Background: an optimization exercise with open tools, aiming at small area and a short achievable clock period. Do not read the settings as production practice. Where RTL was checked, it was by simulation tests only, not by an equivalence proof against the original. Not every run is shown, and edits may drop behaviour that the tests do not exercise. For runs 1 and 12 to 14, only the layout was checked, not whether the RTL still works.

### design/flow/config.mk
export PLATFORM = sky130hd
export DESIGN_NAME = fir
export DESIGN_NICKNAME = fir
export VERILOG_FILES = /design/flow/design.v
export SDC_FILE = /design/flow/constraint.sdc
export NUM_CORES = 4
export LEC_CHECK = 0
export ABC_AREA = 1
export CAP_MARGIN = 20
export CORE_MARGIN = 2
export CORE_UTILIZATION = 40
export CTS_CLUSTER_DIAMETER = 60
export CTS_CLUSTER_SIZE = 40
export SLEW_MARGIN = 20
### design/flow/constraint.sdc
create_clock -name core_clock -period 30.0 [get_ports {clk}]
set_input_delay 6.0000 -clock core_clock [delete_from_list [all_inputs] [get_ports {clk}]]
set_output_delay 6.0000 -clock core_clock [all_outputs]
set_load 0.01 [all_outputs]
### design/flow/design.v
module fixed(
input [15:0] data,
output [15:0] fixed
);
wire sign = data[15];
wire expo_sign = data[14];
wire [3:0] e = data[13:10];
wire [11:0] w = {1'b1, data[9:0], 1'b0};
wire [26:0] wl = {15'b0, w} << e;
wire [11:0] wr = w >> e;
wire left = expo_sign & (e != 4'd0);
wire zero = (data == 16'b0);
wire [14:0] fv = zero ? 15'b0 : (left ? wl[16:2] : {3'b0, wr});
wire [14:0] mag = sign ? (~fv + 15'd1) : fv;
assign fixed = {sign, mag};
endmodule
module fir (
input [15:0] signal,
input clk,
output [15:0] out,
output [15:0] f1,
output [31:0] f2,f3,f4,
output [15:0] fo1
);
wire sign = signal[15];
wire expo_sign = signal[14];
wire [3:0] e = signal[13:10];
wire [11:0] w = {1'b1, signal[9:0], 1'b0};
wire [26:0] wl = {15'b0, w} << e;
wire [11:0] wr = w >> e;
wire left = expo_sign & (e != 4'd0);
wire zero = (signal == 16'b0);
wire [14:0] fv = zero ? 15'b0 : (left ? wl[16:2] : {3'b0, wr});
wire fz = (fv == 15'b0);
wire [15:0] mg = {sign & fz, fv};
wire [19:0] sx = {20{~sign}};
wire signed [15:0] xq_a = {1'b0, fv ^ {15{sign}}};
wire signed [15:0] xq_b = 16'sd0;
wire signed [15:0] xq;
wire [15:0] xq__p = xq_a ^ xq_b;
wire [15:0] xq__g0 = xq_a & xq_b;
wire [15:0] xq__g = {xq__g0[15:1], xq__g0[0] | (xq__p[0] & (sign))};
wire xq__G1 = xq__g[1] | (xq__p[1] & xq__g[0]);
wire xq__P1 = xq__p[1] & xq__p[0];
wire xq__G2 = xq__g[3] | (xq__p[3] & xq__g[2]);
wire xq__P2 = xq__p[3] & xq__p[2];
wire xq__G3 = xq__g[5] | (xq__p[5] & xq__g[4]);
wire xq__P3 = xq__p[5] & xq__p[4];
wire xq__G4 = xq__g[7] | (xq__p[7] & xq__g[6]);
wire xq__P4 = xq__p[7] & xq__p[6];
wire xq__G5 = xq__g[9] | (xq__p[9] & xq__g[8]);
wire xq__P5 = xq__p[9] & xq__p[8];
wire xq__G6 = xq__g[11] | (xq__p[11] & xq__g[10]);
wire xq__P6 = xq__p[11] & xq__p[10];
wire xq__G7 = xq__g[13] | (xq__p[13] & xq__g[12]);
wire xq__P7 = xq__p[13] & xq__p[12];
wire xq__G8 = xq__g[15] | (xq__p[15] & xq__g[14]);
wire xq__P8 = xq__p[15] & xq__p[14];
wire xq__G9 = xq__g[2] | (xq__p[2] & xq__G1);
wire xq__P9 = xq__p[2] & xq__P1;
wire xq__G10 = xq__G2 | (xq__P2 & xq__G1);
wire xq__P10 = xq__P2 & xq__P1;
wire xq__G11 = xq__g[6] | (xq__p[6] & xq__G3);
wire xq__P11 = xq__p[6] & xq__P3;
wire xq__G12 = xq__G4 | (xq__P4 & xq__G3);
wire xq__P12 = xq__P4 & xq__P3;
wire xq__G13 = xq__g[10] | (xq__p[10] & xq__G5);
wire xq__P13 = xq__p[10] & xq__P5;
wire xq__G14 = xq__G6 | (xq__P6 & xq__G5);
wire xq__P14 = xq__P6 & xq__P5;
wire xq__G15 = xq__g[14] | (xq__p[14] & xq__G7);
wire xq__P15 = xq__p[14] & xq__P7;
wire xq__G16 = xq__G8 | (xq__P8 & xq__G7);
wire xq__P16 = xq__P8 & xq__P7;
wire xq__G17 = xq__g[4] | (xq__p[4] & xq__G10);
wire xq__P17 = xq__p[4] & xq__P10;
wire xq__G18 = xq__G3 | (xq__P3 & xq__G10);
wire xq__P18 = xq__P3 & xq__P10;
wire xq__G19 = xq__G11 | (xq__P11 & xq__G10);
wire xq__P19 = xq__P11 & xq__P10;
wire xq__G20 = xq__G12 | (xq__P12 & xq__G10);
wire xq__P20 = xq__P12 & xq__P10;
wire xq__G21 = xq__g[12] | (xq__p[12] & xq__G14);
wire xq__P21 = xq__p[12] & xq__P14;
wire xq__G22 = xq__G7 | (xq__P7 & xq__G14);
wire xq__P22 = xq__P7 & xq__P14;
wire xq__G23 = xq__G15 | (xq__P15 & xq__G14);
wire xq__P23 = xq__P15 & xq__P14;
wire xq__G24 = xq__G16 | (xq__P16 & xq__G14);
wire xq__P24 = xq__P16 & xq__P14;
wire xq__G25 = xq__g[8] | (xq__p[8] & xq__G20);
wire xq__P25 = xq__p[8] & xq__P20;
wire xq__G26 = xq__G5 | (xq__P5 & xq__G20);
wire xq__P26 = xq__P5 & xq__P20;
wire xq__G27 = xq__G13 | (xq__P13 & xq__G20);
wire xq__P27 = xq__P13 & xq__P20;
wire xq__G28 = xq__G14 | (xq__P14 & xq__G20);
wire xq__P28 = xq__P14 & xq__P20;
wire xq__G29 = xq__G21 | (xq__P21 & xq__G20);
wire xq__P29 = xq__P21 & xq__P20;
wire xq__G30 = xq__G22 | (xq__P22 & xq__G20);
wire xq__P30 = xq__P22 & xq__P20;
wire xq__G31 = xq__G23 | (xq__P23 & xq__G20);
wire xq__P31 = xq__P23 & xq__P20;
wire xq__G32 = xq__G24 | (xq__P24 & xq__G20);
wire xq__P32 = xq__P24 & xq__P20;
wire [16:0] xq__c = {xq__G32, xq__G31, xq__G30, xq__G29, xq__G28, xq__G27, xq__G26, xq__G25, xq__G20, xq__G19, xq__G18, xq__G17, xq__G10, xq__G9, xq__G1, xq__g[0], (sign)};
assign xq = xq__p ^ xq__c[15:0];
wire signed [15:0] xin = {sign, xq[14:0]};
wire signed [19:0] nc_x = {1'b0, mg, 3'b0} ^ sx;
wire signed [19:0] nc_y = {4'b0, mg} ^ sx;
wire signed [19:0] nc_z = {18'b0, ~sign, 1'b0};
wire signed [19:0] nc_s = nc_x ^ nc_y ^ nc_z;
wire [19:0] nc_m = (nc_x & nc_y) | (nc_x & nc_z) | (nc_y & nc_z);
wire signed [19:0] nin_a = nc_s;
wire signed [19:0] nin_b = {nc_m[18:0], 1'b0};
wire signed [19:0] nin;
add_sk_20 i_nin (.a(nin_a), .b(nin_b), .ci(1'b0), .s(nin));
reg signed [15:0] x;
reg signed [19:0] n;           
always @(posedge clk) begin
  x <= xin;
  n <= nin;
end
wire signed [18:0] m5_a = n;
wire signed [18:0] m5_b = x <<< 2;
wire signed [18:0] m5;
wire [18:0] m5__p = m5_a ^ m5_b;
wire [18:0] m5__g0 = m5_a & m5_b;
wire [18:0] m5__g = {m5__g0[18:1], m5__g0[0] | (m5__p[0] & (1'b0))};
wire m5__G1 = m5__g[1] | (m5__p[1] & m5__g[0]);
wire m5__P1 = m5__p[1] & m5__p[0];
wire m5__G2 = m5__g[3] | (m5__p[3] & m5__g[2]);
wire m5__P2 = m5__p[3] & m5__p[2];
wire m5__G3 = m5__g[5] | (m5__p[5] & m5__g[4]);
wire m5__P3 = m5__p[5] & m5__p[4];
wire m5__G4 = m5__g[7] | (m5__p[7] & m5__g[6]);
wire m5__P4 = m5__p[7] & m5__p[6];
wire m5__G5 = m5__g[9] | (m5__p[9] & m5__g[8]);
wire m5__P5 = m5__p[9] & m5__p[8];
wire m5__G6 = m5__g[11] | (m5__p[11] & m5__g[10]);
wire m5__P6 = m5__p[11] & m5__p[10];
wire m5__G7 = m5__g[13] | (m5__p[13] & m5__g[12]);
wire m5__P7 = m5__p[13] & m5__p[12];
wire m5__G8 = m5__g[15] | (m5__p[15] & m5__g[14]);
wire m5__P8 = m5__p[15] & m5__p[14];
wire m5__G9 = m5__g[17] | (m5__p[17] & m5__g[16]);
wire m5__P9 = m5__p[17] & m5__p[16];
wire m5__G10 = m5__g[2] | (m5__p[2] & m5__G1);
wire m5__P10 = m5__p[2] & m5__P1;
wire m5__G11 = m5__G2 | (m5__P2 & m5__G1);
wire m5__P11 = m5__P2 & m5__P1;
wire m5__G12 = m5__g[6] | (m5__p[6] & m5__G3);
wire m5__P12 = m5__p[6] & m5__P3;
wire m5__G13 = m5__G4 | (m5__P4 & m5__G3);
wire m5__P13 = m5__P4 & m5__P3;
wire m5__G14 = m5__g[10] | (m5__p[10] & m5__G5);
wire m5__P14 = m5__p[10] & m5__P5;
wire m5__G15 = m5__G6 | (m5__P6 & m5__G5);
wire m5__P15 = m5__P6 & m5__P5;
wire m5__G16 = m5__g[14] | (m5__p[14] & m5__G7);
wire m5__P16 = m5__p[14] & m5__P7;
wire m5__G17 = m5__G8 | (m5__P8 & m5__G7);
wire m5__P17 = m5__P8 & m5__P7;
wire m5__G18 = m5__g[18] | (m5__p[18] & m5__G9);
wire m5__P18 = m5__p[18] & m5__P9;
wire m5__G19 = m5__g[4] | (m5__p[4] & m5__G11);
wire m5__P19 = m5__p[4] & m5__P11;
wire m5__G20 = m5__G3 | (m5__P3 & m5__G11);
wire m5__P20 = m5__P3 & m5__P11;
wire m5__G21 = m5__G12 | (m5__P12 & m5__G11);
wire m5__P21 = m5__P12 & m5__P11;
wire m5__G22 = m5__G13 | (m5__P13 & m5__G11);
wire m5__P22 = m5__P13 & m5__P11;
wire m5__G23 = m5__g[12] | (m5__p[12] & m5__G15);
wire m5__P23 = m5__p[12] & m5__P15;
wire m5__G24 = m5__G7 | (m5__P7 & m5__G15);
wire m5__P24 = m5__P7 & m5__P15;
wire m5__G25 = m5__G16 | (m5__P16 & m5__G15);
wire m5__P25 = m5__P16 & m5__P15;
wire m5__G26 = m5__G17 | (m5__P17 & m5__G15);
wire m5__P26 = m5__P17 & m5__P15;
wire m5__G27 = m5__g[8] | (m5__p[8] & m5__G22);
wire m5__P27 = m5__p[8] & m5__P22;
wire m5__G28 = m5__G5 | (m5__P5 & m5__G22);
wire m5__P28 = m5__P5 & m5__P22;
wire m5__G29 = m5__G14 | (m5__P14 & m5__G22);
wire m5__P29 = m5__P14 & m5__P22;
wire m5__G30 = m5__G15 | (m5__P15 & m5__G22);
wire m5__P30 = m5__P15 & m5__P22;
wire m5__G31 = m5__G23 | (m5__P23 & m5__G22);
wire m5__P31 = m5__P23 & m5__P22;
wire m5__G32 = m5__G24 | (m5__P24 & m5__G22);
wire m5__P32 = m5__P24 & m5__P22;
wire m5__G33 = m5__G25 | (m5__P25 & m5__G22);
wire m5__P33 = m5__P25 & m5__P22;
wire m5__G34 = m5__G26 | (m5__P26 & m5__G22);
wire m5__P34 = m5__P26 & m5__P22;
wire m5__G35 = m5__g[16] | (m5__p[16] & m5__G34);
wire m5__P35 = m5__p[16] & m5__P34;
wire m5__G36 = m5__G9 | (m5__P9 & m5__G34);
wire m5__P36 = m5__P9 & m5__P34;
wire m5__G37 = m5__G18 | (m5__P18 & m5__G34);
wire m5__P37 = m5__P18 & m5__P34;
wire [19:0] m5__c = {m5__G37, m5__G36, m5__G35, m5__G34, m5__G33, m5__G32, m5__G31, m5__G30, m5__G29, m5__G28, m5__G27, m5__G22, m5__G21, m5__G20, m5__G19, m5__G11, m5__G10, m5__G1, m5__g[0], (1'b0)};
assign m5 = m5__p ^ m5__c[18:0];
wire signed [19:0] m11_a = n;
wire signed [19:0] m11_b = ~(x <<< 1);
wire signed [19:0] m11;
wire [19:0] m11__p = m11_a ^ m11_b;
wire [19:0] m11__g0 = m11_a & m11_b;
wire [19:0] m11__g = {m11__g0[19:1], m11__g0[0] | (m11__p[0] & (1'b1))};
wire m11__G1 = m11__g[1] | (m11__p[1] & m11__g[0]);
wire m11__P1 = m11__p[1] & m11__p[0];
wire m11__G2 = m11__g[3] | (m11__p[3] & m11__g[2]);
wire m11__P2 = m11__p[3] & m11__p[2];
wire m11__G3 = m11__g[5] | (m11__p[5] & m11__g[4]);
wire m11__P3 = m11__p[5] & m11__p[4];
wire m11__G4 = m11__g[7] | (m11__p[7] & m11__g[6]);
wire m11__P4 = m11__p[7] & m11__p[6];
wire m11__G5 = m11__g[9] | (m11__p[9] & m11__g[8]);
wire m11__P5 = m11__p[9] & m11__p[8];
wire m11__G6 = m11__g[11] | (m11__p[11] & m11__g[10]);
wire m11__P6 = m11__p[11] & m11__p[10];
wire m11__G7 = m11__g[13] | (m11__p[13] & m11__g[12]);
wire m11__P7 = m11__p[13] & m11__p[12];
wire m11__G8 = m11__g[15] | (m11__p[15] & m11__g[14]);
wire m11__P8 = m11__p[15] & m11__p[14];
wire m11__G9 = m11__g[17] | (m11__p[17] & m11__g[16]);
wire m11__P9 = m11__p[17] & m11__p[16];
wire m11__G10 = m11__g[19] | (m11__p[19] & m11__g[18]);
wire m11__P10 = m11__p[19] & m11__p[18];
wire m11__G11 = m11__g[2] | (m11__p[2] & m11__G1);
wire m11__P11 = m11__p[2] & m11__P1;
wire m11__G12 = m11__G2 | (m11__P2 & m11__G1);
wire m11__P12 = m11__P2 & m11__P1;
wire m11__G13 = m11__g[6] | (m11__p[6] & m11__G3);
wire m11__P13 = m11__p[6] & m11__P3;
wire m11__G14 = m11__G4 | (m11__P4 & m11__G3);
wire m11__P14 = m11__P4 & m11__P3;
wire m11__G15 = m11__g[10] | (m11__p[10] & m11__G5);
wire m11__P15 = m11__p[10] & m11__P5;
wire m11__G16 = m11__G6 | (m11__P6 & m11__G5);
wire m11__P16 = m11__P6 & m11__P5;
wire m11__G17 = m11__g[14] | (m11__p[14] & m11__G7);
wire m11__P17 = m11__p[14] & m11__P7;
wire m11__G18 = m11__G8 | (m11__P8 & m11__G7);
wire m11__P18 = m11__P8 & m11__P7;
wire m11__G19 = m11__g[18] | (m11__p[18] & m11__G9);
wire m11__P19 = m11__p[18] & m11__P9;
wire m11__G20 = m11__G10 | (m11__P10 & m11__G9);
wire m11__P20 = m11__P10 & m11__P9;
wire m11__G21 = m11__g[4] | (m11__p[4] & m11__G12);
wire m11__P21 = m11__p[4] & m11__P12;
wire m11__G22 = m11__G3 | (m11__P3 & m11__G12);
wire m11__P22 = m11__P3 & m11__P12;
wire m11__G23 = m11__G13 | (m11__P13 & m11__G12);
wire m11__P23 = m11__P13 & m11__P12;
wire m11__G24 = m11__G14 | (m11__P14 & m11__G12);
wire m11__P24 = m11__P14 & m11__P12;
wire m11__G25 = m11__g[12] | (m11__p[12] & m11__G16);
wire m11__P25 = m11__p[12] & m11__P16;
wire m11__G26 = m11__G7 | (m11__P7 & m11__G16);
wire m11__P26 = m11__P7 & m11__P16;
wire m11__G27 = m11__G17 | (m11__P17 & m11__G16);
wire m11__P27 = m11__P17 & m11__P16;
wire m11__G28 = m11__G18 | (m11__P18 & m11__G16);
wire m11__P28 = m11__P18 & m11__P16;
wire m11__G29 = m11__g[8] | (m11__p[8] & m11__G24);
wire m11__P29 = m11__p[8] & m11__P24;
wire m11__G30 = m11__G5 | (m11__P5 & m11__G24);
wire m11__P30 = m11__P5 & m11__P24;
wire m11__G31 = m11__G15 | (m11__P15 & m11__G24);
wire m11__P31 = m11__P15 & m11__P24;
wire m11__G32 = m11__G16 | (m11__P16 & m11__G24);
wire m11__P32 = m11__P16 & m11__P24;
wire m11__G33 = m11__G25 | (m11__P25 & m11__G24);
wire m11__P33 = m11__P25 & m11__P24;
wire m11__G34 = m11__G26 | (m11__P26 & m11__G24);
wire m11__P34 = m11__P26 & m11__P24;
wire m11__G35 = m11__G27 | (m11__P27 & m11__G24);
wire m11__P35 = m11__P27 & m11__P24;
wire m11__G36 = m11__G28 | (m11__P28 & m11__G24);
wire m11__P36 = m11__P28 & m11__P24;
wire m11__G37 = m11__g[16] | (m11__p[16] & m11__G36);
wire m11__P37 = m11__p[16] & m11__P36;
wire m11__G38 = m11__G9 | (m11__P9 & m11__G36);
wire m11__P38 = m11__P9 & m11__P36;
wire m11__G39 = m11__G19 | (m11__P19 & m11__G36);
wire m11__P39 = m11__P19 & m11__P36;
wire m11__G40 = m11__G20 | (m11__P20 & m11__G36);
wire m11__P40 = m11__P20 & m11__P36;
wire [20:0] m11__c = {m11__G40, m11__G39, m11__G38, m11__G37, m11__G36, m11__G35, m11__G34, m11__G33, m11__G32, m11__G31, m11__G30, m11__G29, m11__G24, m11__G23, m11__G22, m11__G21, m11__G12, m11__G11, m11__G1, m11__g[0], (1'b1)};
assign m11 = m11__p ^ m11__c[19:0];
wire signed [21:0] m45_a = n <<< 2;
wire signed [21:0] m45_b = n;
wire signed [21:0] m45;
wire [21:0] m45__p = m45_a ^ m45_b;
wire [21:0] m45__g0 = m45_a & m45_b;
wire [21:0] m45__g = {m45__g0[21:1], m45__g0[0] | (m45__p[0] & (1'b0))};
wire m45__G1 = m45__g[1] | (m45__p[1] & m45__g[0]);
wire m45__P1 = m45__p[1] & m45__p[0];
wire m45__G2 = m45__g[3] | (m45__p[3] & m45__g[2]);
wire m45__P2 = m45__p[3] & m45__p[2];
wire m45__G3 = m45__g[5] | (m45__p[5] & m45__g[4]);
wire m45__P3 = m45__p[5] & m45__p[4];
wire m45__G4 = m45__g[7] | (m45__p[7] & m45__g[6]);
wire m45__P4 = m45__p[7] & m45__p[6];
wire m45__G5 = m45__g[9] | (m45__p[9] & m45__g[8]);
wire m45__P5 = m45__p[9] & m45__p[8];
wire m45__G6 = m45__g[11] | (m45__p[11] & m45__g[10]);
wire m45__P6 = m45__p[11] & m45__p[10];
wire m45__G7 = m45__g[13] | (m45__p[13] & m45__g[12]);
wire m45__P7 = m45__p[13] & m45__p[12];
wire m45__G8 = m45__g[15] | (m45__p[15] & m45__g[14]);
wire m45__P8 = m45__p[15] & m45__p[14];
wire m45__G9 = m45__g[17] | (m45__p[17] & m45__g[16]);
wire m45__P9 = m45__p[17] & m45__p[16];
wire m45__G10 = m45__g[19] | (m45__p[19] & m45__g[18]);
wire m45__P10 = m45__p[19] & m45__p[18];
wire m45__G11 = m45__g[21] | (m45__p[21] & m45__g[20]);
wire m45__P11 = m45__p[21] & m45__p[20];
wire m45__G12 = m45__g[2] | (m45__p[2] & m45__G1);
wire m45__P12 = m45__p[2] & m45__P1;
wire m45__G13 = m45__G2 | (m45__P2 & m45__G1);
wire m45__P13 = m45__P2 & m45__P1;
wire m45__G14 = m45__g[6] | (m45__p[6] & m45__G3);
wire m45__P14 = m45__p[6] & m45__P3;
wire m45__G15 = m45__G4 | (m45__P4 & m45__G3);
wire m45__P15 = m45__P4 & m45__P3;
wire m45__G16 = m45__g[10] | (m45__p[10] & m45__G5);
wire m45__P16 = m45__p[10] & m45__P5;
wire m45__G17 = m45__G6 | (m45__P6 & m45__G5);
wire m45__P17 = m45__P6 & m45__P5;
wire m45__G18 = m45__g[14] | (m45__p[14] & m45__G7);
wire m45__P18 = m45__p[14] & m45__P7;
wire m45__G19 = m45__G8 | (m45__P8 & m45__G7);
wire m45__P19 = m45__P8 & m45__P7;
wire m45__G20 = m45__g[18] | (m45__p[18] & m45__G9);
wire m45__P20 = m45__p[18] & m45__P9;
wire m45__G21 = m45__G10 | (m45__P10 & m45__G9);
wire m45__P21 = m45__P10 & m45__P9;
wire m45__G22 = m45__g[4] | (m45__p[4] & m45__G13);
wire m45__P22 = m45__p[4] & m45__P13;
wire m45__G23 = m45__G3 | (m45__P3 & m45__G13);
wire m45__P23 = m45__P3 & m45__P13;
wire m45__G24 = m45__G14 | (m45__P14 & m45__G13);
wire m45__P24 = m45__P14 & m45__P13;
wire m45__G25 = m45__G15 | (m45__P15 & m45__G13);
wire m45__P25 = m45__P15 & m45__P13;
wire m45__G26 = m45__g[12] | (m45__p[12] & m45__G17);
wire m45__P26 = m45__p[12] & m45__P17;
wire m45__G27 = m45__G7 | (m45__P7 & m45__G17);
wire m45__P27 = m45__P7 & m45__P17;
wire m45__G28 = m45__G18 | (m45__P18 & m45__G17);
wire m45__P28 = m45__P18 & m45__P17;
wire m45__G29 = m45__G19 | (m45__P19 & m45__G17);
wire m45__P29 = m45__P19 & m45__P17;
wire m45__G30 = m45__g[20] | (m45__p[20] & m45__G21);
wire m45__P30 = m45__p[20] & m45__P21;
wire m45__G31 = m45__G11 | (m45__P11 & m45__G21);
wire m45__P31 = m45__P11 & m45__P21;
wire m45__G32 = m45__g[8] | (m45__p[8] & m45__G25);
wire m45__P32 = m45__p[8] & m45__P25;
wire m45__G33 = m45__G5 | (m45__P5 & m45__G25);
wire m45__P33 = m45__P5 & m45__P25;
wire m45__G34 = m45__G16 | (m45__P16 & m45__G25);
wire m45__P34 = m45__P16 & m45__P25;
wire m45__G35 = m45__G17 | (m45__P17 & m45__G25);
wire m45__P35 = m45__P17 & m45__P25;
wire m45__G36 = m45__G26 | (m45__P26 & m45__G25);
wire m45__P36 = m45__P26 & m45__P25;
wire m45__G37 = m45__G27 | (m45__P27 & m45__G25);
wire m45__P37 = m45__P27 & m45__P25;
wire m45__G38 = m45__G28 | (m45__P28 & m45__G25);
wire m45__P38 = m45__P28 & m45__P25;
wire m45__G39 = m45__G29 | (m45__P29 & m45__G25);
wire m45__P39 = m45__P29 & m45__P25;
wire m45__G40 = m45__g[16] | (m45__p[16] & m45__G39);
wire m45__P40 = m45__p[16] & m45__P39;
wire m45__G41 = m45__G9 | (m45__P9 & m45__G39);
wire m45__P41 = m45__P9 & m45__P39;
wire m45__G42 = m45__G20 | (m45__P20 & m45__G39);
wire m45__P42 = m45__P20 & m45__P39;
wire m45__G43 = m45__G21 | (m45__P21 & m45__G39);
wire m45__P43 = m45__P21 & m45__P39;
wire m45__G44 = m45__G30 | (m45__P30 & m45__G39);
wire m45__P44 = m45__P30 & m45__P39;
wire m45__G45 = m45__G31 | (m45__P31 & m45__G39);
wire m45__P45 = m45__P31 & m45__P39;
wire [22:0] m45__c = {m45__G45, m45__G44, m45__G43, m45__G42, m45__G41, m45__G40, m45__G39, m45__G38, m45__G37, m45__G36, m45__G35, m45__G34, m45__G33, m45__G32, m45__G25, m45__G24, m45__G23, m45__G22, m45__G13, m45__G12, m45__G1, m45__g[0], (1'b0)};
assign m45 = m45__p ^ m45__c[21:0];
reg signed [9:0] ndh;          
reg nz;                        
reg signed [18:0] m5d;         
reg signed [21:0] m45d;        
reg signed [19:0] m11d;        
reg signed [19:0] r4;          
always @(posedge clk) begin
  ndh <= n[19:10];
  nz <= ~|n[9:0];
  m5d <= m5;
  m45d <= m45;
  m11d <= m11;
  r4 <= {m5d, 1'b0};
end
wire [23:0] p205_a = m45d;
wire [23:0] p205_b = m5d <<< 5;
wire p205_ci = 1'b0;
wire [10:0] p205_g = p205_a[10:0] & p205_b[10:0];
wire [10:0] p205_p = p205_a[10:0] | p205_b[10:0];
wire [11:0] p205_c;
wire p205_G1 = p205_g[0] | (p205_p[0] & p205_ci);
wire p205_G2 = p205_g[2] | (p205_p[2] & p205_g[1]);
wire p205_P2 = p205_p[2] & p205_p[1];
wire p205_G3 = p205_g[4] | (p205_p[4] & p205_g[3]);
wire p205_P3 = p205_p[4] & p205_p[3];
wire p205_G4 = p205_g[6] | (p205_p[6] & p205_g[5]);
wire p205_P4 = p205_p[6] & p205_p[5];
wire p205_G5 = p205_g[8] | (p205_p[8] & p205_g[7]);
wire p205_P5 = p205_p[8] & p205_p[7];
wire p205_G6 = p205_g[10] | (p205_p[10] & p205_g[9]);
wire p205_P6 = p205_p[10] & p205_p[9];
wire p205_G7 = p205_G2 | (p205_P2 & p205_G1);
wire p205_G8 = p205_G4 | (p205_P4 & p205_G3);
wire p205_P8 = p205_P4 & p205_P3;
wire p205_G9 = p205_G6 | (p205_P6 & p205_G5);
wire p205_P9 = p205_P6 & p205_P5;
wire p205_G10 = p205_G8 | (p205_P8 & p205_G7);
wire p205_G11 = p205_G9 | (p205_P9 & p205_G10);
assign p205_c[11] = p205_G11;
wire [10:0] p205_k = {p205_p[9:0], p205_ci};
wire p205_z = &(~(p205_a[10:0] ^ p205_b[10:0] ^ p205_k));
wire [12:0] p205_hi;
add_rip_13 i_p205_hi (.a(p205_a[23:11]), .b(p205_b[23:11]), .ci(p205_c[11]), .s(p205_hi));
wire signed [24:0] c407_x = m11d <<< 5;
wire signed [24:0] c407_y = m45d;
wire signed [24:0] c407_z = m5d <<< 1;
wire signed [24:0] c407_s = c407_x ^ c407_y ^ c407_z;
wire [24:0] c407_m = (c407_x & c407_y) | (c407_x & c407_z) | (c407_y & c407_z);
wire [24:0] p407_a = c407_s;
wire [24:0] p407_b = {c407_m[23:0], 1'b0};
wire p407_ci = 1'b0;
wire [10:0] p407_g = p407_a[10:0] & p407_b[10:0];
wire [10:0] p407_p = p407_a[10:0] | p407_b[10:0];
wire [11:0] p407_c;
wire p407_G1 = p407_g[0] | (p407_p[0] & p407_ci);
wire p407_G2 = p407_g[2] | (p407_p[2] & p407_g[1]);
wire p407_P2 = p407_p[2] & p407_p[1];
wire p407_G3 = p407_g[4] | (p407_p[4] & p407_g[3]);
wire p407_P3 = p407_p[4] & p407_p[3];
wire p407_G4 = p407_g[6] | (p407_p[6] & p407_g[5]);
wire p407_P4 = p407_p[6] & p407_p[5];
wire p407_G5 = p407_g[8] | (p407_p[8] & p407_g[7]);
wire p407_P5 = p407_p[8] & p407_p[7];
wire p407_G6 = p407_g[10] | (p407_p[10] & p407_g[9]);
wire p407_P6 = p407_p[10] & p407_p[9];
wire p407_G7 = p407_G2 | (p407_P2 & p407_G1);
wire p407_G8 = p407_G4 | (p407_P4 & p407_G3);
wire p407_P8 = p407_P4 & p407_P3;
wire p407_G9 = p407_G6 | (p407_P6 & p407_G5);
wire p407_P9 = p407_P6 & p407_P5;
wire p407_G10 = p407_G8 | (p407_P8 & p407_G7);
wire p407_G11 = p407_G9 | (p407_P9 & p407_G10);
assign p407_c[11] = p407_G11;
wire [10:0] p407_k = {p407_p[9:0], p407_ci};
wire p407_z = &(~(p407_a[10:0] ^ p407_b[10:0] ^ p407_k));
wire [13:0] p407_hi;
add_rip_14 i_p407_hi (.a(p407_a[24:11]), .b(p407_b[24:11]), .ci(p407_c[11]), .s(p407_hi));
wire signed [24:0] c327_x = m11d <<< 5;
wire signed [24:0] c327_y = ~(m5d <<< 2);
wire signed [24:0] c327_z = ~m5d;
wire signed [24:0] c327_s = c327_x ^ c327_y ^ c327_z;
wire [24:0] c327_m = (c327_x & c327_y) | (c327_x & c327_z) | (c327_y & c327_z);
wire [24:0] p327_a = c327_s;
wire [24:0] p327_b = {c327_m[23:0], 1'b1};
wire p327_ci = 1'b1;
wire [10:0] p327_g = p327_a[10:0] & p327_b[10:0];
wire [10:0] p327_p = p327_a[10:0] | p327_b[10:0];
wire [11:0] p327_c;
wire p327_G1 = p327_g[0] | (p327_p[0] & p327_ci);
wire p327_G2 = p327_g[2] | (p327_p[2] & p327_g[1]);
wire p327_P2 = p327_p[2] & p327_p[1];
wire p327_G3 = p327_g[4] | (p327_p[4] & p327_g[3]);
wire p327_P3 = p327_p[4] & p327_p[3];
wire p327_G4 = p327_g[6] | (p327_p[6] & p327_g[5]);
wire p327_P4 = p327_p[6] & p327_p[5];
wire p327_G5 = p327_g[8] | (p327_p[8] & p327_g[7]);
wire p327_P5 = p327_p[8] & p327_p[7];
wire p327_G6 = p327_g[10] | (p327_p[10] & p327_g[9]);
wire p327_P6 = p327_p[10] & p327_p[9];
wire p327_G7 = p327_G2 | (p327_P2 & p327_G1);
wire p327_G8 = p327_G4 | (p327_P4 & p327_G3);
wire p327_P8 = p327_P4 & p327_P3;
wire p327_G9 = p327_G6 | (p327_P6 & p327_G5);
wire p327_P9 = p327_P6 & p327_P5;
wire p327_G10 = p327_G8 | (p327_P8 & p327_G7);
wire p327_G11 = p327_G9 | (p327_P9 & p327_G10);
assign p327_c[11] = p327_G11;
wire [10:0] p327_k = {p327_p[9:0], p327_ci};
wire p327_z = &(~(p327_a[10:0] ^ p327_b[10:0] ^ p327_k));
wire [13:0] p327_hi;
add_rip_14 i_p327_hi (.a(p327_a[24:11]), .b(p327_b[24:11]), .ci(p327_c[11]), .s(p327_hi));
wire signed [8:0]  t9   = ndh[9:1];
wire signed [8:0]  t11  = m11d[19:11];
wire signed [8:0]  t10  = m5d[18:10];
wire signed [9:0]  c18  = ~ndh;           wire z18  = nz;
wire signed [11:0] c90  = ~m45d[21:10];   wire z90  = ~|m45d[9:0];
wire signed [12:0] c205 = ~p205_hi;   wire z205 = p205_z;
wire signed [13:0] c327 = ~p327_hi;   wire z327 = p327_z;
wire signed [13:0] c407 = ~p407_hi;   wire z407 = p407_z;
reg signed [8:0] v15;
reg signed [9:0] v14;
reg signed [9:0] v13;
reg signed [10:0] v12;
reg signed [12:0] v11;
reg signed [13:0] v10;
reg signed [14:0] v9;
reg signed [15:0] v8;
reg signed [15:0] v7;
reg signed [15:0] v6;
reg signed [15:0] v5;
reg signed [15:0] v4;
reg signed [15:0] v3;
wire signed [9:0] v14_n_a = t11;
wire signed [9:0] v14_n_b = v15;
wire signed [9:0] v14_n;
wire [10:0] v14_n__c;
assign v14_n__c[0] = (1'b0);
genvar v14_n__i;
generate for (v14_n__i = 0; v14_n__i < 10; v14_n__i = v14_n__i + 1) begin : v14_n__r
  assign v14_n[v14_n__i] = v14_n_a[v14_n__i] ^ v14_n_b[v14_n__i] ^ v14_n__c[v14_n__i];
  assign v14_n__c[v14_n__i+1] = (v14_n_a[v14_n__i] & v14_n_b[v14_n__i]) | (v14_n_a[v14_n__i] & v14_n__c[v14_n__i]) | (v14_n_b[v14_n__i] & v14_n__c[v14_n__i]);
end endgenerate
wire signed [9:0] v13_n_a = t10;
wire signed [9:0] v13_n_b = v14;
wire signed [9:0] v13_n;
wire [10:0] v13_n__c;
assign v13_n__c[0] = (1'b0);
genvar v13_n__i;
generate for (v13_n__i = 0; v13_n__i < 10; v13_n__i = v13_n__i + 1) begin : v13_n__r
  assign v13_n[v13_n__i] = v13_n_a[v13_n__i] ^ v13_n_b[v13_n__i] ^ v13_n__c[v13_n__i];
  assign v13_n__c[v13_n__i+1] = (v13_n_a[v13_n__i] & v13_n_b[v13_n__i]) | (v13_n_a[v13_n__i] & v13_n__c[v13_n__i]) | (v13_n_b[v13_n__i] & v13_n__c[v13_n__i]);
end endgenerate
wire signed [10:0] v12_n_a = c18;
wire signed [10:0] v12_n_b = v13;
wire signed [10:0] v12_n;
wire [11:0] v12_n__c;
assign v12_n__c[0] = (z18);
genvar v12_n__i;
generate for (v12_n__i = 0; v12_n__i < 11; v12_n__i = v12_n__i + 1) begin : v12_n__r
  assign v12_n[v12_n__i] = v12_n_a[v12_n__i] ^ v12_n_b[v12_n__i] ^ v12_n__c[v12_n__i];
  assign v12_n__c[v12_n__i+1] = (v12_n_a[v12_n__i] & v12_n_b[v12_n__i]) | (v12_n_a[v12_n__i] & v12_n__c[v12_n__i]) | (v12_n_b[v12_n__i] & v12_n__c[v12_n__i]);
end endgenerate
wire signed [12:0] v11_n_a = c90;
wire signed [12:0] v11_n_b = v12;
wire signed [12:0] v11_n;
wire [13:0] v11_n__c;
assign v11_n__c[0] = (z90);
genvar v11_n__i;
generate for (v11_n__i = 0; v11_n__i < 13; v11_n__i = v11_n__i + 1) begin : v11_n__r
  assign v11_n[v11_n__i] = v11_n_a[v11_n__i] ^ v11_n_b[v11_n__i] ^ v11_n__c[v11_n__i];
  assign v11_n__c[v11_n__i+1] = (v11_n_a[v11_n__i] & v11_n_b[v11_n__i]) | (v11_n_a[v11_n__i] & v11_n__c[v11_n__i]) | (v11_n_b[v11_n__i] & v11_n__c[v11_n__i]);
end endgenerate
wire signed [13:0] v10_n_a = c205;
wire signed [13:0] v10_n_b = v11;
wire signed [13:0] v10_n;
wire [14:0] v10_n__c;
assign v10_n__c[0] = (z205);
genvar v10_n__i;
generate for (v10_n__i = 0; v10_n__i < 14; v10_n__i = v10_n__i + 1) begin : v10_n__r
  assign v10_n[v10_n__i] = v10_n_a[v10_n__i] ^ v10_n_b[v10_n__i] ^ v10_n__c[v10_n__i];
  assign v10_n__c[v10_n__i+1] = (v10_n_a[v10_n__i] & v10_n_b[v10_n__i]) | (v10_n_a[v10_n__i] & v10_n__c[v10_n__i]) | (v10_n_b[v10_n__i] & v10_n__c[v10_n__i]);
end endgenerate
wire signed [14:0] v9_n_a = c327;
wire signed [14:0] v9_n_b = v10;
wire signed [14:0] v9_n;
wire [15:0] v9_n__c;
assign v9_n__c[0] = (z327);
genvar v9_n__i;
generate for (v9_n__i = 0; v9_n__i < 15; v9_n__i = v9_n__i + 1) begin : v9_n__r
  assign v9_n[v9_n__i] = v9_n_a[v9_n__i] ^ v9_n_b[v9_n__i] ^ v9_n__c[v9_n__i];
  assign v9_n__c[v9_n__i+1] = (v9_n_a[v9_n__i] & v9_n_b[v9_n__i]) | (v9_n_a[v9_n__i] & v9_n__c[v9_n__i]) | (v9_n_b[v9_n__i] & v9_n__c[v9_n__i]);
end endgenerate
wire signed [15:0] v8_n_a = c407;
wire signed [15:0] v8_n_b = v9;
wire signed [15:0] v8_n;
wire [16:0] v8_n__c;
assign v8_n__c[0] = (z407);
genvar v8_n__i;
generate for (v8_n__i = 0; v8_n__i < 16; v8_n__i = v8_n__i + 1) begin : v8_n__r
  assign v8_n[v8_n__i] = v8_n_a[v8_n__i] ^ v8_n_b[v8_n__i] ^ v8_n__c[v8_n__i];
  assign v8_n__c[v8_n__i+1] = (v8_n_a[v8_n__i] & v8_n_b[v8_n__i]) | (v8_n_a[v8_n__i] & v8_n__c[v8_n__i]) | (v8_n_b[v8_n__i] & v8_n__c[v8_n__i]);
end endgenerate
wire signed [15:0] v7_n_a = c407;
wire signed [15:0] v7_n_b = v8;
wire signed [15:0] v7_n;
wire [16:0] v7_n__c;
assign v7_n__c[0] = (z407);
genvar v7_n__i;
generate for (v7_n__i = 0; v7_n__i < 16; v7_n__i = v7_n__i + 1) begin : v7_n__r
  assign v7_n[v7_n__i] = v7_n_a[v7_n__i] ^ v7_n_b[v7_n__i] ^ v7_n__c[v7_n__i];
  assign v7_n__c[v7_n__i+1] = (v7_n_a[v7_n__i] & v7_n_b[v7_n__i]) | (v7_n_a[v7_n__i] & v7_n__c[v7_n__i]) | (v7_n_b[v7_n__i] & v7_n__c[v7_n__i]);
end endgenerate
wire signed [15:0] v6_n_a = c327;
wire signed [15:0] v6_n_b = v7;
wire signed [15:0] v6_n;
wire [16:0] v6_n__c;
assign v6_n__c[0] = (z327);
genvar v6_n__i;
generate for (v6_n__i = 0; v6_n__i < 16; v6_n__i = v6_n__i + 1) begin : v6_n__r
  assign v6_n[v6_n__i] = v6_n_a[v6_n__i] ^ v6_n_b[v6_n__i] ^ v6_n__c[v6_n__i];
  assign v6_n__c[v6_n__i+1] = (v6_n_a[v6_n__i] & v6_n_b[v6_n__i]) | (v6_n_a[v6_n__i] & v6_n__c[v6_n__i]) | (v6_n_b[v6_n__i] & v6_n__c[v6_n__i]);
end endgenerate
wire signed [15:0] v5_n_a = c205;
wire signed [15:0] v5_n_b = v6;
wire signed [15:0] v5_n;
wire [16:0] v5_n__c;
assign v5_n__c[0] = (z205);
genvar v5_n__i;
generate for (v5_n__i = 0; v5_n__i < 16; v5_n__i = v5_n__i + 1) begin : v5_n__r
  assign v5_n[v5_n__i] = v5_n_a[v5_n__i] ^ v5_n_b[v5_n__i] ^ v5_n__c[v5_n__i];
  assign v5_n__c[v5_n__i+1] = (v5_n_a[v5_n__i] & v5_n_b[v5_n__i]) | (v5_n_a[v5_n__i] & v5_n__c[v5_n__i]) | (v5_n_b[v5_n__i] & v5_n__c[v5_n__i]);
end endgenerate
wire signed [15:0] v4_n_a = c90;
wire signed [15:0] v4_n_b = v5;
wire signed [15:0] v4_n;
wire [16:0] v4_n__c;
assign v4_n__c[0] = (z90);
genvar v4_n__i;
generate for (v4_n__i = 0; v4_n__i < 16; v4_n__i = v4_n__i + 1) begin : v4_n__r
  assign v4_n[v4_n__i] = v4_n_a[v4_n__i] ^ v4_n_b[v4_n__i] ^ v4_n__c[v4_n__i];
  assign v4_n__c[v4_n__i+1] = (v4_n_a[v4_n__i] & v4_n_b[v4_n__i]) | (v4_n_a[v4_n__i] & v4_n__c[v4_n__i]) | (v4_n_b[v4_n__i] & v4_n__c[v4_n__i]);
end endgenerate
wire signed [15:0] v3_n_a = c18;
wire signed [15:0] v3_n_b = v4;
wire signed [15:0] v3_n;
wire [16:0] v3_n__c;
assign v3_n__c[0] = (z18);
genvar v3_n__i;
generate for (v3_n__i = 0; v3_n__i < 16; v3_n__i = v3_n__i + 1) begin : v3_n__r
  assign v3_n[v3_n__i] = v3_n_a[v3_n__i] ^ v3_n_b[v3_n__i] ^ v3_n__c[v3_n__i];
  assign v3_n__c[v3_n__i+1] = (v3_n_a[v3_n__i] & v3_n_b[v3_n__i]) | (v3_n_a[v3_n__i] & v3_n__c[v3_n__i]) | (v3_n_b[v3_n__i] & v3_n__c[v3_n__i]);
end endgenerate
wire signed [8:0] t11x = m11[19:11];
wire signed [9:0] u_n_a = t11x;
wire signed [9:0] u_n_b = t10;
wire signed [9:0] u_n;
wire [10:0] u_n__c;
assign u_n__c[0] = (1'b0);
genvar u_n__i;
generate for (u_n__i = 0; u_n__i < 10; u_n__i = u_n__i + 1) begin : u_n__r
  assign u_n[u_n__i] = u_n_a[u_n__i] ^ u_n_b[u_n__i] ^ u_n__c[u_n__i];
  assign u_n__c[u_n__i+1] = (u_n_a[u_n__i] & u_n_b[u_n__i]) | (u_n_a[u_n__i] & u_n__c[u_n__i]) | (u_n_b[u_n__i] & u_n__c[u_n__i]);
end endgenerate
wire signed [15:0] cs1_x = t11x;
wire signed [15:0] cs1_y = t10;
wire signed [15:0] cs1_z = v3;
wire signed [15:0] cs1_s = cs1_x ^ cs1_y ^ cs1_z;
wire [15:0] cs1_m = (cs1_x & cs1_y) | (cs1_x & cs1_z) | (cs1_y & cs1_z);
wire signed [15:0] s1_n_a = cs1_s;
wire signed [15:0] s1_n_b = {cs1_m[14:0], 1'b0};
wire signed [15:0] s1_n;
wire [15:0] s1_n__p = s1_n_a ^ s1_n_b;
wire [15:0] s1_n__g0 = s1_n_a & s1_n_b;
wire [15:0] s1_n__g = {s1_n__g0[15:1], s1_n__g0[0] | (s1_n__p[0] & (1'b0))};
wire s1_n__G1 = s1_n__g[1] | (s1_n__p[1] & s1_n__g[0]);
wire s1_n__P1 = s1_n__p[1] & s1_n__p[0];
wire s1_n__G2 = s1_n__g[3] | (s1_n__p[3] & s1_n__g[2]);
wire s1_n__P2 = s1_n__p[3] & s1_n__p[2];
wire s1_n__G3 = s1_n__g[5] | (s1_n__p[5] & s1_n__g[4]);
wire s1_n__P3 = s1_n__p[5] & s1_n__p[4];
wire s1_n__G4 = s1_n__g[7] | (s1_n__p[7] & s1_n__g[6]);
wire s1_n__P4 = s1_n__p[7] & s1_n__p[6];
wire s1_n__G5 = s1_n__g[9] | (s1_n__p[9] & s1_n__g[8]);
wire s1_n__P5 = s1_n__p[9] & s1_n__p[8];
wire s1_n__G6 = s1_n__g[11] | (s1_n__p[11] & s1_n__g[10]);
wire s1_n__P6 = s1_n__p[11] & s1_n__p[10];
wire s1_n__G7 = s1_n__g[13] | (s1_n__p[13] & s1_n__g[12]);
wire s1_n__P7 = s1_n__p[13] & s1_n__p[12];
wire s1_n__G8 = s1_n__g[15] | (s1_n__p[15] & s1_n__g[14]);
wire s1_n__P8 = s1_n__p[15] & s1_n__p[14];
wire s1_n__G9 = s1_n__G2 | (s1_n__P2 & s1_n__G1);
wire s1_n__P9 = s1_n__P2 & s1_n__P1;
wire s1_n__G10 = s1_n__G4 | (s1_n__P4 & s1_n__G3);
wire s1_n__P10 = s1_n__P4 & s1_n__P3;
wire s1_n__G11 = s1_n__G6 | (s1_n__P6 & s1_n__G5);
wire s1_n__P11 = s1_n__P6 & s1_n__P5;
wire s1_n__G12 = s1_n__G8 | (s1_n__P8 & s1_n__G7);
wire s1_n__P12 = s1_n__P8 & s1_n__P7;
wire s1_n__G13 = s1_n__G10 | (s1_n__P10 & s1_n__G9);
wire s1_n__P13 = s1_n__P10 & s1_n__P9;
wire s1_n__G14 = s1_n__G12 | (s1_n__P12 & s1_n__G11);
wire s1_n__P14 = s1_n__P12 & s1_n__P11;
wire s1_n__G15 = s1_n__G14 | (s1_n__P14 & s1_n__G13);
wire s1_n__P15 = s1_n__P14 & s1_n__P13;
wire s1_n__G16 = s1_n__G11 | (s1_n__P11 & s1_n__G13);
wire s1_n__P16 = s1_n__P11 & s1_n__P13;
wire s1_n__G17 = s1_n__G3 | (s1_n__P3 & s1_n__G9);
wire s1_n__P17 = s1_n__P3 & s1_n__P9;
wire s1_n__G18 = s1_n__G5 | (s1_n__P5 & s1_n__G13);
wire s1_n__P18 = s1_n__P5 & s1_n__P13;
wire s1_n__G19 = s1_n__G7 | (s1_n__P7 & s1_n__G16);
wire s1_n__P19 = s1_n__P7 & s1_n__P16;
wire s1_n__G20 = s1_n__g[2] | (s1_n__p[2] & s1_n__G1);
wire s1_n__P20 = s1_n__p[2] & s1_n__P1;
wire s1_n__G21 = s1_n__g[4] | (s1_n__p[4] & s1_n__G9);
wire s1_n__P21 = s1_n__p[4] & s1_n__P9;
wire s1_n__G22 = s1_n__g[6] | (s1_n__p[6] & s1_n__G17);
wire s1_n__P22 = s1_n__p[6] & s1_n__P17;
wire s1_n__G23 = s1_n__g[8] | (s1_n__p[8] & s1_n__G13);
wire s1_n__P23 = s1_n__p[8] & s1_n__P13;
wire s1_n__G24 = s1_n__g[10] | (s1_n__p[10] & s1_n__G18);
wire s1_n__P24 = s1_n__p[10] & s1_n__P18;
wire s1_n__G25 = s1_n__g[12] | (s1_n__p[12] & s1_n__G16);
wire s1_n__P25 = s1_n__p[12] & s1_n__P16;
wire s1_n__G26 = s1_n__g[14] | (s1_n__p[14] & s1_n__G19);
wire s1_n__P26 = s1_n__p[14] & s1_n__P19;
wire [16:0] s1_n__c = {s1_n__G15, s1_n__G26, s1_n__G19, s1_n__G25, s1_n__G16, s1_n__G24, s1_n__G18, s1_n__G23, s1_n__G13, s1_n__G22, s1_n__G17, s1_n__G21, s1_n__G9, s1_n__G20, s1_n__G1, s1_n__g[0], (1'b0)};
assign s1_n = s1_n__p ^ s1_n__c[15:0];
reg signed [15:0] s1;
reg signed [9:0] u;
always @(posedge clk) begin
  v15 <= t9;
  v14 <= v14_n;
  v13 <= v13_n;
  v12 <= v12_n;
  v11 <= v11_n;
  v10 <= v10_n;
  v9 <= v9_n;
  v8 <= v8_n;
  v7 <= v7_n;
  v6 <= v6_n;
  v5 <= v5_n;
  v4 <= v4_n;
  v3 <= v3_n;
  u <= u_n;
  s1 <= s1_n;
end
wire signed [8:0] t0 = n[19:11];
wire [15:0] out_n;
add_o16 i_out (.a(s1), .bn(t0), .ci(1'b0), .s(out_n));
wire [10:0] fo1_s;
add_f11 i_fo1 (.a({u[9], u}), .bn(t0), .ci(1'b0), .s(fo1_s));
wire [15:0] fo1_n = {{5{fo1_s[10]}}, fo1_s};
assign out = out_n;
assign fo1 = fo1_n;
assign f1 = x;
assign f2 = {{12{n[19]}}, n};
assign f3 = {{12{m11d[19]}}, m11d};
assign f4 = {{12{r4[19]}}, r4};
endmodule
module add_sk_20(input [19:0] a, input [19:0] b, input ci, output [19:0] s);
wire [19:0] p = a ^ b;
wire [19:0] g0 = a & b;
wire [19:0] g = {g0[19:1], g0[0] | (p[0] & ci)};
wire G1 = g[1] | (p[1] & g[0]);
wire P1 = p[1] & p[0];
wire G2 = g[3] | (p[3] & g[2]);
wire P2 = p[3] & p[2];
wire G3 = g[5] | (p[5] & g[4]);
wire P3 = p[5] & p[4];
wire G4 = g[7] | (p[7] & g[6]);
wire P4 = p[7] & p[6];
wire G5 = g[9] | (p[9] & g[8]);
wire P5 = p[9] & p[8];
wire G6 = g[11] | (p[11] & g[10]);
wire P6 = p[11] & p[10];
wire G7 = g[13] | (p[13] & g[12]);
wire P7 = p[13] & p[12];
wire G8 = g[15] | (p[15] & g[14]);
wire P8 = p[15] & p[14];
wire G9 = g[17] | (p[17] & g[16]);
wire P9 = p[17] & p[16];
wire G10 = g[19] | (p[19] & g[18]);
wire P10 = p[19] & p[18];
wire G11 = g[2] | (p[2] & G1);
wire P11 = p[2] & P1;
wire G12 = G2 | (P2 & G1);
wire P12 = P2 & P1;
wire G13 = g[6] | (p[6] & G3);
wire P13 = p[6] & P3;
wire G14 = G4 | (P4 & G3);
wire P14 = P4 & P3;
wire G15 = g[10] | (p[10] & G5);
wire P15 = p[10] & P5;
wire G16 = G6 | (P6 & G5);
wire P16 = P6 & P5;
wire G17 = g[14] | (p[14] & G7);
wire P17 = p[14] & P7;
wire G18 = G8 | (P8 & G7);
wire P18 = P8 & P7;
wire G19 = g[18] | (p[18] & G9);
wire P19 = p[18] & P9;
wire G20 = G10 | (P10 & G9);
wire P20 = P10 & P9;
wire G21 = g[4] | (p[4] & G12);
wire P21 = p[4] & P12;
wire G22 = G3 | (P3 & G12);
wire P22 = P3 & P12;
wire G23 = G13 | (P13 & G12);
wire P23 = P13 & P12;
wire G24 = G14 | (P14 & G12);
wire P24 = P14 & P12;
wire G25 = g[12] | (p[12] & G16);
wire P25 = p[12] & P16;
wire G26 = G7 | (P7 & G16);
wire P26 = P7 & P16;
wire G27 = G17 | (P17 & G16);
wire P27 = P17 & P16;
wire G28 = G18 | (P18 & G16);
wire P28 = P18 & P16;
wire G29 = g[8] | (p[8] & G24);
wire P29 = p[8] & P24;
wire G30 = G5 | (P5 & G24);
wire P30 = P5 & P24;
wire G31 = G15 | (P15 & G24);
wire P31 = P15 & P24;
wire G32 = G16 | (P16 & G24);
wire P32 = P16 & P24;
wire G33 = G25 | (P25 & G24);
wire P33 = P25 & P24;
wire G34 = G26 | (P26 & G24);
wire P34 = P26 & P24;
wire G35 = G27 | (P27 & G24);
wire P35 = P27 & P24;
wire G36 = G28 | (P28 & G24);
wire P36 = P28 & P24;
wire G37 = g[16] | (p[16] & G36);
wire P37 = p[16] & P36;
wire G38 = G9 | (P9 & G36);
wire P38 = P9 & P36;
wire G39 = G19 | (P19 & G36);
wire P39 = P19 & P36;
wire G40 = G20 | (P20 & G36);
wire P40 = P20 & P36;
wire [20:0] c = {G40, G39, G38, G37, G36, G35, G34, G33, G32, G31, G30, G29, G24, G23, G22, G21, G12, G11, G1, g[0], ci};
assign s = p ^ c[19:0];
endmodule
module add_rip_13(input [12:0] a, input [12:0] b, input ci, output [12:0] s);
wire [13:0] c;
assign c[0] = ci;
genvar i;
generate for (i = 0; i < 13; i = i + 1) begin : r
  assign s[i] = a[i] ^ b[i] ^ c[i];
  assign c[i+1] = (a[i] & b[i]) | (a[i] & c[i]) | (b[i] & c[i]);
end endgenerate
endmodule
module add_rip_14(input [13:0] a, input [13:0] b, input ci, output [13:0] s);
wire [14:0] c;
assign c[0] = ci;
genvar i;
generate for (i = 0; i < 14; i = i + 1) begin : r
  assign s[i] = a[i] ^ b[i] ^ c[i];
  assign c[i+1] = (a[i] & b[i]) | (a[i] & c[i]) | (b[i] & c[i]);
end endgenerate
endmodule
module add_o16(input [15:0] a, input [8:0] bn, input ci, output [15:0] s);
wire [15:0] b = {{7{bn[8]}}, bn};
wire [15:0] p = a ^ b;
wire [15:0] g0 = a & b;
wire [15:0] g = {g0[15:1], g0[0] | (p[0] & ci)};
wire G1 = g[1] | (p[1] & g[0]);
wire P1 = p[1] & p[0];
wire G2 = g[3] | (p[3] & g[2]);
wire P2 = p[3] & p[2];
wire G3 = g[5] | (p[5] & g[4]);
wire P3 = p[5] & p[4];
wire G4 = g[7] | (p[7] & g[6]);
wire P4 = p[7] & p[6];
wire G5 = g[9] | (p[9] & g[8]);
wire P5 = p[9] & p[8];
wire G6 = g[11] | (p[11] & g[10]);
wire P6 = p[11] & p[10];
wire G7 = g[13] | (p[13] & g[12]);
wire P7 = p[13] & p[12];
wire G8 = g[15] | (p[15] & g[14]);
wire P8 = p[15] & p[14];
wire G9 = g[2] | (p[2] & G1);
wire P9 = p[2] & P1;
wire G10 = G2 | (P2 & G1);
wire P10 = P2 & P1;
wire G11 = g[6] | (p[6] & G3);
wire P11 = p[6] & P3;
wire G12 = G4 | (P4 & G3);
wire P12 = P4 & P3;
wire G13 = g[10] | (p[10] & G5);
wire P13 = p[10] & P5;
wire G14 = G6 | (P6 & G5);
wire P14 = P6 & P5;
wire G15 = g[14] | (p[14] & G7);
wire P15 = p[14] & P7;
wire G16 = G8 | (P8 & G7);
wire P16 = P8 & P7;
wire G17 = g[4] | (p[4] & G10);
wire P17 = p[4] & P10;
wire G18 = G3 | (P3 & G10);
wire P18 = P3 & P10;
wire G19 = G11 | (P11 & G10);
wire P19 = P11 & P10;
wire G20 = G12 | (P12 & G10);
wire P20 = P12 & P10;
wire G21 = g[12] | (p[12] & G14);
wire P21 = p[12] & P14;
wire G22 = G7 | (P7 & G14);
wire P22 = P7 & P14;
wire G23 = G15 | (P15 & G14);
wire P23 = P15 & P14;
wire G24 = G16 | (P16 & G14);
wire P24 = P16 & P14;
wire G25 = g[8] | (p[8] & G20);
wire P25 = p[8] & P20;
wire G26 = G5 | (P5 & G20);
wire P26 = P5 & P20;
wire G27 = G13 | (P13 & G20);
wire P27 = P13 & P20;
wire G28 = G14 | (P14 & G20);
wire P28 = P14 & P20;
wire G29 = G21 | (P21 & G20);
wire P29 = P21 & P20;
wire G30 = G22 | (P22 & G20);
wire P30 = P22 & P20;
wire G31 = G23 | (P23 & G20);
wire P31 = P23 & P20;
wire G32 = G24 | (P24 & G20);
wire P32 = P24 & P20;
wire [16:0] c = {G32, G31, G30, G29, G28, G27, G26, G25, G20, G19, G18, G17, G10, G9, G1, g[0], ci};
assign s = p ^ c[15:0];
endmodule
module add_f11(input [10:0] a, input [8:0] bn, input ci, output [10:0] s);
wire [10:0] b = {{2{bn[8]}}, bn};
wire [10:0] p = a ^ b;
wire [10:0] g0 = a & b;
wire [10:0] g = {g0[10:1], g0[0] | (p[0] & ci)};
wire G1 = g[1] | (p[1] & g[0]);
wire P1 = p[1] & p[0];
wire G2 = g[3] | (p[3] & g[2]);
wire P2 = p[3] & p[2];
wire G3 = g[5] | (p[5] & g[4]);
wire P3 = p[5] & p[4];
wire G4 = g[7] | (p[7] & g[6]);
wire P4 = p[7] & p[6];
wire G5 = g[9] | (p[9] & g[8]);
wire P5 = p[9] & p[8];
wire G6 = g[2] | (p[2] & G1);
wire P6 = p[2] & P1;
wire G7 = G2 | (P2 & G1);
wire P7 = P2 & P1;
wire G8 = g[6] | (p[6] & G3);
wire P8 = p[6] & P3;
wire G9 = G4 | (P4 & G3);
wire P9 = P4 & P3;
wire G10 = g[10] | (p[10] & G5);
wire P10 = p[10] & P5;
wire G11 = g[4] | (p[4] & G7);
wire P11 = p[4] & P7;
wire G12 = G3 | (P3 & G7);
wire P12 = P3 & P7;
wire G13 = G8 | (P8 & G7);
wire P13 = P8 & P7;
wire G14 = G9 | (P9 & G7);
wire P14 = P9 & P7;
wire G15 = g[8] | (p[8] & G14);
wire P15 = p[8] & P14;
wire G16 = G5 | (P5 & G14);
wire P16 = P5 & P14;
wire G17 = G10 | (P10 & G14);
wire P17 = P10 & P14;
wire [11:0] c = {G17, G16, G15, G14, G13, G12, G11, G7, G6, G1, g[0], ci};
assign s = p ^ c[10:0];
endmodule
### design/flow/flow/run.sh
#!/bin/bash
# The standard layout (standard.sh); the ports are buffered by flow/ports.tcl
# instead of by ORFS's own buffer_ports call.
bash standard.sh DONT_BUFFER_PORTS=1 POST_GLOBAL_PLACE_TCL="$PWD/flow/ports.tcl" finish > standard.log 2>&1
### design/flow/flow/ports.tcl
# Port buffering, run right after global placement in place of ORFS's own
# buffer_ports: every input but the clock gets a buf_4, every output a buf_1.
buffer_ports -inputs -buffer_cell sky130_fd_sc_hd__buf_4
buffer_ports -outputs -buffer_cell sky130_fd_sc_hd__buf_1
### design/flow/standard.sh
#!/bin/bash
# synth_recipe.tcl (not shown) runs the flow's synth.tcl, then flattens the netlist and writes it again
# the make line also repeats each setting of config.mk as NAME=value (left out here)
make -C /OpenROAD-flow-scripts/flow DESIGN_CONFIG=/design/flow/config.mk WORK_HOME=/design/flow/orfs CLKGATE_MAP_FILE= SYNTH_SCRIPT=/design/flow/synth_recipe.tcl "${@:-finish}"
==> results.sh, run 1 <==
export IMPL_drive_gt1_share_pct=6.63
export IMPL_crit_type="reg2out"
export IMPL_crit_family="simple AND/OR/NAND/NOR gates"
export IMPL_setup_viol=0
export IMPL_clk_path_buf_depth=3
export IMPL_synth_xor_area_share_pct=7.57
export IMPL_cp_data_required_time_ns=24.00
export IMPL_netlist_area_um2=21000
export IMPL_hpwl_um=37700
export IMPL_crit_path_top_delay_cell="dfxtp_1"
export IMPL_cts_root_buffer="clkbuf_16"
export IMPL_cts_hold_buffers=0
export IMPL_synth_warnings=1
export IMPL_hp_class="reg2reg"
export IMPL_track_usage_pct=17.8
export IMPL_antenna_left=0
export IMPL_dp_cells=3013
export IMPL_tightestPinTransition_ns=1.06
export IMPL_netlist_area_leader_share_pct=31.2
export IMPL_yosysMostFrequentCell="inv_1"
export IMPL_fmax_mhz=98.3
export IMPL_area_growth_pct=11.2
export IMPL_drc=0
export IMPL_max_stage_delay_ns=0.63
export IMPL_start_util_pct=40.2
export IMPL_cp_arrival_ns=4.18
export IMPL_synth_area_top_cells="dfxtp_1, fa_1, ha_1, inv_1, nand2_1"
export IMPL_cp_end_kind="output pin"
export IMPL_overflow=0
export IMPL_path_depth=22
export IMPL_synth_mux_area_share_pct=0.143
export IMPL_startpoint="n[12]$_DFF_P_"
export IMPL_hp_start="ndh[7]$_DFF_P_"
export IMPL_viasPerCell=4.50
export IMPL_cts_setup_buffers=0
export IMPL_synth_top_family_by_area="adder cells"
export IMPL_ys_async_sr_fraction_pct=0
export IMPL_setup_tns_ns=0
export IMPL_setup_slack_ns=19.82
export IMPL_grt_max_degree=30
export IMPL_relSlewSlack_pct=28.6
export IMPL_final_area_um2=23400
export IMPL_crit_chain="inv_1 -> fa_1 -> inv_1 -> nand3_1 -> nand2_1 -> nand3_1 -> nand2_1 -> a21oi_1 -> o21bai_1 -> nand3_1 -> nand2_1 -> a21oi_1 -> inv_1 -> a21oi_1 -> inv_1 -> nand2_1 -> inv_1 -> nor2_1 -> nor2_1 -> nor2_1 -> xor2_1 -> buf_1"
export IMPL_dr_pass1_iters=5
export IMPL_hold_viol=0
export IMPL_yosysSeqAreaShare_pct=31.2
export IMPL_r2r_cells=35
export IMPL_clkSlewWorstSetupHoldPaths_ns=0.08
export IMPL_synth_simple_area_share_pct=10.5
export IMPL_finalNetCount=2802
export IMPL_rr_startpoint="m11d[0]$_DFF_P_"
export IMPL_worstPathMaxFanout=7
export IMPL_synthTopCellsByCount="inv_1, dfxtp_1, nand2_1"
export IMPL_outcome="timing/DRC/antenna clean"
export IMPL_synthCells=2217
export IMPL_portBuffers=159
export IMPL_cts_max_level=1
export IMPL_drtIter0Drc=614
export IMPL_grt_first_pass_wirelength_um=75700
export IMPL_clk_latency_ns=0.62
export IMPL_ys_types=62
export IMPL_critPathLaunchType="flip-flop"
export IMPL_ioPinCount=161
export IMPL_fin_skew_ns=0.0252
export IMPL_grt_pass1_vias=14500
export IMPL_postSynthAreaPerCell_um2=9.48
export IMPL_cp_endpoint="out[14]"
export IMPL_synthFlopType="dfxtp_1"
export IMPL_synth_seq_cells=328
export IMPL_dp_slack_ns=19.31
export IMPL_rsz0062_at_grt="false"
export IMPL_fin_crit_sh_pct=33.9
export IMPL_place_area_um2=22200
export IMPL_reg2reg_to="v7[15]$_DFF_P_"
export IMPL_r2r_setup_slack_ns=20.44
export IMPL_cpMostUsedCell="inv_1"
export IMPL_antenna_found_initial=0
export IMPL_wire_per_inst_um=14.9
export IMPL_synth_edf_count=0
export IMPL_holdWs_ns=0.414
export IMPL_crit_buf_inv=6
export IMPL_cts_buffers=31
export IMPL_cts_resized=0
export IMPL_synth_fa_ha_area_share_pct=33.5
export IMPL_whs_endpoint="v15[6]$_DFF_P_"
export IMPL_cts_tree="built"
export IMPL_hold_depth=0
export IMPL_drv_cap=0
export IMPL_coreArea_um2=52200
export IMPL_synth_compound_area_share_pct=5.86
export IMPL_fin_crit_ns=10.18
export IMPL_cts_sinks=328
export IMPL_drv_slew=0
export IMPL_antenna_cells=0
export IMPL_yosysTopAreaCell="dfxtp_1"
[run 1: placed cells by master (no fill, tap or decap), types with 24 or more instances in the layout]
cell,count
ha_1,201
o21ai_0,27
clkbuf_16,31
nand2_2,24
xnor2_1,71
nand3_1,39
fa_1,226
nand2_1,296
inv_1,503
dfxtp_1,326
xor2_1,107
nor2_1,93
buf_1,143
a21oi_1,75
[run 1: sequential cells by signal, summed over array words and instances, names as in the netlist, 15 cells and up]
signal	flops
m5d	17
v4	16
n	20
v5	16
x	16
v9	15
m45d	21
r4	19
v7	16
v8	16
v6	16
v3	16
m11d	20
s1	16
[run 1: layer usage]
metal | GRT usage (%) | part of all wire [%] | vias to the layer above | wire (um)
met4 | 5.29 | 2.9 | 0 | 1320
met2 | 30.7 | 48 | 201 | 22000
met1 | 23.3 | 46 | 6596 | 21200
li1 | - | - | 6944 | -
met5 | 0 | 0 | - | 0
met3 | 2.05 | 3.0 | 72 | 1380
[run 1: area by class of cell]
class	count	area, um2
Multi-Input combinational cell	1318	12100
Timing Repair Buffer	165	702
Inverter	514	1930
Tap cell	688	861
Fill cell	4950	28900
Clock buffer	33	803
Clock inverter	25	397
Sequential cell	328	6570
Run 1, met1 routing:
The bar under the picture is 50 um long. Supply wires on this layer in grey.
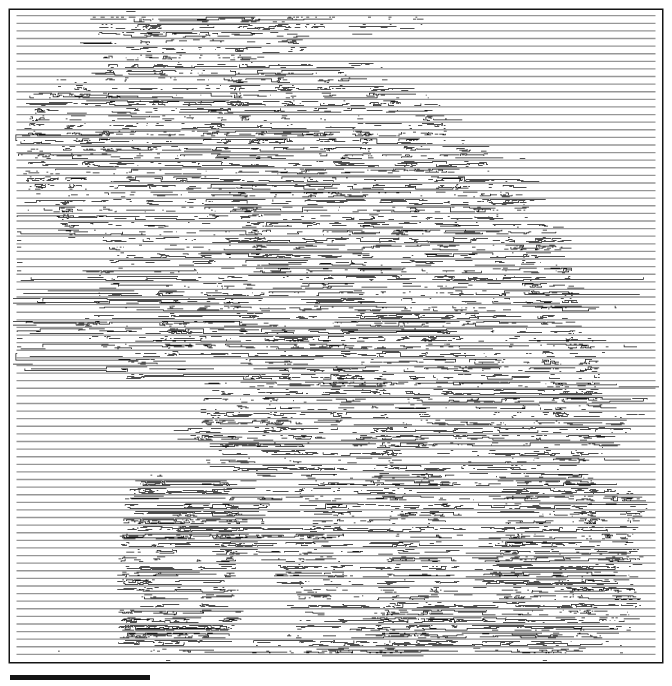
nets with wire on the layer: 2620
longest straight run: 64.9 um
main direction: horizontal
share of all routed wire: 46%
Vias: 13800
met1 Usage GRT: 23.3%
DRT Wirelength: 45900 um

Run 1, metal 4:
The bar under the picture is 50 um long. Supply wires on this layer in grey.
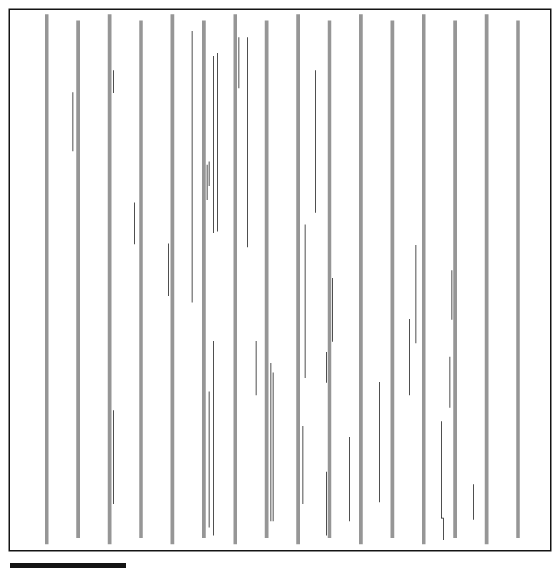
main direction: vertical
nets with wire on the layer: 20
wire length on this layer: 1320 um
longest straight run: 117 um
share of all routed wire: 2.9%

Run 1, top view of the die:
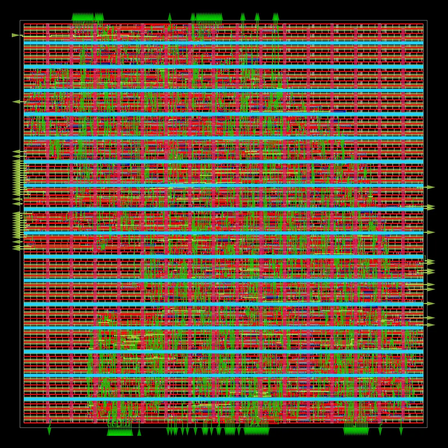
Placement Rows: 84
non-filler instance count after layout: 3071
die area: 54400 um2
die width: 233 um
fin util: 44.7%

==> run 1 -> run 2 <==
--- a/design/flow/design.v
+++ b/design/flow/design.v
@@ -510,4 +510,9 @@
 wire signed [13:0] c327 = ~p327_hi;   wire z327 = p327_z;
 wire signed [13:0] c407 = ~p407_hi;   wire z407 = p407_z;
+wire signed [9:0]  p18  = ndh;
+wire signed [11:0] p90  = m45d[21:10];
+wire signed [12:0] p205h = p205_hi;
+wire signed [13:0] p327h = p327_hi;
+wire signed [13:0] p407h = p407_hi;
 reg signed [8:0] v15;
 reg signed [9:0] v14;
@@ -523,9 +528,9 @@
 reg signed [15:0] v4;
 reg signed [15:0] v3;
-wire signed [9:0] v14_n_a = t11;
+wire signed [9:0] v14_n_a = ~t11;
 wire signed [9:0] v14_n_b = v15;
 wire signed [9:0] v14_n;
 wire [10:0] v14_n__c;
-assign v14_n__c[0] = (1'b0);
+assign v14_n__c[0] = (1'b1);
 genvar v14_n__i;
 generate for (v14_n__i = 0; v14_n__i < 10; v14_n__i = v14_n__i + 1) begin : v14_n__r
@@ -533,9 +538,9 @@
   assign v14_n__c[v14_n__i+1] = (v14_n_a[v14_n__i] & v14_n_b[v14_n__i]) | (v14_n_a[v14_n__i] & v14_n__c[v14_n__i]) | (v14_n_b[v14_n__i] & v14_n__c[v14_n__i]);
 end endgenerate
-wire signed [9:0] v13_n_a = t10;
+wire signed [9:0] v13_n_a = ~t10;
 wire signed [9:0] v13_n_b = v14;
 wire signed [9:0] v13_n;
 wire [10:0] v13_n__c;
-assign v13_n__c[0] = (1'b0);
+assign v13_n__c[0] = (1'b1);
 genvar v13_n__i;
 generate for (v13_n__i = 0; v13_n__i < 10; v13_n__i = v13_n__i + 1) begin : v13_n__r
@@ -543,9 +548,9 @@
   assign v13_n__c[v13_n__i+1] = (v13_n_a[v13_n__i] & v13_n_b[v13_n__i]) | (v13_n_a[v13_n__i] & v13_n__c[v13_n__i]) | (v13_n_b[v13_n__i] & v13_n__c[v13_n__i]);
 end endgenerate
-wire signed [10:0] v12_n_a = c18;
+wire signed [10:0] v12_n_a = p18;
 wire signed [10:0] v12_n_b = v13;
 wire signed [10:0] v12_n;
 wire [11:0] v12_n__c;
-assign v12_n__c[0] = (z18);
+assign v12_n__c[0] = (~z18);
 genvar v12_n__i;
 generate for (v12_n__i = 0; v12_n__i < 11; v12_n__i = v12_n__i + 1) begin : v12_n__r
@@ -553,9 +558,9 @@
   assign v12_n__c[v12_n__i+1] = (v12_n_a[v12_n__i] & v12_n_b[v12_n__i]) | (v12_n_a[v12_n__i] & v12_n__c[v12_n__i]) | (v12_n_b[v12_n__i] & v12_n__c[v12_n__i]);
 end endgenerate
-wire signed [12:0] v11_n_a = c90;
+wire signed [12:0] v11_n_a = p90;
 wire signed [12:0] v11_n_b = v12;
 wire signed [12:0] v11_n;
 wire [13:0] v11_n__c;
-assign v11_n__c[0] = (z90);
+assign v11_n__c[0] = (~z90);
 genvar v11_n__i;
 generate for (v11_n__i = 0; v11_n__i < 13; v11_n__i = v11_n__i + 1) begin : v11_n__r
@@ -563,9 +568,9 @@
   assign v11_n__c[v11_n__i+1] = (v11_n_a[v11_n__i] & v11_n_b[v11_n__i]) | (v11_n_a[v11_n__i] & v11_n__c[v11_n__i]) | (v11_n_b[v11_n__i] & v11_n__c[v11_n__i]);
 end endgenerate
-wire signed [13:0] v10_n_a = c205;
+wire signed [13:0] v10_n_a = p205h;
 wire signed [13:0] v10_n_b = v11;
 wire signed [13:0] v10_n;
 wire [14:0] v10_n__c;
-assign v10_n__c[0] = (z205);
+assign v10_n__c[0] = (~z205);
 genvar v10_n__i;
 generate for (v10_n__i = 0; v10_n__i < 14; v10_n__i = v10_n__i + 1) begin : v10_n__r
@@ -573,9 +578,9 @@
   assign v10_n__c[v10_n__i+1] = (v10_n_a[v10_n__i] & v10_n_b[v10_n__i]) | (v10_n_a[v10_n__i] & v10_n__c[v10_n__i]) | (v10_n_b[v10_n__i] & v10_n__c[v10_n__i]);
 end endgenerate
-wire signed [14:0] v9_n_a = c327;
+wire signed [14:0] v9_n_a = p327h;
 wire signed [14:0] v9_n_b = v10;
 wire signed [14:0] v9_n;
 wire [15:0] v9_n__c;
-assign v9_n__c[0] = (z327);
+assign v9_n__c[0] = (~z327);
 genvar v9_n__i;
 generate for (v9_n__i = 0; v9_n__i < 15; v9_n__i = v9_n__i + 1) begin : v9_n__r
@@ -583,9 +588,9 @@
   assign v9_n__c[v9_n__i+1] = (v9_n_a[v9_n__i] & v9_n_b[v9_n__i]) | (v9_n_a[v9_n__i] & v9_n__c[v9_n__i]) | (v9_n_b[v9_n__i] & v9_n__c[v9_n__i]);
 end endgenerate
-wire signed [15:0] v8_n_a = c407;
+wire signed [15:0] v8_n_a = p407h;
 wire signed [15:0] v8_n_b = v9;
 wire signed [15:0] v8_n;
 wire [16:0] v8_n__c;
-assign v8_n__c[0] = (z407);
+assign v8_n__c[0] = (~z407);
 genvar v8_n__i;
 generate for (v8_n__i = 0; v8_n__i < 16; v8_n__i = v8_n__i + 1) begin : v8_n__r
@@ -593,9 +598,9 @@
   assign v8_n__c[v8_n__i+1] = (v8_n_a[v8_n__i] & v8_n_b[v8_n__i]) | (v8_n_a[v8_n__i] & v8_n__c[v8_n__i]) | (v8_n_b[v8_n__i] & v8_n__c[v8_n__i]);
 end endgenerate
-wire signed [15:0] v7_n_a = c407;
+wire signed [15:0] v7_n_a = p407h;
 wire signed [15:0] v7_n_b = v8;
 wire signed [15:0] v7_n;
 wire [16:0] v7_n__c;
-assign v7_n__c[0] = (z407);
+assign v7_n__c[0] = (~z407);
 genvar v7_n__i;
 generate for (v7_n__i = 0; v7_n__i < 16; v7_n__i = v7_n__i + 1) begin : v7_n__r
@@ -603,9 +608,9 @@
   assign v7_n__c[v7_n__i+1] = (v7_n_a[v7_n__i] & v7_n_b[v7_n__i]) | (v7_n_a[v7_n__i] & v7_n__c[v7_n__i]) | (v7_n_b[v7_n__i] & v7_n__c[v7_n__i]);
 end endgenerate
-wire signed [15:0] v6_n_a = c327;
+wire signed [15:0] v6_n_a = p327h;
 wire signed [15:0] v6_n_b = v7;
 wire signed [15:0] v6_n;
 wire [16:0] v6_n__c;
-assign v6_n__c[0] = (z327);
+assign v6_n__c[0] = (~z327);
 genvar v6_n__i;
 generate for (v6_n__i = 0; v6_n__i < 16; v6_n__i = v6_n__i + 1) begin : v6_n__r
@@ -613,9 +618,9 @@
   assign v6_n__c[v6_n__i+1] = (v6_n_a[v6_n__i] & v6_n_b[v6_n__i]) | (v6_n_a[v6_n__i] & v6_n__c[v6_n__i]) | (v6_n_b[v6_n__i] & v6_n__c[v6_n__i]);
 end endgenerate
-wire signed [15:0] v5_n_a = c205;
+wire signed [15:0] v5_n_a = p205h;
 wire signed [15:0] v5_n_b = v6;
 wire signed [15:0] v5_n;
 wire [16:0] v5_n__c;
-assign v5_n__c[0] = (z205);
+assign v5_n__c[0] = (~z205);
 genvar v5_n__i;
 generate for (v5_n__i = 0; v5_n__i < 16; v5_n__i = v5_n__i + 1) begin : v5_n__r
@@ -623,9 +628,9 @@
   assign v5_n__c[v5_n__i+1] = (v5_n_a[v5_n__i] & v5_n_b[v5_n__i]) | (v5_n_a[v5_n__i] & v5_n__c[v5_n__i]) | (v5_n_b[v5_n__i] & v5_n__c[v5_n__i]);
 end endgenerate
-wire signed [15:0] v4_n_a = c90;
+wire signed [15:0] v4_n_a = p90;
 wire signed [15:0] v4_n_b = v5;
 wire signed [15:0] v4_n;
 wire [16:0] v4_n__c;
-assign v4_n__c[0] = (z90);
+assign v4_n__c[0] = (~z90);
 genvar v4_n__i;
 generate for (v4_n__i = 0; v4_n__i < 16; v4_n__i = v4_n__i + 1) begin : v4_n__r
@@ -633,9 +638,9 @@
   assign v4_n__c[v4_n__i+1] = (v4_n_a[v4_n__i] & v4_n_b[v4_n__i]) | (v4_n_a[v4_n__i] & v4_n__c[v4_n__i]) | (v4_n_b[v4_n__i] & v4_n__c[v4_n__i]);
 end endgenerate
-wire signed [15:0] v3_n_a = c18;
+wire signed [15:0] v3_n_a = p18;
 wire signed [15:0] v3_n_b = v4;
 wire signed [15:0] v3_n;
 wire [16:0] v3_n__c;
-assign v3_n__c[0] = (z18);
+assign v3_n__c[0] = (~z18);
 genvar v3_n__i;
 generate for (v3_n__i = 0; v3_n__i < 16; v3_n__i = v3_n__i + 1) begin : v3_n__r
@@ -656,5 +661,5 @@
 wire signed [15:0] cs1_x = t11x;
 wire signed [15:0] cs1_y = t10;
-wire signed [15:0] cs1_z = v3;
+wire signed [15:0] cs1_z = ~v3;
 wire signed [15:0] cs1_s = cs1_x ^ cs1_y ^ cs1_z;
 wire [15:0] cs1_m = (cs1_x & cs1_y) | (cs1_x & cs1_z) | (cs1_y & cs1_z);
@@ -722,5 +727,5 @@
 reg signed [9:0] u;
 always @(posedge clk) begin
-  v15 <= t9;
+  v15 <= ~t9;
   v14 <= v14_n;
   v13 <= v13_n;
==> design/flow/flow/ports.tcl (replaced) <==
# Port buffering, run right after global placement in place of ORFS's own
# buffer_ports: every input but the clock gets a buf_8, every output a buf_1.
buffer_ports -inputs -buffer_cell sky130_fd_sc_hd__buf_8
buffer_ports -outputs -buffer_cell sky130_fd_sc_hd__buf_1
--- a/design/flow/config.mk
+++ b/design/flow/config.mk
@@ -13,2 +13,3 @@
 export CTS_CLUSTER_SIZE = 40
 export SLEW_MARGIN = 20
+export SYNTH_HIERARCHICAL = 1
Run 2, the metal 2 layer:
The bar under the picture is 50 um long.
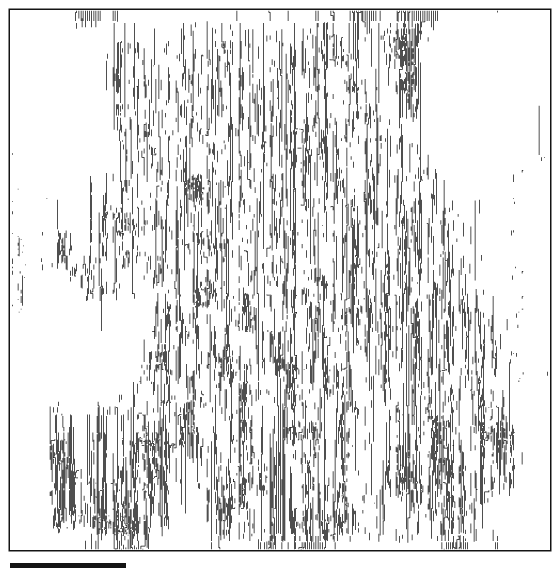
nets with wire on the layer: 2176
wire length on this layer: 22.0 mm
Vias: 13300
met2 global-route usage: 30.3%

Run 2, metal 4:
The bar under the picture is 50 um long. Supply wires on this layer in grey.
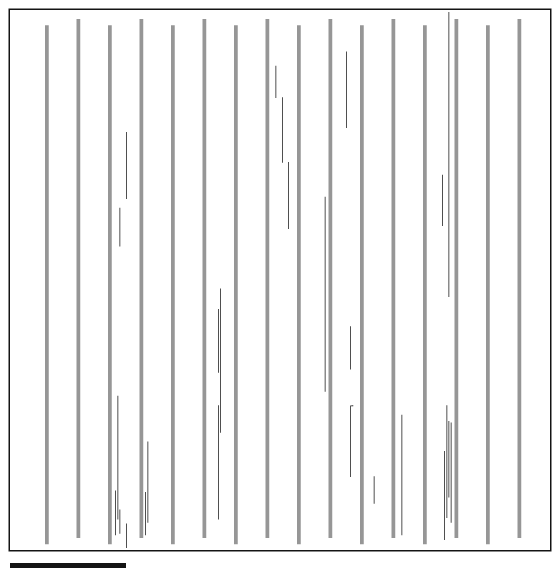
wire length on this layer: 934 um
share of all routed wire: 2.0%
main direction: vertical
longest straight run: 122 um
DRT Wirelength: 46400 um

==> run 2 against run 1 <==
Net effect:
- still clean on timing, DRC and antenna
- die area fell by 0.55%
- critical path depth fell by 10
- critical endpoint is now out[9]
==> results.sh, run 2 <==
export IMPL_cts_max_level=1
export IMPL_grt_pass1_vias=14100
export IMPL_hp_start="m5d[6]$_DFF_P_"
export IMPL_track_usage_pct=17.9
export IMPL_dr_pass1_iters=5
export IMPL_path_depth=12
export IMPL_antenna_cells=0
export IMPL_crit_buf_inv=4
export IMPL_reg2reg_to="v6[15]$_DFF_P_"
export IMPL_largest_register="m45d"
export IMPL_top_regs="m45d x21, m11d x20, n x20"
export IMPL_layout_commonest_cell="inv_1"
export IMPL_ioPinCount=161
export IMPL_clkSlewWorstSetupHoldPaths_ns=0.07
export IMPL_hold_depth=0
export IMPL_synth_fa_ha_area_share_pct=39.4
export IMPL_setup_viol=0
export IMPL_synth_edf_count=0
export IMPL_coreArea_um2=51500
export IMPL_fin_skew_ns=0.0338
export IMPL_grt_max_degree=31
export IMPL_finalNonFillerCells=2885
export IMPL_viasPerCell=4.60
export IMPL_yosysMostFrequentCell="inv_1"
export IMPL_cts_hold_buffers=0
export IMPL_wire_per_inst_um=16.1
export IMPL_cts_tree="built"
export IMPL_ys_types=49
export IMPL_cts_setup_buffers=0
export IMPL_outcome="timing/DRC/antenna clean"
export IMPL_die_area_um2=54100
export IMPL_critPathLaunchType="flip-flop"
export IMPL_cp_arrival_ns=3.26
export IMPL_synthCells=2047
export IMPL_grt_first_pass_wirelength_um=75500
export IMPL_area_growth_pct=10.9
export IMPL_fmax_mhz=108
export IMPL_crit_type="reg2out"
export IMPL_finalNetCount=2683
export IMPL_tightestPinTransition_ns=0.959
export IMPL_drv_cap=0
export IMPL_drive_gt1_share_pct=6.85
export IMPL_setup_slack_ns=20.74
export IMPL_cts_resized=0
export IMPL_r2r_cells=27
export IMPL_synthTopCellsByCount="inv_1, dfxtp_1, fa_1"
export IMPL_cts_root_buffer="clkbuf_16"
export IMPL_dp_cells=2833
export IMPL_cp_endpoint="out[9]"
export IMPL_fin_crit_sh_pct=30.9
export IMPL_hold_viol=0
export IMPL_antenna_left=0
export IMPL_dp_slack_ns=20.36
export IMPL_setup_tns_ns=0
export IMPL_synth_warnings=7
export IMPL_worstPathMaxFanout=8
export IMPL_clk_path_buf_depth=3
export IMPL_r2r_setup_slack_ns=20.96
export IMPL_fin_crit_ns=9.26
export IMPL_drtIter0Drc=796
export IMPL_max_stage_delay_ns=0.61
export IMPL_synth_top_family_by_area="adder cells"
Run 2, met3 routing:
The bar under the picture is 50 um long. Cells faint in the background.
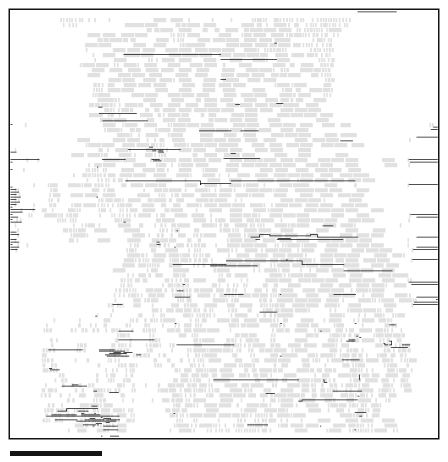
nets with wire on the layer: 123
share of all routed wire: 3.3%
main direction: horizontal
wire length on this layer: 1550 um
GRT met3 Usage: 1.81%

[run 2: stage by stage]
step | util [%] | area (um2)
after floorplan | - | 20900
after global placement | 41.4 | 21300
after detailed placement | 43.0 | 22100
after CTS | 45.0 | 23200
after global routing | 45.0 | 23200
final | 45.0 | 23200
[run 2: worst min-delay path by stage]
stage          slack (ns)             to
6_report             0.41  r4[7]$_DFF_P_
5_1_grt              0.41  r4[5]$_DFF_P_
4_1_cts              0.40  r4[5]$_DFF_P_
3_5_place_dp         0.39  r4[5]$_DFF_P_
3_3_place_gp         0.38  r4[5]$_DFF_P_
2_1_floorplan        0.35  r4[5]$_DFF_P_
[run 2: routing by layer]
layer | GRT usage [%] | share of wire, % | up-vias
li1 | - | - | 6534
met1 | 24.9 | 47 | 6440
met2 | 30.3 | 47 | 248
met3 | 1.81 | 3.3 | 58
met4 | 3.90 | 2.0 | 0
met5 | 0 | 0 | -
[run 2: cell type report]
class	instances	area, um2
multi-input cells	1283	12500
clock buffers	30	728
clock inverters	22	324
inverters	379	1420
flip-flops and latches	328	6570
repair buffers	163	807
well taps	680	851
fillers	4879	28300
==> run 2 -> run 3 <==
==> design/flow/flow/ports.tcl (replaced) <==
# Port buffering, run right after global placement in place of ORFS's own
# buffer_ports: every input but the clock gets a buf_4, every output a buf_1.
buffer_ports -inputs -buffer_cell sky130_fd_sc_hd__buf_4
buffer_ports -outputs -buffer_cell sky130_fd_sc_hd__buf_1
Run 3, the metal 2 layer:
The bar under the picture is 50 um long.
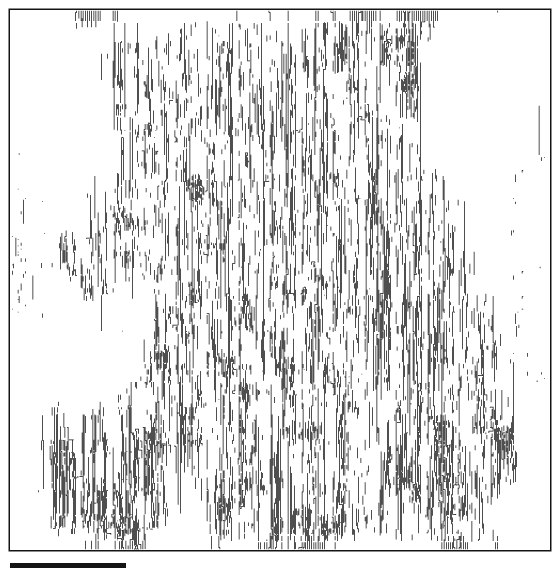
wire length on this layer: 21.6 mm
nets with wire on the layer: 2199
main direction: vertical
share of all routed wire: 47%
Vias: 13200
met2 global-route usage: 29.6%
DRT Wirelength: 46100 um

Run 3, met3 routing:
The bar under the picture is 50 um long. Cells faint in the background.
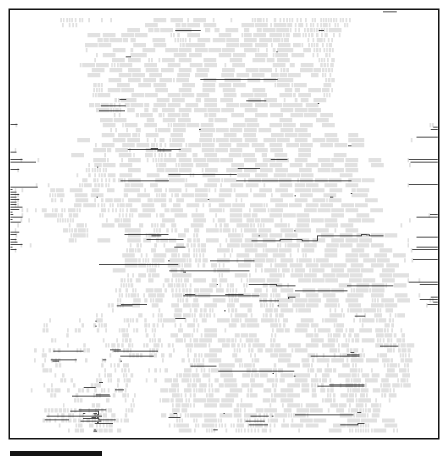
main direction: horizontal
longest straight run: 62.3 um
share of all routed wire: 3.2%
nets with wire on the layer: 105
wire length on this layer: 1490 um
GRT met3 Usage: 1.65%

==> run 3 against run 2 <==
Net effect:
- worst setup slack worse by 0.0068 ns
- fmax about the same
- still clean on timing, DRC and antenna
- register-to-register slack worse by 0.05 ns
- largest cell class unchanged
- area after synthesis unchanged
- cell area down 0.93%
- synthesized cell count unchanged
==> results.sh, run 3 <==
export IMPL_cts_setup_buffers=0
export IMPL_grtUsageMet1_pct=25.1
export IMPL_portBuffers=159
export IMPL_finalNonFillerCells=2881
export IMPL_clkSlewWorstSetupHoldPaths_ns=0.10
export IMPL_outcome="timing/DRC/antenna clean"
export IMPL_synth_area_top_cells="dfxtp_1, fa_1, ha_1, inv_1, nand2_1"
export IMPL_grt_first_pass_wirelength_um=75200
export IMPL_drive_gt1_share_pct=6.59
export IMPL_cts_buffers=26
export IMPL_netlist_area_leader_share_pct=31.4
export IMPL_drv_slew=0
export IMPL_cts_hold_buffers=0
export IMPL_dr_pass1_iters=5
export IMPL_holdWs_ns=0.395
export IMPL_largest_register_ffs=21
export IMPL_antenna_found_initial=1
export IMPL_rsz0062_at_grt="false"
export IMPL_largest_register="m45d"
export IMPL_max_stage_delay_ns=0.61
export IMPL_synthTopCellsByCount="inv_1, dfxtp_1, fa_1"
export IMPL_place_area_um2=22000
export IMPL_multiInputGateArea_um2=12500
export IMPL_ioPinCount=161
export IMPL_highest_layer="met4"
export IMPL_cts_root_buffer="clkbuf_16"
export IMPL_wl_met1_um=21900
export IMPL_cts_sinks=328
export IMPL_viasPerCell=4.59
export IMPL_layout_commonest_cell="inv_1"
export IMPL_grt_pass1_vias=14000
export IMPL_synth_edf_count=0
export IMPL_clk_latency_ns=0.58
export IMPL_layout_common_cells="inv_1, dfxtp_1, fa_1, nand2_1, ha_1"
export IMPL_clk_path_buf_depth=3
export IMPL_dr_wl_met3_um=1490
export IMPL_coreArea_um2=51500
export IMPL_hpwl_um=38500
export IMPL_crit_family="adder cells"
export IMPL_tightestPinTransition_ns=1.01
export IMPL_relSlewSlack_pct=31.8
export IMPL_postSynthAreaPerCell_um2=10.2
export IMPL_crit_buf_inv=4
export IMPL_ff_latch_area_um2=6570
export IMPL_dp_slack_ns=20.29
export IMPL_synthCells=2047
export IMPL_hp_class="reg2reg"
export IMPL_fin_skew_ns=0.0245
export IMPL_setup_slack_ns=20.73
export IMPL_start_util_pct=40.6
export IMPL_dp_cells=2833
export IMPL_wl_met2_um=21600
export IMPL_antenna_left=0
export IMPL_fin_crit_ns=9.27
export IMPL_ys_async_sr_fraction_pct=0
export IMPL_ys_types=49
export IMPL_grt_max_degree=31
export IMPL_crit_chain="inv_1 -> fa_1 -> inv_1 -> fa_1 -> nand3_1 -> nand3_2 -> nand2_1 -> nand2_4 -> inv_1 -> fa_1 -> xnor2_1 -> buf_1"
export IMPL_antenna_cells=0
export IMPL_nFillCells=4913
export IMPL_top_regs="m45d x21, m11d x20, n x20"
export IMPL_worstPathMaxFanout=8
export IMPL_drv_cap=0
export IMPL_grt_busiest_layer="met2"
export IMPL_utilization_pct=44.6
export IMPL_die_width_um=233
export IMPL_synth_warnings=7
export IMPL_drtIter0Drc=759
export IMPL_setup_tns_ns=0
export IMPL_overflow=0
export IMPL_crit_type="reg2out"
export IMPL_critPathLaunchType="flip-flop"
export IMPL_synthFlopType="dfxtp_1"
export IMPL_wire_per_inst_um=16.0
export IMPL_cts_resized=0
export IMPL_drc=0
export IMPL_track_usage_pct=17.9
export IMPL_fin_crit_sh_pct=30.9
export IMPL_finalNetCount=2681
export IMPL_yosysMostFrequentCell="inv_1"
export IMPL_netlist_area_um2=20900
export IMPL_cp_end_kind="output pin"
export IMPL_cts_tree="built"
export IMPL_cts_max_level=1
export IMPL_cp_arrival_ns=3.27
export IMPL_yosysTopAreaCell="dfxtp_1"
export IMPL_cp_data_required_time_ns=24.00
export IMPL_yosysSeqAreaShare_pct=31.4
export IMPL_setup_viol=0
export IMPL_synth_seq_cells=328
export IMPL_rows=83
export IMPL_fmax_mhz=108
export IMPL_hold_viol=0
export IMPL_crit_path_top_delay_cell="dfxtp_1"
export IMPL_area_growth_pct=9.86
Run 3, top view of the die:
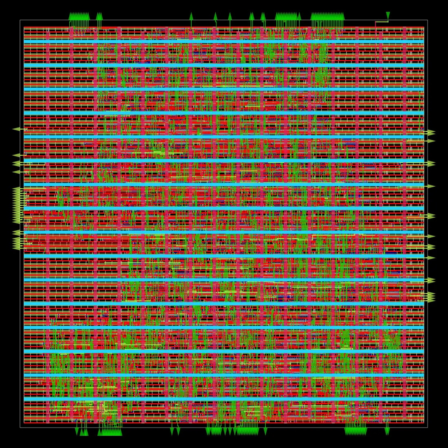
post-layout instance area: 23000 um2
die area: 54100 um2
Die Span Y: 233 um

run 3: final timing paths:
kind                     to  cells past startpoint            start  slack, ns
min           r4[5]$_DFF_P_                      0   m5d[4]$_DFF_P_       0.40
max reg2reg  v6[15]$_DFF_P_                     27  m11d[0]$_DFF_P_      20.91
min reg2reg   r4[5]$_DFF_P_                      0   m5d[4]$_DFF_P_       0.40
max                  out[9]                     12    n[11]$_DFF_P_      20.73
run 3: kinds of logic after synthesis:
logic type	count (synthesis)	share of synthesized area, %
compound gates	132	3.84
fa+ha+maj	483	39.4
xor+xnor	99	4.15
buf+inv	441	8.98
simple gates	563	12.2
other cells	1	0.0179
flops	328	31.4
run 3: layout make-up:
| class | count | share of cell area (%) |
|---|---|---|
| inverter | 379 | 6.20 |
| clock inverter | 20 | 1.30 |
| tap | 680 | 3.71 |
| timing repair buffer | 163 | 2.99 |
| sequential | 328 | 28.6 |
| clock buffer | 28 | 2.87 |
| multi-input combinational | 1283 | 54.3 |
run 3: per-module statistics from Yosys (local to each module, per instance):
module,flops+latches,cells,copies in the design,area [um2]
add_o16,0,129,1,761
add_f11,0,64,1,440
add_sk_20,0,139,1,905
add_rip_14,0,27,2,317
fir,328,1634,1,17900
add_rip_13,0,27,1,299
==> run 3 -> run 4 <==
--- a/design/flow/config.mk
+++ b/design/flow/config.mk
@@ -10,6 +10,7 @@
 export CORE_MARGIN = 2
 export CORE_UTILIZATION = 40
-export CTS_CLUSTER_DIAMETER = 60
-export CTS_CLUSTER_SIZE = 40
+export CTS_BUF_LIST = sky130_fd_sc_hd__clkbuf_16
+export CTS_CLUSTER_DIAMETER = 50
+export CTS_CLUSTER_SIZE = 60
 export SLEW_MARGIN = 20
 export SYNTH_HIERARCHICAL = 1
Run 4, the metal 2 layer:
The bar under the picture is 50 um long.
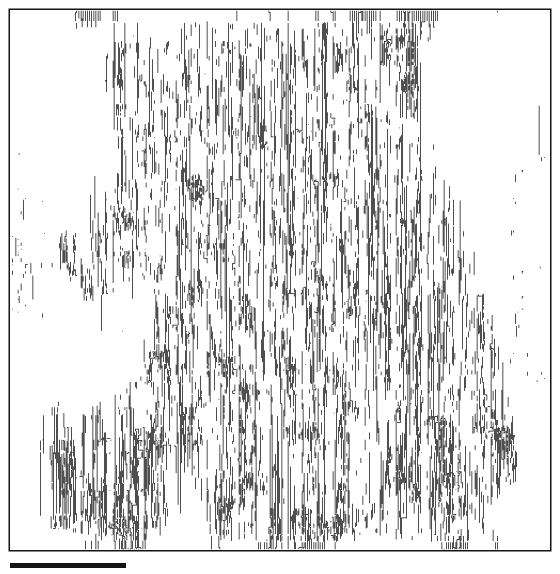
nets with wire on the layer: 2202
main direction: vertical
Vias: 13300
DRT Wirelength: 46200 um
met2 global-route usage: 29.6%

Run 4, top view of the die:
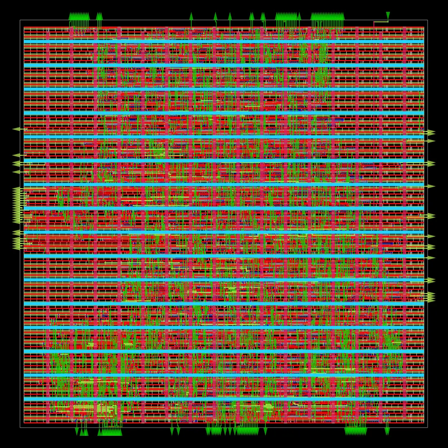
non-filler instance count after layout: 2887
die width: 233 um
Ports: 161
Placement Rows: 83

==> run 4 against run 3 <==
Net effect:
- sequential share of layout area is 0.085 points lower
- worst setup slack better by 0.052 ns
- clock skew is 0.013 ns lower
- hold slack worse by 0.0031 ns
- fmax is 0.56% higher
- final cell count is 0.21% higher
- global-route usage hardly changed
- critical endpoint unchanged
==> results.sh, run 4 <==
export IMPL_worstPathMaxFanout=8
export IMPL_hp_start="m5d[4]$_DFF_P_"
export IMPL_cts_setup_buffers=0
export IMPL_fin_skew_ns=0.0112
export IMPL_overflow=0
export IMPL_ys_types=49
export IMPL_hold_viol=0
export IMPL_outcome="timing/DRC/antenna clean"
export IMPL_drtIter0Drc=744
export IMPL_synth_top_family_by_area="adder cells"
export IMPL_ys_async_sr_fraction_pct=0
export IMPL_rr_startpoint="m11d[0]$_DFF_P_"
export IMPL_crit_buf_inv=4
export IMPL_postSynthAreaPerCell_um2=10.2
export IMPL_layout_common_cells="inv_1, dfxtp_1, fa_1, nand2_1, ha_1"
export IMPL_synth_seq_cells=328
export IMPL_hp_class="reg2reg"
export IMPL_synthTopCellsByCount="inv_1, dfxtp_1, fa_1"
export IMPL_cp_endpoint="out[9]"
export IMPL_synth_fa_ha_area_share_pct=39.4
export IMPL_clkSlewWorstSetupHoldPaths_ns=0.07
export IMPL_drive_gt1_share_pct=6.71
export IMPL_crit_type="reg2out"
export IMPL_synth_warnings=7
export IMPL_cts_root_buffer="clkbuf_16"
export IMPL_fin_crit_sh_pct=30.7
export IMPL_r2r_setup_slack_ns=20.91
export IMPL_rsz0062_at_grt="false"
export IMPL_critPathLaunchType="flip-flop"
export IMPL_cts_sinks=328
export IMPL_reg2reg_to="v6[15]$_DFF_P_"
export IMPL_cts_buffers=29
export IMPL_hold_depth=0
export IMPL_hpwl_um=38500
export IMPL_utilization_pct=44.7
export IMPL_area_growth_pct=10.2
export IMPL_cts_max_level=1
export IMPL_synth_xor_area_share_pct=4.15
export IMPL_cts_hold_buffers=0
export IMPL_largest_register="m45d"
export IMPL_grt_pass1_vias=14000
export IMPL_cp_data_required_time_ns=24.00
export IMPL_track_usage_pct=17.8
export IMPL_startpoint="n[11]$_DFF_P_"
export IMPL_antenna_left=0
export IMPL_coreArea_um2=51500
export IMPL_drv_slew=0
export IMPL_finalNetCount=2684
export IMPL_netlist_area_um2=20900
export IMPL_synth_area_top_cells="dfxtp_1, fa_1, ha_1, inv_1, nand2_1"
export IMPL_crit_family="adder cells"
export IMPL_viasPerCell=4.61
export IMPL_max_stage_delay_ns=0.57
export IMPL_top_regs="m45d x21, m11d x20, n x20"
export IMPL_synth_compound_area_share_pct=3.84
export IMPL_synthCells=2047
export IMPL_die_area_um2=54100
export IMPL_setup_tns_ns=0
export IMPL_layout_commonest_cell="inv_1"
export IMPL_whs_endpoint="r4[5]$_DFF_P_"
export IMPL_grt_max_degree=31
export IMPL_fin_crit_ns=9.22
export IMPL_relSlewSlack_pct=32.8
export IMPL_cp_end_kind="output pin"
export IMPL_drc=0
export IMPL_grt_first_pass_wirelength_um=75100
export IMPL_yosysMostFrequentCell="inv_1"
export IMPL_fmax_mhz=108
export IMPL_antenna_cells=0
export IMPL_path_depth=12
export IMPL_antenna_found_initial=1
export IMPL_drv_cap=0
export IMPL_portBuffers=159
export IMPL_yosysSeqAreaShare_pct=31.4
export IMPL_cts_tree="built"
export IMPL_r2r_cells=27
export IMPL_cts_resized=0
export IMPL_dr_pass1_iters=5
export IMPL_clk_latency_ns=0.58
export IMPL_yosysTopAreaCell="dfxtp_1"
export IMPL_tightestPinTransition_ns=0.998
export IMPL_start_util_pct=40.6
export IMPL_wire_per_inst_um=16.0
export IMPL_largest_register_ffs=21
export IMPL_crit_path_top_delay_cell="dfxtp_1"
export IMPL_crit_chain="inv_1 -> fa_1 -> inv_1 -> fa_1 -> nand3_1 -> nand3_2 -> nand2_1 -> nand2_4 -> inv_1 -> fa_1 -> xnor2_1 -> buf_1"
export IMPL_setup_viol=0
export IMPL_cp_arrival_ns=3.22
export IMPL_netlist_area_leader_share_pct=31.4
export IMPL_synth_edf_count=0
export IMPL_clk_path_buf_depth=3
export IMPL_synth_mux_area_share_pct=0
export IMPL_synth_simple_area_share_pct=12.2
export IMPL_synthFlopType="dfxtp_1"
Run 4, metal 4:
The bar under the picture is 50 um long. Supply wires on this layer in grey.
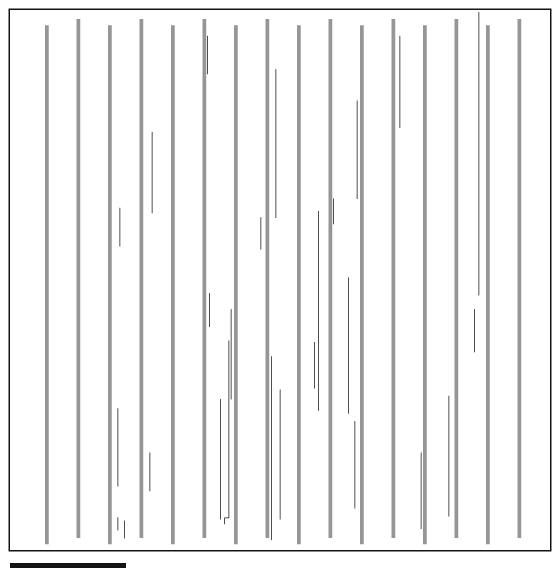
nets with wire on the layer: 16
share of all routed wire: 2.3%
main direction: vertical
wire length on this layer: 1050 um
longest straight run: 122 um

## run 4: cell counts after synthesis
No cell type changed its count.
## run 4: layout make-up
type,count,area [um2]
Clock buffer,29,726
Sequential cell,328,6570
Inverter,379,1420
Clock inverter,25,300
Tap cell,680,851
Fill cell,4906,28500
Multi-Input combinational cell,1283,12500
Timing Repair Buffer,163,687
## run 4: stage by stage
| step | hold slack, ns | worst slack (ns) | area (um2) | std cells |
|---|---|---|---|---|
| 6_report | 0.392 | 20.78 | 23000 | 2887 |
| 5_1_grt | 0.402 | 20.38 | 23000 | 2887 |
| 4_1_cts | 0.397 | 20.69 | 23000 | 2887 |
| 3_5_place_dp | 0.386 | 20.29 | 22000 | 2833 |
| 3_3_place_gp | 0.380 | 20.60 | 21300 | 2674 |
| 2_1_floorplan | 0.355 | 20.99 | 20900 | 2052 |
## run 4: routing by layer
metal	GRT usage, %	part of all wire [%]	vias to the layer above
li1	-	-	6522
met1	25.0	47	6496
met2	29.6	47	239
met3	1.74	3.8	60
met4	4.66	2.3	0
met5	0	0	-
==> run 4 -> run 5 <==
==> design/flow/flow/run.sh (replaced) <==
#!/bin/bash
# The standard layout (standard.sh); the ports are buffered by flow/ports.tcl
# instead of by ORFS's own buffer_ports call, and clock tree synthesis gets its
# arguments from CTS_ARGS.
bash standard.sh DONT_BUFFER_PORTS=1 POST_GLOBAL_PLACE_TCL="$PWD/flow/ports.tcl" \
  CTS_ARGS="-sink_clustering_enable -repair_clock_nets -sink_clustering_size 20 -sink_clustering_max_diameter 40 -dont_use_dummy_load -sink_clustering_buffer sky130_fd_sc_hd__clkbuf_8" finish > standard.log 2>&1
--- a/design/flow/config.mk
+++ b/design/flow/config.mk
@@ -10,7 +10,4 @@
 export CORE_MARGIN = 2
 export CORE_UTILIZATION = 40
-export CTS_BUF_LIST = sky130_fd_sc_hd__clkbuf_16
-export CTS_CLUSTER_DIAMETER = 50
-export CTS_CLUSTER_SIZE = 60
 export SLEW_MARGIN = 20
 export SYNTH_HIERARCHICAL = 1
Run 5, top view of the die:
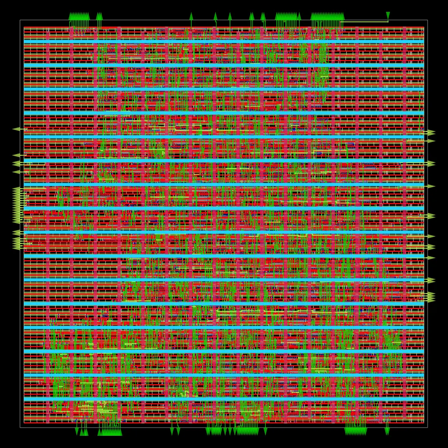
fin util: 43.9%
post-layout instance area: 22600 um2

Run 5, met1 routing:
The bar under the picture is 50 um long. Supply wires on this layer in grey.
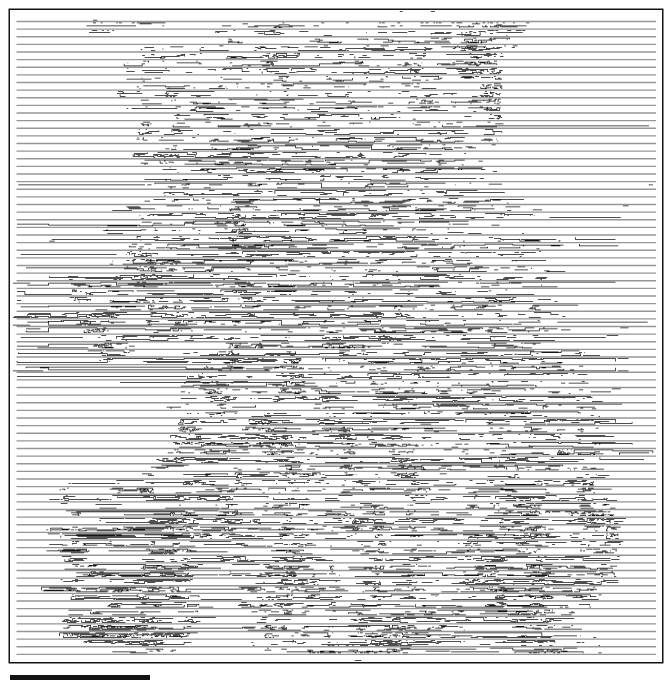
longest straight run: 66.2 um
nets with wire on the layer: 2502
share of all routed wire: 47%
wire length on this layer: 21.8 mm
main direction: horizontal
met1 Usage GRT: 25.0%
DRT Wirelength: 46200 um
Vias: 13300

==> run 5 against run 4 <==
Net effect:
- still clean
- cell area is 1.8% lower
- critical path depth is 8 higher
- largest cell class unchanged
- highest routed layer unchanged
==> results.sh, run 5 <==
export IMPL_nFillCells=4952
export IMPL_cts_buffers=40
export IMPL_setup_slack_ns=20.79
export IMPL_ys_types=49
export IMPL_cp_arrival_ns=9.62
export IMPL_synth_warnings=7
export IMPL_synthTopCellsByCount="inv_1, dfxtp_1, fa_1"
export IMPL_startpoint="signal[12]"
export IMPL_multiInputGateArea_um2=12500
export IMPL_cts_setup_buffers=0
export IMPL_ioPinCount=161
export IMPL_yosysTopAreaCell="dfxtp_1"
export IMPL_dominant_cells="multi-input gates"
export IMPL_place_area_um2=22000
export IMPL_holdWs_ns=0.393
export IMPL_fin_crit_ns=9.21
export IMPL_grt_pass1_vias=14000
export IMPL_synthCells=2047
export IMPL_buffers=163
export IMPL_rsz0062_at_grt="false"
export IMPL_setup_viol=0
export IMPL_max_stage_delay_ns=0.42
export IMPL_fin_crit_sh_pct=30.7
export IMPL_crit_family="adder cells"
export IMPL_track_usage_pct=18.0
export IMPL_cts_hold_buffers=0
export IMPL_finalNonFillerCells=2873
export IMPL_dp_slack_ns=20.29
export IMPL_well_tap_count=680
export IMPL_critPathLaunchType="input pin"
export IMPL_yosysSeqAreaShare_pct=31.4
export IMPL_outcome="timing/DRC/antenna clean"
export IMPL_r2r_setup_slack_ns=20.93
export IMPL_area_growth_pct=8.18
export IMPL_cts_resized=0
export IMPL_die_width_um=233
export IMPL_inverters=379
export IMPL_relSlewSlack_pct=32.0
export IMPL_start_util_pct=40.6
export IMPL_synthFlopType="dfxtp_1"
export IMPL_cts_root_buffer="clkbuf_16"
export IMPL_antenna_left=0
export IMPL_ys_async_sr_fraction_pct=0
export IMPL_buf_share_pct=3.04
export IMPL_clk_latency_ns=0.54
export IMPL_postSynthAreaPerCell_um2=10.2
export IMPL_multi_input_area_share_pct=55.2
export IMPL_largest_register="m45d"
export IMPL_hold_viol=0
export IMPL_hpwl_um=38500
export IMPL_reg2reg_to="v6[15]$_DFF_P_"
export IMPL_crit_chain="buf_4 -> inv_1 -> nor2_2 -> inv_1 -> o211ai_1 -> nand2_1 -> nand2_1 -> inv_1 -> ha_1 -> inv_1 -> ha_1 -> ha_1 -> nand2_1 -> nand3_2 -> nand2_1 -> nand2_2 -> nand2_2 -> nand2_4 -> fa_1 -> xor2_1"
export IMPL_rows=83
export IMPL_crit_path_top_delay_cell="nor2_2"
export IMPL_antenna_found_initial=1
export IMPL_coreArea_um2=51500
export IMPL_cp_end_kind="flip-flop"
export IMPL_die_area_um2=54100
export IMPL_drtIter0Drc=669
export IMPL_clk_path_buf_depth=3
export IMPL_cts_tree="built"
export IMPL_hold_depth=0
export IMPL_top_regs="m45d x21, m11d x20, n x20"
export IMPL_wire_per_inst_um=16.1
export IMPL_multi_input_cells=1283
export IMPL_cp_data_required_time_ns=30.40
export IMPL_r2r_cells=27
export IMPL_seq_cell_count=328
export IMPL_setup_tns_ns=0
export IMPL_drive_gt1_share_pct=6.34
export IMPL_hp_class="reg2reg"
export IMPL_netlist_area_um2=20900
export IMPL_layout_commonest_cell="inv_1"
export IMPL_grt_max_degree=31
export IMPL_crit_buf_inv=5
export IMPL_tightestPinTransition_ns=1.01
export IMPL_seq_area_share_pct=29.0
export IMPL_synth_edf_count=0
export IMPL_fin_skew_ns=0.0746
export IMPL_viasPerCell=4.62
export IMPL_grt_busiest_layer="met2"
export IMPL_antenna_cells=0
export IMPL_fp_dieH_um=233
export IMPL_nClkBuffers=40
export IMPL_drv_slew=0
export IMPL_cts_sinks=328
export IMPL_rr_startpoint="m11d[0]$_DFF_P_"
export IMPL_cp_endpoint="n[17]$_DFF_P_"
export IMPL_yosysMostFrequentCell="inv_1"
export IMPL_whs_endpoint="r4[5]$_DFF_P_"
export IMPL_drc=0
export IMPL_layout_common_cells="inv_1, dfxtp_1, fa_1, nand2_1, ha_1"
export IMPL_worstPathMaxFanout=12
export IMPL_dp_cells=2833
export IMPL_largest_register_ffs=21
export IMPL_clkSlewWorstSetupHoldPaths_ns=0.07
export IMPL_overflow=0
export IMPL_netlist_area_leader_share_pct=31.4
export IMPL_dr_pass1_iters=5
export IMPL_grt_first_pass_wirelength_um=75400
export IMPL_synth_area_top_cells="dfxtp_1, fa_1, ha_1, inv_1, nand2_1"
export IMPL_portBuffers=159
Run 5, met3 routing:
The bar under the picture is 50 um long. Cells faint in the background.
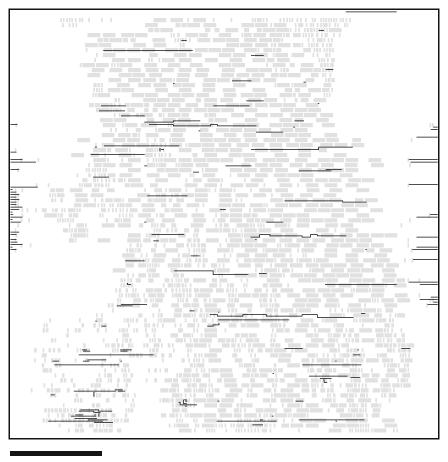
main direction: horizontal
nets with wire on the layer: 112
share of all routed wire: 3.5%
longest straight run: 48.3 um
GRT met3 Usage: 2.32%

## run 5: cell count changes in the layout (fill, tap and decap cells not counted), sizes merged
cell / before / now
inv: 390 / 378
clkbuf: 29 / 40
clkinv: 9 / 1
bufinv: 3 / 0
clkinvlp: 2 / 0
## run 5: per-module statistics from Yosys, one instance, submodules excluded
module | copies in the design | area (um2) | cells inside | flip-flops and latches
add_f11 | 1 | 440 | 64 | 0
add_sk_20 | 1 | 905 | 139 | 0
add_o16 | 1 | 761 | 129 | 0
add_rip_13 | 1 | 299 | 27 | 0
add_rip_14 | 2 | 317 | 27 | 0
fir | 1 | 17900 | 1634 | 328
## run 5: routing by layer
layer / vias to the layer above / routed length [um] / part of all wire [%]
met5: - / 0 / 0
met2: 232 / 21900 / 47
met1: 6470 / 21800 / 47
met3: 53 / 1600 / 3.5
met4: 0 / 862 / 1.9
li1: 6521 / - / -
## run 5: logic make-up after synthesis
logic type	count (synthesis)	synth area share, %
AOI/OAI and AO/OA	132	3.84
xor gates and xnor gates	99	4.15
adders and majority gates	483	39.4
buffers and inverters	441	8.98
DFF	328	31.4
other	1	0.0179
and+or+nand+nor	563	12.2
==> run 5 -> run 6 <==
==> design/flow/flow/run.sh (replaced) <==
#!/bin/bash
# The standard layout (standard.sh); the ports are buffered by flow/ports.tcl
# instead of by ORFS's own buffer_ports call, and clock tree synthesis gets its
# arguments from CTS_ARGS.
bash standard.sh DONT_BUFFER_PORTS=1 POST_GLOBAL_PLACE_TCL="$PWD/flow/ports.tcl" \
  CTS_ARGS="-sink_clustering_enable -repair_clock_nets -sink_clustering_size 60 -sink_clustering_max_diameter 50 -dont_use_dummy_load" finish > standard.log 2>&1
Run 6, metal 4:
The bar under the picture is 50 um long. Supply wires on this layer in grey.
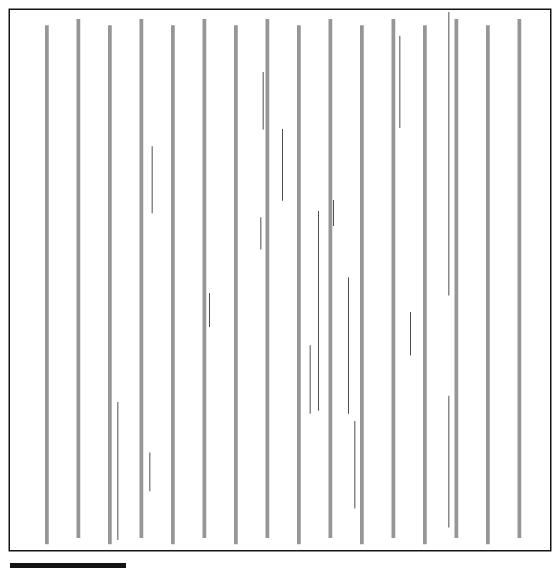
longest straight run: 122 um
main direction: vertical
DRT Wirelength: 46000 um
Vias: 13200

Run 6, met3 routing:
The bar under the picture is 50 um long. Cells faint in the background.
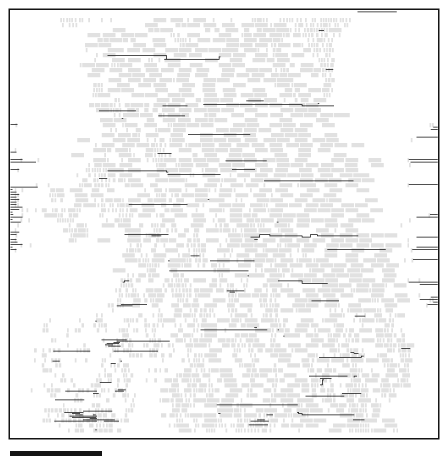
share of all routed wire: 3.3%
nets with wire on the layer: 109
GRT met3 Usage: 1.64%

==> run 6 against run 5 <==
Net effect:
- critical path type unchanged
- worst setup slack improved by 0.026 ns
- utilization increased by 0.23 points
- largest cell class unchanged
- global-route usage decreased by 0.19 points
- critical path depth unchanged
- hold slack got worse by 0.0015 ns
- still clean on timing, DRC and antenna
==> results.sh, run 6 <==
export IMPL_area_growth_pct=8.75
export IMPL_postSynthAreaPerCell_um2=10.2
export IMPL_portBuffers=159
export IMPL_crit_path_top_delay_cell="nor2_2"
export IMPL_hp_class="reg2reg"
export IMPL_die_area_um2=54100
export IMPL_ys_types=49
export IMPL_drv_cap=0
export IMPL_layout_common_cells="inv_1, dfxtp_1, fa_1, nand2_1, ha_1"
export IMPL_clk_latency_ns=0.58
export IMPL_ioPinCount=161
export IMPL_synth_seq_cells=328
export IMPL_setup_slack_ns=20.81
export IMPL_outcome="timing/DRC/antenna clean"
export IMPL_overflow=0
export IMPL_antenna_left=0
export IMPL_layout_commonest_cell="inv_1"
export IMPL_fp_dieH_um=233
export IMPL_viasPerCell=4.63
export IMPL_synth_warnings=7
export IMPL_synth_area_top_cells="dfxtp_1, fa_1, ha_1, inv_1, nand2_1"
export IMPL_antenna_cells=0
export IMPL_r2r_setup_slack_ns=20.95
export IMPL_highest_layer="met4"
export IMPL_inverters=379
export IMPL_die_width_um=233
export IMPL_fmax_mhz=109
export IMPL_top_regs="m45d x21, m11d x20, n x20"
export IMPL_grt_max_degree=31
export IMPL_crit_family="adder cells"
export IMPL_holdWs_ns=0.391
export IMPL_grt_pass1_vias=13900
export IMPL_coreArea_um2=51500
export IMPL_crit_chain="buf_4 -> inv_1 -> nor2_2 -> inv_1 -> o211ai_1 -> nand2_1 -> nand2_1 -> inv_1 -> ha_1 -> inv_1 -> ha_1 -> ha_1 -> nand2_1 -> nand3_2 -> nand2_1 -> nand2_2 -> nand2_2 -> nand2_4 -> fa_1 -> xor2_1"
export IMPL_rsz0062_at_grt="false"
export IMPL_largest_register_ffs=21
export IMPL_cts_root_buffer="clkbuf_16"
export IMPL_cp_arrival_ns=9.60
export IMPL_wl_met1_um=21800
export IMPL_cts_resized=0
export IMPL_max_stage_delay_ns=0.41
export IMPL_worstPathMaxFanout=12
export IMPL_cts_buffers=29
export IMPL_seq_area_share_pct=28.9
export IMPL_gr_usage_met2_pct=30.1
export IMPL_wire_per_inst_um=16.1
export IMPL_drv_slew=0
export IMPL_synthFlopType="dfxtp_1"
export IMPL_nFillCells=4937
export IMPL_rows=83
export IMPL_buffers=163
export IMPL_antenna_found_initial=1
export IMPL_crit_buf_inv=5
export IMPL_seq_cell_count=328
export IMPL_drtIter0Drc=612
export IMPL_clk_share_pct=3.19
export IMPL_netlist_area_leader_share_pct=31.4
export IMPL_setup_viol=0
export IMPL_dr_pass1_iters=5
export IMPL_netlist_area_um2=20900
export IMPL_well_tap_count=680
export IMPL_clk_path_buf_depth=3
export IMPL_cts_setup_buffers=0
export IMPL_cts_max_level=1
export IMPL_nClkBuffers=29
export IMPL_cp_data_required_time_ns=30.41
export IMPL_place_area_um2=22000
export IMPL_ff_latch_area_um2=6570
export IMPL_fin_crit_ns=9.19
export IMPL_fin_crit_sh_pct=30.6
export IMPL_cp_end_kind="flip-flop"
export IMPL_setup_tns_ns=0
export IMPL_synth_edf_count=0
export IMPL_multi_input_cells=1283
export IMPL_yosysMostFrequentCell="inv_1"
Run 6, top view of the die:
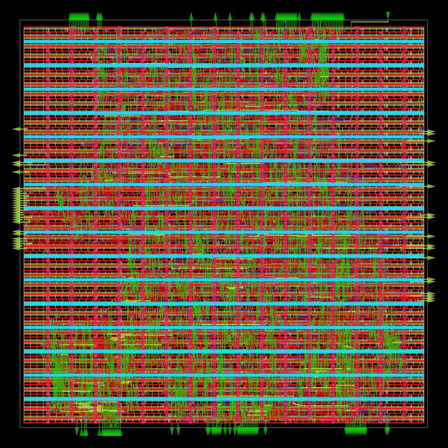
non-filler instance count after layout: 2862
post-layout instance area: 22700 um2
fin util: 44.1%

## run 6: cell counts after synthesis
No cell type changed its count.
## run 6: kinds of logic after synthesis
| family | count (synthesis) | synth area share [%] |
|---|---|---|
| other cells | 1 | 0.0179 |
| simple gates | 563 | 12.2 |
| fa+ha+maj | 483 | 39.4 |
| buf+inv | 441 | 8.98 |
| compound gates | 132 | 3.84 |
| flops | 328 | 31.4 |
| xor+xnor | 99 | 4.15 |
## run 6: per-module statistics from Yosys (local to each module, per instance)
module / times used / cells inside / area, um2
add_f11: 1 / 64 / 440
add_o16: 1 / 129 / 761
add_rip_13: 1 / 27 / 299
add_rip_14: 2 / 27 / 317
add_sk_20: 1 / 139 / 905
fir: 1 / 1634 / 17900
## run 6: final timing paths
kind / endpoint / start / cells after the start
max reg2reg: v6[15]$_DFF_P_ / m11d[0]$_DFF_P_ / 27
max: n[17]$_DFF_P_ / signal[12] / 20
min reg2reg: r4[5]$_DFF_P_ / m5d[4]$_DFF_P_ / 0
min: r4[5]$_DFF_P_ / m5d[4]$_DFF_P_ / 0
==> run 6 -> run 7 <==
==> design/flow/flow/run.sh (replaced) <==
#!/bin/bash
# The standard layout (standard.sh); the ports are buffered by flow/ports.tcl
# instead of by ORFS's own buffer_ports call, and clock tree synthesis gets its
# arguments from CTS_ARGS.
bash standard.sh DONT_BUFFER_PORTS=1 POST_GLOBAL_PLACE_TCL="$PWD/flow/ports.tcl" \
  CTS_ARGS="-sink_clustering_enable -repair_clock_nets -sink_clustering_size 40 -sink_clustering_max_diameter 60 -dont_use_dummy_load" finish > standard.log 2>&1
Run 7, metal 4:
The bar under the picture is 50 um long. Supply wires on this layer in grey.
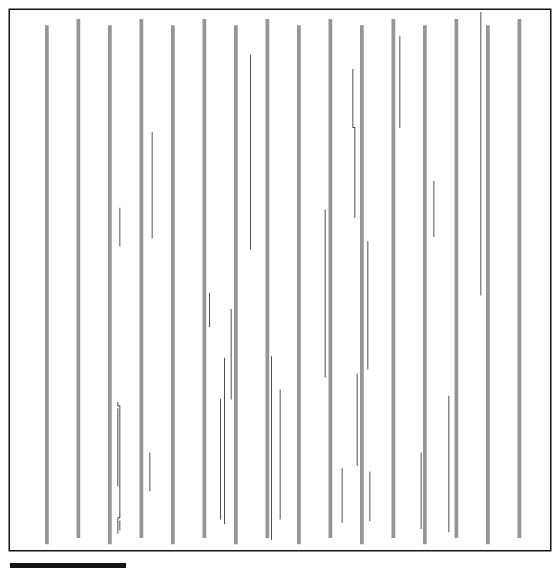
main direction: vertical
share of all routed wire: 2.4%
nets with wire on the layer: 17
wire length on this layer: 1120 um
longest straight run: 122 um
Vias: 13200
DRT Wirelength: 45900 um

Run 7, top view of the die:
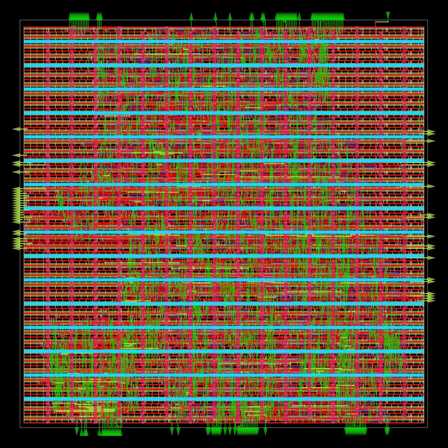
post-layout instance area: 22700 um2
fin util: 44.0%
non-filler instance count after layout: 2859

==> run 7 against run 6 <==
Net effect:
- sequential share of layout area grew 0.096 points
- routed wire length decreased by 0.12%
- critical path depth decreased by 8
- critical path type is now reg2out
- cell area fell by 0.33%
- hold slack gained 0.0036 ns
- fmax decreased by 0.50%
- still clean on timing, DRC and antenna
==> results.sh, run 7 <==
export IMPL_synth_compound_area_share_pct=3.84
export IMPL_setup_viol=0
export IMPL_multiInputGateArea_um2=12500
export IMPL_viasPerCell=4.62
export IMPL_place_area_um2=22000
export IMPL_inverters=379
export IMPL_buffers=163
export IMPL_synth_edf_count=0
export IMPL_ys_async_sr_fraction_pct=0
export IMPL_synth_area_top_cells="dfxtp_1, fa_1, ha_1, inv_1, nand2_1"
export IMPL_dominant_cells="multi-input gates"
export IMPL_outcome="timing/DRC/antenna clean"
export IMPL_startpoint="n[11]$_DFF_P_"
export IMPL_worstPathMaxFanout=8
export IMPL_fin_crit_ns=9.23
export IMPL_cts_resized=0
export IMPL_hpwl_um=38500
export IMPL_fin_crit_sh_pct=30.8
export IMPL_seq_cell_count=328
export IMPL_cts_tree="built"
export IMPL_synth_warnings=7
export IMPL_synthFlopType="dfxtp_1"
export IMPL_antenna_left=0
export IMPL_postSynthAreaPerCell_um2=10.2
export IMPL_track_usage_pct=17.8
export IMPL_antenna_found_initial=1
export IMPL_dp_cells=2833
export IMPL_die_width_um=233
export IMPL_whs_endpoint="r4[5]$_DFF_P_"
export IMPL_grt_max_degree=31
export IMPL_cp_data_required_time_ns=24.00
export IMPL_synth_seq_cells=328
export IMPL_synthCells=2047
export IMPL_drtIter0Drc=686
export IMPL_portBuffers=159
export IMPL_seq_area_share_pct=29.0
export IMPL_nClkBuffers=26
export IMPL_yosysMostFrequentCell="inv_1"
export IMPL_clk_share_pct=2.87
export IMPL_synth_mux_area_share_pct=0
export IMPL_buf_share_pct=3.03
export IMPL_hold_viol=0
export IMPL_crit_buf_inv=4
export IMPL_fp_dieH_um=233
export IMPL_multi_input_cells=1283
export IMPL_synth_simple_area_share_pct=12.2
export IMPL_synth_top_family_by_area="adder cells"
export IMPL_cts_buffers=26
export IMPL_crit_family="adder cells"
export IMPL_reg2reg_to="v6[15]$_DFF_P_"
export IMPL_crit_path_top_delay_cell="dfxtp_1"
export IMPL_synth_xor_area_share_pct=4.15
export IMPL_dp_slack_ns=20.29
export IMPL_rsz0062_at_grt="false"
export IMPL_cts_setup_buffers=0
export IMPL_antenna_cells=0
export IMPL_crit_type="reg2out"
export IMPL_cts_max_level=1
export IMPL_largest_register="m45d"
export IMPL_rows=83
export IMPL_rr_startpoint="m11d[0]$_DFF_P_"
export IMPL_cp_end_kind="output pin"
export IMPL_fin_skew_ns=0.0687
export IMPL_synth_fa_ha_area_share_pct=39.4
export IMPL_r2r_cells=27
export IMPL_multi_input_area_share_pct=55.1
export IMPL_well_tap_count=680
export IMPL_layout_common_cells="inv_1, dfxtp_1, fa_1, nand2_1, ha_1"
export IMPL_setup_tns_ns=0
export IMPL_top_regs="m45d x21, m11d x20, n x20"
export IMPL_finalNetCount=2681
export IMPL_ioPinCount=161
export IMPL_clk_latency_ns=0.57
export IMPL_dr_pass1_iters=5
export IMPL_hold_depth=0
export IMPL_nFillCells=4938
export IMPL_area_growth_pct=8.39
export IMPL_die_area_um2=54100
export IMPL_drive_gt1_share_pct=5.74
export IMPL_critPathLaunchType="flip-flop"
export IMPL_clkSlewWorstSetupHoldPaths_ns=0.10
export IMPL_cts_sinks=328
export IMPL_ff_latch_area_um2=6570
Run 7, met1 routing:
The bar under the picture is 50 um long. Supply wires on this layer in grey.
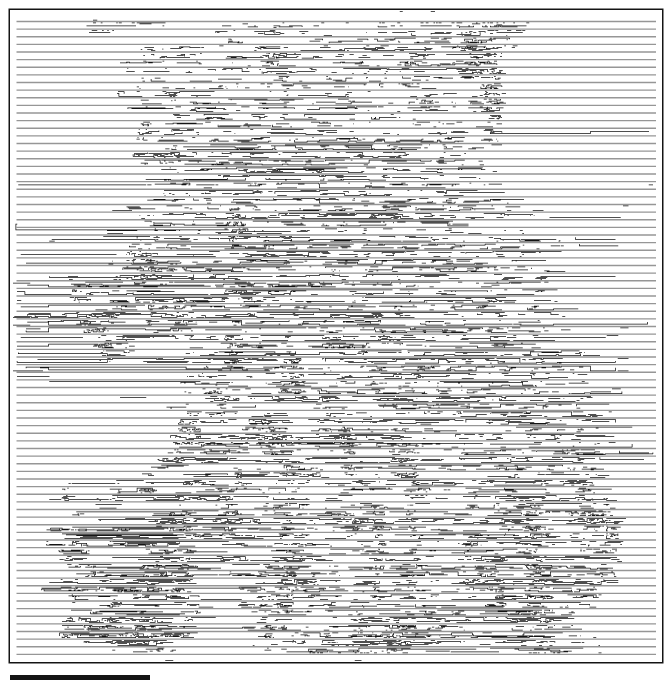
share of all routed wire: 48%
wire length on this layer: 21.8 mm
main direction: horizontal
met1 Usage GRT: 25.0%

run 7: modules after synthesis (local to each module, per instance):
module      cell area (um2)  flops+latches  cells  times used
add_f11                 440              0     64           1
fir                   17900            328   1634           1
add_rip_14              317              0     27           2
add_rip_13              299              0     27           1
add_sk_20               905              0    139           1
add_o16                 761              0    129           1
run 7: metal layers:
layer	vias up	track usage, %	wire length [um]
li1	6486	-	-
met1	6441	25.0	21800
met2	220	29.4	21500
met3	59	1.65	1420
met4	0	4.60	1120
met5	-	0	0
run 7: logic make-up (layout without fill, tap and decap cells):
logic type,Yosys count,in the layout
xor+xnor,99,99
fa+ha+maj,483,483
simple gates,563,563
flops,328,328
buf+inv,441,568
compound gates,132,132
other cells,1,6
run 7: how the worst max path moves through the flow:
stage	end	cells past startpoint
CTS	out[9]	12
finish	out[9]	12
detailed placement	n[17]$_DFF_P_	20
global route	v6[15]$_DFF_P_	27
global placement	n[17]$_DFF_P_	19
floorplan	n[17]$_DFF_P_	22
==> run 7 -> run 8 <==
--- a/design/flow/design.v
+++ b/design/flow/design.v
@@ -116,5 +116,5 @@
 wire signed [19:0] nin_b = {nc_m[18:0], 1'b0};
 wire signed [19:0] nin;
-add_sk_20 i_nin (.a(nin_a), .b(nin_b), .ci(1'b0), .s(nin));
+add_ks_20 i_nin (.a(nin_a), .b(nin_b), .ci(1'b0), .s(nin));
 reg signed [15:0] x;
 reg signed [19:0] n;           
@@ -528,9 +528,9 @@
 reg signed [15:0] v4;
 reg signed [15:0] v3;
-wire signed [9:0] v14_n_a = ~t11;
+wire signed [9:0] v14_n_a = t11;
 wire signed [9:0] v14_n_b = v15;
 wire signed [9:0] v14_n;
 wire [10:0] v14_n__c;
-assign v14_n__c[0] = (1'b1);
+assign v14_n__c[0] = (1'b0);
 genvar v14_n__i;
 generate for (v14_n__i = 0; v14_n__i < 10; v14_n__i = v14_n__i + 1) begin : v14_n__r
@@ -538,9 +538,9 @@
   assign v14_n__c[v14_n__i+1] = (v14_n_a[v14_n__i] & v14_n_b[v14_n__i]) | (v14_n_a[v14_n__i] & v14_n__c[v14_n__i]) | (v14_n_b[v14_n__i] & v14_n__c[v14_n__i]);
 end endgenerate
-wire signed [9:0] v13_n_a = ~t10;
+wire signed [9:0] v13_n_a = t10;
 wire signed [9:0] v13_n_b = v14;
 wire signed [9:0] v13_n;
 wire [10:0] v13_n__c;
-assign v13_n__c[0] = (1'b1);
+assign v13_n__c[0] = (1'b0);
 genvar v13_n__i;
 generate for (v13_n__i = 0; v13_n__i < 10; v13_n__i = v13_n__i + 1) begin : v13_n__r
@@ -549,5 +549,5 @@
 end endgenerate
 wire signed [10:0] v12_n_a = p18;
-wire signed [10:0] v12_n_b = v13;
+wire signed [10:0] v12_n_b = ~v13;
 wire signed [10:0] v12_n;
 wire [11:0] v12_n__c;
@@ -727,5 +727,5 @@
 reg signed [9:0] u;
 always @(posedge clk) begin
-  v15 <= ~t9;
+  v15 <= t9;
   v14 <= v14_n;
   v13 <= v13_n;
@@ -756,5 +756,5 @@
 assign f4 = {{12{r4[19]}}, r4};
 endmodule
-module add_sk_20(input [19:0] a, input [19:0] b, input ci, output [19:0] s);
+module add_ks_20(input [19:0] a, input [19:0] b, input ci, output [19:0] s);
 wire [19:0] p = a ^ b;
 wire [19:0] g0 = a & b;
@@ -762,83 +762,141 @@
 wire G1 = g[1] | (p[1] & g[0]);
 wire P1 = p[1] & p[0];
-wire G2 = g[3] | (p[3] & g[2]);
-wire P2 = p[3] & p[2];
-wire G3 = g[5] | (p[5] & g[4]);
-wire P3 = p[5] & p[4];
-wire G4 = g[7] | (p[7] & g[6]);
-wire P4 = p[7] & p[6];
-wire G5 = g[9] | (p[9] & g[8]);
-wire P5 = p[9] & p[8];
-wire G6 = g[11] | (p[11] & g[10]);
-wire P6 = p[11] & p[10];
-wire G7 = g[13] | (p[13] & g[12]);
-wire P7 = p[13] & p[12];
-wire G8 = g[15] | (p[15] & g[14]);
-wire P8 = p[15] & p[14];
-wire G9 = g[17] | (p[17] & g[16]);
-wire P9 = p[17] & p[16];
-wire G10 = g[19] | (p[19] & g[18]);
-wire P10 = p[19] & p[18];
-wire G11 = g[2] | (p[2] & G1);
-wire P11 = p[2] & P1;
-wire G12 = G2 | (P2 & G1);
-wire P12 = P2 & P1;
-wire G13 = g[6] | (p[6] & G3);
-wire P13 = p[6] & P3;
-wire G14 = G4 | (P4 & G3);
-wire P14 = P4 & P3;
-wire G15 = g[10] | (p[10] & G5);
-wire P15 = p[10] & P5;
-wire G16 = G6 | (P6 & G5);
-wire P16 = P6 & P5;
-wire G17 = g[14] | (p[14] & G7);
-wire P17 = p[14] & P7;
-wire G18 = G8 | (P8 & G7);
-wire P18 = P8 & P7;
-wire G19 = g[18] | (p[18] & G9);
-wire P19 = p[18] & P9;
-wire G20 = G10 | (P10 & G9);
-wire P20 = P10 & P9;
-wire G21 = g[4] | (p[4] & G12);
-wire P21 = p[4] & P12;
-wire G22 = G3 | (P3 & G12);
-wire P22 = P3 & P12;
-wire G23 = G13 | (P13 & G12);
-wire P23 = P13 & P12;
-wire G24 = G14 | (P14 & G12);
-wire P24 = P14 & P12;
-wire G25 = g[12] | (p[12] & G16);
-wire P25 = p[12] & P16;
-wire G26 = G7 | (P7 & G16);
-wire P26 = P7 & P16;
-wire G27 = G17 | (P17 & G16);
-wire P27 = P17 & P16;
-wire G28 = G18 | (P18 & G16);
-wire P28 = P18 & P16;
-wire G29 = g[8] | (p[8] & G24);
-wire P29 = p[8] & P24;
-wire G30 = G5 | (P5 & G24);
-wire P30 = P5 & P24;
-wire G31 = G15 | (P15 & G24);
-wire P31 = P15 & P24;
-wire G32 = G16 | (P16 & G24);
-wire P32 = P16 & P24;
-wire G33 = G25 | (P25 & G24);
-wire P33 = P25 & P24;
-wire G34 = G26 | (P26 & G24);
-wire P34 = P26 & P24;
-wire G35 = G27 | (P27 & G24);
-wire P35 = P27 & P24;
-wire G36 = G28 | (P28 & G24);
-wire P36 = P28 & P24;
-wire G37 = g[16] | (p[16] & G36);
-wire P37 = p[16] & P36;
-wire G38 = G9 | (P9 & G36);
-wire P38 = P9 & P36;
-wire G39 = G19 | (P19 & G36);
-wire P39 = P19 & P36;
-wire G40 = G20 | (P20 & G36);
-wire P40 = P20 & P36;
-wire [20:0] c = {G40, G39, G38, G37, G36, G35, G34, G33, G32, G31, G30, G29, G24, G23, G22, G21, G12, G11, G1, g[0], ci};
+wire G2 = g[2] | (p[2] & g[1]);
+wire P2 = p[2] & p[1];
+wire G3 = g[3] | (p[3] & g[2]);
+wire P3 = p[3] & p[2];
+wire G4 = g[4] | (p[4] & g[3]);
+wire P4 = p[4] & p[3];
+wire G5 = g[5] | (p[5] & g[4]);
+wire P5 = p[5] & p[4];
+wire G6 = g[6] | (p[6] & g[5]);
+wire P6 = p[6] & p[5];
+wire G7 = g[7] | (p[7] & g[6]);
+wire P7 = p[7] & p[6];
+wire G8 = g[8] | (p[8] & g[7]);
+wire P8 = p[8] & p[7];
+wire G9 = g[9] | (p[9] & g[8]);
+wire P9 = p[9] & p[8];
+wire G10 = g[10] | (p[10] & g[9]);
+wire P10 = p[10] & p[9];
+wire G11 = g[11] | (p[11] & g[10]);
+wire P11 = p[11] & p[10];
+wire G12 = g[12] | (p[12] & g[11]);
+wire P12 = p[12] & p[11];
+wire G13 = g[13] | (p[13] & g[12]);
+wire P13 = p[13] & p[12];
+wire G14 = g[14] | (p[14] & g[13]);
+wire P14 = p[14] & p[13];
+wire G15 = g[15] | (p[15] & g[14]);
+wire P15 = p[15] & p[14];
+wire G16 = g[16] | (p[16] & g[15]);
+wire P16 = p[16] & p[15];
+wire G17 = g[17] | (p[17] & g[16]);
+wire P17 = p[17] & p[16];
+wire G18 = g[18] | (p[18] & g[17]);
+wire P18 = p[18] & p[17];
+wire G19 = g[19] | (p[19] & g[18]);
+wire P19 = p[19] & p[18];
+wire G20 = G2 | (P2 & g[0]);
+wire P20 = P2 & p[0];
+wire G21 = G3 | (P3 & G1);
+wire P21 = P3 & P1;
+wire G22 = G4 | (P4 & G2);
+wire P22 = P4 & P2;
+wire G23 = G5 | (P5 & G3);
+wire P23 = P5 & P3;
+wire G24 = G6 | (P6 & G4);
+wire P24 = P6 & P4;
+wire G25 = G7 | (P7 & G5);
+wire P25 = P7 & P5;
+wire G26 = G8 | (P8 & G6);
+wire P26 = P8 & P6;
+wire G27 = G9 | (P9 & G7);
+wire P27 = P9 & P7;
+wire G28 = G10 | (P10 & G8);
+wire P28 = P10 & P8;
+wire G29 = G11 | (P11 & G9);
+wire P29 = P11 & P9;
+wire G30 = G12 | (P12 & G10);
+wire P30 = P12 & P10;
+wire G31 = G13 | (P13 & G11);
+wire P31 = P13 & P11;
+wire G32 = G14 | (P14 & G12);
+wire P32 = P14 & P12;
+wire G33 = G15 | (P15 & G13);
+wire P33 = P15 & P13;
+wire G34 = G16 | (P16 & G14);
+wire P34 = P16 & P14;
+wire G35 = G17 | (P17 & G15);
+wire P35 = P17 & P15;
+wire G36 = G18 | (P18 & G16);
+wire P36 = P18 & P16;
+wire G37 = G19 | (P19 & G17);
+wire P37 = P19 & P17;
+wire G38 = G22 | (P22 & g[0]);
+wire P38 = P22 & p[0];
+wire G39 = G23 | (P23 & G1);
+wire P39 = P23 & P1;
+wire G40 = G24 | (P24 & G20);
+wire P40 = P24 & P20;
+wire G41 = G25 | (P25 & G21);
+wire P41 = P25 & P21;
+wire G42 = G26 | (P26 & G22);
+wire P42 = P26 & P22;
+wire G43 = G27 | (P27 & G23);
+wire P43 = P27 & P23;
+wire G44 = G28 | (P28 & G24);
+wire P44 = P28 & P24;
+wire G45 = G29 | (P29 & G25);
+wire P45 = P29 & P25;
+wire G46 = G30 | (P30 & G26);
+wire P46 = P30 & P26;
+wire G47 = G31 | (P31 & G27);
+wire P47 = P31 & P27;
+wire G48 = G32 | (P32 & G28);
+wire P48 = P32 & P28;
+wire G49 = G33 | (P33 & G29);
+wire P49 = P33 & P29;
+wire G50 = G34 | (P34 & G30);
+wire P50 = P34 & P30;
+wire G51 = G35 | (P35 & G31);
+wire P51 = P35 & P31;
+wire G52 = G36 | (P36 & G32);
+wire P52 = P36 & P32;
+wire G53 = G37 | (P37 & G33);
+wire P53 = P37 & P33;
+wire G54 = G42 | (P42 & g[0]);
+wire P54 = P42 & p[0];
+wire G55 = G43 | (P43 & G1);
+wire P55 = P43 & P1;
+wire G56 = G44 | (P44 & G20);
+wire P56 = P44 & P20;
+wire G57 = G45 | (P45 & G21);
+wire P57 = P45 & P21;
+wire G58 = G46 | (P46 & G38);
+wire P58 = P46 & P38;
+wire G59 = G47 | (P47 & G39);
+wire P59 = P47 & P39;
+wire G60 = G48 | (P48 & G40);
+wire P60 = P48 & P40;
+wire G61 = G49 | (P49 & G41);
+wire P61 = P49 & P41;
+wire G62 = G50 | (P50 & G42);
+wire P62 = P50 & P42;
+wire G63 = G51 | (P51 & G43);
+wire P63 = P51 & P43;
+wire G64 = G52 | (P52 & G44);
+wire P64 = P52 & P44;
+wire G65 = G53 | (P53 & G45);
+wire P65 = P53 & P45;
+wire G66 = G62 | (P62 & g[0]);
+wire P66 = P62 & p[0];
+wire G67 = G63 | (P63 & G1);
+wire P67 = P63 & P1;
+wire G68 = G64 | (P64 & G20);
+wire P68 = P64 & P20;
+wire G69 = G65 | (P65 & G21);
+wire P69 = P65 & P21;
+wire [20:0] c = {G69, G68, G67, G66, G61, G60, G59, G58, G57, G56, G55, G54, G41, G40, G39, G38, G21, G20, G1, g[0], ci};
 assign s = p ^ c[19:0];
 endmodule
Run 8, metal 4:
The bar under the picture is 50 um long. Supply wires on this layer in grey.
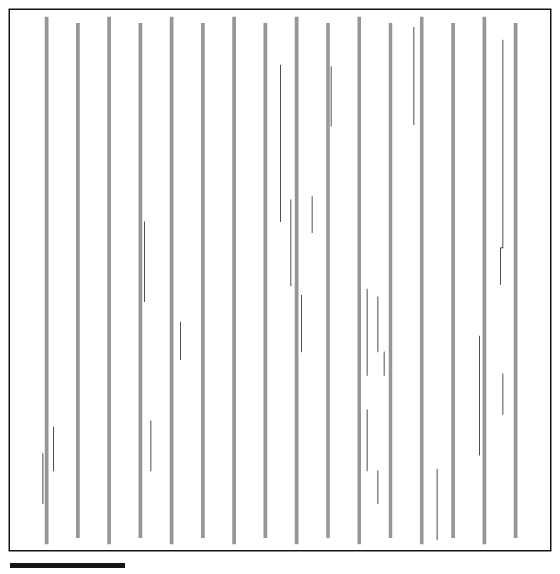
longest straight run: 90.2 um
main direction: vertical
Vias: 13600
DRT Wirelength: 47500 um

Run 8, the metal 2 layer:
The bar under the picture is 50 um long.
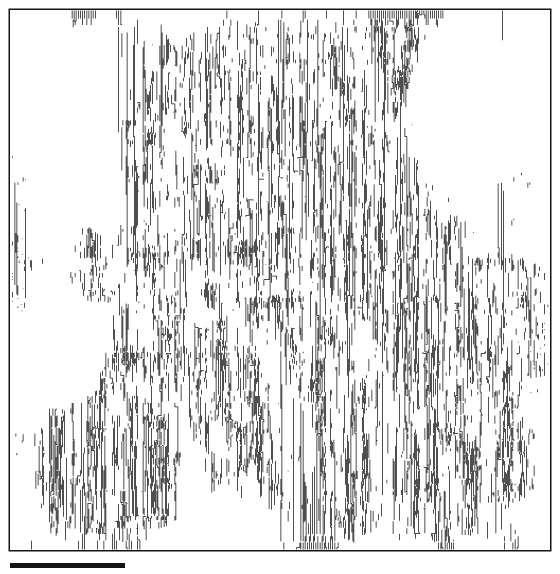
main direction: vertical
share of all routed wire: 47%
nets with wire on the layer: 2254
longest straight run: 89.1 um
wire length on this layer: 22.3 mm
met2 global-route usage: 30.1%

==> run 8 against run 7 <==
Net effect:
- register-to-register slack better by 0.08 ns
- still clean on timing, DRC and antenna
- clock skew up 0.010 ns
- fmax grew 0.34%
==> results.sh, run 8 <==
export IMPL_outcome="timing/DRC/antenna clean"
export IMPL_antenna_found_initial=1
export IMPL_grt_pass1_vias=14200
export IMPL_clk_latency_ns=0.57
export IMPL_fin_crit_ns=9.20
export IMPL_crit_type="reg2out"
export IMPL_dr_pass1_iters=5
export IMPL_postSynthAreaPerCell_um2=10.1
export IMPL_cts_sinks=328
export IMPL_cts_setup_buffers=0
export IMPL_yosysTopAreaCell="dfxtp_1"
export IMPL_highest_layer="met4"
export IMPL_yosysMostFrequentCell="inv_1"
export IMPL_nFillCells=4999
export IMPL_drtIter0Drc=587
export IMPL_wl_met1_um=23200
export IMPL_synth_simple_area_share_pct=13.9
export IMPL_cts_resized=0
export IMPL_path_depth=12
export IMPL_ys_async_sr_fraction_pct=0
export IMPL_largest_register_ffs=21
export IMPL_buffers=164
export IMPL_drc=0
export IMPL_die_width_um=234
export IMPL_synth_fa_ha_area_share_pct=38.5
export IMPL_multi_input_cells=1361
export IMPL_coreArea_um2=52600
export IMPL_finalNetCount=2740
export IMPL_yosysSeqAreaShare_pct=30.9
export IMPL_fin_crit_sh_pct=30.7
export IMPL_setup_viol=0
export IMPL_start_util_pct=40.4
export IMPL_cts_buffers=25
export IMPL_layout_common_cells="inv_1, nand2_1, dfxtp_1, fa_1, ha_1"
export IMPL_netlist_area_leader_share_pct=30.9
export IMPL_hpwl_um=39600
export IMPL_well_tap_count=688
export IMPL_synth_edf_count=0
export IMPL_clk_share_pct=2.73
export IMPL_grt_first_pass_wirelength_um=76400
export IMPL_setup_tns_ns=0
export IMPL_dp_cells=2903
export IMPL_wl_met2_um=22300
export IMPL_synth_xor_area_share_pct=4.08
export IMPL_synthTopCellsByCount="inv_1, nand2_1, dfxtp_1"
export IMPL_finalNonFillerCells=2928
export IMPL_wire_per_inst_um=16.2
export IMPL_crit_family="adder cells"
export IMPL_worstPathMaxFanout=8
export IMPL_drv_slew=0
export IMPL_clkSlewWorstSetupHoldPaths_ns=0.06
export IMPL_overflow=0
export IMPL_seq_area_share_pct=28.6
export IMPL_fmax_mhz=109
export IMPL_crit_chain="inv_1 -> fa_1 -> inv_1 -> fa_1 -> nand3_1 -> nand3_2 -> nand2_1 -> nand2_4 -> inv_1 -> fa_1 -> xnor2_1 -> buf_1"
export IMPL_top_regs="m45d x21, m11d x20, n x20"
export IMPL_cp_end_kind="output pin"
export IMPL_r2r_cells=32
export IMPL_cp_arrival_ns=3.20
export IMPL_multi_input_area_share_pct=55.9
export IMPL_hold_depth=0
export IMPL_ff_latch_area_um2=6570
export IMPL_synth_top_family_by_area="adder cells"
export IMPL_dr_wl_met3_um=1410
export IMPL_rows=84
export IMPL_fin_skew_ns=0.0787
export IMPL_nClkBuffers=25
export IMPL_die_area_um2=54900
export IMPL_drv_cap=0
export IMPL_ioPinCount=161
export IMPL_netlist_area_um2=21200
export IMPL_synthFlopType="dfxtp_1"
export IMPL_synth_warnings=7
export IMPL_tightestPinTransition_ns=0.981
export IMPL_synth_compound_area_share_pct=3.72
export IMPL_portBuffers=159
export IMPL_viasPerCell=4.64
export IMPL_area_growth_pct=8.04
export IMPL_seq_cell_count=328
export IMPL_cts_max_level=1
export IMPL_cts_tree="built"
export IMPL_inverters=362
export IMPL_multiInputGateArea_um2=12800
export IMPL_cts_hold_buffers=0
export IMPL_crit_buf_inv=4
export IMPL_dominant_cells="multi-input gates"
export IMPL_cts_root_buffer="clkbuf_16"
export IMPL_track_usage_pct=18.0
export IMPL_antenna_cells=0
export IMPL_ys_types=49
export IMPL_antenna_left=0
export IMPL_fp_dieH_um=234
export IMPL_synth_seq_cells=328
export IMPL_grtUsageMet1_pct=25.6
export IMPL_synth_mux_area_share_pct=0
export IMPL_relSlewSlack_pct=34.5
export IMPL_cp_data_required_time_ns=24.00
export IMPL_synth_area_top_cells="dfxtp_1, fa_1, ha_1, inv_1, nand2_1"
export IMPL_hold_viol=0
export IMPL_buf_share_pct=3.03
export IMPL_max_stage_delay_ns=0.63
export IMPL_largest_register="m45d"
export IMPL_clk_path_buf_depth=3
export IMPL_drive_gt1_share_pct=5.36
export IMPL_grt_busiest_layer="met2"
export IMPL_critPathLaunchType="flip-flop"
export IMPL_crit_path_top_delay_cell="dfxtp_1"
export IMPL_rsz0062_at_grt="false"
export IMPL_synthCells=2108
export IMPL_grt_max_degree=31
export IMPL_layout_commonest_cell="inv_1"
export IMPL_hp_class="reg2reg"
Run 8, met3 routing:
The bar under the picture is 50 um long. Cells faint in the background.
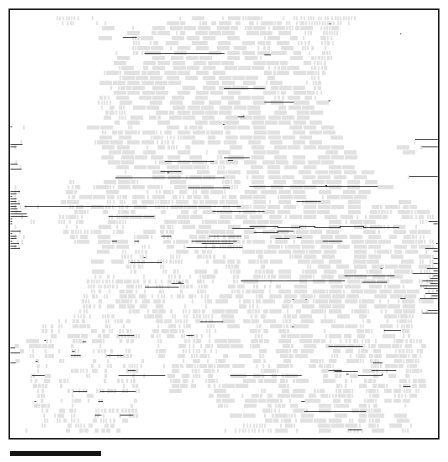
main direction: horizontal
share of all routed wire: 3.0%
wire length on this layer: 1410 um
nets with wire on the layer: 104
GRT met3 Usage: 1.79%

[run 8: changes by cell type after synthesis, moves of 6 or more]
cell	previous run	this run
nand2_1	282	333
inv_1	372	353
a21oi_1	66	84
nand2_2	33	18
nor2_1	66	79
nand3_2	8	15
buf_2	7	1
buf_6	5	11
[run 8: stage by stage]
step / util, % / worst slack [ns] / area (um2) / hold slack (ns)
detailed placement: 42.4 / 20.68 / 22300 / 0.390
CTS: 43.6 / 20.76 / 22900 / 0.398
global placement: 41.2 / 20.94 / 21700 / 0.382
global route: 43.6 / 20.57 / 22900 / 0.410
floorplan: - / 21.32 / 21200 / 0.355
finish: 43.6 / 20.80 / 22900 / 0.394
[run 8: final timing paths]
| check | start | to | slack, ns |
|---|---|---|---|
| max | n[11]$_DFF_P_ | out[9] | 20.80 |
| min | ndh[4]$_DFF_P_ | v15[3]$_DFF_P_ | 0.39 |
| max reg2reg | m11d[0]$_DFF_P_ | v6[15]$_DFF_P_ | 21.04 |
| min reg2reg | ndh[4]$_DFF_P_ | v15[3]$_DFF_P_ | 0.39 |
==> run 8 -> run 9 <==
==> design/flow/flow/run.sh (replaced) <==
#!/bin/bash
# The standard layout (standard.sh); flow/ports.tcl runs after global
# placement (port buffers, flip-flop drive), and clock tree synthesis gets its
# arguments from CTS_ARGS.
bash standard.sh DONT_BUFFER_PORTS=1 POST_GLOBAL_PLACE_TCL="$PWD/flow/ports.tcl" \
  CTS_ARGS="-sink_clustering_enable -repair_clock_nets -sink_clustering_size 40 -sink_clustering_max_diameter 60 -dont_use_dummy_load" finish > standard.log 2>&1
==> design/flow/flow/ports.tcl (replaced) <==
# Run right after global placement.
# Port buffering in place of ORFS's own buffer_ports: every input but the clock
# gets a buf_4, every output a buf_1.
buffer_ports -inputs -buffer_cell sky130_fd_sc_hd__buf_4
buffer_ports -outputs -buffer_cell sky130_fd_sc_hd__buf_1
# Stronger flip-flops (same cell, drive 4) for the registers that start the
# paths to the outputs, whose Q pins carry the largest loads.
foreach inst [get_cells *] {
  if {[regexp {^(n|s1|u)\[[0-9]+\]\$_DFF_P_$} [get_full_name $inst]] && [get_property $inst ref_name] eq "sky130_fd_sc_hd__dfxtp_1"} {
    replace_cell $inst sky130_fd_sc_hd__dfxtp_4
  }
}
Run 9, the metal 2 layer:
The bar under the picture is 50 um long.
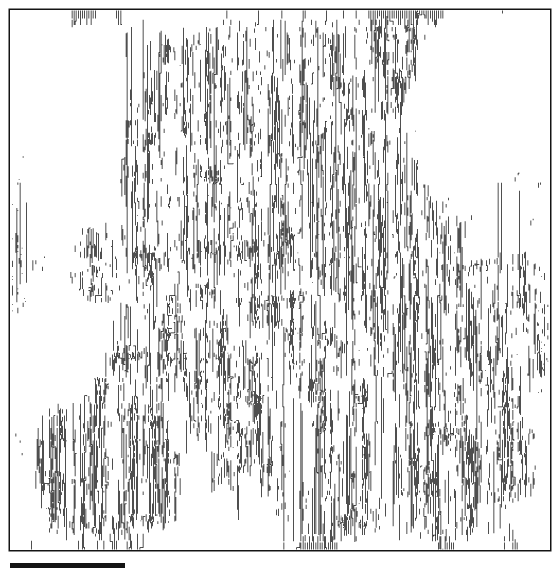
nets with wire on the layer: 2259
wire length on this layer: 22.4 mm
share of all routed wire: 47%
Vias: 13600
DRT Wirelength: 47500 um

Run 9, metal 4:
The bar under the picture is 50 um long. Supply wires on this layer in grey.
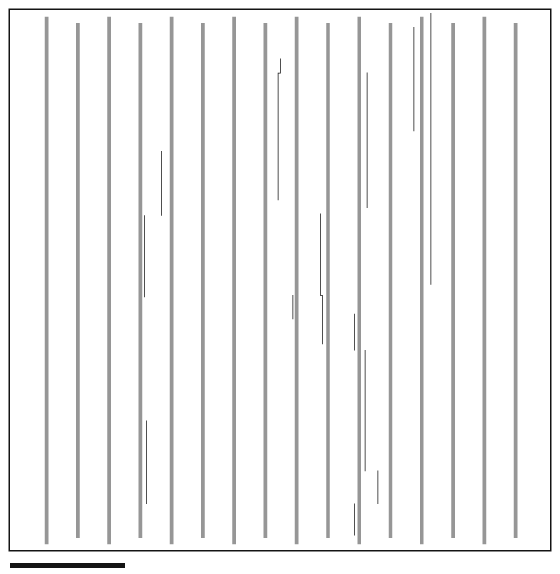
main direction: vertical
wire length on this layer: 546 um
nets with wire on the layer: 7

==> run 9 against run 8 <==
Net effect:
- clock skew is 0.0045 ns higher
- area after synthesis stayed put
- largest cell class unchanged
- still clean on timing, DRC and antenna
- sequential cell count stayed put
- synthesized cell count stayed put
- critical endpoint is now out[5]
- routed wire length is 0.12% higher
- worst setup slack better by 0.22 ns
==> results.sh, run 9 <==
export IMPL_drc=0
export IMPL_die_width_um=234
export IMPL_cp_end_kind="output pin"
export IMPL_largest_register="m45d"
export IMPL_grt_pass1_vias=14200
export IMPL_setup_viol=0
export IMPL_cp_data_required_time_ns=24.00
export IMPL_yosysSeqAreaShare_pct=30.9
export IMPL_place_area_um2=22500
export IMPL_nClkBuffers=25
export IMPL_ys_types=49
export IMPL_crit_type="reg2out"
export IMPL_netlist_area_leader_share_pct=30.9
export IMPL_wl_met1_um=22700
export IMPL_hold_depth=0
export IMPL_wire_per_inst_um=16.2
export IMPL_gr_usage_met2_pct=30.4
export IMPL_layout_common_cells="inv_1, nand2_1, fa_1, dfxtp_1, ha_1"
export IMPL_well_tap_count=688
export IMPL_synthCells=2108
export IMPL_synth_seq_cells=328
export IMPL_cts_max_level=1
export IMPL_viasPerCell=4.66
export IMPL_multi_input_cells=1361
export IMPL_netlist_area_um2=21200
export IMPL_multiInputGateArea_um2=12800
export IMPL_area_growth_pct=8.84
export IMPL_fin_skew_ns=0.0833
export IMPL_grt_first_pass_wirelength_um=76700
export IMPL_worstPathMaxFanout=8
export IMPL_inverters=362
export IMPL_relSlewSlack_pct=36.0
export IMPL_cpMostUsedCell="fa_1"
export IMPL_coreArea_um2=52600
export IMPL_layout_commonest_cell="inv_1"
export IMPL_buffers=164
export IMPL_largest_register_ffs=21
export IMPL_cp_arrival_ns=2.98
export IMPL_crit_buf_inv=3
export IMPL_track_usage_pct=18.1
export IMPL_dominant_cells="multi-input gates"
export IMPL_hpwl_um=39700
export IMPL_cts_tree="built"
export IMPL_nFillCells=5002
export IMPL_antenna_cells=0
export IMPL_crit_family="adder cells"
export IMPL_portBuffers=159
export IMPL_rows=84
export IMPL_outcome="timing/DRC/antenna clean"
export IMPL_critPathLaunchType="flip-flop"
export IMPL_synth_edf_count=0
export IMPL_fp_dieH_um=234
export IMPL_grt_busiest_layer="met2"
export IMPL_ys_async_sr_fraction_pct=0
Run 9, met3 routing:
The bar under the picture is 50 um long. Cells faint in the background.
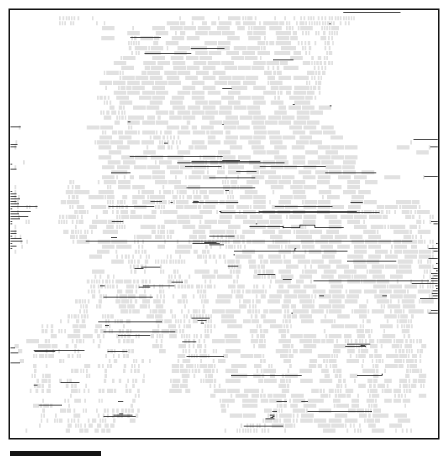
longest straight run: 179 um
wire length on this layer: 1820 um
GRT met3 Usage: 2.24%

## run 9: cell counts after synthesis
No cell type changed its count.
## run 9: logic make-up (layout without fill, tap and decap cells)
group	Yosys count	after routing	share of synthesized area, %
AO/OA/AOI/OAI	136	136	3.72
buffers and inverters	424	551	8.77
adder cells (fa/ha/maj)	481	481	38.5
XOR/XNOR	99	99	4.08
other	1	6	0.0177
flip-flops	328	328	30.9
AND/OR/NAND/NOR	639	639	13.9
## run 9: worst paths after layout
kind,start,to
max,n[11]$_DFF_P_,out[5]
min reg2reg,ndh[4]$_DFF_P_,v15[3]$_DFF_P_
max reg2reg,m11d[0]$_DFF_P_,v6[15]$_DFF_P_
min,ndh[4]$_DFF_P_,v15[3]$_DFF_P_
## run 9: through the flow
| step | setup WS (ns) |
|---|---|
| finish | 21.02 |
| detailed placement | 20.69 |
| floorplan | 21.32 |
| CTS | 20.97 |
| global route | 20.64 |
| global placement | 20.94 |
==> run 9 -> run 10 <==
--- a/design/flow/config.mk
+++ b/design/flow/config.mk
@@ -9,5 +9,6 @@
 export CAP_MARGIN = 20
 export CORE_MARGIN = 2
-export CORE_UTILIZATION = 40
+export CORE_UTILIZATION = 50
+export PLACE_DENSITY = 0.65
 export SLEW_MARGIN = 20
 export SYNTH_HIERARCHICAL = 1
Run 10, met3 routing:
The bar under the picture is 50 um long. Cells faint in the background.
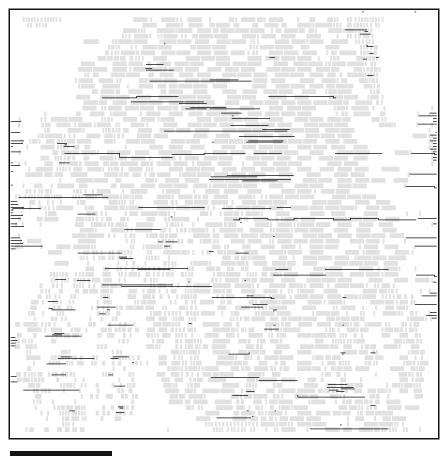
main direction: horizontal
wire length on this layer: 1940 um
nets with wire on the layer: 152
longest straight run: 60.3 um
share of all routed wire: 4.1%
Vias: 13900
GRT met3 Usage: 2.26%

Run 10, the metal 2 layer:
The bar under the picture is 50 um long.
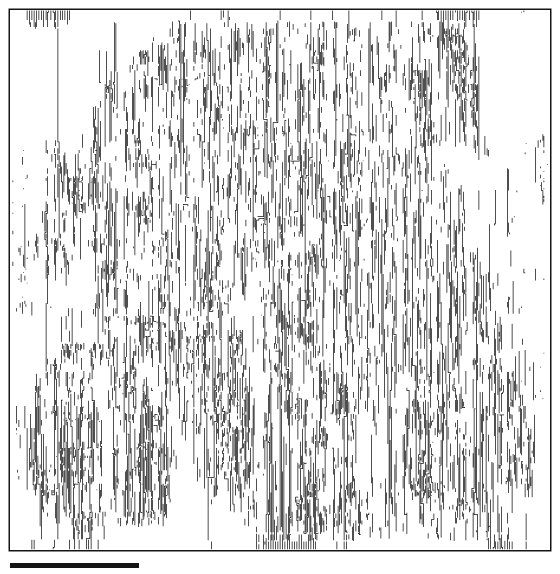
wire length on this layer: 22.0 mm
longest straight run: 84.7 um
DRT Wirelength: 47000 um
met2 global-route usage: 37.2%

==> run 10 against run 9 <==
Net effect:
- still clean
- final cell count decreased by 5.1%
- global-route usage grew 4.2 points
- register-to-register slack gained 0.03 ns
- hold slack worse by 0.0083 ns
- first-iteration DRC count is 3.2% higher
- fmax about the same
- via count rose by 2.0%
- largest cell class unchanged
- highest routed layer unchanged
==> results.sh, run 10 <==
export IMPL_track_usage_pct=22.3
export IMPL_synth_compound_area_share_pct=3.72
export IMPL_fin_skew_ns=0.0810
export IMPL_worstPathMaxFanout=8
export IMPL_cts_setup_buffers=0
export IMPL_start_util_pct=50.6
export IMPL_drc=0
export IMPL_antenna_cells=0
export IMPL_cts_root_buffer="clkbuf_16"
export IMPL_clk_latency_ns=0.59
export IMPL_relSlewSlack_pct=48.8
export IMPL_die_width_um=210
export IMPL_netlist_area_leader_share_pct=30.9
export IMPL_dp_cells=2753
export IMPL_top_regs="m45d x21, m11d x20, n x20"
export IMPL_setup_viol=0
export IMPL_ys_async_sr_fraction_pct=0
export IMPL_hold_viol=0
export IMPL_clkSlewWorstSetupHoldPaths_ns=0.07
export IMPL_grt_max_degree=31
export IMPL_netlist_area_um2=21200
export IMPL_drtIter0Drc=720
export IMPL_die_area_um2=44100
export IMPL_synth_simple_area_share_pct=13.9
export IMPL_cts_sinks=328
export IMPL_portBuffers=159
export IMPL_cp_data_required_time_ns=24.00
export IMPL_cp_arrival_ns=2.97
export IMPL_layout_common_cells="inv_1, nand2_1, fa_1, dfxtp_1, ha_1"
export IMPL_drive_gt1_share_pct=7.41
export IMPL_synth_mux_area_share_pct=0
export IMPL_overflow=0
export IMPL_yosysSeqAreaShare_pct=30.9
export IMPL_synth_top_family_by_area="adder cells"
export IMPL_largest_register_ffs=21
export IMPL_finalNonFillerCells=2780
export IMPL_synth_fa_ha_area_share_pct=38.5
export IMPL_cp_end_kind="output pin"
export IMPL_critPathLaunchType="flip-flop"
export IMPL_utilization_pct=54.7
export IMPL_synth_xor_area_share_pct=4.08
export IMPL_crit_family="adder cells"
export IMPL_synthTopCellsByCount="inv_1, nand2_1, dfxtp_1"
export IMPL_antenna_found_initial=0
export IMPL_max_stage_delay_ns=0.42
export IMPL_tightestPinTransition_ns=0.766
export IMPL_drv_slew=0
export IMPL_final_area_um2=23000
export IMPL_viasPerCell=5.00
export IMPL_yosysTopAreaCell="dfxtp_1"
export IMPL_rsz0062_at_grt="false"
export IMPL_holdWs_ns=0.385
export IMPL_setup_tns_ns=0
export IMPL_fmax_mhz=111
export IMPL_cts_tree="built"
export IMPL_finalNetCount=2741
export IMPL_ioPinCount=161
export IMPL_outcome="timing/DRC/antenna clean"
export IMPL_largest_register="m45d"
export IMPL_synth_warnings=7
export IMPL_layout_commonest_cell="inv_1"
export IMPL_antenna_left=0
export IMPL_crit_type="reg2out"
export IMPL_synth_seq_cells=328
export IMPL_cts_buffers=27
export IMPL_dr_pass1_iters=6
export IMPL_hpwl_um=38800
export IMPL_grt_first_pass_wirelength_um=76600
export IMPL_postSynthAreaPerCell_um2=10.1
export IMPL_nFillCells=3683
export IMPL_yosysMostFrequentCell="inv_1"
export IMPL_fin_crit_sh_pct=29.9
export IMPL_coreArea_um2=41900
export IMPL_crit_buf_inv=4
export IMPL_cts_hold_buffers=0
export IMPL_cts_resized=0
export IMPL_place_area_um2=22300
export IMPL_cts_max_level=1
export IMPL_area_growth_pct=8.16
export IMPL_grt_pass1_vias=14700
Run 10, met1 routing:
The bar under the picture is 50 um long. Supply wires on this layer in grey.
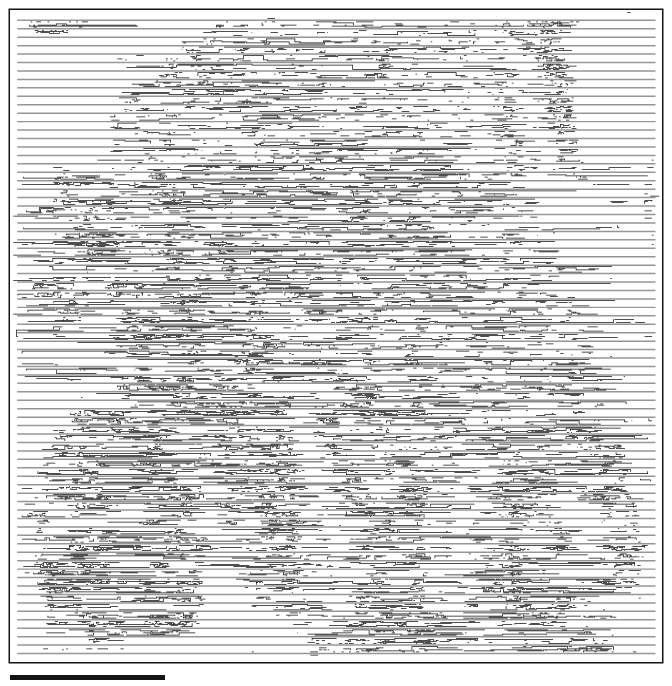
longest straight run: 98.0 um
wire length on this layer: 22.1 mm
share of all routed wire: 47%
main direction: horizontal
nets with wire on the layer: 2479
met1 Usage GRT: 31.6%

## run 10: path summary, 6_finish.rpt
| path | to | depth (start not counted) | slack (ns) | startpoint |
|---|---|---|---|---|
| setup / recovery | out[9] | 12 | 21.03 | n[11]$_DFF_P_ |
| hold / removal | m45d[1]$_DFF_P_ | 0 | 0.39 | n[1]$_DFF_P_ |
| setup reg to reg | v7[15]$_DFF_P_ | 29 | 21.12 | m11d[0]$_DFF_P_ |
| hold reg to reg | m45d[1]$_DFF_P_ | 0 | 0.39 | n[1]$_DFF_P_ |
## run 10: cell type report
| cell class | count | area [um2] | share of cell area, % |
|---|---|---|---|
| Inverter | 362 | 1370 | 5.95 |
| Multi-Input combinational cell | 1361 | 12800 | 55.8 |
| Clock buffer | 27 | 676 | 2.94 |
| Timing Repair Buffer | 163 | 687 | 2.99 |
| Sequential cell | 328 | 6740 | 29.3 |
| Tap cell | 539 | 674 | 2.94 |
## run 10: layer usage
| layer | global-route usage, % | vias up | wire (um) |
|---|---|---|---|
| li1 | - | 6720 | - |
| met1 | 31.6 | 6845 | 22100 |
| met2 | 37.2 | 291 | 22000 |
| met3 | 2.26 | 56 | 1940 |
| met4 | 5.26 | 0 | 924 |
| met5 | 0 | - | 0 |
==> run 10 -> run 11 <==
--- a/design/flow/flow/ports.tcl
+++ b/design/flow/flow/ports.tcl
@@ -1,7 +1,14 @@
 # Run right after global placement.
 # Port buffering in place of ORFS's own buffer_ports: every input but the clock
-# gets a buf_4, every output a buf_1.
+# gets a buf_4, every output a buf_1; the sign and exponent inputs, which fan out
+# across the whole input shifter, get a buf_16 instead.
 buffer_ports -inputs -buffer_cell sky130_fd_sc_hd__buf_4
 buffer_ports -outputs -buffer_cell sky130_fd_sc_hd__buf_1
+set block [ord::get_db_block]
+foreach b {10 11 12 13 14 15} {
+  foreach it [[[$block findBTerm "signal\[$b\]"] getNet] getITerms] {
+    replace_cell [get_cells [[$it getInst] getName]] sky130_fd_sc_hd__buf_16
+  }
+}
 # Stronger flip-flops (same cell, drive 4) for the registers that start the
 # paths to the outputs, whose Q pins carry the largest loads.
--- a/design/flow/config.mk
+++ b/design/flow/config.mk
@@ -9,6 +9,5 @@
 export CAP_MARGIN = 20
 export CORE_MARGIN = 2
-export CORE_UTILIZATION = 50
-export PLACE_DENSITY = 0.65
+export CORE_UTILIZATION = 40
 export SLEW_MARGIN = 20
 export SYNTH_HIERARCHICAL = 1
Run 11, top view of the die:
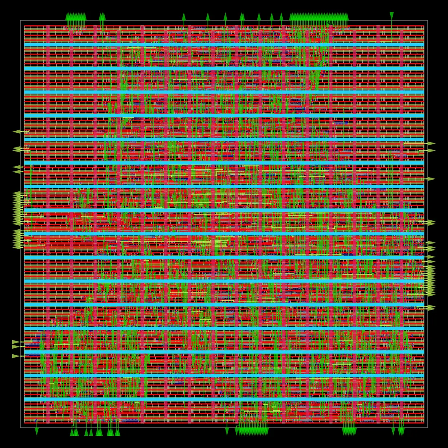
DRT Wirelength: 47800 um
Placement Rows: 84
non-filler instance count after layout: 2929
post-layout instance area: 23200 um2

Run 11, met1 routing:
The bar under the picture is 50 um long. Supply wires on this layer in grey.
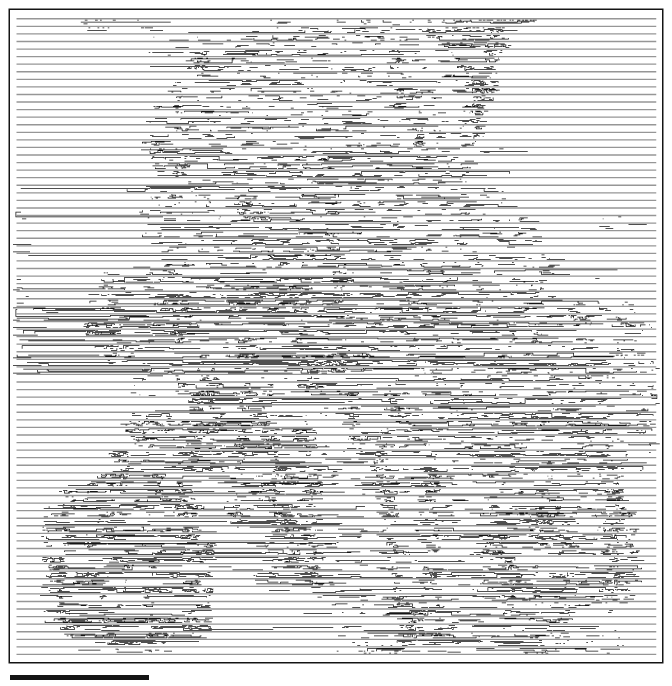
nets with wire on the layer: 2488
wire length on this layer: 22.9 mm
share of all routed wire: 48%
longest straight run: 84.2 um
met1 Usage GRT: 25.4%
Vias: 13700

==> run 11 against run 10 <==
Net effect:
- still clean
- critical path depth up 20
- register-to-register slack worse by 0.11 ns
- final cell count up 5.4%
- worst setup slack worse by 0.023 ns
- critical path type is now reg2reg
- critical endpoint is now v6[15]$_DFF_P_
==> results.sh, run 11 <==
export IMPL_clkSlewWorstSetupHoldPaths_ns=0.09
export IMPL_nFillCells=5004
export IMPL_setup_viol=0
export IMPL_cts_sinks=328
export IMPL_ff_latch_area_um2=6740
export IMPL_crit_type="reg2reg"
export IMPL_critPathLaunchType="flip-flop"
export IMPL_ioPinCount=161
export IMPL_synth_seq_cells=328
export IMPL_r2r_cells=32
export IMPL_crit_path_top_delay_cell="fa_1"
export IMPL_wl_met2_um=22500
export IMPL_die_width_um=234
export IMPL_multiInputGateArea_um2=12800
export IMPL_wl_met1_um=22900
export IMPL_synthCells=2108
export IMPL_yosysSeqAreaShare_pct=30.9
export IMPL_grt_busiest_layer="met2"
export IMPL_max_stage_delay_ns=0.48
export IMPL_rsz0062_at_grt="false"
export IMPL_dp_cells=2903
export IMPL_whs_endpoint="m45d[1]$_DFF_P_"
export IMPL_reg2reg_to="v6[15]$_DFF_P_"
export IMPL_finalNetCount=2741
export IMPL_cpMostUsedCell="fa_1"
export IMPL_crit_buf_inv=5
export IMPL_coreArea_um2=52600
export IMPL_rr_startpoint="m11d[0]$_DFF_P_"
export IMPL_setup_slack_ns=21.01
export IMPL_synth_area_top_cells="dfxtp_1, fa_1, ha_1, inv_1, nand2_1"
export IMPL_yosysMostFrequentCell="inv_1"
export IMPL_highest_layer="met4"
export IMPL_clk_latency_ns=0.57
export IMPL_dp_slack_ns=20.78
export IMPL_dr_pass1_iters=5
export IMPL_postSynthAreaPerCell_um2=10.1
export IMPL_fin_skew_ns=0.0549
export IMPL_worstPathMaxFanout=6
export IMPL_layout_common_cells="inv_1, nand2_1, fa_1, dfxtp_1, ha_1"
export IMPL_holdWs_ns=0.385
export IMPL_fp_dieH_um=234
export IMPL_place_area_um2=22600
export IMPL_drc=0
export IMPL_r2r_setup_slack_ns=21.01
export IMPL_wire_per_inst_um=16.3
export IMPL_portBuffers=159
export IMPL_setup_tns_ns=0
export IMPL_drive_gt1_share_pct=7.41
export IMPL_synth_edf_count=0
export IMPL_cts_root_buffer="clkbuf_16"
export IMPL_cp_arrival_ns=9.44
export IMPL_top_regs="m45d x21, m11d x20, n x20"
export IMPL_drtIter0Drc=665
export IMPL_cts_buffers=26
export IMPL_antenna_left=0
export IMPL_dr_wl_met3_um=1820
export IMPL_ys_types=49
export IMPL_antenna_found_initial=1
export IMPL_multi_input_area_share_pct=55.1
export IMPL_relSlewSlack_pct=35.3
export IMPL_hold_depth=0
export IMPL_antenna_cells=0
export IMPL_crit_family="adder cells"
export IMPL_clk_path_buf_depth=3
export IMPL_synthTopCellsByCount="inv_1, nand2_1, dfxtp_1"
export IMPL_buf_share_pct=3.50
export IMPL_cts_tree="built"
export IMPL_track_usage_pct=18.1
export IMPL_hp_start="n[1]$_DFF_P_"
export IMPL_outcome="timing/DRC/antenna clean"
export IMPL_cp_end_kind="flip-flop"
export IMPL_cp_data_required_time_ns=30.44
export IMPL_grt_first_pass_wirelength_um=76700
export IMPL_netlist_area_um2=21200
export IMPL_hpwl_um=39700
export IMPL_fin_crit_ns=8.99
export IMPL_well_tap_count=688
export IMPL_start_util_pct=40.4
export IMPL_largest_register="m45d"
export IMPL_seq_area_share_pct=29.0
export IMPL_multi_input_cells=1361
export IMPL_synth_warnings=7
export IMPL_yosysTopAreaCell="dfxtp_1"
export IMPL_dominant_cells="multi-input gates"
export IMPL_cts_setup_buffers=0
export IMPL_ys_async_sr_fraction_pct=0
export IMPL_cts_max_level=1
export IMPL_clk_share_pct=2.80
export IMPL_nClkBuffers=26
export IMPL_fin_crit_sh_pct=30.0
export IMPL_hold_viol=0
export IMPL_die_area_um2=54900
export IMPL_overflow=0
export IMPL_area_growth_pct=9.52
export IMPL_viasPerCell=4.67
export IMPL_tightestPinTransition_ns=0.969
export IMPL_hp_class="reg2reg"
export IMPL_drv_cap=0
export IMPL_cts_resized=0
export IMPL_grt_pass1_vias=14300
export IMPL_buffers=164
export IMPL_synthFlopType="dfxtp_1"
export IMPL_utilization_pct=44.2
export IMPL_largest_register_ffs=21
export IMPL_cts_hold_buffers=0
export IMPL_netlist_area_leader_share_pct=30.9
export IMPL_drv_slew=0
export IMPL_grt_max_degree=31
export IMPL_layout_commonest_cell="inv_1"
export IMPL_fmax_mhz=111
export IMPL_seq_cell_count=328
export IMPL_gr_usage_met2_pct=30.5
export IMPL_inverters=362
Run 11, met3 routing:
The bar under the picture is 50 um long. Cells faint in the background.
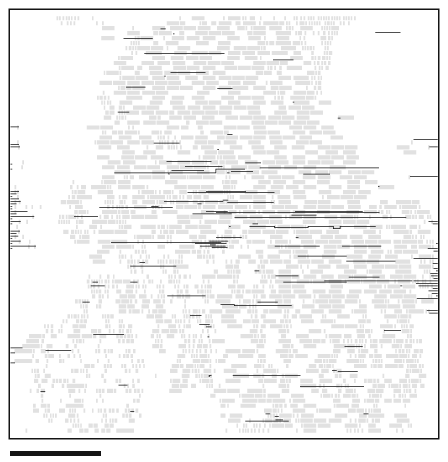
main direction: horizontal
nets with wire on the layer: 115
GRT met3 Usage: 2.15%

[run 11: cell counts after synthesis]
No cell type changed its count.
[run 11: how the worst max path moves through the flow]
stage               cells past startpoint             from              to
global route                           32  m11d[0]$_DFF_P_  v6[15]$_DFF_P_
detailed placement                     22       signal[11]   n[13]$_DFF_P_
global placement                       21       signal[10]   n[13]$_DFF_P_
floorplan                              23       signal[13]   n[13]$_DFF_P_
CTS                                    32  m11d[0]$_DFF_P_  v6[15]$_DFF_P_
finish                                 32  m11d[0]$_DFF_P_  v6[15]$_DFF_P_
[run 11: kinds of logic (layout without fill, tap and decap cells)]
logic type	after synthesis	after routing	share of synthesized area [%]
AOI/OAI and AO/OA	136	136	3.72
xor gates and xnor gates	99	99	4.08
adders and majority gates	481	481	38.5
buffers and inverters	424	552	8.77
DFF	328	328	30.9
other	1	6	0.0177
and+or+nand+nor	639	639	13.9
==> run 11 -> run 12 <==
--- a/design/flow/design.v
+++ b/design/flow/design.v
@@ -108,19 +108,106 @@
 assign xq = xq__p ^ xq__c[15:0];
 wire signed [15:0] xin = {sign, xq[14:0]};
-wire signed [19:0] nc_x = {1'b0, mg, 3'b0} ^ sx;
-wire signed [19:0] nc_y = {4'b0, mg} ^ sx;
-wire signed [19:0] nc_z = {18'b0, ~sign, 1'b0};
-wire signed [19:0] nc_s = nc_x ^ nc_y ^ nc_z;
-wire [19:0] nc_m = (nc_x & nc_y) | (nc_x & nc_z) | (nc_y & nc_z);
-wire signed [19:0] nin_a = nc_s;
-wire signed [19:0] nin_b = {nc_m[18:0], 1'b0};
+wire signed [19:0] nin_a = {1'b0, mg, 3'b0};
+wire signed [19:0] nin_b = {4'b0, mg};
 wire signed [19:0] nin;
 add_ks_20 i_nin (.a(nin_a), .b(nin_b), .ci(1'b0), .s(nin));
 reg signed [15:0] x;
-reg signed [19:0] n;           
+reg [19:0] nx;                
+reg sgn;                      
+reg cf;                       
 always @(posedge clk) begin
   x <= xin;
-  n <= nin;
+  nx <= nin ^ {20{~sign}};
+  sgn <= ~sign;
+  cf <= ~sign & ~|fv[10:0];
 end
+wire signed [19:0] n_a = nx;
+wire signed [19:0] n_b = 20'sd0;
+wire signed [19:0] n;
+wire [19:0] n__p = n_a ^ n_b;
+wire [19:0] n__g0 = n_a & n_b;
+wire [19:0] n__g = {n__g0[19:1], n__g0[0] | (n__p[0] & (sgn))};
+wire n__G1 = n__g[1] | (n__p[1] & n__g[0]);
+wire n__P1 = n__p[1] & n__p[0];
+wire n__G2 = n__g[3] | (n__p[3] & n__g[2]);
+wire n__P2 = n__p[3] & n__p[2];
+wire n__G3 = n__g[5] | (n__p[5] & n__g[4]);
+wire n__P3 = n__p[5] & n__p[4];
+wire n__G4 = n__g[7] | (n__p[7] & n__g[6]);
+wire n__P4 = n__p[7] & n__p[6];
+wire n__G5 = n__g[9] | (n__p[9] & n__g[8]);
+wire n__P5 = n__p[9] & n__p[8];
+wire n__G6 = n__g[11] | (n__p[11] & n__g[10]);
+wire n__P6 = n__p[11] & n__p[10];
+wire n__G7 = n__g[13] | (n__p[13] & n__g[12]);
+wire n__P7 = n__p[13] & n__p[12];
+wire n__G8 = n__g[15] | (n__p[15] & n__g[14]);
+wire n__P8 = n__p[15] & n__p[14];
+wire n__G9 = n__g[17] | (n__p[17] & n__g[16]);
+wire n__P9 = n__p[17] & n__p[16];
+wire n__G10 = n__g[19] | (n__p[19] & n__g[18]);
+wire n__P10 = n__p[19] & n__p[18];
+wire n__G11 = n__g[2] | (n__p[2] & n__G1);
+wire n__P11 = n__p[2] & n__P1;
+wire n__G12 = n__G2 | (n__P2 & n__G1);
+wire n__P12 = n__P2 & n__P1;
+wire n__G13 = n__g[6] | (n__p[6] & n__G3);
+wire n__P13 = n__p[6] & n__P3;
+wire n__G14 = n__G4 | (n__P4 & n__G3);
+wire n__P14 = n__P4 & n__P3;
+wire n__G15 = n__g[10] | (n__p[10] & n__G5);
+wire n__P15 = n__p[10] & n__P5;
+wire n__G16 = n__G6 | (n__P6 & n__G5);
+wire n__P16 = n__P6 & n__P5;
+wire n__G17 = n__g[14] | (n__p[14] & n__G7);
+wire n__P17 = n__p[14] & n__P7;
+wire n__G18 = n__G8 | (n__P8 & n__G7);
+wire n__P18 = n__P8 & n__P7;
+wire n__G19 = n__g[18] | (n__p[18] & n__G9);
+wire n__P19 = n__p[18] & n__P9;
+wire n__G20 = n__G10 | (n__P10 & n__G9);
+wire n__P20 = n__P10 & n__P9;
+wire n__G21 = n__g[4] | (n__p[4] & n__G12);
+wire n__P21 = n__p[4] & n__P12;
+wire n__G22 = n__G3 | (n__P3 & n__G12);
+wire n__P22 = n__P3 & n__P12;
+wire n__G23 = n__G13 | (n__P13 & n__G12);
+wire n__P23 = n__P13 & n__P12;
+wire n__G24 = n__G14 | (n__P14 & n__G12);
+wire n__P24 = n__P14 & n__P12;
+wire n__G25 = n__g[12] | (n__p[12] & n__G16);
+wire n__P25 = n__p[12] & n__P16;
+wire n__G26 = n__G7 | (n__P7 & n__G16);
+wire n__P26 = n__P7 & n__P16;
+wire n__G27 = n__G17 | (n__P17 & n__G16);
+wire n__P27 = n__P17 & n__P16;
+wire n__G28 = n__G18 | (n__P18 & n__G16);
+wire n__P28 = n__P18 & n__P16;
+wire n__G29 = n__g[8] | (n__p[8] & n__G24);
+wire n__P29 = n__p[8] & n__P24;
+wire n__G30 = n__G5 | (n__P5 & n__G24);
+wire n__P30 = n__P5 & n__P24;
+wire n__G31 = n__G15 | (n__P15 & n__G24);
+wire n__P31 = n__P15 & n__P24;
+wire n__G32 = n__G16 | (n__P16 & n__G24);
+wire n__P32 = n__P16 & n__P24;
+wire n__G33 = n__G25 | (n__P25 & n__G24);
+wire n__P33 = n__P25 & n__P24;
+wire n__G34 = n__G26 | (n__P26 & n__G24);
+wire n__P34 = n__P26 & n__P24;
+wire n__G35 = n__G27 | (n__P27 & n__G24);
+wire n__P35 = n__P27 & n__P24;
+wire n__G36 = n__G28 | (n__P28 & n__G24);
+wire n__P36 = n__P28 & n__P24;
+wire n__G37 = n__g[16] | (n__p[16] & n__G36);
+wire n__P37 = n__p[16] & n__P36;
+wire n__G38 = n__G9 | (n__P9 & n__G36);
+wire n__P38 = n__P9 & n__P36;
+wire n__G39 = n__G19 | (n__P19 & n__G36);
+wire n__P39 = n__P19 & n__P36;
+wire n__G40 = n__G20 | (n__P20 & n__G36);
+wire n__P40 = n__P20 & n__P36;
+wire [20:0] n__c = {n__G40, n__G39, n__G38, n__G37, n__G36, n__G35, n__G34, n__G33, n__G32, n__G31, n__G30, n__G29, n__G24, n__G23, n__G22, n__G21, n__G12, n__G11, n__G1, n__g[0], (sgn)};
+assign n = n__p ^ n__c[19:0];
 wire signed [18:0] m5_a = n;
 wire signed [18:0] m5_b = x <<< 2;
@@ -743,9 +830,9 @@
   s1 <= s1_n;
 end
-wire signed [8:0] t0 = n[19:11];
+wire signed [8:0] t0 = nx[19:11];    
 wire [15:0] out_n;
-add_o16 i_out (.a(s1), .bn(t0), .ci(1'b0), .s(out_n));
+add_o16 i_out (.a(s1), .bn(t0), .ci(cf), .s(out_n));
 wire [10:0] fo1_s;
-add_f11 i_fo1 (.a({u[9], u}), .bn(t0), .ci(1'b0), .s(fo1_s));
+add_f11 i_fo1 (.a({u[9], u}), .bn(t0), .ci(cf), .s(fo1_s));
 wire [15:0] fo1_n = {{5{fo1_s[10]}}, fo1_s};
 assign out = out_n;
==> design/flow/flow/run.sh (replaced) <==
#!/bin/bash
# The standard layout (standard.sh); the ports are buffered by flow/ports.tcl
# instead of by ORFS's own buffer_ports call, and clock tree synthesis gets its
# arguments from CTS_ARGS.
bash standard.sh DONT_BUFFER_PORTS=1 POST_GLOBAL_PLACE_TCL="$PWD/flow/ports.tcl" \
  CTS_ARGS="-sink_clustering_enable -repair_clock_nets -sink_clustering_size 40 -sink_clustering_max_diameter 60 -dont_use_dummy_load" finish > standard.log 2>&1
==> design/flow/flow/ports.tcl (replaced) <==
# Port buffering, run right after global placement in place of ORFS's own
# buffer_ports: every input but the clock gets a buf_4, every output a buf_1.
buffer_ports -inputs -buffer_cell sky130_fd_sc_hd__buf_4
buffer_ports -outputs -buffer_cell sky130_fd_sc_hd__buf_1
Run 12, metal 4:
The bar under the picture is 50 um long. Supply wires on this layer in grey.
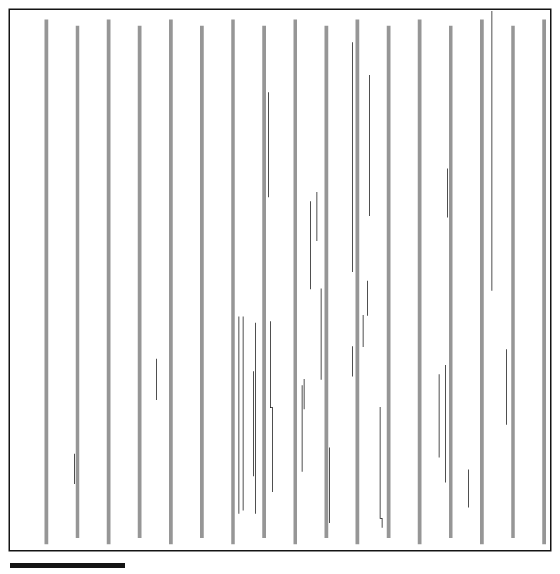
wire length on this layer: 1170 um
longest straight run: 122 um
Vias: 14200
DRT Wirelength: 48700 um

Run 12, met3 routing:
The bar under the picture is 50 um long. Cells faint in the background.
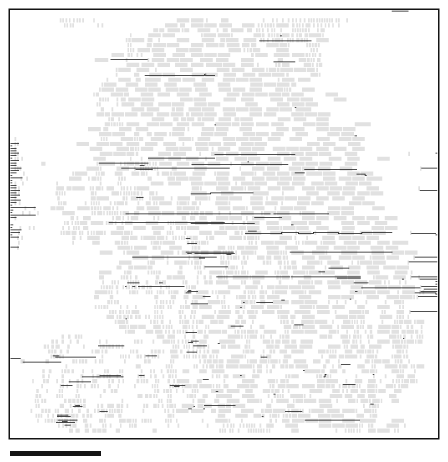
wire length on this layer: 1730 um
longest straight run: 79.6 um
share of all routed wire: 3.5%
nets with wire on the layer: 129
main direction: horizontal
GRT met3 Usage: 2.16%

==> run 12 against run 11 <==
Net effect:
- clock skew up 0.014 ns
- count of clock-buffer cells in the layout fell by 1
- highest routed layer unchanged
- synthesized cell count is 5.2% higher
- register-to-register slack better by 0.07 ns
- sequential cell count rose by 2
- hold slack hardly changed
- final cell count is 3.9% higher
- largest cell class unchanged
- sequential share of layout area decreased by 0.56 points
- area after synthesis grew 1.1%
==> results.sh, run 12 <==
export IMPL_max_stage_delay_ns=0.62
export IMPL_wl_met2_um=23100
export IMPL_layout_common_cells="nand2_1, inv_1, dfxtp_1, fa_1, ha_1"
export IMPL_nClkBuffers=25
export IMPL_fp_dieH_um=236
export IMPL_portBuffers=159
export IMPL_dr_wl_met3_um=1730
export IMPL_crit_buf_inv=2
export IMPL_critPathLaunchType="flip-flop"
export IMPL_crit_chain="ha_1 -> ha_1 -> nand3_1 -> nor2_1 -> and3_1 -> nand4_1 -> nor2_1 -> inv_1 -> nor2_1 -> nand2_1 -> nor2_1 -> ha_1 -> xor2_1 -> buf_1"
export IMPL_clk_path_buf_depth=3
export IMPL_gr_usage_met2_pct=31.2
export IMPL_synth_xor_area_share_pct=4.98
export IMPL_tightestPinTransition_ns=0.992
export IMPL_cpMostUsedCell="nor2_1"
export IMPL_overflow=0
export IMPL_setup_viol=0
export IMPL_rsz0062_at_grt="false"
export IMPL_buffers=167
export IMPL_dominant_cells="multi-input gates"
export IMPL_yosysMostFrequentCell="nand2_1"
export IMPL_cts_tree="built"
export IMPL_holdWs_ns=0.385
export IMPL_buf_share_pct=3.08
export IMPL_synth_top_family_by_area="adder cells"
export IMPL_dp_slack_ns=20.76
export IMPL_grt_pass1_vias=15000
export IMPL_ys_types=49
export IMPL_grt_busiest_layer="met2"
export IMPL_outcome="timing/DRC/antenna clean"
export IMPL_finalNonFillerCells=3044
export IMPL_synthCells=2218
export IMPL_postSynthAreaPerCell_um2=9.67
export IMPL_synth_simple_area_share_pct=14.3
export IMPL_cp_arrival_ns=3.60
export IMPL_hp_class="reg2reg"
export IMPL_clk_latency_ns=0.57
export IMPL_multi_input_area_share_pct=55.8
export IMPL_synth_edf_count=0
export IMPL_coreArea_um2=52800
export IMPL_inverters=388
export IMPL_setup_slack_ns=20.40
export IMPL_viasPerCell=4.67
export IMPL_track_usage_pct=18.2
export IMPL_start_util_pct=40.7
export IMPL_relSlewSlack_pct=33.1
export IMPL_synth_fa_ha_area_share_pct=37.4
export IMPL_grt_first_pass_wirelength_um=80300
export IMPL_synth_seq_cells=330
export IMPL_ioPinCount=161
export IMPL_dr_pass1_iters=5
export IMPL_wire_per_inst_um=16.0
export IMPL_top_regs="m45d x21, m11d x20, nx x20"
export IMPL_synth_compound_area_share_pct=3.64
export IMPL_drtIter0Drc=765
export IMPL_worstPathMaxFanout=6
export IMPL_hold_depth=0
export IMPL_nFillCells=5032
export IMPL_cp_end_kind="output pin"
export IMPL_drv_cap=0
export IMPL_seq_area_share_pct=28.4
export IMPL_yosysSeqAreaShare_pct=30.8
export IMPL_largest_register_ffs=21
export IMPL_highest_layer="met4"
export IMPL_clk_share_pct=2.69
export IMPL_path_depth=14
export IMPL_fin_crit_sh_pct=32.0
export IMPL_multiInputGateArea_um2=13000
export IMPL_largest_register="m45d"
export IMPL_netlist_area_leader_share_pct=30.8
export IMPL_wl_met1_um=22700
export IMPL_drive_gt1_share_pct=4.20
export IMPL_layout_commonest_cell="nand2_1"
export IMPL_fin_skew_ns=0.0693
export IMPL_cp_data_required_time_ns=24.00
export IMPL_yosysTopAreaCell="dfxtp_1"
export IMPL_antenna_found_initial=1
export IMPL_r2r_cells=29
export IMPL_antenna_left=0
export IMPL_crit_path_top_delay_cell="xor2_1"
export IMPL_synthTopCellsByCount="nand2_1, inv_1, dfxtp_1"
export IMPL_drv_slew=0
export IMPL_cts_sinks=330
export IMPL_final_area_um2=23200
export IMPL_area_growth_pct=8.38
export IMPL_fmax_mhz=104
export IMPL_rows=84
export IMPL_drc=0
export IMPL_place_area_um2=22600
export IMPL_synth_area_top_cells="dfxtp_1, fa_1, ha_1, nand2_1, inv_1"
export IMPL_crit_type="reg2out"
export IMPL_hold_viol=0
export IMPL_antenna_cells=0
export IMPL_cts_root_buffer="clkbuf_16"
export IMPL_synth_warnings=7
export IMPL_die_width_um=236
export IMPL_netlist_area_um2=21500
export IMPL_finalNetCount=2844
export IMPL_cts_hold_buffers=0
export IMPL_hpwl_um=41200
export IMPL_ff_latch_area_um2=6610
export IMPL_dp_cells=3019
export IMPL_cts_max_level=1
export IMPL_ys_async_sr_fraction_pct=0
export IMPL_crit_family="simple AND/OR/NAND/NOR gates"
export IMPL_multi_input_cells=1446
export IMPL_seq_cell_count=330
export IMPL_cts_buffers=25
export IMPL_cts_resized=0
export IMPL_well_tap_count=688
export IMPL_die_area_um2=55500
export IMPL_fin_crit_ns=9.60
export IMPL_utilization_pct=44.1
export IMPL_cts_setup_buffers=0
export IMPL_synthFlopType="dfxtp_1"
export IMPL_clkSlewWorstSetupHoldPaths_ns=0.08
export IMPL_grt_max_degree=39
export IMPL_setup_tns_ns=0
export IMPL_synth_mux_area_share_pct=0
Run 12, met1 routing:
The bar under the picture is 50 um long. Supply wires on this layer in grey.
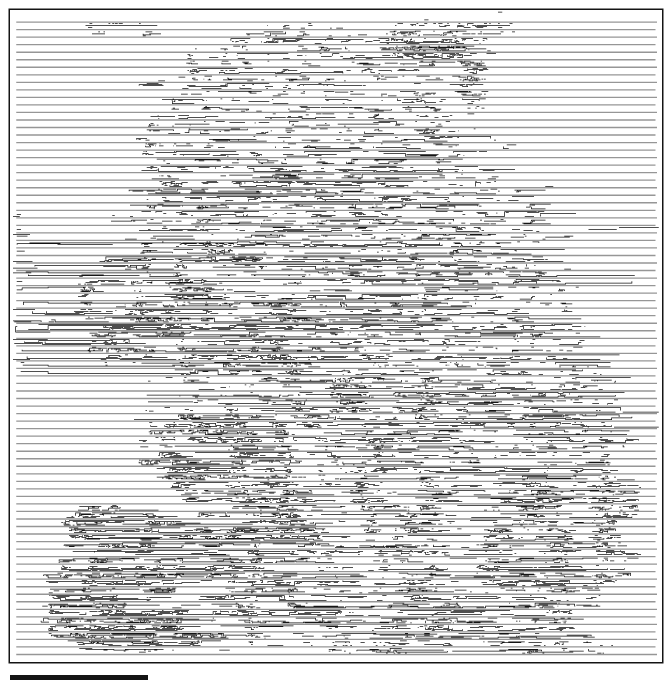
share of all routed wire: 47%
main direction: horizontal
longest straight run: 63.9 um
nets with wire on the layer: 2618
met1 Usage GRT: 24.6%

==> run 12: modules after synthesis (local to each module, per instance) <==
| module | cell area [um2] | cells inside | flops+latches |
|---|---|---|---|
| add_ks_20 | 1150 | 223 | 0 |
| add_o16 | 761 | 129 | 0 |
| add_f11 | 440 | 64 | 0 |
| add_rip_13 | 299 | 27 | 0 |
| add_rip_14 | 317 | 27 | 0 |
| fir | 18200 | 1721 | 330 |
==> run 12: path summary, 6_finish.rpt <==
check | from | to | slack (ns)
worst min register to register | ndh[1]$_DFF_P_ | v15[0]$_DFF_P_ | 0.39
worst max register to register | m11d[0]$_DFF_P_ | v7[15]$_DFF_P_ | 21.08
worst max-delay path | sgn$_DFF_P_ | f2[17] | 20.40
worst min-delay path | ndh[1]$_DFF_P_ | v15[0]$_DFF_P_ | 0.39
==> run 12 -> run 13 <==
--- a/design/flow/design.v
+++ b/design/flow/design.v
@@ -108,106 +108,19 @@
 assign xq = xq__p ^ xq__c[15:0];
 wire signed [15:0] xin = {sign, xq[14:0]};
-wire signed [19:0] nin_a = {1'b0, mg, 3'b0};
-wire signed [19:0] nin_b = {4'b0, mg};
+wire signed [19:0] nc_x = {1'b0, mg, 3'b0} ^ sx;
+wire signed [19:0] nc_y = {4'b0, mg} ^ sx;
+wire signed [19:0] nc_z = {18'b0, ~sign, 1'b0};
+wire signed [19:0] nc_s = nc_x ^ nc_y ^ nc_z;
+wire [19:0] nc_m = (nc_x & nc_y) | (nc_x & nc_z) | (nc_y & nc_z);
+wire signed [19:0] nin_a = nc_s;
+wire signed [19:0] nin_b = {nc_m[18:0], 1'b0};
 wire signed [19:0] nin;
 add_ks_20 i_nin (.a(nin_a), .b(nin_b), .ci(1'b0), .s(nin));
 reg signed [15:0] x;
-reg [19:0] nx;                
-reg sgn;                      
-reg cf;                       
+reg signed [19:0] n;           
 always @(posedge clk) begin
   x <= xin;
-  nx <= nin ^ {20{~sign}};
-  sgn <= ~sign;
-  cf <= ~sign & ~|fv[10:0];
+  n <= nin;
 end
-wire signed [19:0] n_a = nx;
-wire signed [19:0] n_b = 20'sd0;
-wire signed [19:0] n;
-wire [19:0] n__p = n_a ^ n_b;
-wire [19:0] n__g0 = n_a & n_b;
-wire [19:0] n__g = {n__g0[19:1], n__g0[0] | (n__p[0] & (sgn))};
-wire n__G1 = n__g[1] | (n__p[1] & n__g[0]);
-wire n__P1 = n__p[1] & n__p[0];
-wire n__G2 = n__g[3] | (n__p[3] & n__g[2]);
-wire n__P2 = n__p[3] & n__p[2];
-wire n__G3 = n__g[5] | (n__p[5] & n__g[4]);
-wire n__P3 = n__p[5] & n__p[4];
-wire n__G4 = n__g[7] | (n__p[7] & n__g[6]);
-wire n__P4 = n__p[7] & n__p[6];
-wire n__G5 = n__g[9] | (n__p[9] & n__g[8]);
-wire n__P5 = n__p[9] & n__p[8];
-wire n__G6 = n__g[11] | (n__p[11] & n__g[10]);
-wire n__P6 = n__p[11] & n__p[10];
-wire n__G7 = n__g[13] | (n__p[13] & n__g[12]);
-wire n__P7 = n__p[13] & n__p[12];
-wire n__G8 = n__g[15] | (n__p[15] & n__g[14]);
-wire n__P8 = n__p[15] & n__p[14];
-wire n__G9 = n__g[17] | (n__p[17] & n__g[16]);
-wire n__P9 = n__p[17] & n__p[16];
-wire n__G10 = n__g[19] | (n__p[19] & n__g[18]);
-wire n__P10 = n__p[19] & n__p[18];
-wire n__G11 = n__g[2] | (n__p[2] & n__G1);
-wire n__P11 = n__p[2] & n__P1;
-wire n__G12 = n__G2 | (n__P2 & n__G1);
-wire n__P12 = n__P2 & n__P1;
-wire n__G13 = n__g[6] | (n__p[6] & n__G3);
-wire n__P13 = n__p[6] & n__P3;
-wire n__G14 = n__G4 | (n__P4 & n__G3);
-wire n__P14 = n__P4 & n__P3;
-wire n__G15 = n__g[10] | (n__p[10] & n__G5);
-wire n__P15 = n__p[10] & n__P5;
-wire n__G16 = n__G6 | (n__P6 & n__G5);
-wire n__P16 = n__P6 & n__P5;
-wire n__G17 = n__g[14] | (n__p[14] & n__G7);
-wire n__P17 = n__p[14] & n__P7;
-wire n__G18 = n__G8 | (n__P8 & n__G7);
-wire n__P18 = n__P8 & n__P7;
-wire n__G19 = n__g[18] | (n__p[18] & n__G9);
-wire n__P19 = n__p[18] & n__P9;
-wire n__G20 = n__G10 | (n__P10 & n__G9);
-wire n__P20 = n__P10 & n__P9;
-wire n__G21 = n__g[4] | (n__p[4] & n__G12);
-wire n__P21 = n__p[4] & n__P12;
-wire n__G22 = n__G3 | (n__P3 & n__G12);
-wire n__P22 = n__P3 & n__P12;
-wire n__G23 = n__G13 | (n__P13 & n__G12);
-wire n__P23 = n__P13 & n__P12;
-wire n__G24 = n__G14 | (n__P14 & n__G12);
-wire n__P24 = n__P14 & n__P12;
-wire n__G25 = n__g[12] | (n__p[12] & n__G16);
-wire n__P25 = n__p[12] & n__P16;
-wire n__G26 = n__G7 | (n__P7 & n__G16);
-wire n__P26 = n__P7 & n__P16;
-wire n__G27 = n__G17 | (n__P17 & n__G16);
-wire n__P27 = n__P17 & n__P16;
-wire n__G28 = n__G18 | (n__P18 & n__G16);
-wire n__P28 = n__P18 & n__P16;
-wire n__G29 = n__g[8] | (n__p[8] & n__G24);
-wire n__P29 = n__p[8] & n__P24;
-wire n__G30 = n__G5 | (n__P5 & n__G24);
-wire n__P30 = n__P5 & n__P24;
-wire n__G31 = n__G15 | (n__P15 & n__G24);
-wire n__P31 = n__P15 & n__P24;
-wire n__G32 = n__G16 | (n__P16 & n__G24);
-wire n__P32 = n__P16 & n__P24;
-wire n__G33 = n__G25 | (n__P25 & n__G24);
-wire n__P33 = n__P25 & n__P24;
-wire n__G34 = n__G26 | (n__P26 & n__G24);
-wire n__P34 = n__P26 & n__P24;
-wire n__G35 = n__G27 | (n__P27 & n__G24);
-wire n__P35 = n__P27 & n__P24;
-wire n__G36 = n__G28 | (n__P28 & n__G24);
-wire n__P36 = n__P28 & n__P24;
-wire n__G37 = n__g[16] | (n__p[16] & n__G36);
-wire n__P37 = n__p[16] & n__P36;
-wire n__G38 = n__G9 | (n__P9 & n__G36);
-wire n__P38 = n__P9 & n__P36;
-wire n__G39 = n__G19 | (n__P19 & n__G36);
-wire n__P39 = n__P19 & n__P36;
-wire n__G40 = n__G20 | (n__P20 & n__G36);
-wire n__P40 = n__P20 & n__P36;
-wire [20:0] n__c = {n__G40, n__G39, n__G38, n__G37, n__G36, n__G35, n__G34, n__G33, n__G32, n__G31, n__G30, n__G29, n__G24, n__G23, n__G22, n__G21, n__G12, n__G11, n__G1, n__g[0], (sgn)};
-assign n = n__p ^ n__c[19:0];
 wire signed [18:0] m5_a = n;
 wire signed [18:0] m5_b = x <<< 2;
@@ -830,9 +743,9 @@
   s1 <= s1_n;
 end
-wire signed [8:0] t0 = nx[19:11];    
+wire signed [8:0] t0 = n[19:11];
 wire [15:0] out_n;
-add_o16 i_out (.a(s1), .bn(t0), .ci(cf), .s(out_n));
+add_o16 i_out (.a(s1), .bn(t0), .ci(1'b0), .s(out_n));
 wire [10:0] fo1_s;
-add_f11 i_fo1 (.a({u[9], u}), .bn(t0), .ci(cf), .s(fo1_s));
+add_f11 i_fo1 (.a({u[9], u}), .bn(t0), .ci(1'b0), .s(fo1_s));
 wire [15:0] fo1_n = {{5{fo1_s[10]}}, fo1_s};
 assign out = out_n;
@@ -1013,67 +926,101 @@
 wire G1 = g[1] | (p[1] & g[0]);
 wire P1 = p[1] & p[0];
-wire G2 = g[3] | (p[3] & g[2]);
-wire P2 = p[3] & p[2];
-wire G3 = g[5] | (p[5] & g[4]);
-wire P3 = p[5] & p[4];
-wire G4 = g[7] | (p[7] & g[6]);
-wire P4 = p[7] & p[6];
-wire G5 = g[9] | (p[9] & g[8]);
-wire P5 = p[9] & p[8];
-wire G6 = g[11] | (p[11] & g[10]);
-wire P6 = p[11] & p[10];
-wire G7 = g[13] | (p[13] & g[12]);
-wire P7 = p[13] & p[12];
-wire G8 = g[15] | (p[15] & g[14]);
-wire P8 = p[15] & p[14];
-wire G9 = g[2] | (p[2] & G1);
-wire P9 = p[2] & P1;
-wire G10 = G2 | (P2 & G1);
-wire P10 = P2 & P1;
-wire G11 = g[6] | (p[6] & G3);
-wire P11 = p[6] & P3;
-wire G12 = G4 | (P4 & G3);
-wire P12 = P4 & P3;
-wire G13 = g[10] | (p[10] & G5);
-wire P13 = p[10] & P5;
-wire G14 = G6 | (P6 & G5);
-wire P14 = P6 & P5;
-wire G15 = g[14] | (p[14] & G7);
-wire P15 = p[14] & P7;
-wire G16 = G8 | (P8 & G7);
-wire P16 = P8 & P7;
-wire G17 = g[4] | (p[4] & G10);
-wire P17 = p[4] & P10;
-wire G18 = G3 | (P3 & G10);
-wire P18 = P3 & P10;
-wire G19 = G11 | (P11 & G10);
-wire P19 = P11 & P10;
-wire G20 = G12 | (P12 & G10);
-wire P20 = P12 & P10;
-wire G21 = g[12] | (p[12] & G14);
-wire P21 = p[12] & P14;
-wire G22 = G7 | (P7 & G14);
-wire P22 = P7 & P14;
-wire G23 = G15 | (P15 & G14);
-wire P23 = P15 & P14;
-wire G24 = G16 | (P16 & G14);
-wire P24 = P16 & P14;
-wire G25 = g[8] | (p[8] & G20);
-wire P25 = p[8] & P20;
-wire G26 = G5 | (P5 & G20);
-wire P26 = P5 & P20;
-wire G27 = G13 | (P13 & G20);
-wire P27 = P13 & P20;
-wire G28 = G14 | (P14 & G20);
-wire P28 = P14 & P20;
-wire G29 = G21 | (P21 & G20);
-wire P29 = P21 & P20;
-wire G30 = G22 | (P22 & G20);
-wire P30 = P22 & P20;
-wire G31 = G23 | (P23 & G20);
-wire P31 = P23 & P20;
-wire G32 = G24 | (P24 & G20);
-wire P32 = P24 & P20;
-wire [16:0] c = {G32, G31, G30, G29, G28, G27, G26, G25, G20, G19, G18, G17, G10, G9, G1, g[0], ci};
+wire G2 = g[2] | (p[2] & g[1]);
+wire P2 = p[2] & p[1];
+wire G3 = g[3] | (p[3] & g[2]);
+wire P3 = p[3] & p[2];
+wire G4 = g[4] | (p[4] & g[3]);
+wire P4 = p[4] & p[3];
+wire G5 = g[5] | (p[5] & g[4]);
+wire P5 = p[5] & p[4];
+wire G6 = g[6] | (p[6] & g[5]);
+wire P6 = p[6] & p[5];
+wire G7 = g[7] | (p[7] & g[6]);
+wire P7 = p[7] & p[6];
+wire G8 = g[8] | (p[8] & g[7]);
+wire P8 = p[8] & p[7];
+wire G9 = g[9] | (p[9] & g[8]);
+wire P9 = p[9] & p[8];
+wire G10 = g[10] | (p[10] & g[9]);
+wire P10 = p[10] & p[9];
+wire G11 = g[11] | (p[11] & g[10]);
+wire P11 = p[11] & p[10];
+wire G12 = g[12] | (p[12] & g[11]);
+wire P12 = p[12] & p[11];
+wire G13 = g[13] | (p[13] & g[12]);
+wire P13 = p[13] & p[12];
+wire G14 = g[14] | (p[14] & g[13]);
+wire P14 = p[14] & p[13];
+wire G15 = g[15] | (p[15] & g[14]);
+wire P15 = p[15] & p[14];
+wire G16 = G2 | (P2 & g[0]);
+wire P16 = P2 & p[0];
+wire G17 = G3 | (P3 & G1);
+wire P17 = P3 & P1;
+wire G18 = G4 | (P4 & G2);
+wire P18 = P4 & P2;
+wire G19 = G5 | (P5 & G3);
+wire P19 = P5 & P3;
+wire G20 = G6 | (P6 & G4);
+wire P20 = P6 & P4;
+wire G21 = G7 | (P7 & G5);
+wire P21 = P7 & P5;
+wire G22 = G8 | (P8 & G6);
+wire P22 = P8 & P6;
+wire G23 = G9 | (P9 & G7);
+wire P23 = P9 & P7;
+wire G24 = G10 | (P10 & G8);
+wire P24 = P10 & P8;
+wire G25 = G11 | (P11 & G9);
+wire P25 = P11 & P9;
+wire G26 = G12 | (P12 & G10);
+wire P26 = P12 & P10;
+wire G27 = G13 | (P13 & G11);
+wire P27 = P13 & P11;
+wire G28 = G14 | (P14 & G12);
+wire P28 = P14 & P12;
+wire G29 = G15 | (P15 & G13);
+wire P29 = P15 & P13;
+wire G30 = G18 | (P18 & g[0]);
+wire P30 = P18 & p[0];
+wire G31 = G19 | (P19 & G1);
+wire P31 = P19 & P1;
+wire G32 = G20 | (P20 & G16);
+wire P32 = P20 & P16;
+wire G33 = G21 | (P21 & G17);
+wire P33 = P21 & P17;
+wire G34 = G22 | (P22 & G18);
+wire P34 = P22 & P18;
+wire G35 = G23 | (P23 & G19);
+wire P35 = P23 & P19;
+wire G36 = G24 | (P24 & G20);
+wire P36 = P24 & P20;
+wire G37 = G25 | (P25 & G21);
+wire P37 = P25 & P21;
+wire G38 = G26 | (P26 & G22);
+wire P38 = P26 & P22;
+wire G39 = G27 | (P27 & G23);
+wire P39 = P27 & P23;
+wire G40 = G28 | (P28 & G24);
+wire P40 = P28 & P24;
+wire G41 = G29 | (P29 & G25);
+wire P41 = P29 & P25;
+wire G42 = G34 | (P34 & g[0]);
+wire P42 = P34 & p[0];
+wire G43 = G35 | (P35 & G1);
+wire P43 = P35 & P1;
+wire G44 = G36 | (P36 & G16);
+wire P44 = P36 & P16;
+wire G45 = G37 | (P37 & G17);
+wire P45 = P37 & P17;
+wire G46 = G38 | (P38 & G30);
+wire P46 = P38 & P30;
+wire G47 = G39 | (P39 & G31);
+wire P47 = P39 & P31;
+wire G48 = G40 | (P40 & G32);
+wire P48 = P40 & P32;
+wire G49 = G41 | (P41 & G33);
+wire P49 = P41 & P33;
+wire [16:0] c = {G49, G48, G47, G46, G45, G44, G43, G42, G33, G32, G31, G30, G17, G16, G1, g[0], ci};
 assign s = p ^ c[15:0];
 endmodule
@@ -1085,37 +1032,61 @@
 wire G1 = g[1] | (p[1] & g[0]);
 wire P1 = p[1] & p[0];
-wire G2 = g[3] | (p[3] & g[2]);
-wire P2 = p[3] & p[2];
-wire G3 = g[5] | (p[5] & g[4]);
-wire P3 = p[5] & p[4];
-wire G4 = g[7] | (p[7] & g[6]);
-wire P4 = p[7] & p[6];
-wire G5 = g[9] | (p[9] & g[8]);
-wire P5 = p[9] & p[8];
-wire G6 = g[2] | (p[2] & G1);
-wire P6 = p[2] & P1;
-wire G7 = G2 | (P2 & G1);
-wire P7 = P2 & P1;
-wire G8 = g[6] | (p[6] & G3);
-wire P8 = p[6] & P3;
-wire G9 = G4 | (P4 & G3);
-wire P9 = P4 & P3;
-wire G10 = g[10] | (p[10] & G5);
-wire P10 = p[10] & P5;
-wire G11 = g[4] | (p[4] & G7);
-wire P11 = p[4] & P7;
-wire G12 = G3 | (P3 & G7);
-wire P12 = P3 & P7;
-wire G13 = G8 | (P8 & G7);
-wire P13 = P8 & P7;
-wire G14 = G9 | (P9 & G7);
-wire P14 = P9 & P7;
-wire G15 = g[8] | (p[8] & G14);
-wire P15 = p[8] & P14;
-wire G16 = G5 | (P5 & G14);
-wire P16 = P5 & P14;
-wire G17 = G10 | (P10 & G14);
-wire P17 = P10 & P14;
-wire [11:0] c = {G17, G16, G15, G14, G13, G12, G11, G7, G6, G1, g[0], ci};
+wire G2 = g[2] | (p[2] & g[1]);
+wire P2 = p[2] & p[1];
+wire G3 = g[3] | (p[3] & g[2]);
+wire P3 = p[3] & p[2];
+wire G4 = g[4] | (p[4] & g[3]);
+wire P4 = p[4] & p[3];
+wire G5 = g[5] | (p[5] & g[4]);
+wire P5 = p[5] & p[4];
+wire G6 = g[6] | (p[6] & g[5]);
+wire P6 = p[6] & p[5];
+wire G7 = g[7] | (p[7] & g[6]);
+wire P7 = p[7] & p[6];
+wire G8 = g[8] | (p[8] & g[7]);
+wire P8 = p[8] & p[7];
+wire G9 = g[9] | (p[9] & g[8]);
+wire P9 = p[9] & p[8];
+wire G10 = g[10] | (p[10] & g[9]);
+wire P10 = p[10] & p[9];
+wire G11 = G2 | (P2 & g[0]);
+wire P11 = P2 & p[0];
+wire G12 = G3 | (P3 & G1);
+wire P12 = P3 & P1;
+wire G13 = G4 | (P4 & G2);
+wire P13 = P4 & P2;
+wire G14 = G5 | (P5 & G3);
+wire P14 = P5 & P3;
+wire G15 = G6 | (P6 & G4);
+wire P15 = P6 & P4;
+wire G16 = G7 | (P7 & G5);
+wire P16 = P7 & P5;
+wire G17 = G8 | (P8 & G6);
+wire P17 = P8 & P6;
+wire G18 = G9 | (P9 & G7);
+wire P18 = P9 & P7;
+wire G19 = G10 | (P10 & G8);
+wire P19 = P10 & P8;
+wire G20 = G13 | (P13 & g[0]);
+wire P20 = P13 & p[0];
+wire G21 = G14 | (P14 & G1);
+wire P21 = P14 & P1;
+wire G22 = G15 | (P15 & G11);
+wire P22 = P15 & P11;
+wire G23 = G16 | (P16 & G12);
+wire P23 = P16 & P12;
+wire G24 = G17 | (P17 & G13);
+wire P24 = P17 & P13;
+wire G25 = G18 | (P18 & G14);
+wire P25 = P18 & P14;
+wire G26 = G19 | (P19 & G15);
+wire P26 = P19 & P15;
+wire G27 = G24 | (P24 & g[0]);
+wire P27 = P24 & p[0];
+wire G28 = G25 | (P25 & G1);
+wire P28 = P25 & P1;
+wire G29 = G26 | (P26 & G11);
+wire P29 = P26 & P11;
+wire [11:0] c = {G29, G28, G27, G23, G22, G21, G20, G12, G11, G1, g[0], ci};
 assign s = p ^ c[10:0];
 endmodule
==> design/flow/flow/run.sh (replaced) <==
#!/bin/bash
# The standard layout (standard.sh); flow/ports.tcl runs after global
# placement (port buffers, flip-flop drive), and clock tree synthesis gets its
# arguments from CTS_ARGS.
bash standard.sh DONT_BUFFER_PORTS=1 POST_GLOBAL_PLACE_TCL="$PWD/flow/ports.tcl" \
  CTS_ARGS="-sink_clustering_enable -repair_clock_nets -sink_clustering_size 40 -sink_clustering_max_diameter 60 -dont_use_dummy_load" finish > standard.log 2>&1
==> design/flow/flow/ports.tcl (replaced) <==
# Run right after global placement.
# Port buffering in place of ORFS's own buffer_ports: every input but the clock
# gets a buf_4, every output a buf_1.
buffer_ports -inputs -buffer_cell sky130_fd_sc_hd__buf_4
buffer_ports -outputs -buffer_cell sky130_fd_sc_hd__buf_1
# Stronger flip-flops (same cell, drive 4) for the registers that start the
# paths to the outputs, whose Q pins carry the largest loads.
foreach inst [get_cells *] {
  if {[regexp {^(n|s1|u)\[[0-9]+\]\$_DFF_P_$} [get_full_name $inst]] && [get_property $inst ref_name] eq "sky130_fd_sc_hd__dfxtp_1"} {
    replace_cell $inst sky130_fd_sc_hd__dfxtp_4
  }
}
Run 13, met1 routing:
The bar under the picture is 50 um long. Supply wires on this layer in grey.
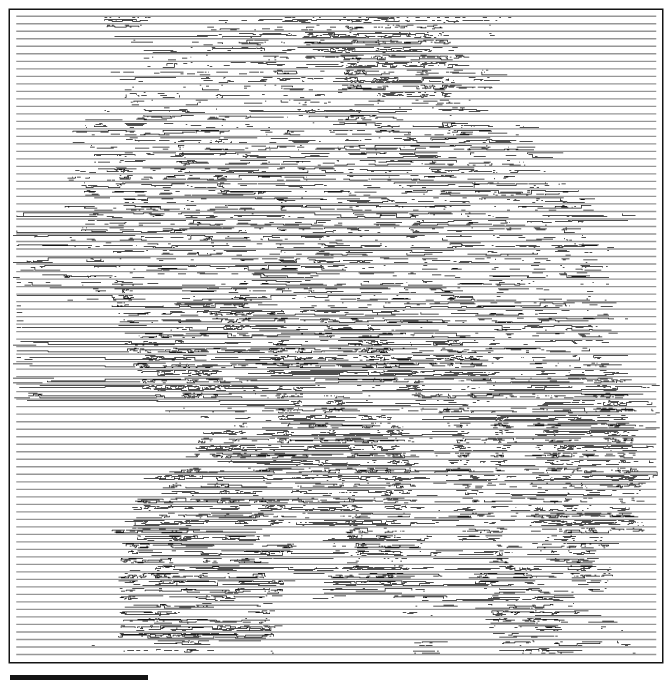
nets with wire on the layer: 2608
main direction: horizontal
wire length on this layer: 22.9 mm
DRT Wirelength: 49500 um
Vias: 14400
met1 Usage GRT: 25.3%

Run 13, the metal 2 layer:
The bar under the picture is 50 um long.
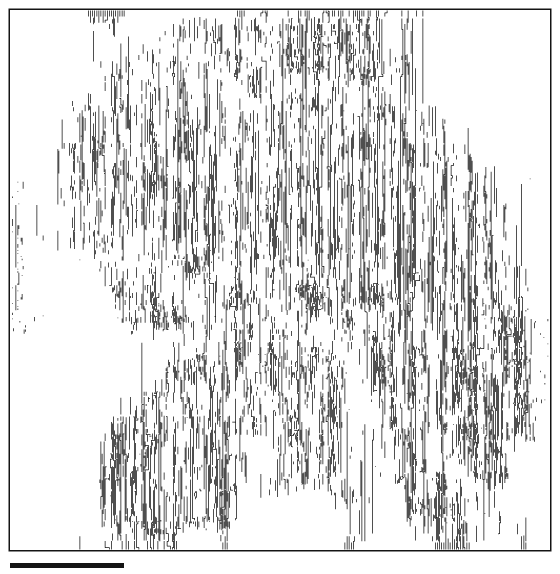
wire length on this layer: 23.1 mm
longest straight run: 98.7 um
met2 global-route usage: 30.6%

==> run 13 against run 12 <==
Net effect:
- first-iteration DRC count shrank 14%
- clock skew rose by 0.026 ns
- utilization is 0.12 points lower
- routed wire length rose by 1.7%
- hold slack lost 0.041 ns
- sequential share of layout area grew 0.18 points
- critical path type is now reg2reg
==> results.sh, run 13 <==
export IMPL_place_area_um2=22900
export IMPL_finalNonFillerCells=3044
export IMPL_outcome="timing/DRC/antenna clean"
export IMPL_drc=0
export IMPL_setup_slack_ns=21.04
export IMPL_setup_tns_ns=0
export IMPL_rsz0062_at_grt="false"
export IMPL_cts_hold_buffers=0
export IMPL_crit_path_top_delay_cell="dfxtp_1"
export IMPL_r2r_cells=32
export IMPL_setup_viol=0
export IMPL_hold_depth=0
export IMPL_drive_gt1_share_pct=7.37
export IMPL_cts_buffers=28
export IMPL_die_area_um2=55800
export IMPL_max_stage_delay_ns=0.48
export IMPL_ys_types=51
export IMPL_cts_setup_buffers=0
export IMPL_dr_wl_met3_um=1910
export IMPL_hpwl_um=41200
export IMPL_netlist_area_leader_share_pct=30.5
export IMPL_reg2reg_to="v6[15]$_DFF_P_"
export IMPL_holdWs_ns=0.344
export IMPL_cts_root_buffer="clkbuf_16"
export IMPL_cp_data_required_time_ns=30.50
export IMPL_cts_max_level=1
export IMPL_cpMostUsedCell="fa_1"
export IMPL_synthFlopType="dfxtp_1"
export IMPL_cts_sinks=328
export IMPL_rr_startpoint="m11d[0]$_DFF_P_"
export IMPL_area_growth_pct=9.24
export IMPL_clkSlewWorstSetupHoldPaths_ns=0.10
export IMPL_hp_class="reg2reg"
export IMPL_largest_register_ffs=21
export IMPL_rows=85
export IMPL_worstPathMaxFanout=6
export IMPL_whs_endpoint="v15[5]$_DFF_P_"
export IMPL_grt_pass1_vias=15300
export IMPL_crit_family="adder cells"
export IMPL_cts_tree="built"
export IMPL_crit_buf_inv=4
export IMPL_synthTopCellsByCount="nand2_1, inv_1, dfxtp_1"
export IMPL_coreArea_um2=53600
export IMPL_grt_max_degree=29
export IMPL_portBuffers=159
export IMPL_drtIter0Drc=661
export IMPL_critPathLaunchType="flip-flop"
export IMPL_netlist_area_um2=21600
export IMPL_startpoint="m11d[0]$_DFF_P_"
export IMPL_synthCells=2208
export IMPL_layout_commonest_cell="nand2_1"
export IMPL_synth_seq_cells=328
export IMPL_overflow=0
export IMPL_path_depth=32
export IMPL_top_regs="m45d x21, m11d x20, n x20"
export IMPL_fp_dieH_um=236
export IMPL_fin_crit_sh_pct=29.9
export IMPL_cts_resized=0
export IMPL_wire_per_inst_um=16.3
export IMPL_wl_met1_um=22900
export IMPL_postSynthAreaPerCell_um2=9.77
export IMPL_synth_edf_count=0
export IMPL_clk_latency_ns=0.60
export IMPL_final_area_um2=23600
export IMPL_finalNetCount=2843
export IMPL_fin_crit_ns=8.96
export IMPL_wl_met2_um=23100
export IMPL_synth_warnings=7
export IMPL_ioPinCount=161
export IMPL_grt_first_pass_wirelength_um=81600
export IMPL_dp_slack_ns=20.72
export IMPL_yosysTopAreaCell="dfxtp_1"
export IMPL_synth_area_top_cells="dfxtp_1, fa_1, ha_1, nand2_1, inv_1"
export IMPL_dr_pass1_iters=5
export IMPL_largest_register="m45d"
export IMPL_antenna_found_initial=0
export IMPL_antenna_left=0
export IMPL_ys_async_sr_fraction_pct=0
export IMPL_start_util_pct=40.2
Run 13, met3 routing:
The bar under the picture is 50 um long. Cells faint in the background.
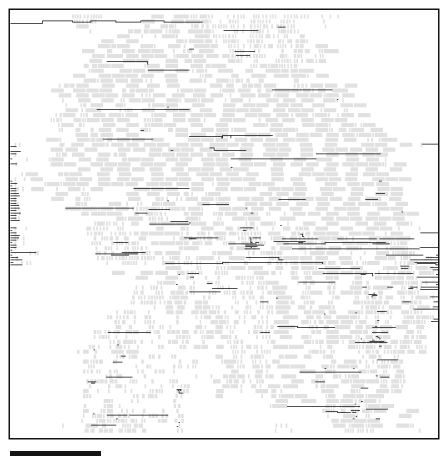
wire length on this layer: 1910 um
nets with wire on the layer: 149
GRT met3 Usage: 2.41%

## run 13: changes by cell type after synthesis, moves of 6 or more
cell,previous run,this run
xnor2_1,65,43
a21oi_1,68,83
ha_1,181,195
inv_1,380,368
nand2_1,403,391
nor2_1,103,91
nand3_2,3,14
buf_6,2,11
nand4_1,11,20
nand3_1,135,143
buf_2,7,1
fa_1,288,282
## run 13: metal layers
metal	vias up	GRT usage, %
met4	0	5.79
met5	-	0
met3	86	2.41
met2	286	30.6
met1	6999	25.3
li1	7063	-
## run 13: Yosys stat by module, one instance, submodules excluded
module	cells	flops+latches	area [um2]
add_o16	180	0	946
add_rip_13	26	0	297
add_f11	114	0	599
add_ks_20	223	0	1150
add_rip_14	27	0	317
fir	1611	328	17900
## run 13: logic make-up after synthesis
logic type                 synth area share [%]
AOI/OAI and AO/OA                          3.64
xor gates and xnor gates                   4.06
adders and majority gates                  37.5
buffers and inverters                      8.88
DFF                                        30.5
other                                    0.0174
and+or+nand+nor                            15.5
## run 13: cell type report
cell class / instances / area (um2)
clock buffers: 28 / 701
well taps: 696 / 871
diodes: 1 / 2.50
inverters: 376 / 1420
flip-flops and latches: 328 / 6740
fillers: 5119 / 30000
multi-input cells: 1447 / 13100
repair buffers: 168 / 724
==> run 13 -> run 14 <==
--- a/design/flow/design.v
+++ b/design/flow/design.v
@@ -926,101 +926,73 @@
 wire G1 = g[1] | (p[1] & g[0]);
 wire P1 = p[1] & p[0];
-wire G2 = g[2] | (p[2] & g[1]);
-wire P2 = p[2] & p[1];
-wire G3 = g[3] | (p[3] & g[2]);
-wire P3 = p[3] & p[2];
-wire G4 = g[4] | (p[4] & g[3]);
-wire P4 = p[4] & p[3];
-wire G5 = g[5] | (p[5] & g[4]);
-wire P5 = p[5] & p[4];
-wire G6 = g[6] | (p[6] & g[5]);
-wire P6 = p[6] & p[5];
-wire G7 = g[7] | (p[7] & g[6]);
-wire P7 = p[7] & p[6];
-wire G8 = g[8] | (p[8] & g[7]);
-wire P8 = p[8] & p[7];
-wire G9 = g[9] | (p[9] & g[8]);
-wire P9 = p[9] & p[8];
-wire G10 = g[10] | (p[10] & g[9]);
-wire P10 = p[10] & p[9];
-wire G11 = g[11] | (p[11] & g[10]);
-wire P11 = p[11] & p[10];
-wire G12 = g[12] | (p[12] & g[11]);
-wire P12 = p[12] & p[11];
-wire G13 = g[13] | (p[13] & g[12]);
-wire P13 = p[13] & p[12];
-wire G14 = g[14] | (p[14] & g[13]);
-wire P14 = p[14] & p[13];
-wire G15 = g[15] | (p[15] & g[14]);
-wire P15 = p[15] & p[14];
-wire G16 = G2 | (P2 & g[0]);
-wire P16 = P2 & p[0];
-wire G17 = G3 | (P3 & G1);
-wire P17 = P3 & P1;
-wire G18 = G4 | (P4 & G2);
-wire P18 = P4 & P2;
-wire G19 = G5 | (P5 & G3);
-wire P19 = P5 & P3;
-wire G20 = G6 | (P6 & G4);
-wire P20 = P6 & P4;
-wire G21 = G7 | (P7 & G5);
-wire P21 = P7 & P5;
-wire G22 = G8 | (P8 & G6);
-wire P22 = P8 & P6;
-wire G23 = G9 | (P9 & G7);
-wire P23 = P9 & P7;
-wire G24 = G10 | (P10 & G8);
-wire P24 = P10 & P8;
-wire G25 = G11 | (P11 & G9);
-wire P25 = P11 & P9;
-wire G26 = G12 | (P12 & G10);
-wire P26 = P12 & P10;
-wire G27 = G13 | (P13 & G11);
-wire P27 = P13 & P11;
-wire G28 = G14 | (P14 & G12);
-wire P28 = P14 & P12;
-wire G29 = G15 | (P15 & G13);
-wire P29 = P15 & P13;
-wire G30 = G18 | (P18 & g[0]);
-wire P30 = P18 & p[0];
-wire G31 = G19 | (P19 & G1);
-wire P31 = P19 & P1;
-wire G32 = G20 | (P20 & G16);
-wire P32 = P20 & P16;
-wire G33 = G21 | (P21 & G17);
-wire P33 = P21 & P17;
-wire G34 = G22 | (P22 & G18);
-wire P34 = P22 & P18;
-wire G35 = G23 | (P23 & G19);
-wire P35 = P23 & P19;
-wire G36 = G24 | (P24 & G20);
-wire P36 = P24 & P20;
-wire G37 = G25 | (P25 & G21);
-wire P37 = P25 & P21;
-wire G38 = G26 | (P26 & G22);
-wire P38 = P26 & P22;
-wire G39 = G27 | (P27 & G23);
-wire P39 = P27 & P23;
-wire G40 = G28 | (P28 & G24);
-wire P40 = P28 & P24;
-wire G41 = G29 | (P29 & G25);
-wire P41 = P29 & P25;
-wire G42 = G34 | (P34 & g[0]);
-wire P42 = P34 & p[0];
-wire G43 = G35 | (P35 & G1);
-wire P43 = P35 & P1;
-wire G44 = G36 | (P36 & G16);
-wire P44 = P36 & P16;
-wire G45 = G37 | (P37 & G17);
-wire P45 = P37 & P17;
-wire G46 = G38 | (P38 & G30);
-wire P46 = P38 & P30;
-wire G47 = G39 | (P39 & G31);
-wire P47 = P39 & P31;
-wire G48 = G40 | (P40 & G32);
-wire P48 = P40 & P32;
-wire G49 = G41 | (P41 & G33);
-wire P49 = P41 & P33;
-wire [16:0] c = {G49, G48, G47, G46, G45, G44, G43, G42, G33, G32, G31, G30, G17, G16, G1, g[0], ci};
+wire G2 = g[3] | (p[3] & g[2]);
+wire P2 = p[3] & p[2];
+wire G3 = g[5] | (p[5] & g[4]);
+wire P3 = p[5] & p[4];
+wire G4 = g[7] | (p[7] & g[6]);
+wire P4 = p[7] & p[6];
+wire G5 = g[9] | (p[9] & g[8]);
+wire P5 = p[9] & p[8];
+wire G6 = g[11] | (p[11] & g[10]);
+wire P6 = p[11] & p[10];
+wire G7 = g[13] | (p[13] & g[12]);
+wire P7 = p[13] & p[12];
+wire G8 = g[15] | (p[15] & g[14]);
+wire P8 = p[15] & p[14];
+wire G9 = g[2] | (p[2] & g[1]);
+wire P9 = p[2] & p[1];
+wire G10 = G9 | (P9 & g[0]);
+wire P10 = P9 & p[0];
+wire G11 = G2 | (P2 & G1);
+wire P11 = P2 & P1;
+wire G12 = g[6] | (p[6] & G3);
+wire P12 = p[6] & P3;
+wire G13 = G4 | (P4 & G3);
+wire P13 = P4 & P3;
+wire G14 = g[10] | (p[10] & G5);
+wire P14 = p[10] & P5;
+wire G15 = G6 | (P6 & G5);
+wire P15 = P6 & P5;
+wire G16 = g[14] | (p[14] & G7);
+wire P16 = p[14] & P7;
+wire G17 = G8 | (P8 & G7);
+wire P17 = P8 & P7;
+wire G18 = g[4] | (p[4] & g[3]);
+wire P18 = p[4] & p[3];
+wire G19 = G18 | (P18 & G10);
+wire P19 = P18 & P10;
+wire G20 = G3 | (P3 & G11);
+wire P20 = P3 & P11;
+wire G21 = G12 | (P12 & G11);
+wire P21 = P12 & P11;
+wire G22 = G13 | (P13 & G11);
+wire P22 = P13 & P11;
+wire G23 = g[12] | (p[12] & G15);
+wire P23 = p[12] & P15;
+wire G24 = G7 | (P7 & G15);
+wire P24 = P7 & P15;
+wire G25 = G16 | (P16 & G15);
+wire P25 = P16 & P15;
+wire G26 = G17 | (P17 & G15);
+wire P26 = P17 & P15;
+wire G27 = g[8] | (p[8] & g[7]);
+wire P27 = p[8] & p[7];
+wire G28 = G27 | (P27 & G21);
+wire P28 = P27 & P21;
+wire G29 = G5 | (P5 & G22);
+wire P29 = P5 & P22;
+wire G30 = G14 | (P14 & G22);
+wire P30 = P14 & P22;
+wire G31 = G15 | (P15 & G22);
+wire P31 = P15 & P22;
+wire G32 = G23 | (P23 & G22);
+wire P32 = P23 & P22;
+wire G33 = G24 | (P24 & G22);
+wire P33 = P24 & P22;
+wire G34 = G25 | (P25 & G22);
+wire P34 = P25 & P22;
+wire G35 = G26 | (P26 & G22);
+wire P35 = P26 & P22;
+wire [16:0] c = {G35, G34, G33, G32, G31, G30, G29, G28, G22, G21, G20, G19, G11, G10, G1, g[0], ci};
 assign s = p ^ c[15:0];
 endmodule
@@ -1032,61 +1004,43 @@
 wire G1 = g[1] | (p[1] & g[0]);
 wire P1 = p[1] & p[0];
-wire G2 = g[2] | (p[2] & g[1]);
-wire P2 = p[2] & p[1];
-wire G3 = g[3] | (p[3] & g[2]);
-wire P3 = p[3] & p[2];
-wire G4 = g[4] | (p[4] & g[3]);
-wire P4 = p[4] & p[3];
-wire G5 = g[5] | (p[5] & g[4]);
-wire P5 = p[5] & p[4];
-wire G6 = g[6] | (p[6] & g[5]);
-wire P6 = p[6] & p[5];
-wire G7 = g[7] | (p[7] & g[6]);
-wire P7 = p[7] & p[6];
-wire G8 = g[8] | (p[8] & g[7]);
-wire P8 = p[8] & p[7];
-wire G9 = g[9] | (p[9] & g[8]);
-wire P9 = p[9] & p[8];
-wire G10 = g[10] | (p[10] & g[9]);
-wire P10 = p[10] & p[9];
-wire G11 = G2 | (P2 & g[0]);
-wire P11 = P2 & p[0];
-wire G12 = G3 | (P3 & G1);
-wire P12 = P3 & P1;
-wire G13 = G4 | (P4 & G2);
-wire P13 = P4 & P2;
-wire G14 = G5 | (P5 & G3);
-wire P14 = P5 & P3;
-wire G15 = G6 | (P6 & G4);
-wire P15 = P6 & P4;
-wire G16 = G7 | (P7 & G5);
-wire P16 = P7 & P5;
-wire G17 = G8 | (P8 & G6);
-wire P17 = P8 & P6;
-wire G18 = G9 | (P9 & G7);
-wire P18 = P9 & P7;
-wire G19 = G10 | (P10 & G8);
-wire P19 = P10 & P8;
-wire G20 = G13 | (P13 & g[0]);
-wire P20 = P13 & p[0];
-wire G21 = G14 | (P14 & G1);
-wire P21 = P14 & P1;
-wire G22 = G15 | (P15 & G11);
-wire P22 = P15 & P11;
-wire G23 = G16 | (P16 & G12);
-wire P23 = P16 & P12;
-wire G24 = G17 | (P17 & G13);
-wire P24 = P17 & P13;
-wire G25 = G18 | (P18 & G14);
-wire P25 = P18 & P14;
-wire G26 = G19 | (P19 & G15);
-wire P26 = P19 & P15;
-wire G27 = G24 | (P24 & g[0]);
-wire P27 = P24 & p[0];
-wire G28 = G25 | (P25 & G1);
-wire P28 = P25 & P1;
-wire G29 = G26 | (P26 & G11);
-wire P29 = P26 & P11;
-wire [11:0] c = {G29, G28, G27, G23, G22, G21, G20, G12, G11, G1, g[0], ci};
+wire G2 = g[3] | (p[3] & g[2]);
+wire P2 = p[3] & p[2];
+wire G3 = g[5] | (p[5] & g[4]);
+wire P3 = p[5] & p[4];
+wire G4 = g[7] | (p[7] & g[6]);
+wire P4 = p[7] & p[6];
+wire G5 = g[9] | (p[9] & g[8]);
+wire P5 = p[9] & p[8];
+wire G6 = g[2] | (p[2] & g[1]);
+wire P6 = p[2] & p[1];
+wire G7 = G6 | (P6 & g[0]);
+wire P7 = P6 & p[0];
+wire G8 = G2 | (P2 & G1);
+wire P8 = P2 & P1;
+wire G9 = g[6] | (p[6] & G3);
+wire P9 = p[6] & P3;
+wire G10 = G4 | (P4 & G3);
+wire P10 = P4 & P3;
+wire G11 = g[10] | (p[10] & G5);
+wire P11 = p[10] & P5;
+wire G12 = g[4] | (p[4] & g[3]);
+wire P12 = p[4] & p[3];
+wire G13 = G12 | (P12 & G7);
+wire P13 = P12 & P7;
+wire G14 = G3 | (P3 & G8);
+wire P14 = P3 & P8;
+wire G15 = G9 | (P9 & G8);
+wire P15 = P9 & P8;
+wire G16 = G10 | (P10 & G8);
+wire P16 = P10 & P8;
+wire G17 = g[8] | (p[8] & g[7]);
+wire P17 = p[8] & p[7];
+wire G18 = G17 | (P17 & G15);
+wire P18 = P17 & P15;
+wire G19 = G5 | (P5 & G16);
+wire P19 = P5 & P16;
+wire G20 = G11 | (P11 & G16);
+wire P20 = P11 & P16;
+wire [11:0] c = {G20, G19, G18, G16, G15, G14, G13, G8, G7, G1, g[0], ci};
 assign s = p ^ c[10:0];
 endmodule
Run 14, top view of the die:
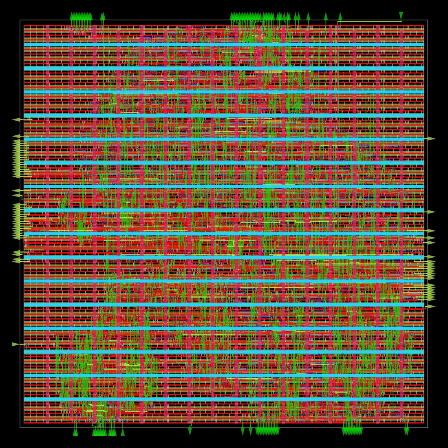
Die Span Y: 234 um
fin util: 44.2%
non-filler instance count after layout: 2949
post-layout instance area: 23200 um2
DRT Wirelength: 48200 um

Run 14, the metal 2 layer:
The bar under the picture is 50 um long.
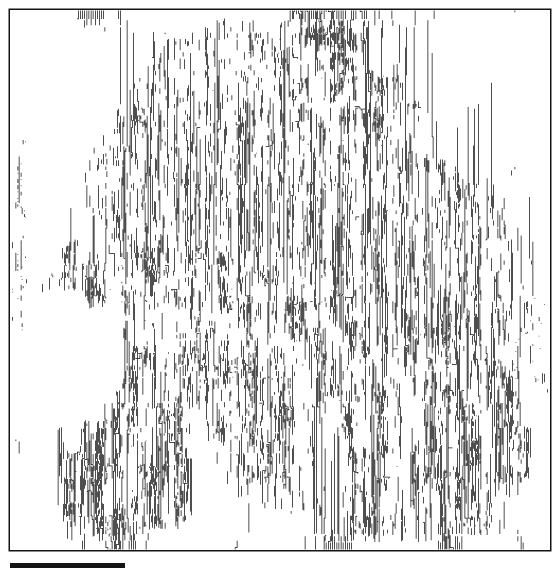
main direction: vertical
nets with wire on the layer: 2293
share of all routed wire: 48%
wire length on this layer: 23.1 mm
longest straight run: 91.8 um
Vias: 13900
met2 global-route usage: 31.5%

==> run 14 against run 13 <==
Net effect:
- clock skew increased by 0.016 ns
- die area decreased by 1.4%
- routed wire length decreased by 2.7%
- final cell count decreased by 3.1%
- count of clock-buffer cells in the layout decreased by 1
- sequential cell count unchanged
- utilization increased by 0.25 points
- fmax decreased by 1.0%
- sequential share of layout area increased by 0.41 points
- largest cell class unchanged
==> results.sh, run 14 <==
export IMPL_outcome="timing/DRC/antenna clean"
export IMPL_die_area_um2=55000
export IMPL_cts_hold_buffers=0
export IMPL_hold_viol=0
export IMPL_largest_register="m45d"
export IMPL_clk_share_pct=2.91
export IMPL_grt_pass1_vias=14700
export IMPL_area_growth_pct=9.30
export IMPL_clkSlewWorstSetupHoldPaths_ns=0.08
export IMPL_crit_type="reg2reg"
export IMPL_wl_met1_um=22400
export IMPL_startpoint="m11d[0]$_DFF_P_"
export IMPL_hpwl_um=40300
export IMPL_cpMostUsedCell="fa_1"
export IMPL_top_regs="m45d x21, m11d x20, n x20"
export IMPL_seq_cell_count=328
export IMPL_synth_compound_area_share_pct=3.90
export IMPL_layout_commonest_cell="inv_1"
export IMPL_cp_data_required_time_ns=30.48
export IMPL_nClkBuffers=27
export IMPL_setup_viol=0
export IMPL_cts_max_level=1
export IMPL_ioPinCount=161
export IMPL_synth_xor_area_share_pct=4.24
export IMPL_dr_wl_met3_um=1820
export IMPL_critPathLaunchType="flip-flop"
export IMPL_reg2reg_to="v7[15]$_DFF_P_"
export IMPL_r2r_setup_slack_ns=20.95
export IMPL_cp_endpoint="v7[15]$_DFF_P_"
export IMPL_yosysTopAreaCell="dfxtp_1"
export IMPL_netlist_area_leader_share_pct=30.9
export IMPL_relSlewSlack_pct=34.0
export IMPL_synth_edf_count=0
export IMPL_clk_path_buf_depth=3
export IMPL_grt_use_met3_pct=1.99
export IMPL_netlist_area_um2=21300
export IMPL_largest_register_ffs=21
export IMPL_grtUsageMet1_pct=25.3
export IMPL_rows=84
export IMPL_cts_resized=0
export IMPL_tightestPinTransition_ns=0.988
export IMPL_overflow=0
export IMPL_dominant_cells="multi-input gates"
export IMPL_cts_sinks=328
export IMPL_rr_startpoint="m11d[0]$_DFF_P_"
export IMPL_grt_max_degree=29
export IMPL_wl_met2_um=23100
export IMPL_drive_gt1_share_pct=8.27
export IMPL_cts_setup_buffers=0
export IMPL_highest_layer="met4"
export IMPL_drtIter0Drc=629
export IMPL_ys_types=50
export IMPL_synthTopCellsByCount="inv_1, dfxtp_1, nand2_1"
export IMPL_r2r_cells=27
export IMPL_viasPerCell=4.72
export IMPL_fin_crit_ns=9.05
export IMPL_synth_seq_cells=328
export IMPL_wire_per_inst_um=16.4
export IMPL_track_usage_pct=18.5
export IMPL_coreArea_um2=52600
export IMPL_drv_slew=0
export IMPL_cts_tree="built"
export IMPL_crit_family="adder cells"
export IMPL_synthCells=2125
export IMPL_cp_end_kind="flip-flop"
export IMPL_hp_start="ndh[1]$_DFF_P_"
export IMPL_path_depth=27
export IMPL_die_width_um=234
export IMPL_layout_common_cells="inv_1, nand2_1, fa_1, dfxtp_1, ha_1"
export IMPL_synth_mux_area_share_pct=0
export IMPL_buf_share_pct=3.09
export IMPL_synth_warnings=7
export IMPL_antenna_found_initial=0
export IMPL_crit_path_top_delay_cell="fa_1"
export IMPL_inverters=343
export IMPL_setup_tns_ns=0
export IMPL_synth_fa_ha_area_share_pct=38.0
export IMPL_fmax_mhz=110
export IMPL_synth_top_family_by_area="adder cells"
export IMPL_multi_input_cells=1396
export IMPL_fin_crit_sh_pct=30.2
export IMPL_cts_root_buffer="clkbuf_16"
export IMPL_synth_simple_area_share_pct=14.6
export IMPL_postSynthAreaPerCell_um2=10.0
Run 14, metal 4:
The bar under the picture is 50 um long. Supply wires on this layer in grey.
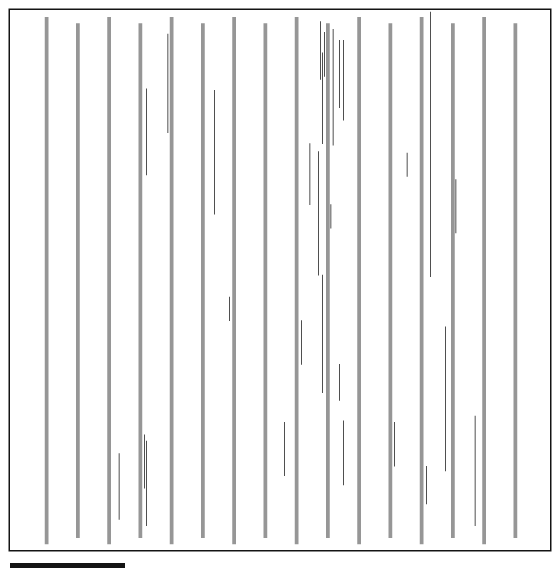
longest straight run: 115 um
share of all routed wire: 2.0%
wire length on this layer: 951 um
nets with wire on the layer: 16

-- run 14: changes by cell type after synthesis, sizes merged, moves of 3 or more --
cell	change
nand2	-48
inv	-33
a21oi	+8
nand3	-6
nand4	-6
nor2	-3
or2	+3
-- run 14: through the flow --
step / setup slack [ns] / instances / instance area (um2) / hold WS (ns) / util, %
2_1_floorplan: 21.24 / 2130 / 21300 / 0.355 / -
3_3_place_gp: 20.80 / 2763 / 21700 / 0.380 / 41.3
3_5_place_dp: 20.63 / 2922 / 22600 / 0.385 / 42.9
4_1_cts: 20.84 / 2949 / 23200 / 0.349 / 44.2
5_1_grt: 20.42 / 2949 / 23200 / 0.368 / 44.2
6_report: 20.95 / 2949 / 23200 / 0.353 / 44.2
-- run 14: worst min path at each step --
stage	endpoint	slack, ns	cells after the start
floorplan	r4[5]$_DFF_P_	0.35	0
global placement	v15[3]$_DFF_P_	0.38	0
detailed placement	v15[1]$_DFF_P_	0.38	0
CTS	v15[0]$_DFF_P_	0.35	0
global route	v15[0]$_DFF_P_	0.37	0
finish	v15[0]$_DFF_P_	0.35	0
==> run 14 -> run 15 <==
--- a/design/flow/design.v
+++ b/design/flow/design.v
@@ -405,10 +405,13 @@
   r4 <= {m5d, 1'b0};
 end
+wire signed [23:0] e205a = m45;
+wire signed [23:0] e205b = m5 <<< 5;
 wire [23:0] p205_a = m45d;
 wire [23:0] p205_b = m5d <<< 5;
+wire [10:0] p205_qa = e205a[10:0];
+wire [10:0] p205_qb = e205b[10:0];
 wire p205_ci = 1'b0;
-wire [10:0] p205_g = p205_a[10:0] & p205_b[10:0];
-wire [10:0] p205_p = p205_a[10:0] | p205_b[10:0];
-wire [11:0] p205_c;
+wire [10:0] p205_g = p205_qa & p205_qb;
+wire [10:0] p205_p = p205_qa | p205_qb;
 wire p205_G1 = p205_g[0] | (p205_p[0] & p205_ci);
 wire p205_G2 = p205_g[2] | (p205_p[2] & p205_g[1]);
@@ -429,9 +432,12 @@
 wire p205_G10 = p205_G8 | (p205_P8 & p205_G7);
 wire p205_G11 = p205_G9 | (p205_P9 & p205_G10);
-assign p205_c[11] = p205_G11;
 wire [10:0] p205_k = {p205_p[9:0], p205_ci};
-wire p205_z = &(~(p205_a[10:0] ^ p205_b[10:0] ^ p205_k));
+reg p205_c11, p205_z;
+always @(posedge clk) begin
+  p205_c11 <= p205_G11;
+  p205_z <= &(~(p205_qa ^ p205_qb ^ p205_k));
+end
 wire [12:0] p205_hi;
-add_rip_13 i_p205_hi (.a(p205_a[23:11]), .b(p205_b[23:11]), .ci(p205_c[11]), .s(p205_hi));
+add_rip_13 i_p205_hi (.a(p205_a[23:11]), .b(p205_b[23:11]), .ci(p205_c11), .s(p205_hi));
 wire signed [24:0] c407_x = m11d <<< 5;
 wire signed [24:0] c407_y = m45d;
@@ -439,10 +445,16 @@
 wire signed [24:0] c407_s = c407_x ^ c407_y ^ c407_z;
 wire [24:0] c407_m = (c407_x & c407_y) | (c407_x & c407_z) | (c407_y & c407_z);
+wire signed [24:0] c407p_x = m11 <<< 5;
+wire signed [24:0] c407p_y = m45;
+wire signed [24:0] c407p_z = m5 <<< 1;
+wire signed [24:0] c407p_s = c407p_x ^ c407p_y ^ c407p_z;
+wire [24:0] c407p_m = (c407p_x & c407p_y) | (c407p_x & c407p_z) | (c407p_y & c407p_z);
 wire [24:0] p407_a = c407_s;
 wire [24:0] p407_b = {c407_m[23:0], 1'b0};
+wire [10:0] p407_qa = c407p_s[10:0];
+wire [10:0] p407_qb = {c407p_m[9:0], 1'b0};
 wire p407_ci = 1'b0;
-wire [10:0] p407_g = p407_a[10:0] & p407_b[10:0];
-wire [10:0] p407_p = p407_a[10:0] | p407_b[10:0];
-wire [11:0] p407_c;
+wire [10:0] p407_g = p407_qa & p407_qb;
+wire [10:0] p407_p = p407_qa | p407_qb;
 wire p407_G1 = p407_g[0] | (p407_p[0] & p407_ci);
 wire p407_G2 = p407_g[2] | (p407_p[2] & p407_g[1]);
@@ -463,9 +475,12 @@
 wire p407_G10 = p407_G8 | (p407_P8 & p407_G7);
 wire p407_G11 = p407_G9 | (p407_P9 & p407_G10);
-assign p407_c[11] = p407_G11;
 wire [10:0] p407_k = {p407_p[9:0], p407_ci};
-wire p407_z = &(~(p407_a[10:0] ^ p407_b[10:0] ^ p407_k));
+reg p407_c11, p407_z;
+always @(posedge clk) begin
+  p407_c11 <= p407_G11;
+  p407_z <= &(~(p407_qa ^ p407_qb ^ p407_k));
+end
 wire [13:0] p407_hi;
-add_rip_14 i_p407_hi (.a(p407_a[24:11]), .b(p407_b[24:11]), .ci(p407_c[11]), .s(p407_hi));
+add_rip_14 i_p407_hi (.a(p407_a[24:11]), .b(p407_b[24:11]), .ci(p407_c11), .s(p407_hi));
 wire signed [24:0] c327_x = m11d <<< 5;
 wire signed [24:0] c327_y = ~(m5d <<< 2);
@@ -473,10 +488,16 @@
 wire signed [24:0] c327_s = c327_x ^ c327_y ^ c327_z;
 wire [24:0] c327_m = (c327_x & c327_y) | (c327_x & c327_z) | (c327_y & c327_z);
+wire signed [24:0] c327p_x = m11 <<< 5;
+wire signed [24:0] c327p_y = ~(m5 <<< 2);
+wire signed [24:0] c327p_z = ~m5;
+wire signed [24:0] c327p_s = c327p_x ^ c327p_y ^ c327p_z;
+wire [24:0] c327p_m = (c327p_x & c327p_y) | (c327p_x & c327p_z) | (c327p_y & c327p_z);
 wire [24:0] p327_a = c327_s;
 wire [24:0] p327_b = {c327_m[23:0], 1'b1};
+wire [10:0] p327_qa = c327p_s[10:0];
+wire [10:0] p327_qb = {c327p_m[9:0], 1'b1};
 wire p327_ci = 1'b1;
-wire [10:0] p327_g = p327_a[10:0] & p327_b[10:0];
-wire [10:0] p327_p = p327_a[10:0] | p327_b[10:0];
-wire [11:0] p327_c;
+wire [10:0] p327_g = p327_qa & p327_qb;
+wire [10:0] p327_p = p327_qa | p327_qb;
 wire p327_G1 = p327_g[0] | (p327_p[0] & p327_ci);
 wire p327_G2 = p327_g[2] | (p327_p[2] & p327_g[1]);
@@ -497,9 +518,12 @@
 wire p327_G10 = p327_G8 | (p327_P8 & p327_G7);
 wire p327_G11 = p327_G9 | (p327_P9 & p327_G10);
-assign p327_c[11] = p327_G11;
 wire [10:0] p327_k = {p327_p[9:0], p327_ci};
-wire p327_z = &(~(p327_a[10:0] ^ p327_b[10:0] ^ p327_k));
+reg p327_c11, p327_z;
+always @(posedge clk) begin
+  p327_c11 <= p327_G11;
+  p327_z <= &(~(p327_qa ^ p327_qb ^ p327_k));
+end
 wire [13:0] p327_hi;
-add_rip_14 i_p327_hi (.a(p327_a[24:11]), .b(p327_b[24:11]), .ci(p327_c[11]), .s(p327_hi));
+add_rip_14 i_p327_hi (.a(p327_a[24:11]), .b(p327_b[24:11]), .ci(p327_c11), .s(p327_hi));
 wire signed [8:0]  t9   = ndh[9:1];
 wire signed [8:0]  t11  = m11d[19:11];
Run 15, the metal 2 layer:
The bar under the picture is 50 um long.
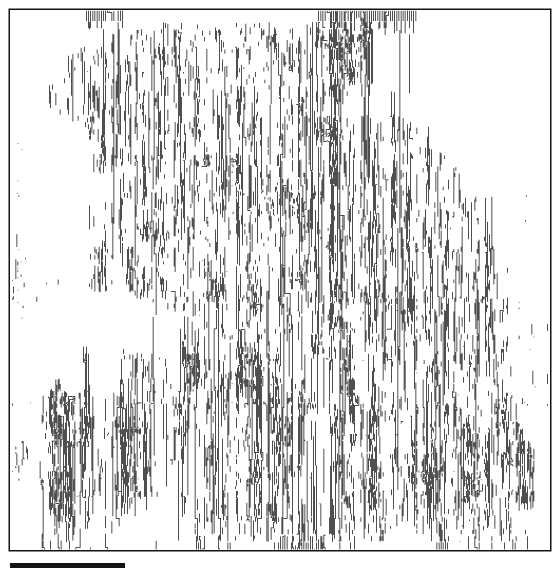
nets with wire on the layer: 2324
main direction: vertical
Vias: 14200
met2 global-route usage: 32.1%
DRT Wirelength: 50200 um

Run 15, metal 4:
The bar under the picture is 50 um long. Supply wires on this layer in grey.
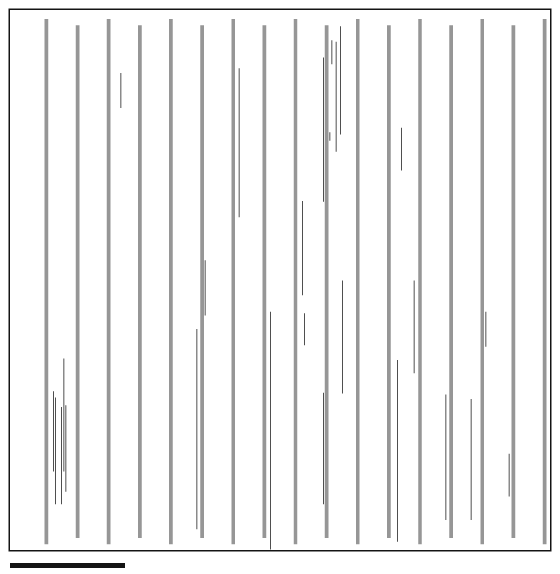
share of all routed wire: 2.2%
main direction: vertical
nets with wire on the layer: 19
wire length on this layer: 1100 um

==> run 15 against run 14 <==
Net effect:
- highest routed layer unchanged
- area after synthesis is 0.75% higher
- clock skew is 0.048 ns lower
- sequential cell count increased by 6
- final cell count rose by 1.0%
- die area grew 0.74%
==> results.sh, run 15 <==
export IMPL_cts_root_buffer="clkbuf_16"
export IMPL_portBuffers=159
export IMPL_wire_per_inst_um=16.9
export IMPL_outcome="timing/DRC/antenna clean"
export IMPL_postSynthAreaPerCell_um2=9.94
export IMPL_rows=84
export IMPL_cts_buffers=29
export IMPL_tightestPinTransition_ns=0.720
export IMPL_ioPinCount=161
export IMPL_cp_end_kind="flip-flop"
export IMPL_synth_xor_area_share_pct=4.29
export IMPL_yosysSeqAreaShare_pct=31.2
export IMPL_yosysMostFrequentCell="nand2_1"
export IMPL_cts_setup_buffers=0
export IMPL_synth_compound_area_share_pct=4.07
export IMPL_drc=0
export IMPL_coreArea_um2=52800
export IMPL_synthTopCellsByCount="nand2_1, dfxtp_1, inv_1"
export IMPL_fin_skew_ns=0.0633
export IMPL_holdWs_ns=0.328
export IMPL_largest_register_ffs=21
export IMPL_crit_chain="buf_4 -> inv_2 -> nand3_1 -> nand3_1 -> a21oi_1 -> o21ai_0 -> nand3_1 -> nor2_1 -> nand3_1 -> o21ai_0 -> ha_1 -> ha_1 -> nand2_1 -> nor2_1 -> and2_1 -> nand3b_1 -> nand4_1 -> nand2_1"
export IMPL_cts_sinks=334
export IMPL_crit_type="in2reg"
export IMPL_synth_simple_area_share_pct=14.5
export IMPL_utilization_pct=44.4
export IMPL_viasPerCell=4.75
export IMPL_ys_async_sr_fraction_pct=0
export IMPL_cp_arrival_ns=9.25
export IMPL_setup_viol=0
export IMPL_cts_max_level=1
export IMPL_rr_startpoint="m5d[11]$_DFF_P_"
export IMPL_startpoint="signal[11]"
export IMPL_synthCells=2154
export IMPL_fin_crit_ns=8.83
export IMPL_hpwl_um=42200
export IMPL_synth_warnings=7
export IMPL_drv_slew=0
export IMPL_finalNetCount=2784
export IMPL_fp_dieH_um=235
export IMPL_cp_data_required_time_ns=30.43
export IMPL_r2r_setup_slack_ns=21.49
export IMPL_fin_crit_sh_pct=29.4
export IMPL_area_growth_pct=9.38
export IMPL_dr_pass1_iters=5
export IMPL_start_util_pct=40.6
export IMPL_synth_area_top_cells="dfxtp_1, fa_1, ha_1, nand2_1, inv_1"
export IMPL_r2r_cells=21
export IMPL_synth_edf_count=0
export IMPL_layout_common_cells="nand2_1, inv_1, dfxtp_1, fa_1, ha_1"
export IMPL_grt_use_met3_pct=1.62
export IMPL_synth_seq_cells=334
export IMPL_drive_gt1_share_pct=7.73
export IMPL_netlist_area_leader_share_pct=31.2
export IMPL_cpMostUsedCell="nand3_1"
export IMPL_drtIter0Drc=708
export IMPL_track_usage_pct=18.6
export IMPL_yosysTopAreaCell="dfxtp_1"
export IMPL_antenna_left=0
export IMPL_netlist_area_um2=21400
export IMPL_top_regs="m45d x21, m11d x20, n x20"
export IMPL_rsz0062_at_grt="false"
export IMPL_clk_path_buf_depth=3
export IMPL_clkSlewWorstSetupHoldPaths_ns=0.06
export IMPL_relSlewSlack_pct=52.0
export IMPL_layout_commonest_cell="nand2_1"
export IMPL_clk_latency_ns=0.59
export IMPL_reg2reg_to="v6[15]$_DFF_P_"
export IMPL_die_area_um2=55400
export IMPL_critPathLaunchType="input pin"
export IMPL_synth_mux_area_share_pct=0
export IMPL_max_stage_delay_ns=0.39
export IMPL_drv_cap=0
export IMPL_crit_path_top_delay_cell="ha_1"
export IMPL_overflow=0
export IMPL_place_area_um2=22700
export IMPL_hp_class="reg2reg"
export IMPL_cts_resized=0
export IMPL_grt_pass1_vias=14800
export IMPL_cts_tree="built"
export IMPL_grt_busiest_layer="met2"
export IMPL_whs_endpoint="r4[3]$_DFF_P_"
export IMPL_antenna_cells=0
export IMPL_fmax_mhz=113
export IMPL_hp_start="m5d[2]$_DFF_P_"
export IMPL_antenna_found_initial=0
export IMPL_hold_viol=0
export IMPL_final_area_um2=23400
export IMPL_cts_hold_buffers=0
export IMPL_worstPathMaxFanout=25
Run 15, met1 routing:
The bar under the picture is 50 um long. Supply wires on this layer in grey.
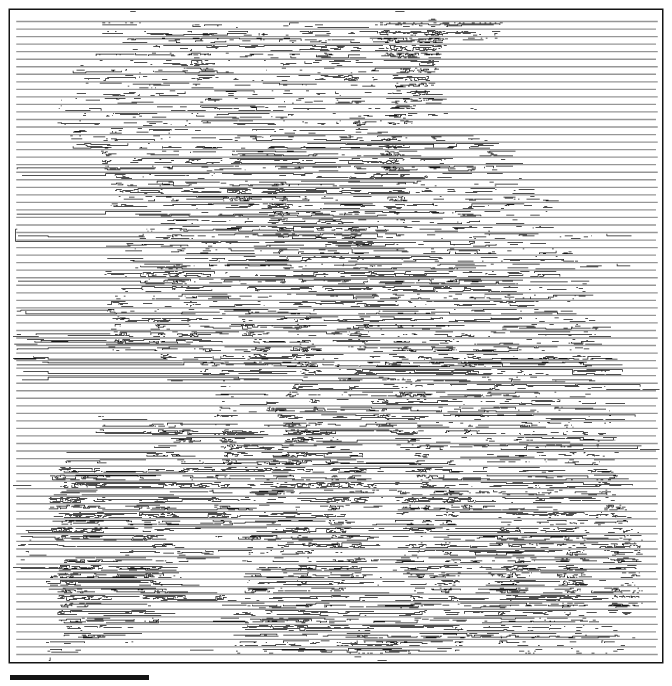
wire length on this layer: 23.3 mm
share of all routed wire: 46%
longest straight run: 73.1 um
main direction: horizontal
met1 Usage GRT: 25.3%

[run 15: cell count changes after synthesis, sizes merged, moves of 5 or more]
cell   delta
nor2      +6
a21oi     -5
dfxtp     +6
nand2    +17
[run 15: through the flow]
| stage | setup slack (ns) | cells |
|---|---|---|
| floorplan | 21.35 | 2159 |
| global placement | 20.90 | 2791 |
| detailed placement | 20.67 | 2950 |
| CTS | 21.22 | 2979 |
| global route | 20.82 | 2979 |
| finish | 21.17 | 2979 |
[run 15: per-layer routing]
layer	wire, um	up-vias
met4	1100	0
met3	1520	62
met2	24300	267
li1	-	6909
met5	0	-
met1	23300	6912
[run 15: Yosys stat by module, one instance, submodules excluded]
module      cells inside  cell area [um2]
add_rip_13            27              299
fir                 1639            18100
add_ks_20            223             1150
add_o16              136              768
add_rip_14            27              317
add_f11               75              474
[run 15: cell type report]
cell class,count,area (um2)
fill,5004,29300
multi-input combinational,1422,13000
sequential,334,6860
inverter,340,1300
tap,688,861
clock buffer,29,726
timing repair buffer,166,709
[run 15: worst max-delay path, delay by kind of cell]
family                   cells  cell delay, ns
buffers and inverters        2            0.50
adder cells (fa/ha/maj)      2            0.66
AND/OR/NAND/NOR             11            1.47
AO/OA/AOI/OAI                3            0.63
==> run 15 -> run 16 <==
--- a/design/flow/config.mk
+++ b/design/flow/config.mk
@@ -9,5 +9,6 @@
 export CAP_MARGIN = 20
 export CORE_MARGIN = 2
-export CORE_UTILIZATION = 40
+export CORE_UTILIZATION = 60
+export PLACE_DENSITY = 0.75
 export SLEW_MARGIN = 20
 export SYNTH_HIERARCHICAL = 1
Run 16, the metal 2 layer:
The bar under the picture is 50 um long.
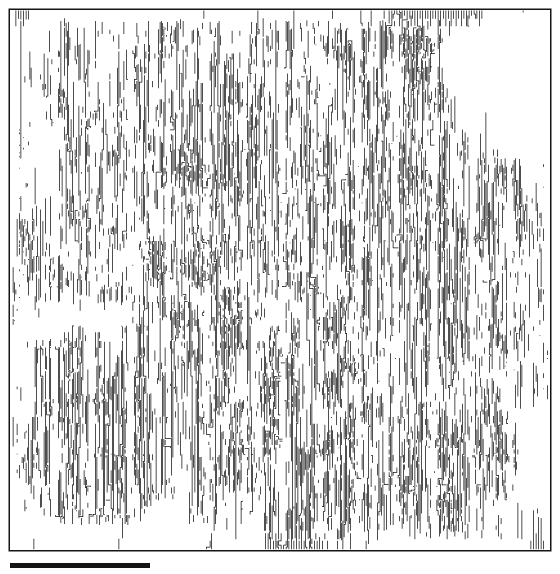
longest straight run: 58.5 um
nets with wire on the layer: 2275
met2 global-route usage: 45.9%
DRT Wirelength: 48200 um
Vias: 14300

Run 16, metal 4:
The bar under the picture is 50 um long. Supply wires on this layer in grey.
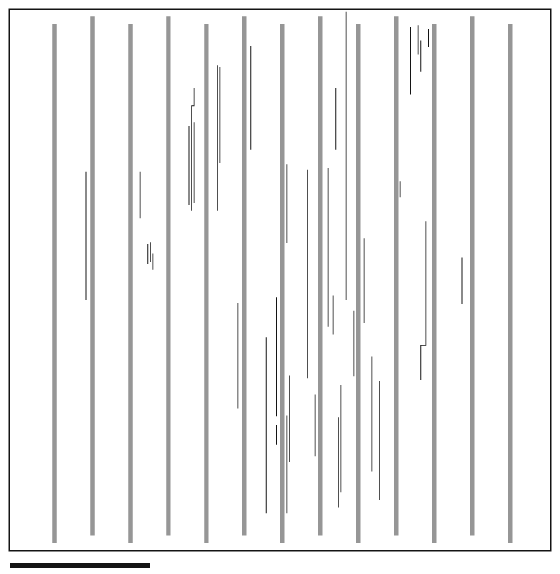
main direction: vertical
wire length on this layer: 1170 um
share of all routed wire: 2.4%

==> run 16 against run 15 <==
Net effect:
- clock skew grew 0.0042 ns
- area after synthesis stayed put
- critical path depth is 2 higher
- first-iteration DRC count up 25%
- sequential cell count stayed put
- register-to-register slack about the same
- synthesized cell count unchanged
- cell area down 1.6%
- via count grew 0.93%
==> results.sh, run 16 <==
export IMPL_crit_path_top_delay_cell="ha_1"
export IMPL_path_depth=20
export IMPL_grtUsageMet1_pct=38.1
export IMPL_wl_met1_um=21500
export IMPL_yosysMostFrequentCell="nand2_1"
export IMPL_postSynthAreaPerCell_um2=9.94
export IMPL_grt_pass1_vias=15000
export IMPL_hp_start="m5d[2]$_DFF_P_"
export IMPL_r2r_setup_slack_ns=21.50
export IMPL_synth_area_top_cells="dfxtp_1, fa_1, ha_1, nand2_1, inv_1"
export IMPL_cp_data_required_time_ns=30.41
export IMPL_start_util_pct=60.5
export IMPL_synth_seq_cells=334
export IMPL_track_usage_pct=27.5
export IMPL_drtIter0Drc=888
export IMPL_cts_resized=0
export IMPL_ys_types=56
export IMPL_hp_class="reg2reg"
export IMPL_cts_root_buffer="clkbuf_16"
export IMPL_reg2reg_to="v6[15]$_DFF_P_"
export IMPL_fp_dieH_um=193
export IMPL_rsz0062_at_grt="false"
export IMPL_coreArea_um2=35400
export IMPL_crit_type="in2reg"
export IMPL_setup_slack_ns=21.25
export IMPL_area_growth_pct=7.60
export IMPL_layout_common_cells="nand2_1, inv_1, dfxtp_1, fa_1, ha_1"
export IMPL_portBuffers=159
export IMPL_wl_met2_um=23100
export IMPL_overflow=0
export IMPL_cts_setup_buffers=0
export IMPL_crit_family="simple AND/OR/NAND/NOR gates"
export IMPL_drv_slew=0
export IMPL_max_stage_delay_ns=0.37
export IMPL_layout_commonest_cell="nand2_1"
export IMPL_cp_arrival_ns=9.16
export IMPL_yosysTopAreaCell="dfxtp_1"
export IMPL_dr_pass1_iters=5
export IMPL_die_area_um2=37200
export IMPL_ioPinCount=161
export IMPL_fin_crit_sh_pct=29.2
export IMPL_antenna_cells=0
export IMPL_largest_register="m45d"
export IMPL_finalNetCount=2778
export IMPL_drc=0
export IMPL_rows=69
export IMPL_cts_buffers=26
export IMPL_utilization_pct=65.1
export IMPL_grt_busiest_layer="met2"
export IMPL_dp_slack_ns=20.77
export IMPL_clkSlewWorstSetupHoldPaths_ns=0.05
export IMPL_largest_register_ffs=21
export IMPL_synthTopCellsByCount="nand2_1, dfxtp_1, inv_1"
export IMPL_critPathLaunchType="input pin"
export IMPL_fin_crit_ns=8.75
export IMPL_dr_wl_met3_um=2420
export IMPL_grt_first_pass_wirelength_um=79000
export IMPL_place_area_um2=22400
export IMPL_grt_max_degree=29
export IMPL_clk_latency_ns=0.58
export IMPL_antenna_left=0
export IMPL_outcome="timing/DRC/antenna clean"
export IMPL_crit_buf_inv=2
export IMPL_tightestPinTransition_ns=0.976
export IMPL_holdWs_ns=0.322
export IMPL_fin_skew_ns=0.0675
export IMPL_worstPathMaxFanout=25
export IMPL_antenna_found_initial=1
export IMPL_rr_startpoint="m5d[11]$_DFF_P_"
export IMPL_clk_path_buf_depth=3
export IMPL_netlist_area_leader_share_pct=31.2
export IMPL_synthCells=2154
export IMPL_synthFlopType="dfxtp_1"
export IMPL_crit_chain="buf_4 -> inv_2 -> nand3_1 -> nand2_1 -> o21ai_0 -> nand2_1 -> o21ai_0 -> a21oi_1 -> nand2_1 -> nor2_1 -> nand3_1 -> o21ai_0 -> ha_1 -> ha_1 -> nand2_1 -> nor2_1 -> and2_1 -> nand3b_1 -> nand4_1 -> nand2_1"
export IMPL_nFillCells=2786
export IMPL_ff_latch_area_um2=6860
export IMPL_cpMostUsedCell="nand2_1"
export IMPL_cts_sinks=334
export IMPL_cts_hold_buffers=0
export IMPL_synth_edf_count=0
export IMPL_dp_cells=2720
export IMPL_finalNonFillerCells=2746
export IMPL_highest_layer="met4"
export IMPL_cts_max_level=1
export IMPL_whs_endpoint="r4[3]$_DFF_P_"
export IMPL_cp_end_kind="flip-flop"
export IMPL_setup_viol=0
export IMPL_startpoint="signal[11]"
export IMPL_netlist_area_um2=21400
export IMPL_relSlewSlack_pct=34.9
export IMPL_r2r_cells=21
export IMPL_fmax_mhz=114
export IMPL_synth_warnings=7
export IMPL_hold_depth=0
export IMPL_final_area_um2=23000
export IMPL_die_width_um=193
export IMPL_drv_cap=0
export IMPL_drive_gt1_share_pct=7.48
export IMPL_ys_async_sr_fraction_pct=0
export IMPL_yosysSeqAreaShare_pct=31.2
export IMPL_hpwl_um=39600
export IMPL_multiInputGateArea_um2=13000
export IMPL_hold_viol=0
export IMPL_cp_endpoint="n[19]$_DFF_P_"
export IMPL_viasPerCell=5.20
export IMPL_cts_tree="built"
export IMPL_setup_tns_ns=0
export IMPL_wire_per_inst_um=17.5
export IMPL_top_regs="m45d x21, m11d x20, n x20"
Run 16, met3 routing:
The bar under the picture is 50 um long. Cells faint in the background.
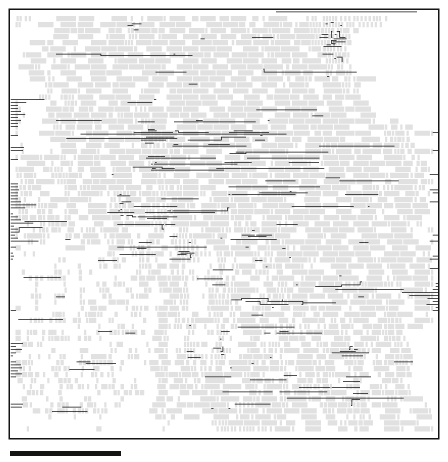
main direction: horizontal
share of all routed wire: 5.0%
nets with wire on the layer: 197
GRT met3 Usage: 3.66%

## run 16: cells by family (layout without fill, tap and decap cells)
logic type | Yosys count | after routing | synth area share, %
AND/OR/NAND/NOR | 685 | 685 | 14.5
adder cells (fa/ha/maj) | 475 | 475 | 37.6
buffers and inverters | 403 | 529 | 8.31
flip-flops | 334 | 334 | 31.2
AO/OA/AOI/OAI | 151 | 151 | 4.07
XOR/XNOR | 105 | 105 | 4.29
other | 1 | 6 | 0.0175
## run 16: cell type report
| cell class | count | area share, % |
|---|---|---|
| flip-flops and latches | 334 | 29.8 |
| repair buffers | 163 | 2.98 |
| multi-input cells | 1422 | 56.3 |
| inverters | 340 | 5.65 |
| clock buffers | 26 | 2.82 |
| well taps | 461 | 2.50 |

-- re-timing with driven ports --
In the flow no input, the clock included, has a driving cell. The finished layouts below were timed again as built, in two steps. Step 1 sets driving cells, clkbuf_16 on the clock port and buf_2 on the other inputs (assumed; they add their load-dependent delay and slew). Step 2 also shifts input and output timing later by t, the mid clock arrival at the registers, as if the neighbouring blocks saw the same clock. Three values: ideal ports, drivers, drivers and shift; two values: the first two.
run | t (ns) | setup slack, ns | hold WS [ns] | clock arrival spread, ns | worst register clock-pin slew, ns
run 1 | 0.663 | 19.822 / 19.763 / 19.270 | 0.414 / 0.414 / 0.414 | 0.025 / 0.025 | 0.09 / 0.09
run 2 | 0.627 | 20.738 / 20.684 / 20.320 | 0.407 / 0.407 / 0.407 | 0.034 / 0.034 | 0.08 / 0.08
run 3 | 0.617 | 20.731 / 20.677 / 20.258 | 0.395 / 0.395 / 0.395 | 0.025 / 0.025 | 0.10 / 0.10
run 4 | 0.633 | 20.783 / 20.729 / 20.248 | 0.392 / 0.392 / 0.392 | 0.012 / 0.011 | 0.08 / 0.08
run 5 | 0.556 | 20.787 / 20.789 / 20.260 | 0.393 / 0.393 / 0.393 | 0.075 / 0.075 | 0.10 / 0.10
run 6 | 0.601 | 20.814 / 20.768 / 20.242 | 0.391 / 0.391 / 0.391 | 0.066 / 0.067 | 0.08 / 0.08
run 7 | 0.589 | 20.768 / 20.715 / 20.238 | 0.395 / 0.395 / 0.395 | 0.069 / 0.069 | 0.10 / 0.10
run 8 | 0.588 | 20.799 / 20.745 / 20.619 | 0.394 / 0.394 / 0.394 | 0.088 / 0.088 | 0.09 / 0.09
run 9 | 0.579 | 21.023 / 20.970 / 20.639 | 0.393 / 0.393 / 0.393 | 0.091 / 0.090 | 0.09 / 0.09
run 10 | 0.603 | 21.030 / 20.977 / 20.653 | 0.385 / 0.385 / 0.385 | 0.081 / 0.081 | 0.09 / 0.09
run 11 | 0.592 | 21.007 / 20.994 / 20.705 | 0.385 / 0.385 / 0.385 | 0.060 / 0.060 | 0.09 / 0.09
run 12 | 0.590 | 20.400 / 20.347 / 20.733 | 0.385 / 0.385 / 0.385 | 0.070 / 0.069 | 0.10 / 0.10
run 13 | 0.608 | 21.044 / 21.044 / 20.673 | 0.344 / 0.344 / 0.344 | 0.096 / 0.095 | 0.10 / 0.10
run 14 | 0.606 | 20.950 / 20.950 / 20.584 | 0.353 / 0.353 / 0.353 | 0.112 / 0.112 | 0.10 / 0.10
run 15 | 0.609 | 21.174 / 21.204 / 20.596 | 0.328 / 0.328 / 0.328 | 0.064 / 0.063 | 0.09 / 0.09
run 16 | 0.599 | 21.254 / 21.285 / 20.686 | 0.322 / 0.322 / 0.322 | 0.068 / 0.067 | 0.09 / 0.09
After both steps setup and hold are still met in every run listed. The setup slack of run 15, which loses most, moves by +0.030 ns with the drivers and by -0.578 ns with both steps.
